Background: an optimization exercise with open tools, aiming at small area, a short achievable clock period and few clock cycles. Do not read the settings as production practice. In this exercise RTL edits were held to simulation tests only and were not proved equivalent to the original. Power figures rest on the tool's default switching activity, not on a simulated workload.

### design.v
module decoder_5_32(in,out);
input [4:0] in;
output [31:0] out; 
wire [4:0] in;
wire [31:0 ]out;
wire [3:0] high_d;
wire [7:0] low_d;
assign high_d[3] = ( in[4]) & ( in[3]);
assign high_d[2] = ( in[4]) & (~in[3]);
assign high_d[1] = (~in[4]) & ( in[3]);
assign high_d[0] = (~in[4]) & (~in[3]);
assign low_d[7] = ( in[2]) & ( in[1]) & ( in[0]);
assign low_d[6] = ( in[2]) & ( in[1]) & (~in[0]);
assign low_d[5] = ( in[2]) & (~in[1]) & ( in[0]);
assign low_d[4] = ( in[2]) & (~in[1]) & (~in[0]);
assign low_d[3] = (~in[2]) & ( in[1]) & ( in[0]);
assign low_d[2] = (~in[2]) & ( in[1]) & (~in[0]);
assign low_d[1] = (~in[2]) & (~in[1]) & ( in[0]);
assign low_d[0] = (~in[2]) & (~in[1]) & (~in[0]);
assign out[31] = high_d[3] & low_d[7];
assign out[30] = high_d[3] & low_d[6];
assign out[29] = high_d[3] & low_d[5];
assign out[28] = high_d[3] & low_d[4];
assign out[27] = high_d[3] & low_d[3];
assign out[26] = high_d[3] & low_d[2];
assign out[25] = high_d[3] & low_d[1];
assign out[24] = high_d[3] & low_d[0];    
assign out[23] = high_d[2] & low_d[7];
assign out[22] = high_d[2] & low_d[6];
assign out[21] = high_d[2] & low_d[5];
assign out[20] = high_d[2] & low_d[4];
assign out[19] = high_d[2] & low_d[3];
assign out[18] = high_d[2] & low_d[2];
assign out[17] = high_d[2] & low_d[1];
assign out[16] = high_d[2] & low_d[0];    
assign out[15] = high_d[1] & low_d[7];
assign out[14] = high_d[1] & low_d[6];
assign out[13] = high_d[1] & low_d[5];
assign out[12] = high_d[1] & low_d[4];
assign out[11] = high_d[1] & low_d[3];
assign out[10] = high_d[1] & low_d[2];
assign out[ 9] = high_d[1] & low_d[1];
assign out[ 8] = high_d[1] & low_d[0];    
assign out[ 7] = high_d[0] & low_d[7];
assign out[ 6] = high_d[0] & low_d[6];
assign out[ 5] = high_d[0] & low_d[5];
assign out[ 4] = high_d[0] & low_d[4];
assign out[ 3] = high_d[0] & low_d[3];
assign out[ 2] = high_d[0] & low_d[2];
assign out[ 1] = high_d[0] & low_d[1];
assign out[ 0] = high_d[0] & low_d[0];    
endmodule  
module decoder_6_64(in,out);
input  [ 5:0] in;
output [63:0] out; 
wire [5:0]  in;
wire [63:0] out;
wire [7:0]  high_d;
wire [7:0]  low_d;
assign high_d[7] = ( in[5]) & ( in[4]) & ( in[3]);
assign high_d[6] = ( in[5]) & ( in[4]) & (~in[3]);
assign high_d[5] = ( in[5]) & (~in[4]) & ( in[3]);
assign high_d[4] = ( in[5]) & (~in[4]) & (~in[3]);
assign high_d[3] = (~in[5]) & ( in[4]) & ( in[3]);
assign high_d[2] = (~in[5]) & ( in[4]) & (~in[3]);
assign high_d[1] = (~in[5]) & (~in[4]) & ( in[3]);
assign high_d[0] = (~in[5]) & (~in[4]) & (~in[3]);
assign low_d[7] = ( in[2]) & ( in[1]) & ( in[0]);
assign low_d[6] = ( in[2]) & ( in[1]) & (~in[0]);
assign low_d[5] = ( in[2]) & (~in[1]) & ( in[0]);
assign low_d[4] = ( in[2]) & (~in[1]) & (~in[0]);
assign low_d[3] = (~in[2]) & ( in[1]) & ( in[0]);
assign low_d[2] = (~in[2]) & ( in[1]) & (~in[0]);
assign low_d[1] = (~in[2]) & (~in[1]) & ( in[0]);
assign low_d[0] = (~in[2]) & (~in[1]) & (~in[0]);
assign out[63] = high_d[7] & low_d[7];
assign out[62] = high_d[7] & low_d[6];
assign out[61] = high_d[7] & low_d[5];
assign out[60] = high_d[7] & low_d[4];
assign out[59] = high_d[7] & low_d[3];
assign out[58] = high_d[7] & low_d[2];
assign out[57] = high_d[7] & low_d[1];
assign out[56] = high_d[7] & low_d[0];    
assign out[55] = high_d[6] & low_d[7];
assign out[54] = high_d[6] & low_d[6];
assign out[53] = high_d[6] & low_d[5];
assign out[52] = high_d[6] & low_d[4];
assign out[51] = high_d[6] & low_d[3];
assign out[50] = high_d[6] & low_d[2];
assign out[49] = high_d[6] & low_d[1];
assign out[48] = high_d[6] & low_d[0];    
assign out[47] = high_d[5] & low_d[7];
assign out[46] = high_d[5] & low_d[6];
assign out[45] = high_d[5] & low_d[5];
assign out[44] = high_d[5] & low_d[4];
assign out[43] = high_d[5] & low_d[3];
assign out[42] = high_d[5] & low_d[2];
assign out[41] = high_d[5] & low_d[1];
assign out[40] = high_d[5] & low_d[0];    
assign out[39] = high_d[4] & low_d[7];
assign out[38] = high_d[4] & low_d[6];
assign out[37] = high_d[4] & low_d[5];
assign out[36] = high_d[4] & low_d[4];
assign out[35] = high_d[4] & low_d[3];
assign out[34] = high_d[4] & low_d[2];
assign out[33] = high_d[4] & low_d[1];
assign out[32] = high_d[4] & low_d[0];    
assign out[31] = high_d[3] & low_d[7];
assign out[30] = high_d[3] & low_d[6];
assign out[29] = high_d[3] & low_d[5];
assign out[28] = high_d[3] & low_d[4];
assign out[27] = high_d[3] & low_d[3];
assign out[26] = high_d[3] & low_d[2];
assign out[25] = high_d[3] & low_d[1];
assign out[24] = high_d[3] & low_d[0];    
assign out[23] = high_d[2] & low_d[7];
assign out[22] = high_d[2] & low_d[6];
assign out[21] = high_d[2] & low_d[5];
assign out[20] = high_d[2] & low_d[4];
assign out[19] = high_d[2] & low_d[3];
assign out[18] = high_d[2] & low_d[2];
assign out[17] = high_d[2] & low_d[1];
assign out[16] = high_d[2] & low_d[0];    
assign out[15] = high_d[1] & low_d[7];
assign out[14] = high_d[1] & low_d[6];
assign out[13] = high_d[1] & low_d[5];
assign out[12] = high_d[1] & low_d[4];
assign out[11] = high_d[1] & low_d[3];
assign out[10] = high_d[1] & low_d[2];
assign out[ 9] = high_d[1] & low_d[1];
assign out[ 8] = high_d[1] & low_d[0];    
assign out[ 7] = high_d[0] & low_d[7];
assign out[ 6] = high_d[0] & low_d[6];
assign out[ 5] = high_d[0] & low_d[5];
assign out[ 4] = high_d[0] & low_d[4];
assign out[ 3] = high_d[0] & low_d[3];
assign out[ 2] = high_d[0] & low_d[2];
assign out[ 1] = high_d[0] & low_d[1];
assign out[ 0] = high_d[0] & low_d[0];    
endmodule  
`timescale 10ns / 1ns
module ALU(
    input  wire [32 - 1:0] A,
    input  wire [32 - 1:0] B,
    input  wire [              3:0] ALUop,
    input  wire                     is_signed,
    output reg                      Overflow,
    output reg                      CarryOut,
    output reg                      Zero,
    output reg  [32 - 1:0] Result
  );
    reg temp;
    parameter [3:0] 
        AND          = 4'b0000,
        OR           = 4'b0001,
        ADD          = 4'b0010,
        LF_16        = 4'b0011,
        UNSIGNED_SLT = 4'b0100,
        SLL          = 4'b0101,
        SUB          = 4'b0110,
        SIGNED_SLT   = 4'b0111,
        NOR          = 4'b1001,
        XOR          = 4'b1010,
        SRA          = 4'b1011,
        SRL          = 4'b1100;
    always @(*) begin
      case(ALUop)
        AND: begin
              Result = A & B;
              {Overflow,CarryOut,Zero,temp} = 'd0;
             end
        OR:  begin
              Result = A | B;
              {Overflow,CarryOut,Zero,temp} = 'd0;
             end
        ADD:  begin
               {CarryOut,Result} = {A[31],A} + {B[31],B};
               if((CarryOut != Result[31]) && (is_signed == 1))
                   Overflow = 1'b1;
               else 
                   Overflow = 1'b0;
               {CarryOut,Zero,temp} = 'd0;
              end    
        SUB:  begin
               {CarryOut,Result} = {A[31],A} - {B[31],B};
               if((CarryOut != Result[31]) && (is_signed == 1))
                   Overflow = 1'b1;
               else 
                   Overflow = 1'b0;    
               {CarryOut,Zero,temp} = 'd0;
              end
        SIGNED_SLT :  begin    
                    if (A[32 - 2:0] < B[32 - 2:0]) 
                       temp = 1;
                    else 
                       temp = 0;
                    if(~A[32 - 1] && B[32 - 1])
                        Result = 0;
                    else  begin
                      if(A[32 - 1] && ~B[32 - 1])
                        Result = 1;
                      else
                        Result = temp;                      
                    end
                    {CarryOut,Zero,Overflow,temp} = 0;             
                  end
        LF_16   : begin
                  Result = {B[15:0],16'd0};
                  {Overflow,CarryOut,Zero,temp} = 'd0;
                  end    
        UNSIGNED_SLT :  begin
                  Result = A < B ? 32'd1 : 32'd0;
                  {Overflow,CarryOut,Zero,temp} = 'd0;
                  end      
        SLL    :  begin  
                  Result = B << (A[4:0]);
                  {Overflow,CarryOut,Zero,temp} = 'd0;
                  end    
        NOR    :  begin
                  Result = ~(A | B);
                  {Overflow,CarryOut,Zero,temp} = 'd0;
                  end 
        XOR    :  begin
                  Result = A ^ B;
                  {Overflow,CarryOut,Zero,temp} = 'd0;
                  end  
        SRA    :  begin
                  Result = $signed(B) >>> A[4:0];
                  {Overflow,CarryOut,Zero,temp} = 'd0;
                  end  
        SRL    :  begin
                  Result = B >> A[4:0];
                  {Overflow,CarryOut,Zero,temp} = 'd0;
                  end
        default : begin      
                  {Overflow,CarryOut,Zero,temp,Result} = 'd0;                       
                  end
      endcase
    end
endmodule  
`timescale 10ns / 1ns
module bypass(
    input  wire        clk,
    input  wire        rst,
    input  wire        is_rs_read,
    input  wire        is_rt_read,
    input  wire        MemToReg_DE_EX,
    input  wire        MemToReg_EX_MEM,
    input  wire        MemToReg_MEM_WB,
    input  wire [ 4:0] RegWaddr_EX_MEM,
    input  wire [ 4:0] RegWaddr_MEM_WB,
    input  wire [ 4:0] RegWaddr_DE_EX,
    input  wire [ 3:0] RegWrite_DE_EX,
    input  wire [ 3:0] RegWrite_EX_MEM,
    input  wire [ 3:0] RegWrite_MEM_WB,
    input  wire [ 4:0] rs_DE,
    input  wire [ 4:0] rt_DE,
    input  wire DIV_Busy,
    input  wire DIV,
    input  wire ex_int_handle,
    output wire        PCWrite,
    output wire        IRWrite,
    output wire        DE_EX_Stall,
    output wire [ 1:0] RegRdata1_src,
    output wire [ 1:0] RegRdata2_src,
    input   is_j_or_b,
    input   de_valid,
    input   wb_valid,
    input   exe_valid,
    input   mem_valid
  );
    wire [ 4:0] rs_read, rt_read;
    assign rs_read = (is_rs_read) ? rs_DE : 5'd0;
    assign rt_read = (is_rt_read) ? rt_DE : 5'd0;
    wire Haz_DE_EX_rs, Haz_DE_EX_rt,
         Haz_DE_MEM_rs, Haz_DE_MEM_rt,
         Haz_DE_WB_rs,  Haz_DE_WB_rt;
    assign Haz_DE_EX_rs = (((|RegWaddr_DE_EX) & (|rs_read)) & ((&(rs_read^~RegWaddr_DE_EX)) & (|RegWrite_DE_EX))) & exe_valid&(de_valid|is_j_or_b) ;
    assign Haz_DE_EX_rt = (((|RegWaddr_DE_EX) & (|rt_read)) & ((&(rt_read^~RegWaddr_DE_EX)) & (|RegWrite_DE_EX))) & exe_valid&(de_valid|is_j_or_b);
    assign Haz_DE_MEM_rs = ((|RegWaddr_EX_MEM) & (|rs_read)) & ((&(rs_read^~RegWaddr_EX_MEM)) & (|RegWrite_EX_MEM)) & mem_valid&(de_valid|is_j_or_b);
    assign Haz_DE_MEM_rt = ((|RegWaddr_EX_MEM) & (|rt_read)) & ((&(rt_read^~RegWaddr_EX_MEM)) & (|RegWrite_EX_MEM)) & mem_valid&(de_valid|is_j_or_b);
    assign Haz_DE_WB_rs  = ((|RegWaddr_MEM_WB) & (|rs_read)) & ((&(rs_read^~RegWaddr_MEM_WB)) & (|RegWrite_MEM_WB)) & wb_valid&(de_valid|is_j_or_b);
    assign Haz_DE_WB_rt  = ((|RegWaddr_MEM_WB) & (|rt_read)) & ((&(rt_read^~RegWaddr_MEM_WB)) & (|RegWrite_MEM_WB)) & wb_valid&(de_valid|is_j_or_b);
    assign RegRdata1_src = Haz_DE_EX_rs ? 2'b01 :
                          (Haz_DE_MEM_rs ? 2'b10 :
                          (Haz_DE_WB_rs  ? 2'b11 : 2'b00));
    assign RegRdata2_src = Haz_DE_EX_rt ? 2'b01 :
                          (Haz_DE_MEM_rt ? 2'b10 :
                          (Haz_DE_WB_rt  ? 2'b11 : 2'b00));
    assign DE_EX_Stall = ((((Haz_DE_EX_rt |  Haz_DE_EX_rs) & MemToReg_DE_EX)  |
                          (( Haz_DE_MEM_rt & ~Haz_DE_EX_rt) | (Haz_DE_MEM_rs & ~Haz_DE_EX_rs) & MemToReg_EX_MEM)) |
                          (( Haz_DE_WB_rt & ~Haz_DE_EX_rt & ~Haz_DE_MEM_rt | Haz_DE_WB_rs & ~Haz_DE_EX_rs & ~Haz_DE_MEM_rs) & MemToReg_MEM_WB |
                            DIV_Busy  & DIV))
                            & (~ex_int_handle & ~rst);
    assign PCWrite = ~DE_EX_Stall;
    assign IRWrite = ~(DE_EX_Stall);
endmodule  
`timescale 10ns / 1ns
module control(
    input  wire       rst,
    input  wire       BranchCond,
    input  wire [4:0] rt,
    input  wire [4:0] rs,
    input  wire [5:0] op,
    input  wire [5:0] func,
    output wire       MemEn,
    output wire       JSrc,
    output wire       MemToReg,
    output wire       is_rs_read,
    output wire       is_rt_read,
    output wire       LB,
    output wire       LBU,
    output wire       LH,
    output wire       LHU,
    output wire [1:0] PCSrc,
    output wire [1:0] RegDst,
    output wire [1:0] ALUSrcA,
    output wire [1:0] ALUSrcB,
    output wire [3:0] ALUop,
    output wire [3:0] RegWrite,
    output wire [3:0] MemWrite,
    output wire [5:0] B_Type,
    output wire [1:0] MULT,
    output wire [1:0] DIV,
    output wire [1:0] MFHL,
    output wire [1:0] MTHL,
    output wire [1:0] LW,
    output wire [1:0] SW,
    output wire       SB,
    output wire       SH,
    output wire       trap,
    output wire       eret,
    output wire       cp0_Write,
    output wire       mfc0,
    output wire       is_signed,
    output wire       is_j_or_br,
    output wire       ri,
    output wire       sys,
    output wire       bp
  );
wire inst_lw      = (op == 6'b100011);
wire inst_sw      = (op == 6'b101011);
wire inst_addiu   = (op == 6'b001001);
wire inst_beq     = (op == 6'b000100);
wire inst_bne     = (op == 6'b000101);
wire inst_j       = (op == 6'b000010);
wire inst_jal     = (op == 6'b000011);
wire inst_slti    = (op == 6'b001010);
wire inst_sltiu   = (op == 6'b001011);
wire inst_lui     = (op == 6'b001111);
wire inst_jr      = (op == 6'b000000) && (func == 6'b001000);
wire inst_sll     = (op == 6'b000000) && (func == 6'b000000);
wire inst_or      = (op == 6'b000000) && (func == 6'b100101);
wire inst_slt     = (op == 6'b000000) && (func == 6'b101010);
wire inst_addu    = (op == 6'b000000) && (func == 6'b100001);
wire inst_addi    = (op == 6'b001000);
wire inst_andi    = (op == 6'b001100);
wire inst_ori     = (op == 6'b001101);
wire inst_xori    = (op == 6'b001110);
wire inst_add     = (op == 6'b000000) && (func == 6'b100000);
wire inst_sub     = (op == 6'b000000) && (func == 6'b100010);
wire inst_subu    = (op == 6'b000000) && (func == 6'b100011);
wire inst_sltu    = (op == 6'b000000) && (func == 6'b101011);
wire inst_and     = (op == 6'b000000) && (func == 6'b100100);
wire inst_nor     = (op == 6'b000000) && (func == 6'b100111);
wire inst_xor     = (op == 6'b000000) && (func == 6'b100110);
wire inst_sllv    = (op == 6'b000000) && (func == 6'b000100);
wire inst_sra     = (op == 6'b000000) && (func == 6'b000011);
wire inst_srav    = (op == 6'b000000) && (func == 6'b000111);
wire inst_srl     = (op == 6'b000000) && (func == 6'b000010);
wire inst_srlv    = (op == 6'b000000) && (func == 6'b000110);
wire inst_div     = (op == 6'b000000) && (func == 6'b011010);
wire inst_divu    = (op == 6'b000000) && (func == 6'b011011);
wire inst_mult    = (op == 6'b000000) && (func == 6'b011000);
wire inst_multu   = (op == 6'b000000) && (func == 6'b011001);
wire inst_mfhi    = (op == 6'b000000) && (func == 6'b010000);
wire inst_mflo    = (op == 6'b000000) && (func == 6'b010010);
wire inst_mthi    = (op == 6'b000000) && (func == 6'b010001);
wire inst_mtlo    = (op == 6'b000000) && (func == 6'b010011);
wire inst_jalr    = (op == 6'b000000) && (func == 6'b001001);
wire inst_bgtz    = (op == 6'b000111) && (rt == 5'd0);
wire inst_blez    = (op == 6'b000110) && (rt == 5'd0);
wire inst_bltz    = (op == 6'b000001) && (rt == 5'd0);
wire inst_bgez    = (op == 6'b000001) && (rt == 5'b00001);
wire inst_bltzal  = (op == 6'b000001) && (rt == 5'b10000);
wire inst_bgezal  = (op == 6'b000001) && (rt == 5'b10001);
wire inst_lb      = (op == 6'b100000);
wire inst_lbu     = (op == 6'b100100);
wire inst_lh      = (op == 6'b100001);
wire inst_lhu     = (op == 6'b100101);
wire inst_lwl     = (op == 6'b100010);
wire inst_lwr     = (op == 6'b100110);
wire inst_sb      = (op == 6'b101000);
wire inst_sh      = (op == 6'b101001);
wire inst_swl     = (op == 6'b101010);
wire inst_swr     = (op == 6'b101110);
wire inst_mtc0    = (op == 6'b010000) && (rs == 5'b00100);
wire inst_mfc0    = (op == 6'b010000) && (rs == 5'b00000);
wire inst_syscall = (op == 6'b000000) && (func == 6'b001100);
wire inst_eret    = (op == 6'b010000) && (func == 6'b011000);
wire inst_break   = (op == 6'b000000) && (func == 6'b001101);
wire is_branch;
assign MemToReg   = ~rst &  (inst_lw   | inst_lb    | inst_lbu  | inst_lh     |
                             inst_lhu  | inst_lwl   | inst_lwr  );
assign JSrc       = ~rst &  (inst_jr   | inst_jalr  );
assign MemEn      = ~rst &  (inst_sw   | inst_lw    | inst_lb   | inst_lbu    |
                             inst_lh   | inst_lhu   | inst_lwl  | inst_lwr    | 
                             inst_sb   | inst_sh    | inst_swl  | inst_swr    );
assign is_rs_read = ~rst & ~(inst_j    | inst_jal   );
assign is_rt_read = ~rst & ~(inst_addi | inst_addiu | inst_slti | inst_sltiu  |
                             inst_andi | inst_lui   | inst_ori  | inst_xori   |
                             inst_j    | inst_jal   | inst_lw   | inst_jalr   |
                             inst_lb   | inst_lbu   | inst_lh   | inst_lhu    |
                             inst_lwl  | inst_lwr   );
assign is_branch  = ~rst &  (inst_bne  | inst_blez  | inst_bgez | inst_bgezal |
                             inst_beq  | inst_bltz  | inst_bgtz | inst_bltzal );
assign PCSrc[1]   = ~rst & (is_branch   & BranchCond );
assign PCSrc[0]   = ~rst & (inst_jal    | inst_j     | inst_jr  | inst_jalr );
assign ALUSrcA[1] = ~rst & (inst_sll    | inst_sra   | inst_srl   );
assign ALUSrcA[0] = ~rst & (inst_jal    | inst_jalr  | inst_bltzal|
                            inst_bgezal );
assign ALUSrcB[1] = ~rst & (inst_jal    | inst_ori   | inst_xori   |
                            inst_andi   | inst_jalr  | inst_bgezal |
                            inst_bltzal );
assign ALUSrcB[0] = ~rst & (inst_lw     | inst_sw    | inst_addiu  |
                            inst_slti   | inst_sltiu | inst_lui    |
                            inst_addi   | inst_andi  | inst_ori    |
                            inst_xori   | inst_lb    | inst_lbu    |
                            inst_lh     | inst_lhu   | inst_sb     |
                            inst_sh     | inst_swl   | inst_swr    |
                            inst_lwl    | inst_lwr   );
assign RegDst[1]  = ~rst & (inst_jal    | inst_bgezal | inst_bltzal );
assign RegDst[0]  = ~rst & (inst_addu   | inst_or     | inst_slt    |
                            inst_sll    | inst_add    | inst_sub    |
                            inst_subu   | inst_sltu   | inst_and    |
                            inst_nor    | inst_xor    | inst_sllv   |
                            inst_sra    | inst_srav   | inst_srl    |
                            inst_srlv   | inst_jalr   | inst_mult   |
                            inst_multu  | inst_div    | inst_divu   |
                            inst_mfhi   | inst_mflo   );
assign RegWrite = {4{~rst & (inst_lw    | inst_addiu  | inst_slti  |
                            inst_sltiu  | inst_lui    | inst_addu  |
                            inst_or     | inst_slt    | inst_sll   |
                            inst_jal    | inst_addi   | inst_andi  |
                            inst_ori    | inst_xori   | inst_add   |
                            inst_sub    | inst_subu   | inst_sltu  |
                            inst_and    | inst_nor    | inst_xor   |
                            inst_sllv   | inst_sra    | inst_srav  |
                            inst_srl    | inst_srlv   | inst_jalr  |
                            inst_bltzal | inst_bgezal | inst_mfhi  |
                            inst_mflo   | inst_lb     | inst_lbu   |
                            inst_lh     | inst_lhu    | inst_lwl   |
                            inst_lwr    | inst_mfc0   )}};
assign MemWrite[3] = ~rst & (inst_sw | inst_swl | inst_swr);
assign MemWrite[2] = ~rst & (inst_sw | inst_swl | inst_swr);
assign MemWrite[1] = ~rst & (inst_sw | inst_sh  | inst_swl | inst_swr);
assign MemWrite[0] = ~rst & (inst_sw | inst_sb  | inst_sh  | inst_swl | inst_swr);
assign ALUop[3] = ~rst & (inst_xori   | inst_nor  | inst_xor    |
                          inst_sra    | inst_srav | inst_srl    |
                          inst_srlv   );
assign ALUop[2] = ~rst & (inst_slti   | inst_slt  | inst_sltiu  |
                          inst_sll    | inst_sub  | inst_sltu   |
                          inst_sllv   | inst_srl  | inst_srlv   |
                          inst_subu   );
assign ALUop[1] = ~rst & (inst_lw     | inst_sw   | inst_addiu  |
                          inst_slti   | inst_slt  | inst_lui    |
                          inst_jal    | inst_addu | inst_addi   |
                          inst_xori   | inst_add  | inst_sub    |
                          inst_xor    | inst_sra  | inst_srav   |
                          inst_subu   | inst_jalr | inst_bgezal |
                          inst_bltzal | inst_lb   | inst_lbu    |
                          inst_lh     | inst_lhu  | inst_lwl    |
                          inst_lwr    | inst_sb   | inst_sh     |
                          inst_swl    | inst_swr  );
assign ALUop[0] = ~rst & (inst_slti   | inst_slt  | inst_or     |
                          inst_lui    | inst_sll  | inst_ori    |
                          inst_nor    | inst_sllv | inst_sra    |
                          inst_srav   );
assign B_Type[5] = ~rst & (inst_bltz | inst_bltzal);
assign B_Type[4] = ~rst & (inst_blez);
assign B_Type[3] = ~rst & (inst_bgtz);
assign B_Type[2] = ~rst & (inst_bgez | inst_bgezal);
assign B_Type[1] = ~rst & (inst_beq );
assign B_Type[0] = ~rst & (inst_bne );
assign MULT[1] = ~rst & inst_multu;
assign MULT[0] = ~rst & inst_mult;
assign DIV[1]  = ~rst & inst_divu;
assign DIV[0]  = ~rst & inst_div;
assign MFHL[1] = ~rst & inst_mfhi;
assign MFHL[0] = ~rst & inst_mflo;
assign MTHL[1] = ~rst & inst_mthi;
assign MTHL[0] = ~rst & inst_mtlo;
assign LB  = ~rst & inst_lb;
assign LBU = ~rst & inst_lbu;
assign LH  = ~rst & inst_lh;
assign LHU = ~rst & inst_lhu;
assign LW[1] = ~rst & (inst_lwl | inst_lw);
assign LW[0] = ~rst & (inst_lwr | inst_lw);
assign SW[1] = ~rst & (inst_swl | inst_sw);
assign SW[0] = ~rst & (inst_swr | inst_sw);
assign SB = ~rst & inst_sb;
assign SH = ~rst & inst_sh;
assign mfc0 = ~rst & inst_mfc0;
assign eret = ~rst & inst_eret;
assign trap = ~rst & (inst_syscall | inst_break);
assign sys  = ~rst &  inst_syscall ;
assign bp   = ~rst &  inst_break   ;
assign cp0_Write = ~rst & (inst_mtc0);
assign is_signed = ~rst & (inst_add  | inst_sub     | inst_addi  );
wire  in_inst_set     = rst          |  inst_lw      | 
         inst_sw      |  inst_addiu  |  inst_beq     |  inst_bne   | 
         inst_sltiu   |  inst_lui    |  inst_jr      |  inst_sll   |
         inst_or      |  inst_slt    |  inst_addu    |  inst_addi  |
         inst_andi    |  inst_ori    |  inst_xori    |  inst_add   |
         inst_sub     |  inst_subu   |  inst_sltu    |  inst_and   |
         inst_nor     |  inst_xor    |  inst_sllv    |  inst_sra   |
         inst_srav    |  inst_srl    |  inst_srlv    |  inst_div   |
         inst_divu    |  inst_mult   |  inst_multu   |  inst_mfhi  |
         inst_mflo    |  inst_mthi   |  inst_mtlo    |  inst_jalr  |
         inst_bgtz    |  inst_blez   |  inst_bltz    |  inst_bgez  |
         inst_bltzal  |  inst_bgezal |  inst_lb      |  inst_lbu   |
         inst_lh      |  inst_lhu    |  inst_lwl     |  inst_lwr   |
         inst_sb      |  inst_sh     |  inst_swl     |  inst_swr   |
         inst_mtc0    |  inst_mfc0   |  inst_syscall |  inst_eret  |  
         inst_j       |  inst_jal    |  inst_slti    |  inst_break ;
assign ri = ~in_inst_set;
assign is_j_or_br = ~rst &  (inst_bne  | inst_blez  | inst_bgez | inst_bgezal |
                             inst_beq  | inst_bltz  | inst_bgtz | inst_bltzal |
                             inst_j    | inst_jal   | inst_jalr | inst_jr     );
endmodule  
`timescale 10ns / 1ns
module cp0reg(
    input                      clk,
    input                      rst,
    input                      wen,
    input                      eret,
    input                      Exc_BD,
    input  [              5:0] ext_int,
    input  [              6:0] Exc_Vec,  
    input  [5 - 1:0] waddr,
    input  [5 - 1:0] raddr,
    input  [32 - 1:0] wdata,
    input  [32 - 1:0] epc_in,  
    input  [32 - 1:0] Exc_BadVaddr,
    output [32 - 1:0] rdata,
    output [32 - 1:0] epc_value,
    output                     ex_int_handle,
    output                     eret_handle,
    input                      exe_ready_go,
    input                      exe_refresh
);
    reg  [31:0] badvaddr;
    wire [31:0] badvaddr_value;
    assign badvaddr_value = badvaddr;
    reg         cycle;
    reg  [31:0] count;
    wire [31:0] count_value;
    assign count_value = count;
    reg  [31:0] compare;
    wire [31:0] compare_value;
    assign compare_value = compare;
    wire count_cmp_eq = (count_value == compare_value) ? 1'b1 : 1'b0;
    wire        status_CU3   = 1'b0;
    wire        status_CU2   = 1'b0;
    wire        status_CU1   = 1'b0;
    wire        status_CU0   = 1'b0;
    wire        status_RP    = 1'b0;
    wire        status_FR    = 1'b0;
    wire        status_RE    = 1'b0;
    wire        status_MX    = 1'b0;
    wire        status_BEV   = 1'b1;
    wire        status_TS    = 1'b0;
    wire        status_SR    = 1'b0;
    wire        status_NMI   = 1'b0;
    wire        status_ASE   = 1'b0;
    reg         status_IM7;
    reg         status_IM6;
    reg         status_IM5;
    reg         status_IM4;
    reg         status_IM3;
    reg         status_IM2;
    reg         status_IM1;
    reg         status_IM0;
    wire [ 1:0] status_KSU   = 2'b00;
    wire        status_ERL   = 1'b0;
    reg         status_EXL;
    reg         status_IE;
    wire [31:0] status_value;
    assign status_value = {status_CU3, status_CU2, status_CU1, status_CU0,
                           status_RP,  status_FR,  status_RE,  status_MX,  
                    1'b0,  status_BEV, status_TS,  status_SR,  status_NMI, status_ASE, 
                    2'd0,  status_IM7, status_IM6, status_IM5, status_IM4, status_IM3,
                           status_IM2, status_IM1, status_IM0, 3'd0,       status_KSU,
                           status_ERL, status_EXL, status_IE };
    reg         cause_BD;
    reg         cause_TI;
    reg         cause_IP7;
    reg         cause_IP6;
    reg         cause_IP5;
    reg         cause_IP4;
    reg         cause_IP3;
    reg         cause_IP2;
    reg         cause_IP1;
    reg         cause_IP0;
    reg  [4:0]  cause_ExcCode;
    wire [31:0] cause_value;
    wire [ 4:0]ExcCode;
    assign cause_value = {cause_BD,  cause_TI, 14'd0, cause_IP7, cause_IP6, 
                          cause_IP5, cause_IP4,       cause_IP3, cause_IP2,
                          cause_IP1, cause_IP0, 1'b0, cause_ExcCode, 2'd0};
    assign ExcCode     =  (Exc_Vec[6]) ? 5'h4 :         
                          (Exc_Vec[5]) ? 5'ha :         
                          (Exc_Vec[4]) ? 5'hc :         
                          (Exc_Vec[3]) ? 5'h8 :         
                          (Exc_Vec[2]) ? 5'h9 :         
                          (Exc_Vec[1]) ? 5'h4 :         
                          (Exc_Vec[0]) ? 5'h5 : 5'hf;   
    reg  [31:0] epc;
    assign epc_value = epc;
    wire [7:0] int_vec;
    wire int_pending = |int_vec & status_IE;
    wire exc_pending = |Exc_Vec;
    wire int_handle;
    wire ex_handle;
    assign ex_int_handle = ~status_EXL & (int_pending | exc_pending);
    assign int_handle = ~status_EXL & int_pending;
    assign ex_handle  = ~status_EXL & exc_pending;
    reg wait_for_epc;
    reg wait_for_epc_r;
    always @(posedge clk) begin
      if (~status_EXL) begin
        if (|int_vec && status_IE) begin
          cause_ExcCode <= 5'd0;
        end
        else if (|Exc_Vec) begin
          cause_ExcCode <= ExcCode;
          cause_BD      <= Exc_BD;
          if (Exc_Vec[6] | Exc_Vec[1] | Exc_Vec[0])
            badvaddr <= Exc_BadVaddr;
        end
      end
      if(rst) begin
        badvaddr <= 32'd0;
      end
      if(rst) begin
        cycle <= 1'b0;
        count <= 32'd0;
      end
      else if(wen && waddr==5'd9) begin
        count <= wdata;
        cycle <= 1'b0;
      end
      else begin
        cycle <= ~cycle;
        if(cycle)
          count <= count + 1'b1;
      end
      if (rst)
        compare <= 32'h0;
      else if (wen && waddr == 5'd11)
        compare <= wdata[31:0];
      if (rst) begin
        status_IM7   <= 1'b0;
        status_IM6   <= 1'b0;
        status_IM5   <= 1'b0;
        status_IM4   <= 1'b0;
        status_IM3   <= 1'b0;
        status_IM2   <= 1'b0;
        status_IM1   <= 1'b0;
        status_IM0   <= 1'b0;
        status_EXL   <= 1'b0;
        status_IE    <= 1'b0;
      end
      else begin
        if (eret && exe_ready_go) 
          status_EXL <= 1'b0;
        else if ((exc_pending || int_pending) && exe_ready_go)
          status_EXL <= 1'b1;
        else if (wen && waddr == 5'd12)
          status_EXL <= wdata[1];
        if (wen && waddr == 5'd12) begin
          status_IM7 <= wdata[ 15];
          status_IM6 <= wdata[ 14];
          status_IM5 <= wdata[ 13];
          status_IM4 <= wdata[ 12];
          status_IM3 <= wdata[ 11];
          status_IM2 <= wdata[ 10];
          status_IM1 <= wdata[  9];
          status_IM0 <= wdata[  8];
          status_IE  <= wdata[  0];
        end
      end
      if (rst) begin
        cause_TI <= 1'b0;
      end
      else if (wen && waddr==5'd11) begin  
        cause_TI <= 1'b0;
      end
      else if (count_cmp_eq) begin
        cause_TI <= 1'b1;
      end
      if (rst) begin
        cause_BD      <= 1'b0;
        cause_IP7     <= 1'b0;
        cause_IP6     <= 1'b0;
        cause_IP5     <= 1'b0;
        cause_IP4     <= 1'b0;
        cause_IP3     <= 1'b0;
        cause_IP2     <= 1'b0;
        cause_IP1     <= 1'b0;
        cause_IP0     <= 1'b0;
        cause_ExcCode <= 5'h1f;
      end
      else begin
        if (wen && waddr == 5'd13) begin
          cause_IP1  <= wdata[ 9];
          cause_IP0  <= wdata[ 8];
        end
        cause_IP7    <= ext_int[5] | cause_TI;  
        cause_IP6    <= ext_int[4];
        cause_IP5    <= ext_int[3];
        cause_IP4    <= ext_int[2];
        cause_IP3    <= ext_int[1];
        cause_IP2    <= ext_int[0];
      end
      if (rst) begin
          epc <= 32'd0;
      end
      else begin
      if (wait_for_epc_neg || ex_handle&&exe_ready_go) begin
          epc <= epc_in;
      end
      else if (wen && waddr == 5'd14)
          epc <= wdata[31:0];
      end
    end
    always @ (posedge clk) begin
        if (rst) begin
            wait_for_epc <= 1'b0;
        end
        else begin
            if (int_handle)
                wait_for_epc <= 1'b1;
            else if (wait_for_epc&&exe_refresh)
                wait_for_epc <= 1'b0;
        end
    end
    always @ (posedge clk) begin
        if (rst) begin
            wait_for_epc_r <= 1'b0;
        end
        else begin
            wait_for_epc_r <= wait_for_epc;
        end
    end
    assign wait_for_epc_neg = ~wait_for_epc & wait_for_epc_r;
    assign rdata = {32{&(~(raddr ^ 5'b01000))}}  & badvaddr_value |
                   {32{&(~(raddr ^ 5'b01001))}}  &    count_value |
                   {32{&(~(raddr ^ 5'b01011))}}  &  compare_value |
                   {32{&(~(raddr ^ 5'b01100))}}  &   status_value |
                   {32{&(~(raddr ^ 5'b01101))}}  &    cause_value |
                   {32{&(~(raddr ^ 5'b01110))}}  &      epc_value ;
    assign int_vec = {(ext_int[5] | cause_TI) & status_IM7,
                       ext_int[4]             & status_IM6,
                       ext_int[3]             & status_IM5,
                       ext_int[2]             & status_IM4,
                       ext_int[1]             & status_IM3,
                       ext_int[0]             & status_IM2,
                      cause_IP1           & status_IM1,
                      cause_IP0           & status_IM0};
    assign eret_handle = eret; 
endmodule   
`timescale 10ns / 1ns
module decode(
    input  wire                     clk,
    input  wire                     rst,
    input  wire [31:0]       Inst_IF_DE,
    input  wire [31:0]         PC_IF_DE,
    input  wire [31:0]   PC_add_4_IF_DE,
    input  wire           PC_AdEL_IF_DE,   
    input  wire               DSI_IF_DE,   
    output wire [ 4:0]     RegRaddr1_DE,
    output wire [ 4:0]     RegRaddr2_DE,
    input  wire [31:0]     RegRdata1_DE,
    input  wire [31:0]     RegRdata2_DE,
    input  wire        ex_int_handle_DE,
    input  wire [31:0]       Bypass_EX,
    input  wire [31:0]       Bypass_MEM,
    input  wire [31:0]      RegWdata_WB,
    input  wire [63:0]      MULT_Result,
    input  wire [31:0]               HI,
    input  wire [31:0]               LO,
    input  wire [ 1:0]     MFHL_DE_EX_1,
    input  wire [ 1:0]     MFHL_EX_MEM,
    input  wire [ 1:0]     MFHL_MEM_WB,
    input  wire [ 1:0]     MULT_EX_MEM,
    input  wire [ 1:0]     RegRdata1_src,
    input  wire [ 1:0]     RegRdata2_src,
    input  wire             DE_EX_Stall,
    input  wire             DIV_Done,
    output wire                    JSrc,
    output wire [ 1:0]            PCSrc,
    output wire [31:0]      J_target_DE,
    output wire [31:0]     JR_target_DE,
    output wire [31:0]     Br_target_DE,
    output reg  [ 1:0]   ALUSrcA_DE_EX,
    output reg  [ 1:0]   ALUSrcB_DE_EX,
    output reg  [ 3:0]     ALUop_DE_EX,
    output reg  [ 3:0]  RegWrite_DE_EX,
    output reg  [ 3:0]  MemWrite_DE_EX,
    output reg             MemEn_DE_EX,
    output reg          MemToReg_DE_EX,
    output reg  [ 1:0]      MULT_DE_EX,
    output reg  [ 1:0]       DIV_DE_EX,
    output reg  [ 1:0]      MFHL_DE_EX,
    output reg  [ 1:0]      MTHL_DE_EX,
    output reg                LB_DE_EX,  
    output reg               LBU_DE_EX,  
    output reg                LH_DE_EX,  
    output reg               LHU_DE_EX,  
    output reg  [ 1:0]        LW_DE_EX,  
    output reg  [ 1:0]        SW_DE_EX,  
    output reg                SB_DE_EX,  
    output reg                SH_DE_EX,  
    output reg              mfc0_DE_EX,
    output reg         cp0_Write_DE_EX,   
    output reg         is_signed_DE_EX,   
    output reg               DSI_DE_EX,   
    output reg              eret_DE_EX,
    output reg  [ 3:0]   Exc_vec_DE_EX,  
    output reg  [ 4:0]        Rd_DE_EX,
    output reg  [ 4:0]  RegWaddr_DE_EX,
    output reg  [31:0]  PC_add_4_DE_EX,
    output reg  [31:0]        PC_DE_EX,
    output reg  [31:0] RegRdata1_DE_EX,
    output reg  [31:0] RegRdata2_DE_EX,
    output reg  [31:0]        Sa_DE_EX,
    output reg  [31:0] SgnExtend_DE_EX,
    output reg  [31:0]   ZExtend_DE_EX,
    output            is_j_or_br_DE,
    output            is_rs_read_DE,
    output            is_rt_read_DE,
    input             ex_int_handling,
    input             eret_handling,
    output              de_to_exe_valid,   
    output               decode_allowin,
    input                   exe_allowin,
    input                fe_to_de_valid,
    output               exe_refresh,
    output               decode_stage_valid
  );
    reg  decode_valid;
    wire decode_ready_go;
    assign decode_ready_go = !DE_EX_Stall;
    assign decode_allowin = !decode_valid || exe_allowin && decode_ready_go;
    assign de_to_exe_valid = decode_valid&&decode_ready_go;
    always @ (posedge clk) begin
        if (rst) begin
            decode_valid <= 1'b0;
        end
        else if (decode_allowin) begin
            decode_valid <= fe_to_de_valid;
        end
    end
    assign decode_stage_valid = decode_valid;
    assign exe_refresh = de_to_exe_valid&&exe_allowin;
    wire                    eret_DE; 
    wire                  cp0_Write;
    wire              BranchCond_DE;
    wire                MemToReg_DE;
    wire                    JSrc_DE;
    wire                   MemEn_DE;
    wire [ 1:0]          ALUSrcA_DE;
    wire [ 1:0]          ALUSrcB_DE;
    wire [ 1:0]           RegDst_DE;
    wire [ 1:0]            PCSrc_DE;
    wire [ 3:0]            ALUop_DE;
    wire [ 3:0]         MemWrite_DE;
    wire [ 3:0]         RegWrite_DE;
    wire [31:0]        SgnExtend_DE;
    wire [31:0]          ZExtend_DE;
    wire [31:0]    SgnExtend_LF2_DE;
    wire [31:0]         PC_add_4_DE;
    wire [31:0]               Sa_DE;
    wire [31:0]               PC_DE;
    wire [ 4:0]         RegWaddr_DE;
    wire [ 5:0]           B_Type_DE;
    wire [ 1:0]             MULT_DE;
    wire [ 1:0]              DIV_DE;
    wire [ 1:0]             MFHL_DE;
    wire [ 1:0]             MTHL_DE;
    wire                      LB_DE;
    wire                     LBU_DE;
    wire                      LH_DE;
    wire                     LHU_DE;
    wire [ 1:0]               LW_DE;
    wire [ 1:0]               SW_DE;
    wire                      SB_DE;
    wire                      SH_DE;
    wire                    mfc0_DE;
    wire               is_signed_DE;  
    wire                      RI_DE;
    wire                     sys_DE;
    wire                      bp_DE;
    wire [31:0]  RegRdata1_Final_DE;
    wire [31:0]  RegRdata2_Final_DE;
    wire [ 3:0]          Exc_vec_DE;
    wire [ 4:0]  rs,rt,sa,rd;
    wire [31:0]  DE_EX_data;
    wire [31:0] EX_MEM_data;
    wire [31:0]  MEM_WB_data;
    assign Exc_vec_DE = {PC_AdEL_IF_DE,RI_DE,sys_DE,bp_DE};
    assign rs = Inst_IF_DE[25:21];
    assign rt = Inst_IF_DE[20:16];
    assign rd = Inst_IF_DE[15:11];
    assign sa = Inst_IF_DE[10: 6];
    assign RegRaddr1_DE = Inst_IF_DE[25:21];
    assign RegRaddr2_DE = Inst_IF_DE[20:16];
    assign     SgnExtend_DE = {{16{Inst_IF_DE[15]}},Inst_IF_DE[15:0]};
    assign       ZExtend_DE = {{16'd0},Inst_IF_DE[15:0]};
    assign            Sa_DE = {{27{1'b0}}, Inst_IF_DE[10: 6]};
    assign SgnExtend_LF2_DE = SgnExtend_DE << 2;
    assign  JSrc =  JSrc_DE & ~(ex_int_handling|eret_handling);
    assign PCSrc = PCSrc_DE & {2{~(ex_int_handling|eret_handling)}};
    assign  J_target_DE = {{PC_IF_DE[31:28]},{Inst_IF_DE[25:0]},{2'b00}};
    assign JR_target_DE = RegRdata1_Final_DE;
    assign Br_target_DE = PC_add_4_DE + SgnExtend_LF2_DE;
    assign        PC_DE = PC_IF_DE;
    assign  PC_add_4_DE = PC_add_4_IF_DE;
    always @ (posedge clk) begin
        if (rst) begin
            {  
                 MemEn_DE_EX,  MemToReg_DE_EX,     ALUop_DE_EX, RegWrite_DE_EX, 
              MemWrite_DE_EX,   ALUSrcA_DE_EX,   ALUSrcB_DE_EX,     MULT_DE_EX, 
                   DIV_DE_EX,      MFHL_DE_EX,      MTHL_DE_EX,       LB_DE_EX,
                   LBU_DE_EX,        LH_DE_EX,       LHU_DE_EX,       LW_DE_EX, 
                    SW_DE_EX,        SB_DE_EX,        SH_DE_EX,     mfc0_DE_EX,
              RegWaddr_DE_EX,        Sa_DE_EX,        PC_DE_EX, PC_add_4_DE_EX, 
             RegRdata1_DE_EX, RegRdata2_DE_EX, SgnExtend_DE_EX,  ZExtend_DE_EX, 
             is_signed_DE_EX,       DSI_DE_EX,   Exc_vec_DE_EX,     eret_DE_EX,
                    Rd_DE_EX, cp0_Write_DE_EX
            } <= 'd0;
        end
        else begin
            if (de_to_exe_valid&&exe_allowin) begin
                  MemEn_DE_EX  <=           MemEn_DE;
               MemToReg_DE_EX  <=        MemToReg_DE;
                  ALUop_DE_EX  <=           ALUop_DE;
               RegWrite_DE_EX  <=        RegWrite_DE;
               MemWrite_DE_EX  <=        MemWrite_DE;
                ALUSrcA_DE_EX  <=         ALUSrcA_DE;
                ALUSrcB_DE_EX  <=         ALUSrcB_DE;
                   MULT_DE_EX  <=            MULT_DE;
                    DIV_DE_EX  <=             DIV_DE;
                   MFHL_DE_EX  <=            MFHL_DE;
                   MTHL_DE_EX  <=            MTHL_DE;
                     LB_DE_EX  <=              LB_DE;
                    LBU_DE_EX  <=             LBU_DE;
                     LH_DE_EX  <=              LH_DE;
                    LHU_DE_EX  <=             LHU_DE;
                     LW_DE_EX  <=              LW_DE;
                     SW_DE_EX  <=              SW_DE;
                     SB_DE_EX  <=              SB_DE;
                     SH_DE_EX  <=              SH_DE;
                   mfc0_DE_EX  <=            mfc0_DE;
              is_signed_DE_EX  <=       is_signed_DE;
                Exc_vec_DE_EX  <=         Exc_vec_DE;
              cp0_Write_DE_EX  <=          cp0_Write;
                    DSI_DE_EX  <=          DSI_IF_DE;
                   eret_DE_EX  <=            eret_DE;
                     Rd_DE_EX  <=                 rd;
               RegWaddr_DE_EX  <=        RegWaddr_DE;
                     Sa_DE_EX  <=              Sa_DE;
                     PC_DE_EX  <=           PC_IF_DE;
               PC_add_4_DE_EX  <=     PC_add_4_IF_DE;
              RegRdata1_DE_EX  <= RegRdata1_Final_DE;
              RegRdata2_DE_EX  <= RegRdata2_Final_DE;
              SgnExtend_DE_EX  <=       SgnExtend_DE;
                ZExtend_DE_EX  <=         ZExtend_DE;
            end
        end
    end
    branch Branch_Cond(
        .A           ( RegRdata1_Final_DE),
        .B           ( RegRdata2_Final_DE),
        .B_Type      (          B_Type_DE),
        .Cond        (      BranchCond_DE)
    );
    control Control(
        .rst         (                rst),
        .BranchCond  (      BranchCond_DE),
        .op          (  Inst_IF_DE[31:26]),
        .func        (  Inst_IF_DE[ 5: 0]),
        .rs          (  Inst_IF_DE[25:21]),
        .rt          (                 rt),
        .MemEn       (           MemEn_DE),
        .JSrc        (            JSrc_DE),
        .MemToReg    (        MemToReg_DE),
        .ALUop       (           ALUop_DE),
        .PCSrc       (           PCSrc_DE),
        .RegDst      (          RegDst_DE),
        .RegWrite    (        RegWrite_DE),
        .MemWrite    (        MemWrite_DE),
        .ALUSrcA     (         ALUSrcA_DE),
        .ALUSrcB     (         ALUSrcB_DE),
        .is_rs_read  (      is_rs_read_DE),
        .is_rt_read  (      is_rt_read_DE),
        .B_Type      (          B_Type_DE),
        .MULT        (            MULT_DE),
        .DIV         (             DIV_DE),
        .MFHL        (            MFHL_DE),
        .MTHL        (            MTHL_DE),
        .LB          (              LB_DE),
        .LBU         (             LBU_DE),
        .LH          (              LH_DE),
        .LHU         (             LHU_DE),
        .LW          (              LW_DE),
        .SW          (              SW_DE),
        .SB          (              SB_DE),
        .SH          (              SH_DE),
        .mfc0        (            mfc0_DE),
        .eret        (            eret_DE),
        .cp0_Write   (          cp0_Write),
        .is_signed   (       is_signed_DE),
        .ri          (              RI_DE),
        .is_j_or_br  (      is_j_or_br_DE),
        .sys         (             sys_DE),
        .bp          (              bp_DE)
    );
    MUX_4_32 RegRdata1_MUX(
        .Src1        (       RegRdata1_DE),
        .Src2        (        DE_EX_data),
        .Src3        (       EX_MEM_data),
        .Src4        (        MEM_WB_data),
        .op          (      RegRdata1_src),
        .Result      ( RegRdata1_Final_DE)
    );
    MUX_4_32 RegRdata2_MUX(
        .Src1        (       RegRdata2_DE),
        .Src2        (        DE_EX_data),
        .Src3        (       EX_MEM_data),
        .Src4        (        MEM_WB_data),
        .op          (      RegRdata2_src),
        .Result      ( RegRdata2_Final_DE)
    );
    MUX_3_5 RegWaddr_MUX(
        .Src1        (                 rt),
        .Src2        (                 rd),
        .Src3        (           5'b11111),
        .op          (          RegDst_DE),
        .Result      (        RegWaddr_DE)
    );
  wire [31:0] MULT_HI_LO = {32{MFHL_DE_EX_1[1]}}  & MULT_Result[63:32] | 
                           {32{MFHL_DE_EX_1[0]}}  & MULT_Result[31: 0] ;
  wire [31:0]  EX_HI_LO = {32{MFHL_DE_EX_1[1]}}  &         HI         | 
                           {32{MFHL_DE_EX_1[0]}}  &         LO         ;
  wire [31:0]  MEM_HI_LO = {32{MFHL_EX_MEM[1]}}   &         HI         | 
                           {32{MFHL_EX_MEM[0]}}   &         LO         ;
  wire [31:0]   WB_HI_LO = {32{MFHL_MEM_WB[1]}}    &         HI         |
                           {32{MFHL_MEM_WB[0]}}    &         LO         ;
  assign DE_EX_data  =  |MFHL_DE_EX  ? (MULT_EX_MEM ? MULT_HI_LO : EX_HI_LO) : Bypass_EX;
  assign EX_MEM_data =  |MFHL_EX_MEM ? MEM_HI_LO : Bypass_MEM;
  assign MEM_WB_data  =  |MFHL_MEM_WB  ?  WB_HI_LO : RegWdata_WB;
endmodule  
module divider(
    input   wire            div_clk,
    input   wire            rst,
    input   wire   [31:0]   x,
    input   wire   [31:0]   y,
    input   wire            div,
    input   wire            div_signed,
    output  wire   [31:0]   s,
    output  wire   [31:0]   r,
    output  wire            busy,
    output  wire            Done
    );
reg [5:0] count;
wire sign_x;
wire sign_y;
wire [31:0] abs_x;
wire [31:0] abs_y;
assign sign_x = div_signed & x[31];
assign sign_y = div_signed & y[31];
assign abs_x = sign_x ? ~x+1 : x;
assign abs_y = sign_y ? ~y+1 : y;
wire [63:0] abs_x_63;
wire [63:0] abs_y_63;
assign abs_x_63 = {32'd0, abs_x};
assign abs_y_63 = {1'b0, abs_y, 31'd0};
reg [63:0] rmdr;
reg [31:0] q;
wire [63:0] next_rmdr;
wire [31:0] next_q;
always @(posedge div_clk) begin
    if (rst || Done) begin
        rmdr <= 64'd0;
        count <= 6'd0;
        q <= 32'd0;
    end
    else if (div==1 && count== 0) begin
        rmdr <= abs_x_63;
        count <= count + 1;
        q <= q;
    end
    else if(div==1 ) begin
        rmdr <= next_rmdr;
        count <= count + 1;
        q <= next_q;
    end
end
wire [63:0] diff;
wire [63:0] r_64;
assign diff = rmdr - abs_y_63;
assign next_rmdr = diff[63] ? ({rmdr[62:0], 1'b0}) : ({diff[62:0], 1'b0});
assign r_64 = diff[63] ? (rmdr[63:0]) : (diff[63:0]) ;
assign next_q = {q[30:0], ~diff[63]};
assign Done = (count == 6'd32);
assign busy = ~Done&div;
assign s = {32{ ~sign_x & ~sign_y | sign_x&sign_y }} & next_q
          |{32{ sign_x & ~sign_y | ~sign_x & sign_y }} & (~next_q + 1);
assign r = {32{ ~sign_x }} & r_64[62:31]
          |{32{ sign_x }} & (~r_64[62:31] + 1);
endmodule
`timescale 10ns / 1ns
module execute(
    input  wire                      clk,
    input  wire                      rst, 
    input  wire [31:0]   PC_add_4_DE_EX,
    input  wire [31:0]         PC_DE_EX,
    input  wire [31:0]  RegRdata1_DE_EX,
    input  wire [31:0]  RegRdata2_DE_EX,
    input  wire [31:0]         Sa_DE_EX,
    input  wire [31:0]  SgnExtend_DE_EX,
    input  wire [31:0]    ZExtend_DE_EX,
    input  wire [ 4:0]   RegWaddr_DE_EX,
    input  wire               DSI_DE_EX,
    input  wire [ 3:0]    Exc_vec_DE_EX,  
    input  wire         cp0_Write_DE_EX,    
    input                    eret_DE_EX,
    input  wire             MemEn_DE_EX,
    input  wire         is_signed_DE_EX,
    input  wire          MemToReg_DE_EX,
    input  wire [ 1:0]    ALUSrcA_DE_EX,
    input  wire [ 1:0]    ALUSrcB_DE_EX,
    input  wire [ 3:0]      ALUop_DE_EX,
    input  wire [ 3:0]   MemWrite_DE_EX,
    input  wire [ 3:0]   RegWrite_DE_EX,
    input  wire [ 1:0]       MULT_DE_EX,
    input       [ 1:0]        DIV_DE_EX,
    input  wire [ 1:0]       MFHL_DE_EX,
    input  wire [ 1:0]       MTHL_DE_EX,
    input  wire                LB_DE_EX,
    input  wire               LBU_DE_EX,
    input  wire                LH_DE_EX,
    input  wire               LHU_DE_EX,
    input  wire [ 1:0]         LW_DE_EX,
    input  wire [ 1:0]         SW_DE_EX,
    input  wire                SB_DE_EX,
    input  wire                SH_DE_EX,
    output      [ 1:0]           DIV_EX,
    output      [ 1:0]          MULT_EX,
    output reg             MemEn_EX_MEM,
    output reg          MemToReg_EX_MEM,
    output reg  [ 3:0]  MemWrite_EX_MEM,
    output reg  [ 3:0]  RegWrite_EX_MEM,
    output reg  [ 1:0]      MULT_EX_MEM,
    output reg  [ 1:0]      MFHL_EX_MEM,
    output reg  [ 1:0]      MTHL_EX_MEM,
    output reg                LB_EX_MEM,
    output reg               LBU_EX_MEM,
    output reg                LH_EX_MEM,
    output reg               LHU_EX_MEM,
    output reg  [ 1:0]        LW_EX_MEM,
    output reg  [ 4:0]  RegWaddr_EX_MEM,
    output reg  [31:0] ALUResult_EX_MEM,
    output reg  [31:0]  MemWdata_EX_MEM,
    output reg  [31:0]        PC_EX_MEM,
    output reg  [31:0] RegRdata1_EX_MEM,
    output reg  [31:0] RegRdata2_EX_MEM,
    output reg  [ 1:0]   s_vaddr_EX_MEM,
    output reg  [ 2:0]    s_size_EX_MEM,
    output wire [31:0]        Bypass_EX,  
    input  wire [ 4:0]         Rd_DE_EX,
    input  wire              mfc0_DE_EX,
    output reg  [31:0]  cp0Rdata_EX_MEM,
    output reg              mfc0_EX_MEM,
    output                 cp0_Write_EX,
    output wire [31:0]      Exc_BadVaddr,   
    output wire [31:0]      Exc_EPC ,
    output wire             Exc_BD,
    output wire [ 6:0]      Exc_Vec,
    input  wire [31:0]      cp0Rdata_EX,
    input  wire             ex_int_handle,
    output reg              ex_int_handling,
    output reg              eret_handling,
    input                   mem_allowin,
    input               de_to_exe_valid,
    output                  exe_allowin,
    output             exe_to_mem_valid,
    output             exe_stage_valid,
    input              DE_EX_Stall,
    output                 exe_ready_go,
    input       [31:0]     epc_value,
    input       [31:0]            PC
);
    reg exe_valid;
    assign exe_ready_go     = !(ex_int_handle&&PC!=32'hbfc00380);
    assign exe_allowin      = !exe_valid || exe_ready_go && mem_allowin;
    assign exe_to_mem_valid = exe_valid && exe_ready_go;
    always @ (posedge clk) begin
        if (rst) begin
            exe_valid <= 1'b0;
        end
        else if (exe_allowin) begin
            exe_valid <= de_to_exe_valid;
        end
    end
    assign exe_stage_valid = exe_valid;
    wire        AdEL_EX,AdES_EX;
    wire        ACarryOut,AOverflow,AZero;     
    wire [31:0] ALUA,ALUB;
    wire [ 4:0] RegWaddr_EX;
    wire [31:0] ALUResult_EX,BadVaddr_EX;
    wire [ 3:0] MemWrite_Final;
    wire [31:0] MemWdata;
    wire [ 1:0] vaddr_final;
    wire [ 2:0] s_size;
    assign cp0_Write_EX = cp0_Write_DE_EX & ~(ex_int_handling|eret_handling);
    assign MULT_EX      = MULT_DE_EX      & {2{~(ex_int_handling|eret_handling)}};
    assign DIV_EX       = DIV_DE_EX       & {2{~(ex_int_handling|eret_handling)}};
    assign BadVaddr_EX = ALUResult_EX & {32{AdEL_EX|AdES_EX}};
    assign Exc_BadVaddr = Exc_vec_DE_EX[3] ? PC_DE_EX : BadVaddr_EX;  
    assign Exc_EPC      = DSI_DE_EX ? PC_DE_EX - 32'd4: PC_DE_EX;
    assign Exc_Vec      = {Exc_vec_DE_EX[3:2], AOverflow,
                           Exc_vec_DE_EX[1:0], AdEL_EX,AdES_EX};
    assign RegWaddr_EX = RegWaddr_DE_EX;
    assign Bypass_EX = mfc0_DE_EX ? cp0Rdata_EX : ALUResult_EX;
    assign Exc_BD = DSI_DE_EX;
    always @ (posedge clk) begin
        if (rst) begin
            ex_int_handling <= 1'b0;
              eret_handling <= 1'b0;
        end
        else begin
            if (PC_DE_EX==32'hbfc00380) begin
                ex_int_handling <= 1'b0;
            end
            else if (ex_int_handle) begin
                ex_int_handling <= 1'b1;
            end
            if (PC_DE_EX==epc_value) begin
                eret_handling <= 1'b0;
            end
            else if (eret_DE_EX) begin
                eret_handling <= 1'b1;
            end
        end
    end
    wire   exe_control_invalid;
    assign exe_control_invalid = ex_int_handling&PC_DE_EX!=32'hbfc00380 | eret_handling&PC_DE_EX!=epc_value;
    always @ (posedge clk) begin
        if (rst) begin
            {    MemEn_EX_MEM,  MemToReg_EX_MEM,  MemWrite_EX_MEM, RegWrite_EX_MEM, 
              RegWaddr_EX_MEM,      MULT_EX_MEM,      MFHL_EX_MEM,     MTHL_EX_MEM, 
                    LB_EX_MEM,       LBU_EX_MEM,        LH_EX_MEM,      LHU_EX_MEM, 
                    LW_EX_MEM,      mfc0_EX_MEM, ALUResult_EX_MEM, MemWdata_EX_MEM,
                    PC_EX_MEM, RegRdata1_EX_MEM, RegRdata2_EX_MEM, cp0Rdata_EX_MEM,
                    s_vaddr_EX_MEM, s_size_EX_MEM
            } <= 'd0;
        end
        else if (exe_to_mem_valid && mem_allowin) begin
            MemWrite_EX_MEM  <=   MemWrite_Final & {4{~(exe_control_invalid)}};
               MemEn_EX_MEM  <=     MemEn_DE_EX &    ~(exe_control_invalid);
            MemToReg_EX_MEM  <=  MemToReg_DE_EX &    ~(exe_control_invalid);
            RegWrite_EX_MEM  <=  RegWrite_DE_EX & {4{~(exe_control_invalid)}};
                MULT_EX_MEM  <=      MULT_DE_EX & {2{~(exe_control_invalid)}};
                MFHL_EX_MEM  <=      MFHL_DE_EX & {2{~(exe_control_invalid)}};
                MTHL_EX_MEM  <=      MTHL_DE_EX & {2{~(exe_control_invalid)}};
                  LB_EX_MEM  <=        LB_DE_EX &    ~(exe_control_invalid);
                 LBU_EX_MEM  <=       LBU_DE_EX &    ~(exe_control_invalid);
                  LH_EX_MEM  <=        LH_DE_EX &    ~(exe_control_invalid);
                 LHU_EX_MEM  <=       LHU_DE_EX &    ~(exe_control_invalid);
                  LW_EX_MEM  <=        LW_DE_EX & {2{~(exe_control_invalid)}};
                mfc0_EX_MEM  <=      mfc0_DE_EX &    ~(exe_control_invalid);
            RegWaddr_EX_MEM  <=     RegWaddr_EX;
           ALUResult_EX_MEM  <=    ALUResult_EX;
            MemWdata_EX_MEM  <=         MemWdata;
                  PC_EX_MEM  <=        PC_DE_EX;
           RegRdata1_EX_MEM  <= RegRdata1_DE_EX;
           RegRdata2_EX_MEM  <= RegRdata2_DE_EX;
            cp0Rdata_EX_MEM  <=     cp0Rdata_EX;  
             s_vaddr_EX_MEM  <=      vaddr_final;
              s_size_EX_MEM  <=           s_size;
        end
    end
    MUX_4_32 ALUA_MUX(
        .Src1   (RegRdata1_DE_EX),
        .Src2   ( PC_add_4_DE_EX),
        .Src3   (       Sa_DE_EX),
        .Src4   (           32'd0),
        .op     (  ALUSrcA_DE_EX),
        .Result (            ALUA)
    );
    MUX_4_32 ALUB_MUX(
        .Src1   (RegRdata2_DE_EX),
        .Src2   (SgnExtend_DE_EX),
        .Src3   (           32'd4),
        .Src4   (  ZExtend_DE_EX),
        .op     (  ALUSrcB_DE_EX),
        .Result (            ALUB)
    );
    ALU ALU(
         .A         (            ALUA),
         .B         (            ALUB),
         .is_signed (is_signed_DE_EX),
         .ALUop     (    ALUop_DE_EX),
         .Overflow  (       AOverflow),
         .CarryOut  (       ACarryOut),
         .Zero      (           AZero),
         .Result    (   ALUResult_EX)
    );
    MemWrite_Sel MemW (
         .MemWrite_DE_EX (    MemWrite_DE_EX),
         .SB_DE_EX       (          SB_DE_EX),
         .SH_DE_EX       (          SH_DE_EX),
         .SW_DE_EX       (          SW_DE_EX),
         .vaddr           ( ALUResult_EX[1:0]),
         .MemWrite        (     MemWrite_Final)
    );
    Store_sel Store (
         .vaddr        (  ALUResult_EX[1:0]),
         .SW           (           SW_DE_EX),
         .SB           (           SB_DE_EX),
         .SH           (           SH_DE_EX),
         .Rt_read_data (    RegRdata2_DE_EX),
         .MemWdata     (            MemWdata),
         .vaddr_final  (         vaddr_final),
         .s_size       (              s_size)
    );
    Addr_error ADELS(
         .is_lh        (LH_DE_EX|LHU_DE_EX),  
         .is_lw        (          &LW_DE_EX),
         .is_sh        (           SH_DE_EX),
         .is_sw        (          &SW_DE_EX),
         .address      (  ALUResult_EX[1:0]),
         .AdEL_EX     (            AdEL_EX),
         .AdES_EX     (            AdES_EX)
    );
endmodule  
`timescale 10ns / 1ns
module fetch(
    input  wire        clk,
    input  wire        rst,
    input  wire        DSI_DE,  
    input  wire        IRWrite,
    input  wire        PC_AdEL,
    input  [31:0]        PC_buffer,
    output reg  [31:0]       PC_IF_DE,            
    output reg  [31:0] PC_add_4_IF_DE,
    output      [31:0]       IR_IF_DE,            
    output reg          PC_AdEL_IF_DE,
    output reg              DSI_IF_DE,
    input       [ 1:0] data_r_req,                
    output             fetch_axi_rready ,
    input              fetch_axi_rvalid ,
    input       [31:0] fetch_axi_rdata  ,
    input       [ 3:0] fetch_axi_rid    ,
    input              fetch_axi_arready,
    input              decode_allowin,
    output             fe_to_de_valid,
    output             IR_buffer_valid
  );
    parameter reset_addr = 32'hbfc00000;
    reg [32:0] IR_buffer;
    reg [31:0] IR;
    wire fetch_allowin;
    wire fetch_ready_go;
    assign IR_IF_DE = IR;
    assign fetch_axi_rready = decode_allowin || data_r_req!=2'd0;  
    wire fetch_valid;
    assign IR_buffer_valid = IR_buffer[32];
    assign fetch_valid = fetch_ready_go;
    assign fetch_ready_go = fetch_axi_rvalid && fetch_axi_rid==4'd0 && data_r_req==2'd0 || IR_buffer_valid;
    assign fe_to_de_valid = fetch_valid && fetch_ready_go; 
    always @(posedge clk) begin  
        if (rst) begin
          IR             <= 32'd0;
          IR_buffer      <= 33'd0;
          PC_IF_DE       <= 32'd0;
          PC_add_4_IF_DE <= 32'd0;
          PC_AdEL_IF_DE  <=  1'd0;
          DSI_IF_DE      <=  1'd0;
        end
        else if (!IR_buffer_valid) begin
            if (fetch_axi_rready&&fetch_axi_rvalid) begin
                if (data_r_req==2'd0) begin
                    if (fetch_axi_rid==4'd0) begin
                        IR             <= fetch_axi_rdata;
                        PC_IF_DE       <= PC_buffer;
                        PC_add_4_IF_DE <= PC_buffer + 32'd4;
                        PC_AdEL_IF_DE  <= PC_AdEL;
                        DSI_IF_DE      <= DSI_DE;
                    end
                end
                else begin
                    if (fetch_axi_rid==4'd0) begin
                        IR_buffer <= {1'b1,fetch_axi_rdata};
                    end
                end
            end
        end
        else begin
            if (decode_allowin&&IRWrite) begin
                IR             <= IR_buffer;
                IR_buffer      <= 33'd0;
                PC_IF_DE       <= PC_buffer;
                PC_add_4_IF_DE <= PC_buffer + 32'd4;
                PC_AdEL_IF_DE  <= PC_AdEL;
                DSI_IF_DE      <= DSI_DE;
            end
        end
    end
endmodule  
module memory(
    input  wire                       clk,
    input  wire                       rst,
    input  wire             MemEn_EX_MEM,
    input  wire          MemToReg_EX_MEM,
    input  wire  [ 3:0]  MemWrite_EX_MEM,
    input  wire  [ 3:0]  RegWrite_EX_MEM,
    input  wire  [ 1:0]      MFHL_EX_MEM,
    input  wire                LB_EX_MEM, 
    input  wire               LBU_EX_MEM, 
    input  wire                LH_EX_MEM, 
    input  wire               LHU_EX_MEM, 
    input  wire  [ 1:0]        LW_EX_MEM, 
    input  wire  [ 4:0]  RegWaddr_EX_MEM,
    input  wire  [31:0] ALUResult_EX_MEM,
    input  wire  [31:0]  MemWdata_EX_MEM,
    input  wire  [31:0] RegRdata2_EX_MEM, 
    input  wire  [31:0]        PC_EX_MEM,
    input  wire  [ 1:0]   s_vaddr_EX_MEM,
    input  wire  [ 2:0]    s_size_EX_MEM,
    input        [ 1:0]      MULT_EX_MEM,
    input        [ 1:0]      MTHL_EX_MEM,
    output       [ 1:0]          MULT_MEM,
    output       [ 1:0]          MTHL_MEM,
    output reg            MemToReg_MEM_WB,
    output reg   [ 3:0]   RegWrite_MEM_WB,
    output reg   [ 1:0]       MFHL_MEM_WB,
    output reg                  LB_MEM_WB,
    output reg                 LBU_MEM_WB,
    output reg                  LH_MEM_WB,
    output reg                 LHU_MEM_WB,
    output reg   [ 1:0]         LW_MEM_WB,
    output reg   [ 4:0]   RegWaddr_MEM_WB,
    output reg   [31:0]  ALUResult_MEM_WB,
    output reg   [31:0]  RegRdata2_MEM_WB,
    output reg   [31:0]         PC_MEM_WB,
    output reg   [31:0]   MemRdata_MEM_WB,
    output wire  [31:0]        Bypass_MEM,   
    input  wire  [31:0] cp0Rdata_EX_MEM,
    input  wire             mfc0_EX_MEM,
    output reg   [31:0]  cp0Rdata_MEM_WB,
    output reg               mfc0_MEM_WB,
    input                      wb_allowin,
    input                exe_to_mem_valid,
    output                    mem_allowin,
    output                mem_to_wb_valid,
    output reg   [ 1:0]        data_r_req,
    output reg               do_req_raddr,
    input        [31:0]     mem_axi_rdata,
    input                   mem_axi_rvalid,
    input        [ 3:0]     mem_axi_rid,
    output                  mem_axi_rready,
    output       [ 3:0]     mem_axi_arid,
    output       [31:0]     mem_axi_araddr,
    output       [ 2:0]     mem_axi_arsize,
    input                   mem_axi_arready,
    output                  mem_axi_arvalid,
    output       [ 3:0]     mem_axi_awid,
    output       [31:0]     mem_axi_awaddr,
    output       [ 2:0]     mem_axi_awsize,
    output                  mem_axi_awvalid,
    input                   mem_axi_awready,
    output       [ 3:0]     mem_axi_wid,
    output       [31:0]     mem_axi_wdata,
    output       [ 3:0]     mem_axi_wstrb,
    output                  mem_axi_wvalid,
    input                   mem_axi_wready,
    output                  mem_axi_bready,
    input        [ 3:0]     mem_axi_bid,
    input                   mem_axi_bvalid,
    input        [ 3:0]     cpu_arid,
    output                  mem_read_req,
    output      mem_stage_valid
);
    wire mem_ready_go;
    reg mem_valid;
    wire read_req;
    wire write_req;
    wire arvalid;
    wire arready;
    wire [3:0] rid;    
    reg  rready;
    wire rvalid;   
    reg  awvalid;
    wire awready;
    reg  wvalid;
    wire wready;
    wire bvalid;
    wire bready;
    wire [3:0] bid;
    reg [1:0] data_w_req;
    reg [0:3] do_req_waddr;
    reg [0:3] do_req_wdata;
    wire [0:3] do_req_waddr_pos;  
    wire [0:3] do_req_wdata_pos;      
    reg r_addr_rcv;
    reg [0:3] w_addr_rcv;
    reg [0:3] w_data_rcv;
    reg [1:0] data_in_ready [0:3];
    wire r_data_back;
    wire [0:3] w_data_back;
    reg [32:0] do_waddr_r [0:3];
    reg [ 3:0] do_dsize_r [0:3];
    wire [4:0] write_id_n;
    wire pot_hazard;
    wire data_w_req_pos;               
    wire data_r_req_pos;
    wire r_addr_rcv_pos;    
    wire [0:3] data_in_ready_pos;               
    reg [2:0] do_write_id;
    wire arid;
    assign arid =  cpu_arid;
    assign mem_ready_go    =  (data_r_req==2'd0&&!read_req&&data_w_req==2'd0&&!write_req) ||  
                              (data_r_req==2'd2&&r_data_back) ||                              
                              (data_w_req==2'd2&&(|data_in_ready_pos));                       
    assign mem_allowin     = !mem_valid || mem_ready_go && wb_allowin;
    assign mem_to_wb_valid = mem_valid && mem_ready_go;
    always @ (posedge clk) begin
        if (rst) begin
            mem_valid <= 1'b0;
        end
        else if (mem_allowin) begin
            mem_valid <= exe_to_mem_valid;
        end
    end
    assign mem_stage_valid = mem_valid;
    assign write_id_n = do_waddr_r[0][32]==1'b0 ? 4'd0 :
                        do_waddr_r[1][32]==1'b0 ? 4'd1 :
                        do_waddr_r[2][32]==1'b0 ? 4'd2 :
                        do_waddr_r[3][32]==1'b0 ? 4'd3 : 4'd4;
    always @ (posedge clk) begin
        if (rst) begin
            do_write_id <= 3'd0;
        end
        else
        if (data_w_req_pos) begin
            do_write_id <= write_id_n;
        end
    end
    assign pot_hazard = mem_axi_araddr==(do_waddr_r[0][31:0]&32'hfffffffc) && do_waddr_r[0][32] ||
                        mem_axi_araddr==(do_waddr_r[1][31:0]&32'hfffffffc) && do_waddr_r[1][32] ||
                        mem_axi_araddr==(do_waddr_r[2][31:0]&32'hfffffffc) && do_waddr_r[2][32] ||
                        mem_axi_araddr==(do_waddr_r[3][31:0]&32'hfffffffc) && do_waddr_r[3][32] ;
    assign Bypass_MEM      =      mfc0_EX_MEM ? 
                              cp0Rdata_EX_MEM : ALUResult_EX_MEM;
    assign mem_axi_wid     = do_write_id;
    assign mem_axi_wstrb   = MemWrite_EX_MEM;
    assign mem_axi_wdata   = MemWdata_EX_MEM;
    assign mem_axi_wvalid  = wvalid && mem_valid;
    assign wready = mem_axi_wready;
    assign mem_axi_awid    = do_write_id;
    assign mem_axi_awvalid = awvalid && mem_valid;
    assign mem_axi_awaddr  = {ALUResult_EX_MEM[31:2],s_vaddr_EX_MEM};
    assign mem_axi_awsize  =  s_size_EX_MEM; 
    assign awready = mem_axi_awready;
    assign mem_axi_arid    = 4'd1;
    assign mem_axi_araddr  = {ALUResult_EX_MEM[31:2],2'b00};
    assign mem_axi_arsize  = (|LW_EX_MEM)|
                               LH_EX_MEM | LHU_EX_MEM |
                               LB_EX_MEM | LBU_EX_MEM ? 3'b010 : 3'b00;  
    assign mem_axi_arvalid = arvalid && mem_valid;
    assign arready = mem_axi_arready;
    assign arvalid = do_req_raddr;
    assign rvalid = mem_axi_rvalid;
    assign rid    = mem_axi_rid;
    assign mem_axi_rready = rready;
    assign bid = mem_axi_bid;
    assign bvalid = mem_axi_bvalid;
    assign mem_axi_bready = bready;
    always @ (posedge clk) begin
        if (rst) begin
            { 
                 PC_MEM_WB,  RegWaddr_MEM_WB, MemToReg_MEM_WB, RegWrite_MEM_WB, 
          ALUResult_MEM_WB, RegRdata2_MEM_WB, cp0Rdata_MEM_WB,     MFHL_MEM_WB, 
                 LB_MEM_WB,       LBU_MEM_WB,       LH_MEM_WB,      LHU_MEM_WB,
                 LW_MEM_WB,      mfc0_MEM_WB, MemRdata_MEM_WB
            } <= 'd0;
        end
        else if (mem_to_wb_valid && wb_allowin) begin
            PC_MEM_WB        <=        PC_EX_MEM;
            RegWaddr_MEM_WB  <=  RegWaddr_EX_MEM;
            MemToReg_MEM_WB  <=  MemToReg_EX_MEM;
            RegWrite_MEM_WB  <=  RegWrite_EX_MEM;
            ALUResult_MEM_WB <= ALUResult_EX_MEM;
            RegRdata2_MEM_WB <= RegRdata2_EX_MEM;
            cp0Rdata_MEM_WB  <=  cp0Rdata_EX_MEM;
            MFHL_MEM_WB      <=      MFHL_EX_MEM;
            LB_MEM_WB        <=        LB_EX_MEM;
            LBU_MEM_WB       <=       LBU_EX_MEM;
            LH_MEM_WB        <=        LH_EX_MEM;
            LHU_MEM_WB       <=       LHU_EX_MEM;
            LW_MEM_WB        <=        LW_EX_MEM;
            mfc0_MEM_WB      <=      mfc0_EX_MEM;
            MemRdata_MEM_WB  <=     mem_axi_rdata;
        end
    end
    assign MULT_MEM = MULT_EX_MEM & {2{mem_valid}};
    assign MTHL_MEM = MTHL_EX_MEM & {2{mem_valid}};
    assign mem_read_req = read_req;
    assign write_req = |MemWrite_EX_MEM && mem_valid;
    assign read_req  =  MemEn_EX_MEM && ~(|MemWrite_EX_MEM) && mem_valid;
    always @(posedge clk) 
    begin
        data_w_req  <=  rst ? 2'd0 :
                        data_w_req==2'd0 ? 
                            (write_req ? 
                                (write_id_n!=4'd4 ? 2'd2 : 2'd1) 
                            : data_w_req)
                        :   (data_w_req==2'd1   ? 
                            (write_id_n!=4'd4   ? 2'd2 : data_w_req)
                        :   (|data_in_ready_pos ? 2'd0 : data_w_req));
        data_r_req  <=  rst ? 2'd0 :
                        data_r_req==2'd0 ? 
                            read_req ? 
                                !pot_hazard ? 2'd2 : 2'd1
                            : data_r_req
                        :data_r_req==2'd1 ?
                            !pot_hazard ? 2'd2 : data_r_req
                        :r_data_back ? 2'd0 : data_r_req;
    end
    always @ (posedge clk) begin
    end
    always @ (posedge clk) begin
        if (rst) begin
            do_waddr_r[0] <= 33'd0;
            do_waddr_r[1] <= 33'd0;
            do_waddr_r[2] <= 33'd0;
            do_waddr_r[3] <= 33'd0;
            do_dsize_r[0] <= 3'd0;
            do_dsize_r[1] <= 3'd0;
            do_dsize_r[2] <= 3'd0;
            do_dsize_r[3] <= 3'd0;
        end
        else
        if (data_w_req_pos) begin
            if (write_id_n==4'd0) begin
                if (bvalid&&bready) begin
                    if (bid==4'd1) do_waddr_r[1] <= 33'd0;
                    if (bid==4'd2) do_waddr_r[2] <= 33'd0;
                    if (bid==4'd3) do_waddr_r[3] <= 33'd0;
                end   
                do_waddr_r[0] <= {1'b1,mem_axi_awaddr};
                do_dsize_r[0] <= mem_axi_awsize;
            end
            if (write_id_n==4'd1) begin
                if (bvalid&&bready) begin
                    if (bid==4'd0) do_waddr_r[0] <= 33'd0;
                    if (bid==4'd2) do_waddr_r[2] <= 33'd0;
                    if (bid==4'd3) do_waddr_r[3] <= 33'd0;
                end
                do_waddr_r[1] <= {1'b1,mem_axi_awaddr};
                do_dsize_r[1] <= mem_axi_awsize;
            end
            if (write_id_n==4'd2) begin
                if (bvalid&&bready) begin
                    if (bid==4'd0) do_waddr_r[0] <= 33'd0;
                    if (bid==4'd1) do_waddr_r[1] <= 33'd0;
                    if (bid==4'd3) do_waddr_r[3] <= 33'd0;
                end
                do_waddr_r[2] <= {1'b1,mem_axi_awaddr};
                do_dsize_r[2] <= mem_axi_awsize;
            end
            if (write_id_n==4'd3) begin
                if (bvalid&&bready) begin
                    if (bid==4'd0) do_waddr_r[0] <= 33'd0;
                    if (bid==4'd1) do_waddr_r[1] <= 33'd0;
                    if (bid==4'd2) do_waddr_r[2] <= 33'd0;
                end
                do_waddr_r[3] <= {1'b1,mem_axi_awaddr};
                do_dsize_r[3] <= mem_axi_awsize;
            end
        end
        else if (bvalid&&bready) begin
            if (bid==4'd0) do_waddr_r[0] <= 33'd0;
            if (bid==4'd1) do_waddr_r[1] <= 33'd0;
            if (bid==4'd2) do_waddr_r[2] <= 33'd0;
            if (bid==4'd3) do_waddr_r[3] <= 33'd0;            
        end
    end
    always @ (posedge clk) begin
        do_req_raddr    <= rst               ? 1'b0 :
                           data_r_req_pos    ? 1'b1 :
                           r_addr_rcv_pos    ? 1'b0 : do_req_raddr;
    end
    always @(posedge clk) begin
        r_addr_rcv <= rst                          ? 1'b0 :
                      arvalid&&arready&&arid==4'd1 ? 1'b1 :
                      r_data_back                  ? 1'b0 : r_addr_rcv;
        rready     <= rst              ? 1'b0 :
                      r_addr_rcv_pos   ? 1'b1 :
                      r_data_back      ? 1'b0 : rready;
    end
    assign r_data_back = r_addr_rcv && (rvalid && rready && rid==4'd1);
    assign w_data_back[0] = (w_addr_rcv[0]&&w_data_rcv[0]) && (bvalid && bready && bid==4'd0);
    assign w_data_back[1] = (w_addr_rcv[1]&&w_data_rcv[1]) && (bvalid && bready && bid==4'd1);
    assign w_data_back[2] = (w_addr_rcv[2]&&w_data_rcv[2]) && (bvalid && bready && bid==4'd2);
    assign w_data_back[3] = (w_addr_rcv[3]&&w_data_rcv[3]) && (bvalid && bready && bid==4'd3);
    always @ (posedge clk) begin
        if (rst) begin
            do_req_waddr[0]  <= 1'b0;
            do_req_waddr[1]  <= 1'b0;
            do_req_waddr[2]  <= 1'b0;
            do_req_waddr[3]  <= 1'b0;
            do_req_wdata[0]  <= 1'b0;
            do_req_wdata[1]  <= 1'b0;
            do_req_wdata[2]  <= 1'b0;
            do_req_wdata[3]  <= 1'b0;
            data_in_ready[0] <= 2'b00;
            data_in_ready[1] <= 2'b00;
            data_in_ready[2] <= 2'b00;
            data_in_ready[3] <= 2'b00;
        end
        else begin
            if (data_w_req_pos) begin
                if (write_id_n==3'd0) begin
                    do_req_waddr[0] <= 1'b1;
                    do_req_wdata[0] <= 1'b1;
                end
                if (write_id_n==3'd1) begin
                    do_req_waddr[1] <= 1'b1;
                    do_req_wdata[1] <= 1'b1;
                end
                if (write_id_n==3'd2) begin
                    do_req_waddr[2] <= 1'b1;
                    do_req_wdata[2] <= 1'b1;
                end
                if (write_id_n==3'd3) begin
                    do_req_waddr[3] <= 1'b1;
                    do_req_wdata[3] <= 1'b1;
                end
            end
            else begin
                if (data_in_ready_pos[0]) begin
                    do_req_waddr[0] <= 1'b0;
                    do_req_wdata[0] <= 1'b0;
                end
                if (data_in_ready_pos[1]) begin
                    do_req_waddr[1] <= 1'b0;
                    do_req_wdata[1] <= 1'b0;
                end
                if (data_in_ready_pos[2]) begin
                    do_req_waddr[2] <= 1'b0;
                    do_req_wdata[2] <= 1'b0;
                end
                if (data_in_ready_pos[3]) begin
                    do_req_waddr[3] <= 1'b0;
                    do_req_wdata[3] <= 1'b0;
                end
            end
            if (do_write_id==3'd0) begin
                if (awvalid&&awready && wvalid&&wready) begin
                    data_in_ready[0] <= 2'b11;
                end
                else if (awvalid&&awready) begin
                    data_in_ready[0] <= data_in_ready[0] + 2'b01;
                end
                else if (wvalid&&wready) begin
                    data_in_ready[0] <= data_in_ready[0] + 2'b10;
                end
            end
            if (w_data_back[0]) begin
                data_in_ready[0] <= 2'b00;
            end
            if (do_write_id==3'd1) begin
                if (awvalid&&awready && wvalid&&wready) begin
                    data_in_ready[1] <= 2'b11;
                end
                else if (awvalid&&awready) begin
                    data_in_ready[1] <= data_in_ready[1] + 2'b01;
                end
                else if (wvalid&&wready) begin
                    data_in_ready[1] <= data_in_ready[1] + 2'b10;
                end
            end
            if (w_data_back[1]) begin
                data_in_ready[1] <= 2'b00;
            end
            if (do_write_id==3'd2) begin
                if (awvalid&&awready && wvalid&&wready) begin
                    data_in_ready[2] <= 2'b11;
                end
                else if (awvalid&&awready) begin
                    data_in_ready[2] <= data_in_ready[2] + 2'b01;
                end
                else if (wvalid&&wready) begin
                    data_in_ready[2] <= data_in_ready[2] + 2'b10;
                end
            end
            if (w_data_back[2]) begin
                data_in_ready[2] <= 2'b00;
            end
            if (do_write_id==3'd3) begin
                if (awvalid&&awready && wvalid&&wready) begin
                    data_in_ready[3] <= 2'b11;
                end
                else if (awvalid&&awready) begin
                    data_in_ready[3] <= data_in_ready[3] + 2'b01;
                end
                else if (wvalid&&wready) begin
                    data_in_ready[3] <= data_in_ready[3] + 2'b10;
                end
            end
            if (w_data_back[3]) begin
                data_in_ready[3] <= 2'b00;
            end
        end
    end
    always @ (posedge clk) begin
        if (rst) begin
            awvalid <= 1'b0;
            wvalid  <= 1'b0;
        end
        else begin
            if (|do_req_waddr_pos) begin
                awvalid <= 1'b1;
            end
            else if (awready) begin
                awvalid <= 1'b0;
            end
            if (|do_req_wdata_pos) begin
                wvalid <= 1'b1;
            end
            else if (wready) begin
                wvalid <= 1'b0;
            end
        end
    end
    always @ (posedge clk) begin
        if (rst) begin
            w_addr_rcv[0] <= 1'b0;
            w_addr_rcv[1] <= 1'b0;
            w_addr_rcv[2] <= 1'b0;
            w_addr_rcv[3] <= 1'b0;
            w_data_rcv[0] <= 1'b0;
            w_data_rcv[1] <= 1'b0;
            w_data_rcv[2] <= 1'b0;
            w_data_rcv[3] <= 1'b0;
        end
        else begin
            if (awvalid&&awready) begin
                if (do_write_id==3'd0) begin
                    w_addr_rcv[0] <= 1'b1;
                end
                if (do_write_id==3'd1) begin
                    w_addr_rcv[1] <= 1'b1;
                end
                if (do_write_id==3'd2) begin
                    w_addr_rcv[2] <= 1'b1;
                end
                if (do_write_id==3'd3) begin
                    w_addr_rcv[3] <= 1'b1;
                end
            end
            if (wvalid&&wready) begin
                if (do_write_id==3'd0) begin
                    w_data_rcv[0] <= 1'b1;
                end
                if (do_write_id==3'd1) begin
                    w_data_rcv[1] <= 1'b1;
                end
                if (do_write_id==3'd2) begin
                    w_data_rcv[2] <= 1'b1;
                end
                if (do_write_id==3'd3) begin
                    w_data_rcv[3] <= 1'b1;
                end
            end
            if (w_data_back[0]) begin
                w_addr_rcv[0] <= 1'b0;
                w_data_rcv[0] <= 1'b0;
            end
            if (w_data_back[1]) begin
                w_addr_rcv[1] <= 1'b0;
                w_data_rcv[1] <= 1'b0;
            end
            if (w_data_back[2]) begin
                w_addr_rcv[2] <= 1'b0;
                w_data_rcv[2] <= 1'b0;
            end
            if (w_data_back[3]) begin
                w_addr_rcv[3] <= 1'b0;
                w_data_rcv[3] <= 1'b0;
            end
        end
    end
    assign bready = 1'b1;
    assign data_w_req_pos = data_w_req==2'd0 && write_req && write_id_n!=4'd4 ||
                            data_w_req==2'd1 && write_id_n!=4'd4;
    assign data_r_req_pos = data_r_req==2'd0 && read_req && !pot_hazard ||
                            data_r_req==2'd1 && !pot_hazard;
    assign r_addr_rcv_pos = !r_addr_rcv && arvalid&&arready&&arid==4'd1;
    assign data_in_ready_pos[0] = data_in_ready[0]==2'd1 && wvalid&&wready   || 
                                  data_in_ready[0]==2'd2 && awvalid&&awready ||
                                  data_in_ready[0]==2'd0 && awvalid&&awready && wvalid&&wready;
    assign data_in_ready_pos[1] = data_in_ready[1]==2'd1 && wvalid&&wready   || 
                                  data_in_ready[1]==2'd2 && awvalid&&awready ||
                                  data_in_ready[1]==2'd0 && awvalid&&awready && wvalid&&wready;
    assign data_in_ready_pos[2] = data_in_ready[2]==2'd1 && wvalid&&wready   || 
                                  data_in_ready[2]==2'd2 && awvalid&&awready ||
                                  data_in_ready[2]==2'd0 && awvalid&&awready && wvalid&&wready;
    assign data_in_ready_pos[3] = data_in_ready[3]==2'd1 && wvalid&&wready   || 
                                  data_in_ready[3]==2'd2 && awvalid&&awready ||
                                  data_in_ready[3]==2'd0 && awvalid&&awready && wvalid&&wready;
    assign do_req_waddr_pos[0]  = !do_req_waddr[0] && data_w_req_pos && write_id_n==3'd0;
    assign do_req_waddr_pos[1]  = !do_req_waddr[1] && data_w_req_pos && write_id_n==3'd1;
    assign do_req_waddr_pos[2]  = !do_req_waddr[2] && data_w_req_pos && write_id_n==3'd2;
    assign do_req_waddr_pos[3]  = !do_req_waddr[3] && data_w_req_pos && write_id_n==3'd3;
    assign do_req_wdata_pos[0]  = !do_req_wdata[0] && data_w_req_pos && write_id_n==3'd0;
    assign do_req_wdata_pos[1]  = !do_req_wdata[1] && data_w_req_pos && write_id_n==3'd1;
    assign do_req_wdata_pos[2]  = !do_req_wdata[2] && data_w_req_pos && write_id_n==3'd2;
    assign do_req_wdata_pos[3]  = !do_req_wdata[3] && data_w_req_pos && write_id_n==3'd3;
endmodule  
module multiplyer(
    input  [31:0] x,
    input  [31:0] y,
    input  mul_clk,
    input  resetn,
    input  mul_signed,
    output [63:0] result
);
reg [31:0] x_r;
reg [31:0] y_r;
reg          mul_signed_r;
always @(posedge mul_clk)
begin
    if (!resetn)
    begin
        x_r          <= 32'd0;
        y_r          <= 32'd0;
        mul_signed_r <= 1'b0;
    end
    else
    begin
        x_r          <= x;
        y_r          <= y;
        mul_signed_r <= mul_signed;
    end
end
wire signed [32:0] x_e;
wire signed [32:0] y_e;
assign x_e        = {mul_signed_r & x_r[31],x_r};
assign y_e        = {mul_signed_r & y_r[31],y_r};
assign result = x_e * y_e;
endmodule
`timescale 10 ns / 1 ns
module reg_file(
	input clk,
	input rst,
	input [5 - 1:0] waddr,
	input [5 - 1:0] raddr1,
	input [5 - 1:0] raddr2,
	input [               3:0] wen,
	input [32 - 1:0] wdata,
	output [32 - 1:0] rdata1,
	output [32 - 1:0] rdata2
);
	reg [32-1:0] sram_32 [32-1:0];
	integer i;
	always @(posedge clk)
	begin
		if (rst==1'b1)
		begin
            	sram_32[0] <= 0;
		end
		else
		begin
			if (wen!=4'b0000&& waddr!=0)
				sram_32[waddr] <= wdata;
		end
	end
	assign rdata1 = sram_32[raddr1];
	assign rdata2 = sram_32[raddr2];
endmodule
module writeback(
    input wire                       clk,
    input wire                       rst,
    input wire           MemToReg_MEM_WB,
    input wire  [ 3:0]   RegWrite_MEM_WB,
    input wire  [ 1:0]       MFHL_MEM_WB,
    input wire                 LB_MEM_WB,  
    input wire                LBU_MEM_WB,  
    input wire                 LH_MEM_WB,  
    input wire                LHU_MEM_WB,  
    input wire  [ 1:0]         LW_MEM_WB,  
    input  wire [ 1:0]       MFHL_DE_EX,
    input wire  [ 4:0]   RegWaddr_MEM_WB,
    input wire  [31:0]  ALUResult_MEM_WB,
    input wire  [31:0]  RegRdata2_MEM_WB,  
    input wire  [31:0]         PC_MEM_WB,
    input wire  [31:0]   MemRdata_MEM_WB,
    input wire  [31:0]         HI_MEM_WB,
    input wire  [31:0]         LO_MEM_WB,
    output wire [ 4:0]       RegWaddr_WB,
    output wire [31:0]       RegWdata_WB,
    output wire [31:0]       RegWdata_Bypass_WB,
    output wire [ 3:0]       RegWrite_WB,
    output wire [31:0]             PC_WB,
    input  wire [31:0]   cp0Rdata_MEM_WB,  
    input  wire              mfc0_MEM_WB,   
   output                    wb_allowin,
    input                mem_to_wb_valid,
    output                wb_stage_valid
);
reg wb_valid;
wire wb_ready_go;
assign wb_ready_go = 1'b1;
assign wb_allowin = !wb_valid || wb_ready_go;
always @ (posedge clk) begin
    if (rst) begin
        wb_valid <= 1'b0;
    end
    else if (wb_allowin) begin
        wb_valid <= mem_to_wb_valid;
    end
end
    assign wb_stage_valid = wb_valid;
    wire        MemToReg_WB;
    wire  [31:0]  HI_LO_out;
    wire  [31:0] MemRdata_Final;
    assign HI_LO_out = { 32{wb_valid}} & 
                       ({32{MFHL_MEM_WB[1]}} & HI_MEM_WB |
                        {32{MFHL_MEM_WB[0]}} & LO_MEM_WB );   
    assign       PC_WB =       PC_MEM_WB; 
    assign RegWaddr_WB = RegWaddr_MEM_WB & { 5{wb_valid}};
    assign MemToReg_WB = MemToReg_MEM_WB &     wb_valid  ;
    assign RegWrite_WB = RegWrite_MEM_WB & { 4{wb_valid}};
    assign RegWdata_WB = {32{wb_valid}} &
                         (|MFHL_MEM_WB ?      HI_LO_out  : 
                          (MemToReg_WB ? MemRdata_Final  : 
                          (mfc0_MEM_WB ? cp0Rdata_MEM_WB : ALUResult_MEM_WB)));
    assign RegWdata_Bypass_WB = 
                                (|MFHL_MEM_WB ?       HI_LO_out :
                                 (MemToReg_WB ?  MemRdata_Final :
                                 (mfc0_MEM_WB ? cp0Rdata_MEM_WB :ALUResult_MEM_WB)));
    RegWdata_Sel RegWdata (
          .MemRdata (       MemRdata_MEM_WB),
          .Rt_data  (      RegRdata2_MEM_WB),
          .LW       (             LW_MEM_WB),
          .vaddr    ( ALUResult_MEM_WB[1:0]),
          .LB       (             LB_MEM_WB),
          .LBU      (            LBU_MEM_WB),
          .LH       (             LH_MEM_WB),
          .LHU      (            LHU_MEM_WB),
          .RegWdata (        MemRdata_Final)
    );
endmodule  
module mycpu_top(
    input              clk,
    input              resetn, 
    input       [ 5:0] ext_int,
    output      [ 3:0] cpu_arid,          
    output      [31:0] cpu_araddr,        
    output      [ 7:0] cpu_arlen,         
    output      [ 2:0] cpu_arsize,        
    output      [ 1:0] cpu_arburst,       
    output      [ 1:0] cpu_arlock,        
    output      [ 3:0] cpu_arcache,       
    output      [ 2:0] cpu_arprot,        
    output             cpu_arvalid,       
    input              cpu_arready,       
    input       [ 3:0] cpu_rid,           
    input       [31:0] cpu_rdata,         
    input       [ 1:0] cpu_rresp,         
    input              cpu_rlast,         
    input              cpu_rvalid,        
    output             cpu_rready,        
    output      [ 3:0] cpu_awid,          
    output      [31:0] cpu_awaddr,        
    output      [ 7:0] cpu_awlen,         
    output      [ 2:0] cpu_awsize,        
    output      [ 1:0] cpu_awburst,       
    output      [ 1:0] cpu_awlock,        
    output      [ 3:0] cpu_awcache,       
    output      [ 2:0] cpu_awprot,        
    output             cpu_awvalid,       
    input              cpu_awready,       
    output      [ 3:0] cpu_wid,           
    output      [31:0] cpu_wdata,         
    output      [ 3:0] cpu_wstrb,         
    output             cpu_wlast,         
    output             cpu_wvalid,        
    input              cpu_wready,        
    input       [ 3:0] cpu_bid,           
    input       [ 1:0] cpu_bresp,         
    input              cpu_bvalid,        
    output             cpu_bready         
   ,output wire [31:0] debug_wb_pc,
    output wire [ 3:0] debug_wb_rf_wen,
    output wire [ 4:0] debug_wb_rf_wnum,
    output wire [31:0] debug_wb_rf_wdata
  );
parameter ADDR = 32'hbfc00000;
parameter except_addr = 32'hbfc00380;  
reg   rst;
always @(posedge clk) rst <= ~resetn;
wire                     JSrc;
wire [ 1:0]             PCSrc;
wire [ 4:0]         RegRaddr1;
wire [ 4:0]         RegRaddr2;
wire [31:0]         RegRdata1;
wire [31:0]         RegRdata2;
wire                   DSI_DE;
wire                DSI_IF_DE;
reg [31:0]           nextpc;
wire [31:0]          PC_IF_DE;
wire [31:0]    PC_add_4_IF_DE;
wire            PC_AdEL_IF_DE;
reg                  PC_AdEL;
wire [31:0]          IR_IF_DE;
wire                  PCWrite;
wire                  IRWrite;
wire [31:0]       J_target_DE;
wire [31:0]      JR_target_DE;
wire [31:0]      Br_target_DE;
wire [31:0]       PC_add_4_DE;
wire [ 1:0]     RegRdata1_src;
wire [ 1:0]     RegRdata2_src;
wire               is_rs_read;
wire               is_rt_read;
wire             DE_EX_Stall;
wire [31:0]         PC_DE_EX;
wire [31:0]   PC_add_4_DE_EX;
wire [ 1:0]     RegDst_DE_EX;
wire [ 1:0]    ALUSrcA_DE_EX;
wire [ 1:0]    ALUSrcB_DE_EX;
wire [ 3:0]      ALUop_DE_EX;
wire [ 3:0]   RegWrite_DE_EX;
wire [ 3:0]   MemWrite_DE_EX;
wire         is_signed_DE_EX;
wire             MemEn_DE_EX;
wire          MemToReg_DE_EX;
wire [ 1:0]       MULT_DE_EX;
wire [ 1:0]        DIV_DE_EX;
wire [ 1:0]       MFHL_DE_EX;
wire [ 1:0]       MTHL_DE_EX;
wire                LB_DE_EX; 
wire               LBU_DE_EX; 
wire                LH_DE_EX; 
wire               LHU_DE_EX; 
wire [ 1:0]         LW_DE_EX; 
wire [ 1:0]         SW_DE_EX; 
wire                SB_DE_EX; 
wire                SH_DE_EX; 
wire [ 4:0]   RegWaddr_DE_EX;
wire [31:0]     ALUResult_EX;
wire [31:0]     ALUResult_MEM;
wire [ 1:0]           DIV_EX;
wire [ 1:0]          MULT_EX;
wire [31:0]  RegRdata1_DE_EX;
wire [31:0]  RegRdata2_DE_EX;
wire [31:0]         Sa_DE_EX;
wire [31:0]  SgnExtend_DE_EX;
wire [31:0]    ZExtend_DE_EX;
wire            MemEn_EX_MEM;
wire         MemToReg_EX_MEM;
wire [ 3:0]  MemWrite_EX_MEM;
wire [ 3:0]  RegWrite_EX_MEM;
wire [ 3:0]      RegWrite_EX;
wire [ 4:0]  RegWaddr_EX_MEM;
wire [ 1:0]      MULT_EX_MEM;
wire [ 1:0]      MFHL_EX_MEM;
wire [ 1:0]      MTHL_EX_MEM;
wire               LB_EX_MEM; 
wire              LBU_EX_MEM; 
wire               LH_EX_MEM; 
wire              LHU_EX_MEM; 
wire [ 1:0]        LW_EX_MEM; 
wire [31:0] ALUResult_EX_MEM;
wire [31:0]  MemWdata_EX_MEM;
wire [31:0]        PC_EX_MEM;
wire [31:0] RegRdata1_EX_MEM;
wire [31:0] RegRdata2_EX_MEM;
wire [ 1:0]   s_vaddr_EX_MEM;
wire [ 2:0]    s_size_EX_MEM;
wire [ 1:0]          MULT_MEM;
wire [ 1:0]          MTHL_MEM;
wire          MemToReg_MEM_WB;
wire [ 3:0]   RegWrite_MEM_WB;
wire [ 4:0]   RegWaddr_MEM_WB;
wire [ 1:0]       MFHL_MEM_WB;
wire                LB_MEM_WB; 
wire               LBU_MEM_WB; 
wire                LH_MEM_WB; 
wire               LHU_MEM_WB; 
wire [ 1:0]         LW_MEM_WB; 
wire [31:0]  ALUResult_MEM_WB;
wire [31:0]  RegRdata2_MEM_WB;
wire [31:0]         PC_MEM_WB;
wire [31:0]             PC_WB;
wire [31:0]       RegWdata_WB;
wire [ 4:0]       RegWaddr_WB;
wire [ 3:0]       RegWrite_WB;
wire [31:0]   MemRdata_MEM_WB;
wire [31:0] RegWdata_Bypass_WB;
wire [63:0]  MULT_Result     ;
wire [31:0]  DIV_quotient    ;
wire [31:0]  DIV_remainder   ;
wire DIV_Busy                ;
wire DIV_Done            ;
wire [31:0] HI_in            ;
wire [31:0] LO_in            ;
wire [ 1:0] HILO_Write       ;
reg [31:0] HI          ;
reg [31:0] LO           ;
wire [ 4:0] CP0Raddr         ;
wire [31:0] CP0Rdata         ;
wire [ 4:0] CP0Waddr         ;
wire [31:0] CP0Wdata         ;
wire        CP0Write         ;
wire [31:0]      epc         ;
wire [ 4:0] rd               ;
wire [31:0] RegRdata2_Final  ;
wire [31:0] cp0Rdata_EX_MEM ;
wire [31:0] cp0Rdata_MEM_WB  ;
wire           mfc0_DE_EX   ;
wire           mfc0_EX_MEM  ;
wire           mfc0_MEM_WB   ;
wire [31:0] Bypass_EX       ;
wire [31:0] Bypass_MEM       ;
wire [31:0] Exc_BadVaddr     ;
wire [31:0] Exc_EPC          ;
wire [ 5:0] Exc_Cause        ;
wire        ex_int_handle    ;
wire        ex_int_handling  ;
wire        eret_handle      ;
wire        eret_handling    ;
wire        DSI_DE_EX       ;                
wire        eret_DE_EX      ;                 
wire        cp0_Write_DE_EX ;                      
wire        Exc_BD           ;            
wire [ 6:0] Exc_Vec          ;
wire [ 4:0] Rd_DE_EX        ;
wire [ 3:0] Exc_vec_DE_EX   ;
reg [31:0]  PC_buffer       ;
wire PC_refresh              ;
wire [ 1:0] data_r_req       ;               
wire do_req_raddr            ;           
wire mem_read_req;    
reg [31:0] PC               ;
wire [31:0] mem_axi_rdata    ;                 
wire        mem_axi_rvalid   ;                 
wire [ 3:0] mem_axi_rid      ;                 
wire        mem_axi_rready   ;                 
wire [ 3:0] mem_axi_arid     ;                 
wire [31:0] mem_axi_araddr   ;                 
wire [ 2:0] mem_axi_arsize   ;                 
wire        mem_axi_arready  ;                 
wire        mem_axi_arvalid  ;                 
wire [ 3:0] mem_axi_awid     ;                 
wire [31:0] mem_axi_awaddr   ;                 
wire [ 2:0] mem_axi_awsize   ;                 
wire        mem_axi_awvalid  ;                 
wire        mem_axi_awready  ;                 
wire [ 3:0] mem_axi_wid      ;                 
wire [31:0] mem_axi_wdata    ;                 
wire [ 3:0] mem_axi_wstrb    ;                 
wire        mem_axi_wvalid   ;                 
wire        mem_axi_wready   ;                 
wire        mem_axi_bready   ;                 
wire [ 3:0] mem_axi_bid      ;                 
wire        mem_axi_bvalid   ;   
wire [ 1:0] mem_axi_bresp    ;
wire        fetch_axi_rready ;           
wire        fetch_axi_rvalid ;           
wire        fetch_axi_rdata  ;           
wire [ 3:0] fetch_axi_rid    ;           
wire        fetch_axi_arready;           
wire        fetch_axi_arvalid;           
wire [ 2:0] fetch_axi_arsize ;           
wire        fetch_axi_arid   ;           
wire        decode_allowin   ;    
wire        exe_allowin;
wire        mem_allowin;
wire        wb_allowin;
wire        fe_to_de_valid;
wire        de_to_exe_valid;
wire        exe_to_mem_valid;
wire        mem_to_wb_valid;
wire        de_valid;
wire        exe_valid;
wire        mem_valid;
wire        wb_valid;
wire        exe_refresh;
wire        exe_ready_go;
wire        IR_buffer_valid;
wire        j_or_b_DE;
    wire [31:0] Jump_addr, inst_addr, PC_mux;
    assign Jump_addr = JSrc ? JR_target_DE   : J_target_DE; 
    assign inst_addr = ex_int_handle  ? except_addr : 
                                eret_handle  ? epc         : PC_mux; 
    always @(posedge clk) begin
        if (rst) begin
            PC          <= ADDR;
            nextpc     <= ADDR + 32'd4;
            PC_buffer   <= 'd0;
            PC_AdEL     <= 'd0;
        end
        else if (PC_refresh) begin
            PC          <= inst_addr;                
            nextpc     <= inst_addr + 32'd4;        
            PC_buffer   <= PC;                       
            PC_AdEL     <= |PC[1:0] ? 1'b1 : 1'b0;   
        end
        else begin
            nextpc     <= nextpc;
            PC          <= PC;
            PC_buffer   <= PC_buffer;
            PC_AdEL     <= PC_AdEL  ;
        end
    end
    MUX_4_32 PCS_MUX(
        .Src1   (         nextpc),
        .Src2   (  Jump_addr),
        .Src3   (    Br_target_DE),
        .Src4   (      32'd0),
        .op     (      PCSrc),
        .Result (  PC_mux) 
    );
fetch fe_stage(
    .clk               (              clk),  
    .rst               (              rst),  
    .DSI_DE            (           DSI_DE),  
    .IRWrite           (          IRWrite),  
    .PC_AdEL           (          PC_AdEL),  
    .PC_IF_DE          (         PC_IF_DE),  
    .PC_add_4_IF_DE    (   PC_add_4_IF_DE),  
    .IR_IF_DE          (         IR_IF_DE),  
    .PC_buffer         (        PC_buffer),  
    .PC_AdEL_IF_DE     (    PC_AdEL_IF_DE),  
    .DSI_IF_DE         (        DSI_IF_DE),  
    .data_r_req        (       data_r_req),  
    .fetch_axi_rready  (fetch_axi_rready ),  
    .fetch_axi_rvalid  (      cpu_rvalid ),  
    .fetch_axi_rdata   (      cpu_rdata  ),  
    .fetch_axi_rid     (      cpu_rid    ),  
    .fetch_axi_arready (      cpu_arready),  
    .fe_to_de_valid    (   fe_to_de_valid),  
    .decode_allowin    (decode_allowin   ),  
    .IR_buffer_valid   (  IR_buffer_valid)
  );
decode de_stage(
    .clk               (               clk),  
    .rst               (               rst),  
    .Inst_IF_DE        (          IR_IF_DE),  
    .PC_IF_DE          (          PC_IF_DE),  
    .PC_add_4_IF_DE    (    PC_add_4_IF_DE),  
    .DSI_IF_DE         (         DSI_IF_DE),  
    .PC_AdEL_IF_DE     (     PC_AdEL_IF_DE),  
    .ex_int_handle_DE  (     ex_int_handle),  
    .RegRaddr1_DE      (         RegRaddr1),  
    .RegRaddr2_DE      (         RegRaddr2),  
    .RegRdata1_DE      (         RegRdata1),  
    .RegRdata2_DE      (         RegRdata2),  
    .Bypass_EX        (        Bypass_EX),  
    .Bypass_MEM        (        Bypass_MEM),  
    .RegWdata_WB       (RegWdata_Bypass_WB),  
    .MULT_Result       (       MULT_Result),  
    .HI                (            HI),  
    .LO                (            LO),  
    .MFHL_DE_EX_1     (       MFHL_DE_EX),  
    .MFHL_EX_MEM      (      MFHL_EX_MEM),  
    .MFHL_MEM_WB       (       MFHL_MEM_WB),  
    .MULT_EX_MEM      (      MULT_EX_MEM),  
    .RegRdata1_src     (     RegRdata1_src),  
    .RegRdata2_src     (     RegRdata2_src),  
    .DE_EX_Stall      (      DE_EX_Stall),  
    .DIV_Done      (      DIV_Done),  
    .JSrc              (              JSrc),  
    .PCSrc             (             PCSrc),  
    .J_target_DE       (       J_target_DE),  
    .JR_target_DE      (      JR_target_DE),  
    .Br_target_DE      (      Br_target_DE),  
    .ALUSrcA_DE_EX    (    ALUSrcA_DE_EX),  
    .ALUSrcB_DE_EX    (    ALUSrcB_DE_EX),  
    .ALUop_DE_EX      (      ALUop_DE_EX),  
    .RegWrite_DE_EX   (   RegWrite_DE_EX),  
    .MemWrite_DE_EX   (   MemWrite_DE_EX),  
    .MemEn_DE_EX      (      MemEn_DE_EX),  
    .MemToReg_DE_EX   (   MemToReg_DE_EX),  
    .is_signed_DE_EX  (  is_signed_DE_EX),  
    .MULT_DE_EX       (       MULT_DE_EX),  
    .DIV_DE_EX        (        DIV_DE_EX),  
    .MFHL_DE_EX       (       MFHL_DE_EX),  
    .MTHL_DE_EX       (       MTHL_DE_EX),  
    .LB_DE_EX         (         LB_DE_EX),  
    .LBU_DE_EX        (        LBU_DE_EX),  
    .LH_DE_EX         (         LH_DE_EX),  
    .LHU_DE_EX        (        LHU_DE_EX),  
    .LW_DE_EX         (         LW_DE_EX),  
    .SW_DE_EX         (         SW_DE_EX),  
    .SB_DE_EX         (         SB_DE_EX),  
    .SH_DE_EX         (         SH_DE_EX),  
    .DSI_DE_EX        (        DSI_DE_EX),  
    .eret_DE_EX       (       eret_DE_EX),  
    .Rd_DE_EX         (         Rd_DE_EX),  
    .Exc_vec_DE_EX    (    Exc_vec_DE_EX),  
    .RegWaddr_DE_EX   (   RegWaddr_DE_EX),  
    .PC_add_4_DE_EX   (   PC_add_4_DE_EX),  
    .PC_DE_EX         (         PC_DE_EX),  
    .RegRdata1_DE_EX  (  RegRdata1_DE_EX),  
    .RegRdata2_DE_EX  (  RegRdata2_DE_EX),  
    .Sa_DE_EX         (         Sa_DE_EX),  
    .SgnExtend_DE_EX  (  SgnExtend_DE_EX),  
    .ZExtend_DE_EX    (    ZExtend_DE_EX),  
    .cp0_Write_DE_EX  (  cp0_Write_DE_EX),  
    .mfc0_DE_EX       (       mfc0_DE_EX),  
    .is_rs_read_DE     (        is_rs_read),  
    .is_rt_read_DE     (        is_rt_read),  
    .is_j_or_br_DE     (            DSI_DE),  
    .ex_int_handling   (   ex_int_handling),
    .eret_handling     (     eret_handling),
    .de_to_exe_valid   (   de_to_exe_valid),  
    .decode_allowin    (    decode_allowin),  
    .fe_to_de_valid    (    fe_to_de_valid),  
    .exe_allowin       (       exe_allowin),  
    .exe_refresh       (       exe_refresh),
    .decode_stage_valid(          de_valid)
  );
execute exe_stage
        (
            .clk               (clk),
            .rst               (rst),
            .PC_add_4_DE_EX   (PC_add_4_DE_EX),
            .PC_DE_EX         (PC_DE_EX),
            .RegRdata1_DE_EX  (RegRdata1_DE_EX),
            .RegRdata2_DE_EX  (RegRdata2_DE_EX),
            .Sa_DE_EX         (Sa_DE_EX),
            .SgnExtend_DE_EX  (SgnExtend_DE_EX),
            .ZExtend_DE_EX    (ZExtend_DE_EX),
            .RegWaddr_DE_EX   (RegWaddr_DE_EX),
            .DSI_DE_EX        (DSI_DE_EX),
            .Exc_vec_DE_EX    (Exc_vec_DE_EX),
            .cp0_Write_DE_EX  (cp0_Write_DE_EX),
            .MemEn_DE_EX      (MemEn_DE_EX),
            .is_signed_DE_EX  (is_signed_DE_EX),
            .MemToReg_DE_EX   (MemToReg_DE_EX),
            .ALUSrcA_DE_EX    (ALUSrcA_DE_EX),
            .ALUSrcB_DE_EX    (ALUSrcB_DE_EX),
            .ALUop_DE_EX      (ALUop_DE_EX),
            .MemWrite_DE_EX   (MemWrite_DE_EX),
            .RegWrite_DE_EX   (RegWrite_DE_EX),
            .DIV_DE_EX        (DIV_DE_EX),
            .MULT_DE_EX       (MULT_DE_EX),
            .MFHL_DE_EX       (MFHL_DE_EX),
            .MTHL_DE_EX       (MTHL_DE_EX),
            .LB_DE_EX         (LB_DE_EX),
            .LBU_DE_EX        (LBU_DE_EX),
            .LH_DE_EX         (LH_DE_EX),
            .LHU_DE_EX        (LHU_DE_EX),
            .LW_DE_EX         (LW_DE_EX),
            .SW_DE_EX         (SW_DE_EX),
            .SB_DE_EX         (SB_DE_EX),
            .SH_DE_EX         (SH_DE_EX),
            .MemEn_EX_MEM     (MemEn_EX_MEM),
            .MemToReg_EX_MEM  (MemToReg_EX_MEM),
            .MemWrite_EX_MEM  (MemWrite_EX_MEM),
            .RegWrite_EX_MEM  (RegWrite_EX_MEM),
            .MULT_EX_MEM      (MULT_EX_MEM),
            .MFHL_EX_MEM      (MFHL_EX_MEM),
            .MTHL_EX_MEM      (MTHL_EX_MEM),
            .LB_EX_MEM        (LB_EX_MEM),
            .LBU_EX_MEM       (LBU_EX_MEM),
            .LH_EX_MEM        (LH_EX_MEM),
            .LHU_EX_MEM       (LHU_EX_MEM),
            .LW_EX_MEM        (LW_EX_MEM),
            .RegWaddr_EX_MEM  (RegWaddr_EX_MEM),
            .ALUResult_EX_MEM (ALUResult_EX_MEM),
            .MemWdata_EX_MEM  (MemWdata_EX_MEM),
            .PC_EX_MEM        (PC_EX_MEM),
            .RegRdata1_EX_MEM (RegRdata1_EX_MEM),
            .RegRdata2_EX_MEM (RegRdata2_EX_MEM),
            .s_vaddr_EX_MEM   (s_vaddr_EX_MEM),
            .s_size_EX_MEM    (s_size_EX_MEM),
            .Bypass_EX        (Bypass_EX),
            .Rd_DE_EX         (Rd_DE_EX),
            .mfc0_DE_EX       (mfc0_DE_EX),
            .cp0Rdata_EX_MEM  (cp0Rdata_EX_MEM),
            .mfc0_EX_MEM      (mfc0_EX_MEM),
            .Exc_BadVaddr      (Exc_BadVaddr),
            .Exc_EPC           (Exc_EPC),
            .Exc_BD            (Exc_BD),
            .Exc_Vec           (Exc_Vec),
            .cp0Rdata_EX      (CP0Rdata),
            .ex_int_handle     (ex_int_handle),
            .ex_int_handling   (ex_int_handling),
            .eret_handling     (eret_handling),
            .mem_allowin       (mem_allowin),
            .de_to_exe_valid   (de_to_exe_valid),
            .exe_allowin       (exe_allowin),
            .exe_to_mem_valid  (exe_to_mem_valid),
            .cp0_Write_EX     (CP0Write),
            .exe_ready_go      (exe_ready_go),
            .exe_stage_valid   (exe_valid),
            .DE_EX_Stall      (DE_EX_Stall),
            .DIV_EX           (DIV_EX),
            .MULT_EX          (MULT_EX),
            .eret_DE_EX       (eret_DE_EX),
            .epc_value         (epc),
            .PC                (PC)
        );
memory mem_stage
        (
            .clk               (clk),
            .rst               (rst),
            .MemEn_EX_MEM     (MemEn_EX_MEM),
            .MemToReg_EX_MEM  (MemToReg_EX_MEM),
            .MemWrite_EX_MEM  (MemWrite_EX_MEM),
            .RegWrite_EX_MEM  (RegWrite_EX_MEM),
            .MFHL_EX_MEM      (MFHL_EX_MEM),
            .LB_EX_MEM        (LB_EX_MEM),
            .LBU_EX_MEM       (LBU_EX_MEM),
            .LH_EX_MEM        (LH_EX_MEM),
            .LHU_EX_MEM       (LHU_EX_MEM),
            .LW_EX_MEM        (LW_EX_MEM),
            .RegWaddr_EX_MEM  (RegWaddr_EX_MEM),
            .ALUResult_EX_MEM (ALUResult_EX_MEM),
            .MemWdata_EX_MEM  (MemWdata_EX_MEM),
            .RegRdata2_EX_MEM (RegRdata2_EX_MEM),
            .PC_EX_MEM        (PC_EX_MEM),
            .s_vaddr_EX_MEM   (s_vaddr_EX_MEM),
            .s_size_EX_MEM    (s_size_EX_MEM),
            .MULT_EX_MEM      (MULT_EX_MEM),
            .MTHL_EX_MEM      (MTHL_EX_MEM),
            .MULT_MEM          (MULT_MEM),
            .MTHL_MEM          (MTHL_MEM),
            .MemToReg_MEM_WB   (MemToReg_MEM_WB),
            .RegWrite_MEM_WB   (RegWrite_MEM_WB),
            .MFHL_MEM_WB       (MFHL_MEM_WB),
            .LB_MEM_WB         (LB_MEM_WB),
            .LBU_MEM_WB        (LBU_MEM_WB),
            .LH_MEM_WB         (LH_MEM_WB),
            .LHU_MEM_WB        (LHU_MEM_WB),
            .LW_MEM_WB         (LW_MEM_WB),
            .RegWaddr_MEM_WB   (RegWaddr_MEM_WB),
            .ALUResult_MEM_WB  (ALUResult_MEM_WB),
            .RegRdata2_MEM_WB  (RegRdata2_MEM_WB),
            .PC_MEM_WB         (PC_MEM_WB),
            .MemRdata_MEM_WB   (MemRdata_MEM_WB),
            .Bypass_MEM        (Bypass_MEM),
            .cp0Rdata_EX_MEM  (cp0Rdata_EX_MEM),
            .mfc0_EX_MEM      (mfc0_EX_MEM),
            .cp0Rdata_MEM_WB   (cp0Rdata_MEM_WB),
            .mfc0_MEM_WB       (mfc0_MEM_WB),
            .wb_allowin        (wb_allowin),
            .exe_to_mem_valid  (exe_to_mem_valid),
            .mem_allowin       (mem_allowin),
            .mem_to_wb_valid   (mem_to_wb_valid),
            .data_r_req        (data_r_req),
            .do_req_raddr      (do_req_raddr),
            .mem_axi_rdata     (mem_axi_rdata),
            .mem_axi_rvalid    (mem_axi_rvalid),
            .mem_axi_rid       (mem_axi_rid),
            .mem_axi_rready    (mem_axi_rready),
            .mem_axi_arid      (mem_axi_arid),
            .mem_axi_araddr    (mem_axi_araddr),
            .mem_axi_arsize    (mem_axi_arsize),
            .mem_axi_arready   (mem_axi_arready),
            .mem_axi_arvalid   (mem_axi_arvalid),
            .mem_axi_awid      (mem_axi_awid),
            .mem_axi_awaddr    (mem_axi_awaddr),
            .mem_axi_awsize    (mem_axi_awsize),
            .mem_axi_awvalid   (mem_axi_awvalid),
            .mem_axi_awready   (mem_axi_awready),
            .mem_axi_wid       (mem_axi_wid),
            .mem_axi_wdata     (mem_axi_wdata),
            .mem_axi_wstrb     (mem_axi_wstrb),
            .mem_axi_wvalid    (mem_axi_wvalid),
            .mem_axi_wready    (mem_axi_wready),
            .mem_axi_bready    (mem_axi_bready),
            .mem_axi_bid       (mem_axi_bid),
            .mem_axi_bvalid    (mem_axi_bvalid),
            .cpu_arid          (cpu_arid),
            .mem_read_req      (mem_read_req),
            .mem_stage_valid   (mem_valid)
        );
writeback wb_stage(
    .clk               (              clk),  
    .rst               (              rst),  
    .MemToReg_MEM_WB   (  MemToReg_MEM_WB),  
    .RegWrite_MEM_WB   (  RegWrite_MEM_WB),  
    .MFHL_MEM_WB       (      MFHL_MEM_WB),  
    .LB_MEM_WB         (        LB_MEM_WB),  
    .LBU_MEM_WB        (       LBU_MEM_WB),  
    .LH_MEM_WB         (        LH_MEM_WB),  
    .LHU_MEM_WB        (       LHU_MEM_WB),  
    .LW_MEM_WB         (        LW_MEM_WB),  
    .RegWaddr_MEM_WB   (  RegWaddr_MEM_WB),  
    .ALUResult_MEM_WB  ( ALUResult_MEM_WB),  
    .RegRdata2_MEM_WB  ( RegRdata2_MEM_WB),  
    .MemRdata_MEM_WB   (  MemRdata_MEM_WB),  
    .PC_MEM_WB         (        PC_MEM_WB),  
    .HI_MEM_WB         (           HI),  
    .LO_MEM_WB         (           LO),  
    .RegWdata_WB       (      RegWdata_WB),  
    .RegWdata_Bypass_WB(RegWdata_Bypass_WB),
    .RegWaddr_WB       (      RegWaddr_WB),  
    .RegWrite_WB       (      RegWrite_WB),  
    .PC_WB             (            PC_WB),  
    .cp0Rdata_MEM_WB   (  cp0Rdata_MEM_WB),  
    .mfc0_MEM_WB       (      mfc0_MEM_WB),  
    .mem_to_wb_valid   (  mem_to_wb_valid),  
    .wb_allowin        (       wb_allowin),  
    .wb_stage_valid    (         wb_valid)  
);
bypass bypass_unit(
    .clk                (              clk),
    .rst                (              rst),
    .is_rs_read         (       is_rs_read),
    .is_rt_read         (       is_rt_read),
    .MemToReg_DE_EX    (  MemToReg_DE_EX),
    .MemToReg_EX_MEM   ( MemToReg_EX_MEM),
    .MemToReg_MEM_WB    (  MemToReg_MEM_WB),
    .RegWaddr_EX_MEM   ( RegWaddr_EX_MEM),
    .RegWaddr_MEM_WB    (  RegWaddr_MEM_WB),
    .RegWaddr_DE_EX    (  RegWaddr_DE_EX),
    .rs_DE              (  IR_IF_DE[25:21]),
    .rt_DE              (  IR_IF_DE[20:16]),
    .RegWrite_DE_EX    (  RegWrite_DE_EX),
    .RegWrite_EX_MEM   ( RegWrite_EX_MEM),
    .RegWrite_MEM_WB    (  RegWrite_MEM_WB),
    .DIV_Busy           (         DIV_Busy),
    .DIV                (      |DIV_DE_EX),
    .ex_int_handle      (    ex_int_handle),
    .PCWrite            (          PCWrite),
    .IRWrite            (          IRWrite),
    .DE_EX_Stall       (     DE_EX_Stall),
    .RegRdata1_src      (    RegRdata1_src),
    .RegRdata2_src      (    RegRdata2_src),
    .de_valid           (         de_valid),
    .wb_valid           (         wb_valid),
    .exe_valid          (        exe_valid),
    .mem_valid          (        mem_valid),
    .is_j_or_b          (           DSI_DE)
);
reg_file RegFile(
    .clk               (              clk),  
    .rst               (              rst),  
    .waddr             (      RegWaddr_WB),  
    .raddr1            (        RegRaddr1),  
    .raddr2            (        RegRaddr2),  
    .wen               (      RegWrite_WB),  
    .wdata             (      RegWdata_WB),  
    .rdata1            (        RegRdata1),  
    .rdata2            (        RegRdata2)   
);
cp0reg cp0(
    .clk               (              clk),  
    .rst               (              rst),  
    .eret              (      eret_DE_EX),  
    .ext_int               (            ext_int),  
    .Exc_BD            (           Exc_BD),  
    .Exc_Vec           (          Exc_Vec),  
    .waddr             (         CP0Waddr),  
    .raddr             (         CP0Raddr),  
    .wen               (        CP0Write),  
    .wdata             (         CP0Wdata),  
    .epc_in            (          Exc_EPC),  
    .Exc_BadVaddr      (     Exc_BadVaddr),  
    .rdata             (         CP0Rdata),  
    .epc_value         (              epc),  
    .ex_int_handle     (    ex_int_handle),  
    .eret_handle       (      eret_handle),  
    .exe_ready_go      (     exe_ready_go),
    .exe_refresh       (      exe_refresh)   
);
multiplyer mul(
    .x          (RegRdata1_DE_EX),
    .y          (RegRdata2_DE_EX),
    .mul_clk    (clk),
    .resetn     (resetn),
    .mul_signed (MULT_EX[0]&~MULT_EX[1]),
    .result     (MULT_Result)
);
divider div(
    .div_clk        (clk),
    .rst        (rst),
    .x   (RegRdata1_DE_EX),
    .y   (RegRdata2_DE_EX),
    .div        (|DIV_EX),
    .div_signed (DIV_EX[0]&~DIV_EX[1]),
    .s  (DIV_quotient),
    .r  (DIV_remainder),
    .busy       (DIV_Busy),
    .Done   (DIV_Done)
);
assign HI_in = |MULT_MEM    ? MULT_Result[63:32] :
                MTHL_EX_MEM[1] ? RegRdata1_EX_MEM  :
                DIV_Done    ? DIV_remainder      : 'd0;
assign LO_in = |MULT_MEM    ? MULT_Result[31: 0] :
                MTHL_EX_MEM[0] ? RegRdata1_EX_MEM  :
                DIV_Done    ? DIV_quotient       : 'd0;
assign HILO_Write[1] = |MULT_MEM | DIV_Done | MTHL_EX_MEM[1];
assign HILO_Write[0] = |MULT_MEM | DIV_Done | MTHL_EX_MEM[0];
always @ (posedge clk) 
begin
        if (rst) 
        begin
            HI <= 32'd0;
            LO <= 32'd0;
        end
        else 
        begin
            if (HILO_Write[1]) HI <= HI_in;
            else               HI <= HI;
            if (HILO_Write[0]) LO <= LO_in;
            else               LO <= LO;
        end
end
assign CP0Waddr = Rd_DE_EX;
assign CP0Wdata = RegRdata2_DE_EX;
assign CP0Raddr = Rd_DE_EX;
assign debug_wb_pc       = PC_WB;
assign debug_wb_rf_wen   = RegWrite_WB;
assign debug_wb_rf_wnum  = RegWaddr_WB;
assign debug_wb_rf_wdata = RegWdata_WB;
reg  arvalid_r;
reg  first_fetch;
reg  [31:0] do_araddr;
reg  [ 3:0] do_arid;
reg  [ 2:0] do_arsize;
reg  [ 1:0] do_r_req;
wire [ 3:0] do_r_req_pos;
assign cpu_arid     =  do_arid;
assign cpu_araddr   =  do_araddr;
assign cpu_arlen    =  8'd0;
assign cpu_arsize   =  do_arsize;
assign cpu_arburst  =  2'd1;
assign cpu_arlock   =  2'd0;
assign cpu_arcache  =  4'd0;
assign cpu_arprot   =  3'd0;
assign cpu_arvalid  =  |do_r_req;
assign mem_axi_arready = cpu_arready;
assign fetch_axi_arready = cpu_arready;
assign mem_axi_rid = cpu_rid;
assign fetch_axi_rid = cpu_rid;
assign mem_axi_rdata = cpu_rdata;
assign fetch_axi_rdata = cpu_rdata;
assign mem_axi_rvalid = cpu_rvalid;
assign fetch_axi_rvalid = cpu_rvalid;
assign cpu_rready   =  fetch_axi_rready || mem_axi_rready;
assign cpu_awid     =  mem_axi_awid;
assign cpu_awaddr   =  mem_axi_awaddr;
assign cpu_awlen    =  8'd0;
assign cpu_awsize   =  mem_axi_awsize;
assign cpu_awburst  =  2'd1;
assign cpu_awlock   =  2'd0;
assign cpu_awcache  =  2'd0;
assign cpu_awprot   =  4'd0;
assign cpu_awvalid  =  mem_axi_awvalid;
assign mem_axi_awready = cpu_awready;
assign cpu_wid      =  mem_axi_wid;
assign cpu_wdata    =  mem_axi_wdata;
assign cpu_wstrb    =  mem_axi_wstrb;
assign cpu_wlast    =  1'd1;
assign cpu_wvalid   =  mem_axi_wvalid;
assign mem_axi_wready = cpu_wready;
assign mem_axi_bid   = cpu_bid;
assign mem_axi_bresp = cpu_bresp;
assign mem_axi_bvalid = cpu_bvalid;
assign cpu_bready   =  mem_axi_bready;
assign PC_refresh = cpu_arvalid && cpu_arready && cpu_arid==4'd0;
always @(posedge clk) begin    
  if (rst) begin 
    arvalid_r   <= 1'b0;
    first_fetch <= 1'b1;
  end
  else if (cpu_arready&&cpu_arvalid&&cpu_arid==4'd0) begin 
    arvalid_r   <= 1'b0;
    first_fetch <= 1'b0;
  end
  else if (cpu_rready&&cpu_rvalid&&cpu_rid==4'd0) begin
    arvalid_r   <= 1'b1;
    first_fetch <= 1'b0;
  end
end
always @ (posedge clk) begin
    if (rst) begin
        do_r_req <= 2'd0;
    end
    else begin
        if (do_r_req==2'd0) begin
            if (first_fetch) begin
                do_r_req <= 2'd1;
            end
            else if (do_req_raddr) begin
                do_r_req <= 2'd3;
            end
            else if (arvalid_r&&(data_r_req!=2'd2||data_r_req!=2'd1)&&!IR_buffer_valid&&!DE_EX_Stall) begin
                do_r_req <= 2'd2;
            end
        end
        else begin
            if (do_r_req==2'd1||do_r_req==2'd2) begin
                if (cpu_arready&&cpu_arid==4'd0) begin
                    do_r_req <= 2'd0;
                end
            end
            if (do_r_req==2'd3) begin
                if (cpu_arready&&cpu_arid==4'd1) begin
                    do_r_req <= 2'd0;
                end
            end
        end
    end
end
assign do_r_req_pos[0] = 1'b0;
assign do_r_req_pos[1] = do_r_req==2'd0 && first_fetch;
assign do_r_req_pos[2] = do_r_req==2'd0 && !DE_EX_Stall && arvalid_r&&(data_r_req!=2'd2||data_r_req!=2'd1)&&!IR_buffer_valid;
assign do_r_req_pos[3] = do_r_req==2'd0 && do_req_raddr;
always @ (posedge clk) begin
    if (rst) begin
        do_arid   <= 'd0;
        do_arsize <= 'd0;
        do_araddr <= 'd0;
    end
    else begin
        if (do_r_req_pos[1]||do_r_req_pos[2]) begin
            do_arid   <= 4'd0;
            do_arsize <= 3'd2;
            do_araddr <= {PC[31:2],2'd0};
        end
        if (do_r_req_pos[3]) begin
            do_arid   <= 4'd1;
            do_arsize <= mem_axi_arsize;
            do_araddr <= mem_axi_araddr;
        end
    end
end
endmodule  
module MUX_3_5(
    input  [4:0] Src1,
    input  [4:0] Src2,
    input  [4:0] Src3,
    input  [1:0] op,
    output [4:0] Result
);
    wire [4:0] and1, and2, and3, op1, op1x, op0, op0x;
	  assign op1  = {5{ op[1]}};
    assign op1x = {5{~op[1]}};
    assign op0  = {5{ op[0]}};
    assign op0x = {5{~op[0]}};
    assign and1 = Src1   & op1x & op0x;
    assign and2 = Src2   & op1x & op0;
    assign and3 = Src3   & op1  & op0x;
    assign Result = and1 | and2 | and3;
endmodule
module MUX_4_32(
    input  [31:0] Src1,
    input  [31:0] Src2,
    input  [31:0] Src3,
    input  [31:0] Src4,
    input  [ 1:0] op,
    output [31:0] Result
);
    wire [31:0] and1, and2, and3, and4, op1, op1x, op0, op0x;
    assign op1  = {32{ op[1]}};
    assign op1x = {32{~op[1]}};
    assign op0  = {32{ op[0]}};
    assign op0x = {32{~op[0]}};
    assign and1 = Src1   & op1x & op0x;
    assign and2 = Src2   & op1x & op0;
    assign and3 = Src3   & op1  & op0x;
    assign and4 = Src4   & op1  & op0;
    assign Result = (and1 | and2) | (and3 | and4);
endmodule
module RegWdata_Sel(
    input  [31:0] MemRdata,
    input  [31:0]  Rt_data,
    input  [ 1:0]       LW,
    input  [ 1:0]    vaddr,
    input               LB,
    input              LBU,
    input               LH,
    input              LHU,
    output [31:0] RegWdata
);
    wire [31:0] LWL_data, LWR_data;
    wire [3:0] v;
    wire LWL, LWR;
    wire [7:0]  LB_data;
    wire [15:0] LH_data;
    assign LWL =  LW[1] & ~LW[0];
    assign LWR = ~LW[1] &  LW[0];
    assign v[3] =  vaddr[1] &  vaddr[0];
    assign v[2] =  vaddr[1] & ~vaddr[0];
    assign v[1] = ~vaddr[1] &  vaddr[0];
    assign v[0] = ~vaddr[1] & ~vaddr[0];
    assign LWL_data = ({32{v[0]}} & {MemRdata[ 7:0],Rt_data[23:0]} | {32{v[1]}} & {MemRdata[15:0],Rt_data[15:0]}) |
                      ({32{v[2]}} & {MemRdata[23:0],Rt_data[ 7:0]} | {32{v[3]}} & MemRdata);
    assign LWR_data = ({32{v[3]}} & {Rt_data[31: 8],MemRdata[31:24]} | {32{v[2]}} & {Rt_data[31:16],MemRdata[31:16]}) |
                      ({32{v[1]}} & {Rt_data[31:24],MemRdata[31: 8]} | {32{v[0]}} & MemRdata);
    assign LB_data = ({8{v[0]}} & MemRdata[ 7: 0] | {8{v[1]}} & MemRdata[15: 8]) |
                     ({8{v[2]}} & MemRdata[23:16] | {8{v[3]}} & MemRdata[31:24]) ;
    assign LH_data = {16{v[0]}} & MemRdata[15: 0] |
                     {16{v[2]}} & MemRdata[31:16] ;  
    assign RegWdata = (({32{&LW}} & MemRdata | {32{ LB}} & {{24{LB_data[7]}},  LB_data}) | ({32{LBU}} & {24'd0,LB_data} | {32{ LH}} & {{16{LH_data[15]}}, LH_data})) |
                      (({32{LHU}} & {16'd0,LH_data} | {32{LWL}} & LWL_data) |  {32{LWR}} & LWR_data) ;
endmodule
module Adder(
    input  [31:0] A,
    input  [31:0] B,
    output [31:0] Result
  );
    ALU adder(
        .A      (      A),
        .B      (      B),
        .ALUop  (4'b0010),    
        .Result ( Result)
    );
endmodule
module MemWrite_Sel(
    input  [3:0] MemWrite_DE_EX,
    input  [1:0]       SW_DE_EX,
    input              SB_DE_EX,
    input              SH_DE_EX,
    input  [1:0]           vaddr,
    output [3:0]        MemWrite
);
    wire [3:0] MemW_L, MemW_R, MemW_SB, MemW_SH;
    wire [3:0] v;
    assign MemW_L[3] = &vaddr;
    assign MemW_L[2] = vaddr[1];
    assign MemW_L[1] = |vaddr;
    assign MemW_L[0] = 1'b1;
    assign MemW_R[3] = 1'b1;
    assign MemW_R[2] = ~(&vaddr);
    assign MemW_R[1] = ~vaddr[1];
    assign MemW_R[0] = ~(|vaddr);
    assign v[3] =  vaddr[1] &  vaddr[0];
    assign v[2] =  vaddr[1] & ~vaddr[0];
    assign v[1] = ~vaddr[1] &  vaddr[0];
    assign v[0] = ~vaddr[1] & ~vaddr[0];
    assign MemW_SB = ({4{v[0]}} & 4'b0001 | {4{v[1]}} & 4'b0010) |
                     ({4{v[2]}} & 4'b0100 | {4{v[3]}} & 4'b1000) ;
    assign MemW_SH = ({4{v[0]}} & 4'b0011) | ({4{v[2]}} & 4'b1100);
    assign MemWrite = ( SW_DE_EX[1] &~SW_DE_EX[0]) ? MemW_L : 
                      (~SW_DE_EX[1] & SW_DE_EX[0]) ? MemW_R : 
                      ( SW_DE_EX[1] & SW_DE_EX[0]) ? MemWrite_DE_EX : 
                       SB_DE_EX           ? MemW_SB :
                       SH_DE_EX           ? MemW_SH : MemWrite_DE_EX;
endmodule
module Store_sel(
    input  wire [ 1:0] vaddr,
    input  wire [ 1:0] SW,
    input  wire        SB,
    input  wire        SH,
    input  wire [31:0] Rt_read_data,
    output wire [31:0] MemWdata,
    output wire [ 1:0] vaddr_final,
    output wire [ 2:0] s_size
  );
  wire swr = SW[0] & ~SW[1];
  wire swl = SW[1] & ~SW[0];
  wire sw  = &SW;
  wire [3:0] v;
  wire [1:0] swl_vaddr, swr_vaddr;
  wire [2:0] size_l, size_r;
  wire [31:0] swr_1,swr_2,swr_3,swr_4,swr_data;
  wire [31:0] swl_1,swl_2,swl_3,swl_4,swl_data;
  wire [31:0] sb_data, sh_data;
  assign v[3] =  vaddr[1] &  vaddr[0];
  assign v[2] =  vaddr[1] & ~vaddr[0];
  assign v[1] = ~vaddr[1] &  vaddr[0];
  assign v[0] = ~vaddr[1] & ~vaddr[0];
  assign swl_1 = {24'd0,Rt_read_data[31:24]};
  assign swl_2 = {16'd0,Rt_read_data[31:16]};
  assign swl_3 = { 8'd0,Rt_read_data[31: 8]};
  assign swl_4 = Rt_read_data;
  assign swl_vaddr = 2'b00;
  assign size_l = |vaddr ? {1'b0,vaddr} : 3'b010;  
  assign swl_data = (({32{v[0]}} & swl_1) | ({32{v[1]}} & swl_2)) |
                    (({32{v[2]}} & swl_3) | ({32{v[3]}} & swl_4)) ;
  assign swr_1 =  Rt_read_data;
  assign swr_2 = {Rt_read_data[23:0], 8'd0};
  assign swr_3 = {Rt_read_data[15:0],16'd0};
  assign swr_4 = {Rt_read_data[ 7:0],24'd0};
  assign swr_vaddr = v[1] ? 2'b00 : vaddr;
  assign size_r = &(~vaddr) ? 3'b010 : ~vaddr;  
  assign swr_data = (({32{v[0]}} & swr_1) | ({32{v[1]}} & swr_2)) |
                    (({32{v[2]}} & swr_3) | ({32{v[3]}} & swr_4)) ;
  assign sb_data = ({32{v[0]}} & {24'd0,Rt_read_data[7:0]      } |
                    {32{v[1]}} & {16'd0,Rt_read_data[7:0], 8'd0}  )
                                          |
                   ({32{v[2]}} & { 8'd0,Rt_read_data[7:0],16'd0} |
                    {32{v[3]}} & {      Rt_read_data[7:0],24'd0}  ) ;
  assign sh_data = {32{v[0]}} & {16'd0,Rt_read_data[15:0]      } |
                   {32{v[2]}} & {      Rt_read_data[15:0],16'd0} ;
  assign MemWdata = (({32{sw }} & Rt_read_data) |
                     ({32{swl}} & swl_data    ))  |
                    (({32{swr}} & swr_data    ) |
                     ({32{SB }} & sb_data     ))  |
                     ({32{SH }} & sh_data     ) ;
  assign vaddr_final = {2{sw }} & vaddr     |
                       {2{SH }} & vaddr     | 
                       {2{SB }} & vaddr     |
                       {2{swl}} & swl_vaddr |
                       {2{swr}} & swr_vaddr ;
  assign s_size = {3{sw }} & 3'b010 |
                  {3{SB }} & 3'b000 |
                  {3{SH }} & 3'b001 |
                  {3{swl}} & size_l |
                  {3{swr}} & size_r ; 
endmodule  
module Addr_error(
    input  wire        is_lh   ,  
    input  wire        is_lw   ,
    input  wire        is_sh   ,
    input  wire        is_sw   ,
    input  wire [ 1:0] address ,
    output wire        AdEL_EX,
    output wire        AdES_EX
  );
  wire   AdEL_LH, AdEL_LW, AdES_SH, AdES_SW;
  assign AdEL_LH = address[0] & is_lh;
  assign AdEL_LW = (|address) & is_lw;
  assign AdES_SH = address[0] & is_sh;
  assign AdES_SW = (|address) & is_sw;
  assign AdEL_EX = AdEL_LH | AdEL_LW;
  assign AdES_EX = AdES_SH | AdES_SW;
endmodule  
module branch(
    input [31:0] A,
    input [31:0] B,
    input [ 5:0] B_Type,    
    output       Cond
);
	wire zero, ge, gt, le, lt;
    assign zero = ~(|(A - B));
    assign ge = ~A[31];
    assign gt = ~A[31] &    |A[30:0];
    assign le =  A[31] | (&(~A[31:0]));
    assign lt =  A[31];
    assign Cond = ((B_Type[0] & ~zero | B_Type[1] & zero) | (B_Type[2] & ge | B_Type[3] & gt)) | (B_Type[4] & le | B_Type[5] & lt);
endmodule
### run.sh
#!/bin/bash
# synth_recipe.tcl (not shown) runs the flow's synth.tcl, then flattens the netlist and writes it again
# the make line also repeats each setting of config.mk as NAME=value (left out here)
make -C /OpenROAD-flow-scripts/flow DESIGN_CONFIG=/design/flow/config.mk WORK_HOME=/design/flow/orfs CLKGATE_MAP_FILE= SYNTH_SCRIPT=/design/flow/synth_recipe.tcl finish
### config.mk
export PLATFORM = sky130hd
export DESIGN_NAME = mycpu_top
export DESIGN_NICKNAME = mycpu_top
export VERILOG_FILES = /design/flow/design.v
export SDC_FILE = /design/flow/constraint.sdc
export NUM_CORES = 4
export LEC_CHECK = 0
export CAP_MARGIN = 40
export CORE_MARGIN = 2
export CORE_UTILIZATION = 35
export SLEW_MARGIN = 40
### constraint.sdc
create_clock -name core_clock -period 20.0 [get_ports {clk}]
set_input_delay 4.0000 -clock core_clock [delete_from_list [all_inputs] [get_ports {clk}]]
set_output_delay 4.0000 -clock core_clock [all_outputs]
set_load 0.01 [all_outputs]
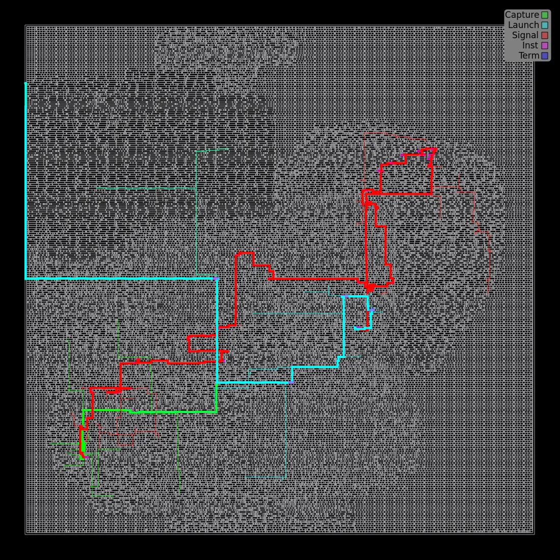
(images/final_worst_path.png)
fin cells: 24608
setup TNS: 0 ns
Util after Layout: 39.2%
Final min period: 17.73 ns
post-route setup slack: 2.27 ns

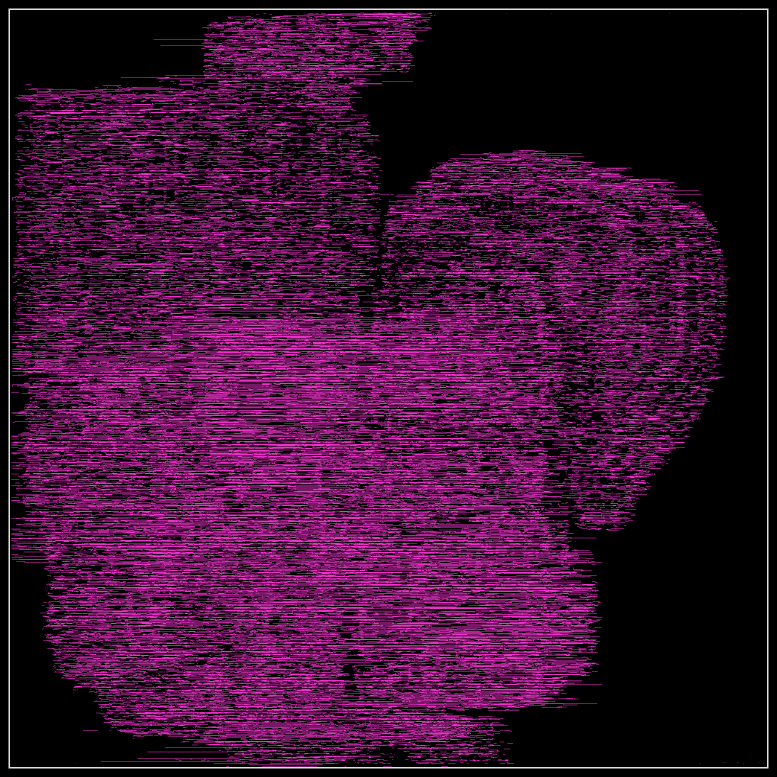
(images/met1.png)
longest straight run	173 um
share of all routed wire	39%
total routed wirelength: 795 mm
M1 GR Usage: 41.0%
via count: 149005

==> out/qor.yml <==
layout:
  largest_register: "RegFile.sram_32"
  fillers: 48545
  final_common_cell: "nand2_1"
  clockNetworkAreaShare_pct: 4.49
  final_area_um2: 193000
  seq_share_pct: 30.6
  biggestCellCategory: "multi-input combinational cells"
  register_area_um2: 59000
  largest_reg_flops: 1024
  synthToLayoutAreaGrowth_pct: 11.7
  multi_input_area_share_pct: 54.1
  n_antenna_cell: 71
  n_all_buffers: 896
  drive_gt1_share_pct: 12.1
  nClkBuffers: 350
  multiInputGateArea_um2: 104000
  multi_input_cells: 12934
  final_cell_mix: "2639 x nand2_1, 1381 x a21oi_1, 1349 x dfxtp_1, 1289 x inv_1, 1269 x nor2_1"
  design.seq.count: 2429
  num-nonclk-inverters: 1304
  nonClkBufAreaFrac_pct: 3.97
  fin_nets: 19444
timing:
  whs_ns: 0.443
  fmax_ghz: 0.0564
  clock_skew_ns: 0.0536
  hold_violations: 0
  relSlewSlack_pct: 29.5
  rsz0062_at_grt: "no"
  drv_slew: 0
  tightest_slew_ns: 1.05
  period_share_pct: 88.7
  setup_viol: 0
route:
  maxUsedRoutingLayer: "met5"
  wl_met3_mm: 94.7
  drc: 0
  wl_met2_mm: 331
  firstDrtPassIters: 10
  antenna_left: 0
  wl_per_cell_um: 32.3
  drt_iter0_drc: 21171
  wl_met1_mm: 311
  viasPerCell: 6.06
worst_hold_path:
  hold_class: "reg -> reg"
  min_from: "fe_stage.PC_IF_DE[4]"
  hold_path_depth: 2
  hold_end: "de_stage.PC_DE_EX[4]"
pwr:
  p_seq_share_pct: 47.0
  p_total_w: 0.0111
  p_int_w: 0.00827
  peakVddDrop_uv: 70.0
  p_clk_share_pct: 45.5
  powerComb_w: 0.000825
  p_switching_w: 0.00283
  pg_clk_w: 0.00505
  power_frac_comb_pct: 7.4
  power.leakage_nw: 68.8
  p_per_area_nw_per_um2: 57.5
  swShare_pct: 25.5
  power_sequential_w: 0.00522
  power_top_consumer: "sequential cells"
yosys:
  yosysTopAreaCell: "edfxtp_1"
  syn-cell-area_um2: 173000
  seq_area_frac_synth_pct: 34.1
  synth.area.top_cells: "edfxtp_1 18%, dfxtp_1 16%, fa_1 13%, mux4_2 8.3%, nand2_1 5.7%"
  yosys_warnings: 15
  ys_top_cells_by_count: "2645 x nand2_1, 1405 x dfxtp_1, 1403 x a21oi_1"
  synthMuxAreaShare_pct: 11.2
  synth-edff-count: 1024
  synthArstFlopShare_pct: 0
  synth_cell_types: 113
  synth_fa_ha_area_share_pct: 16.2
  synthCells: 18100
  ys_seq_elements: 2429
  avgSynthCellArea_um2: 9.55
  synth-compound-area-share_pct: 13.7
  synthXorXnorAreaFrac_pct: 3.01
  yosys.area_share.simple_pct: 15.5
  yosysMostFrequentCell: "nand2_1"
  ys.flop_type: "dfxtp_1"
  synth_top_family_by_area: "adder cells"
  yosys.area.top_type_share_pct: 17.8
critical_path:
  endpoint: "nextpc[25]"
  cp_data_arrival_time_ns: 18.63
  path_max_fanout: 22
  max_stage_delay_ns: 0.89
  cp-end-kind: "flip-flop"
  r2r_cells: 49
  cp_top_family: "compound AO/OA/AOI/OAI gates"
  path_common_cell: "fa_1"
  crit_path_start: "mul.x_r[15]"
  worst_ep_required_time_ns: 20.90
  cp-start-kind: "flip-flop"
  reg2reg_to: "nextpc[25]"
  slowest_stage: "dfxtp_1"
  rr_startpoint: "mul.x_r[15]"
  cp_num_buf_inv: 7
  reg2reg_slack_ns: 2.27
  criticalPathCategory: "reg -> reg"
  path_depth: 49
placed_design:
  dp_hpwl_mm: 585
  globalplace.congestion: 1.05
  dp_worst_setup_slack_ns: 2.43
  placed_area_um2: 184000
  placedCellCount: 24056
clock_tree:
  cts_tree: "built"
  cts.sinks: 2429
  postCtsSetupRepairBufs: 0
  path_clk_slew_ns: 0.06
  root_buffer: "clkbuf_16"
  cts_buffers: 266
  hold_buffers: 0
  cts_buffer_depth: 4
  cts_resized: 0
  clkLatencyLatePin_ns: 1.00
  htreeDepth: 5
flow_run:
  cap_violations: 0
floorplanning:
  die_height_um: 707
  die_x_um: 707
  nWellTaps: 6500
  rows: 258
  dieArea_um2: 499000
  initial_core_util_pct: 35.1
global_routing:
  antenna_found_initial: 84
  grt_max_degree: 160
  use_met3_pct: 8.86
  grt_pass1_vias: 139928
  grt_pass1_wl_mm: 1100
  grt_use_met2_pct: 44.2
  grt_usage_pct: 30.9
  grt_overflow_total: 0
  grt_busiest_layer: "met2"
status:
  outcome: "complete, no violations"
Testbench counts, summed over its fixed seeds: cycles 457,395.
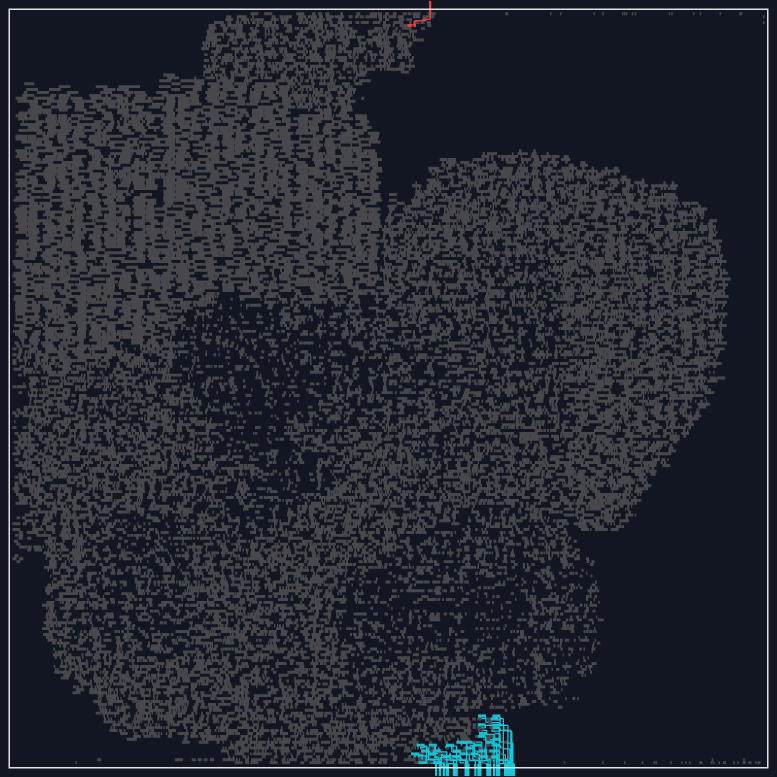
(images/port_nets.png)
color	port	direction	edge	end cells	wire
cyan	cpu_wdata	output	south	32	1090 um
red	cpu_wready	input	north	3	39.3 um
I/O pin cnt: 293
Port Buf Inserts: 238

==> port drivers added, routing unchanged <==
Ports are ideal in the flow. The routed layout listed here was re-timed in OpenROAD. Step 1 assumes that a clkbuf_16 drives the clock port and a buf_2 every other input. Step 2, shift: input delay + t, output delay - t, t = (earliest + latest rising clock arrival at the registers) / 2. This alone moves slack from input paths to output paths. Slacks: ideal ports / drivers / drivers and shift; pairs: ideal ports / drivers.
t, ns: 1.063
setup WS [ns]: 2.266 / 2.266 / 2.266
worst setup path after step 2: register to register
After both steps setup and hold are still met in this run. For this run, drivers alone change the setup slack by 0.000 ns; drivers and shift together by 0.000 ns.
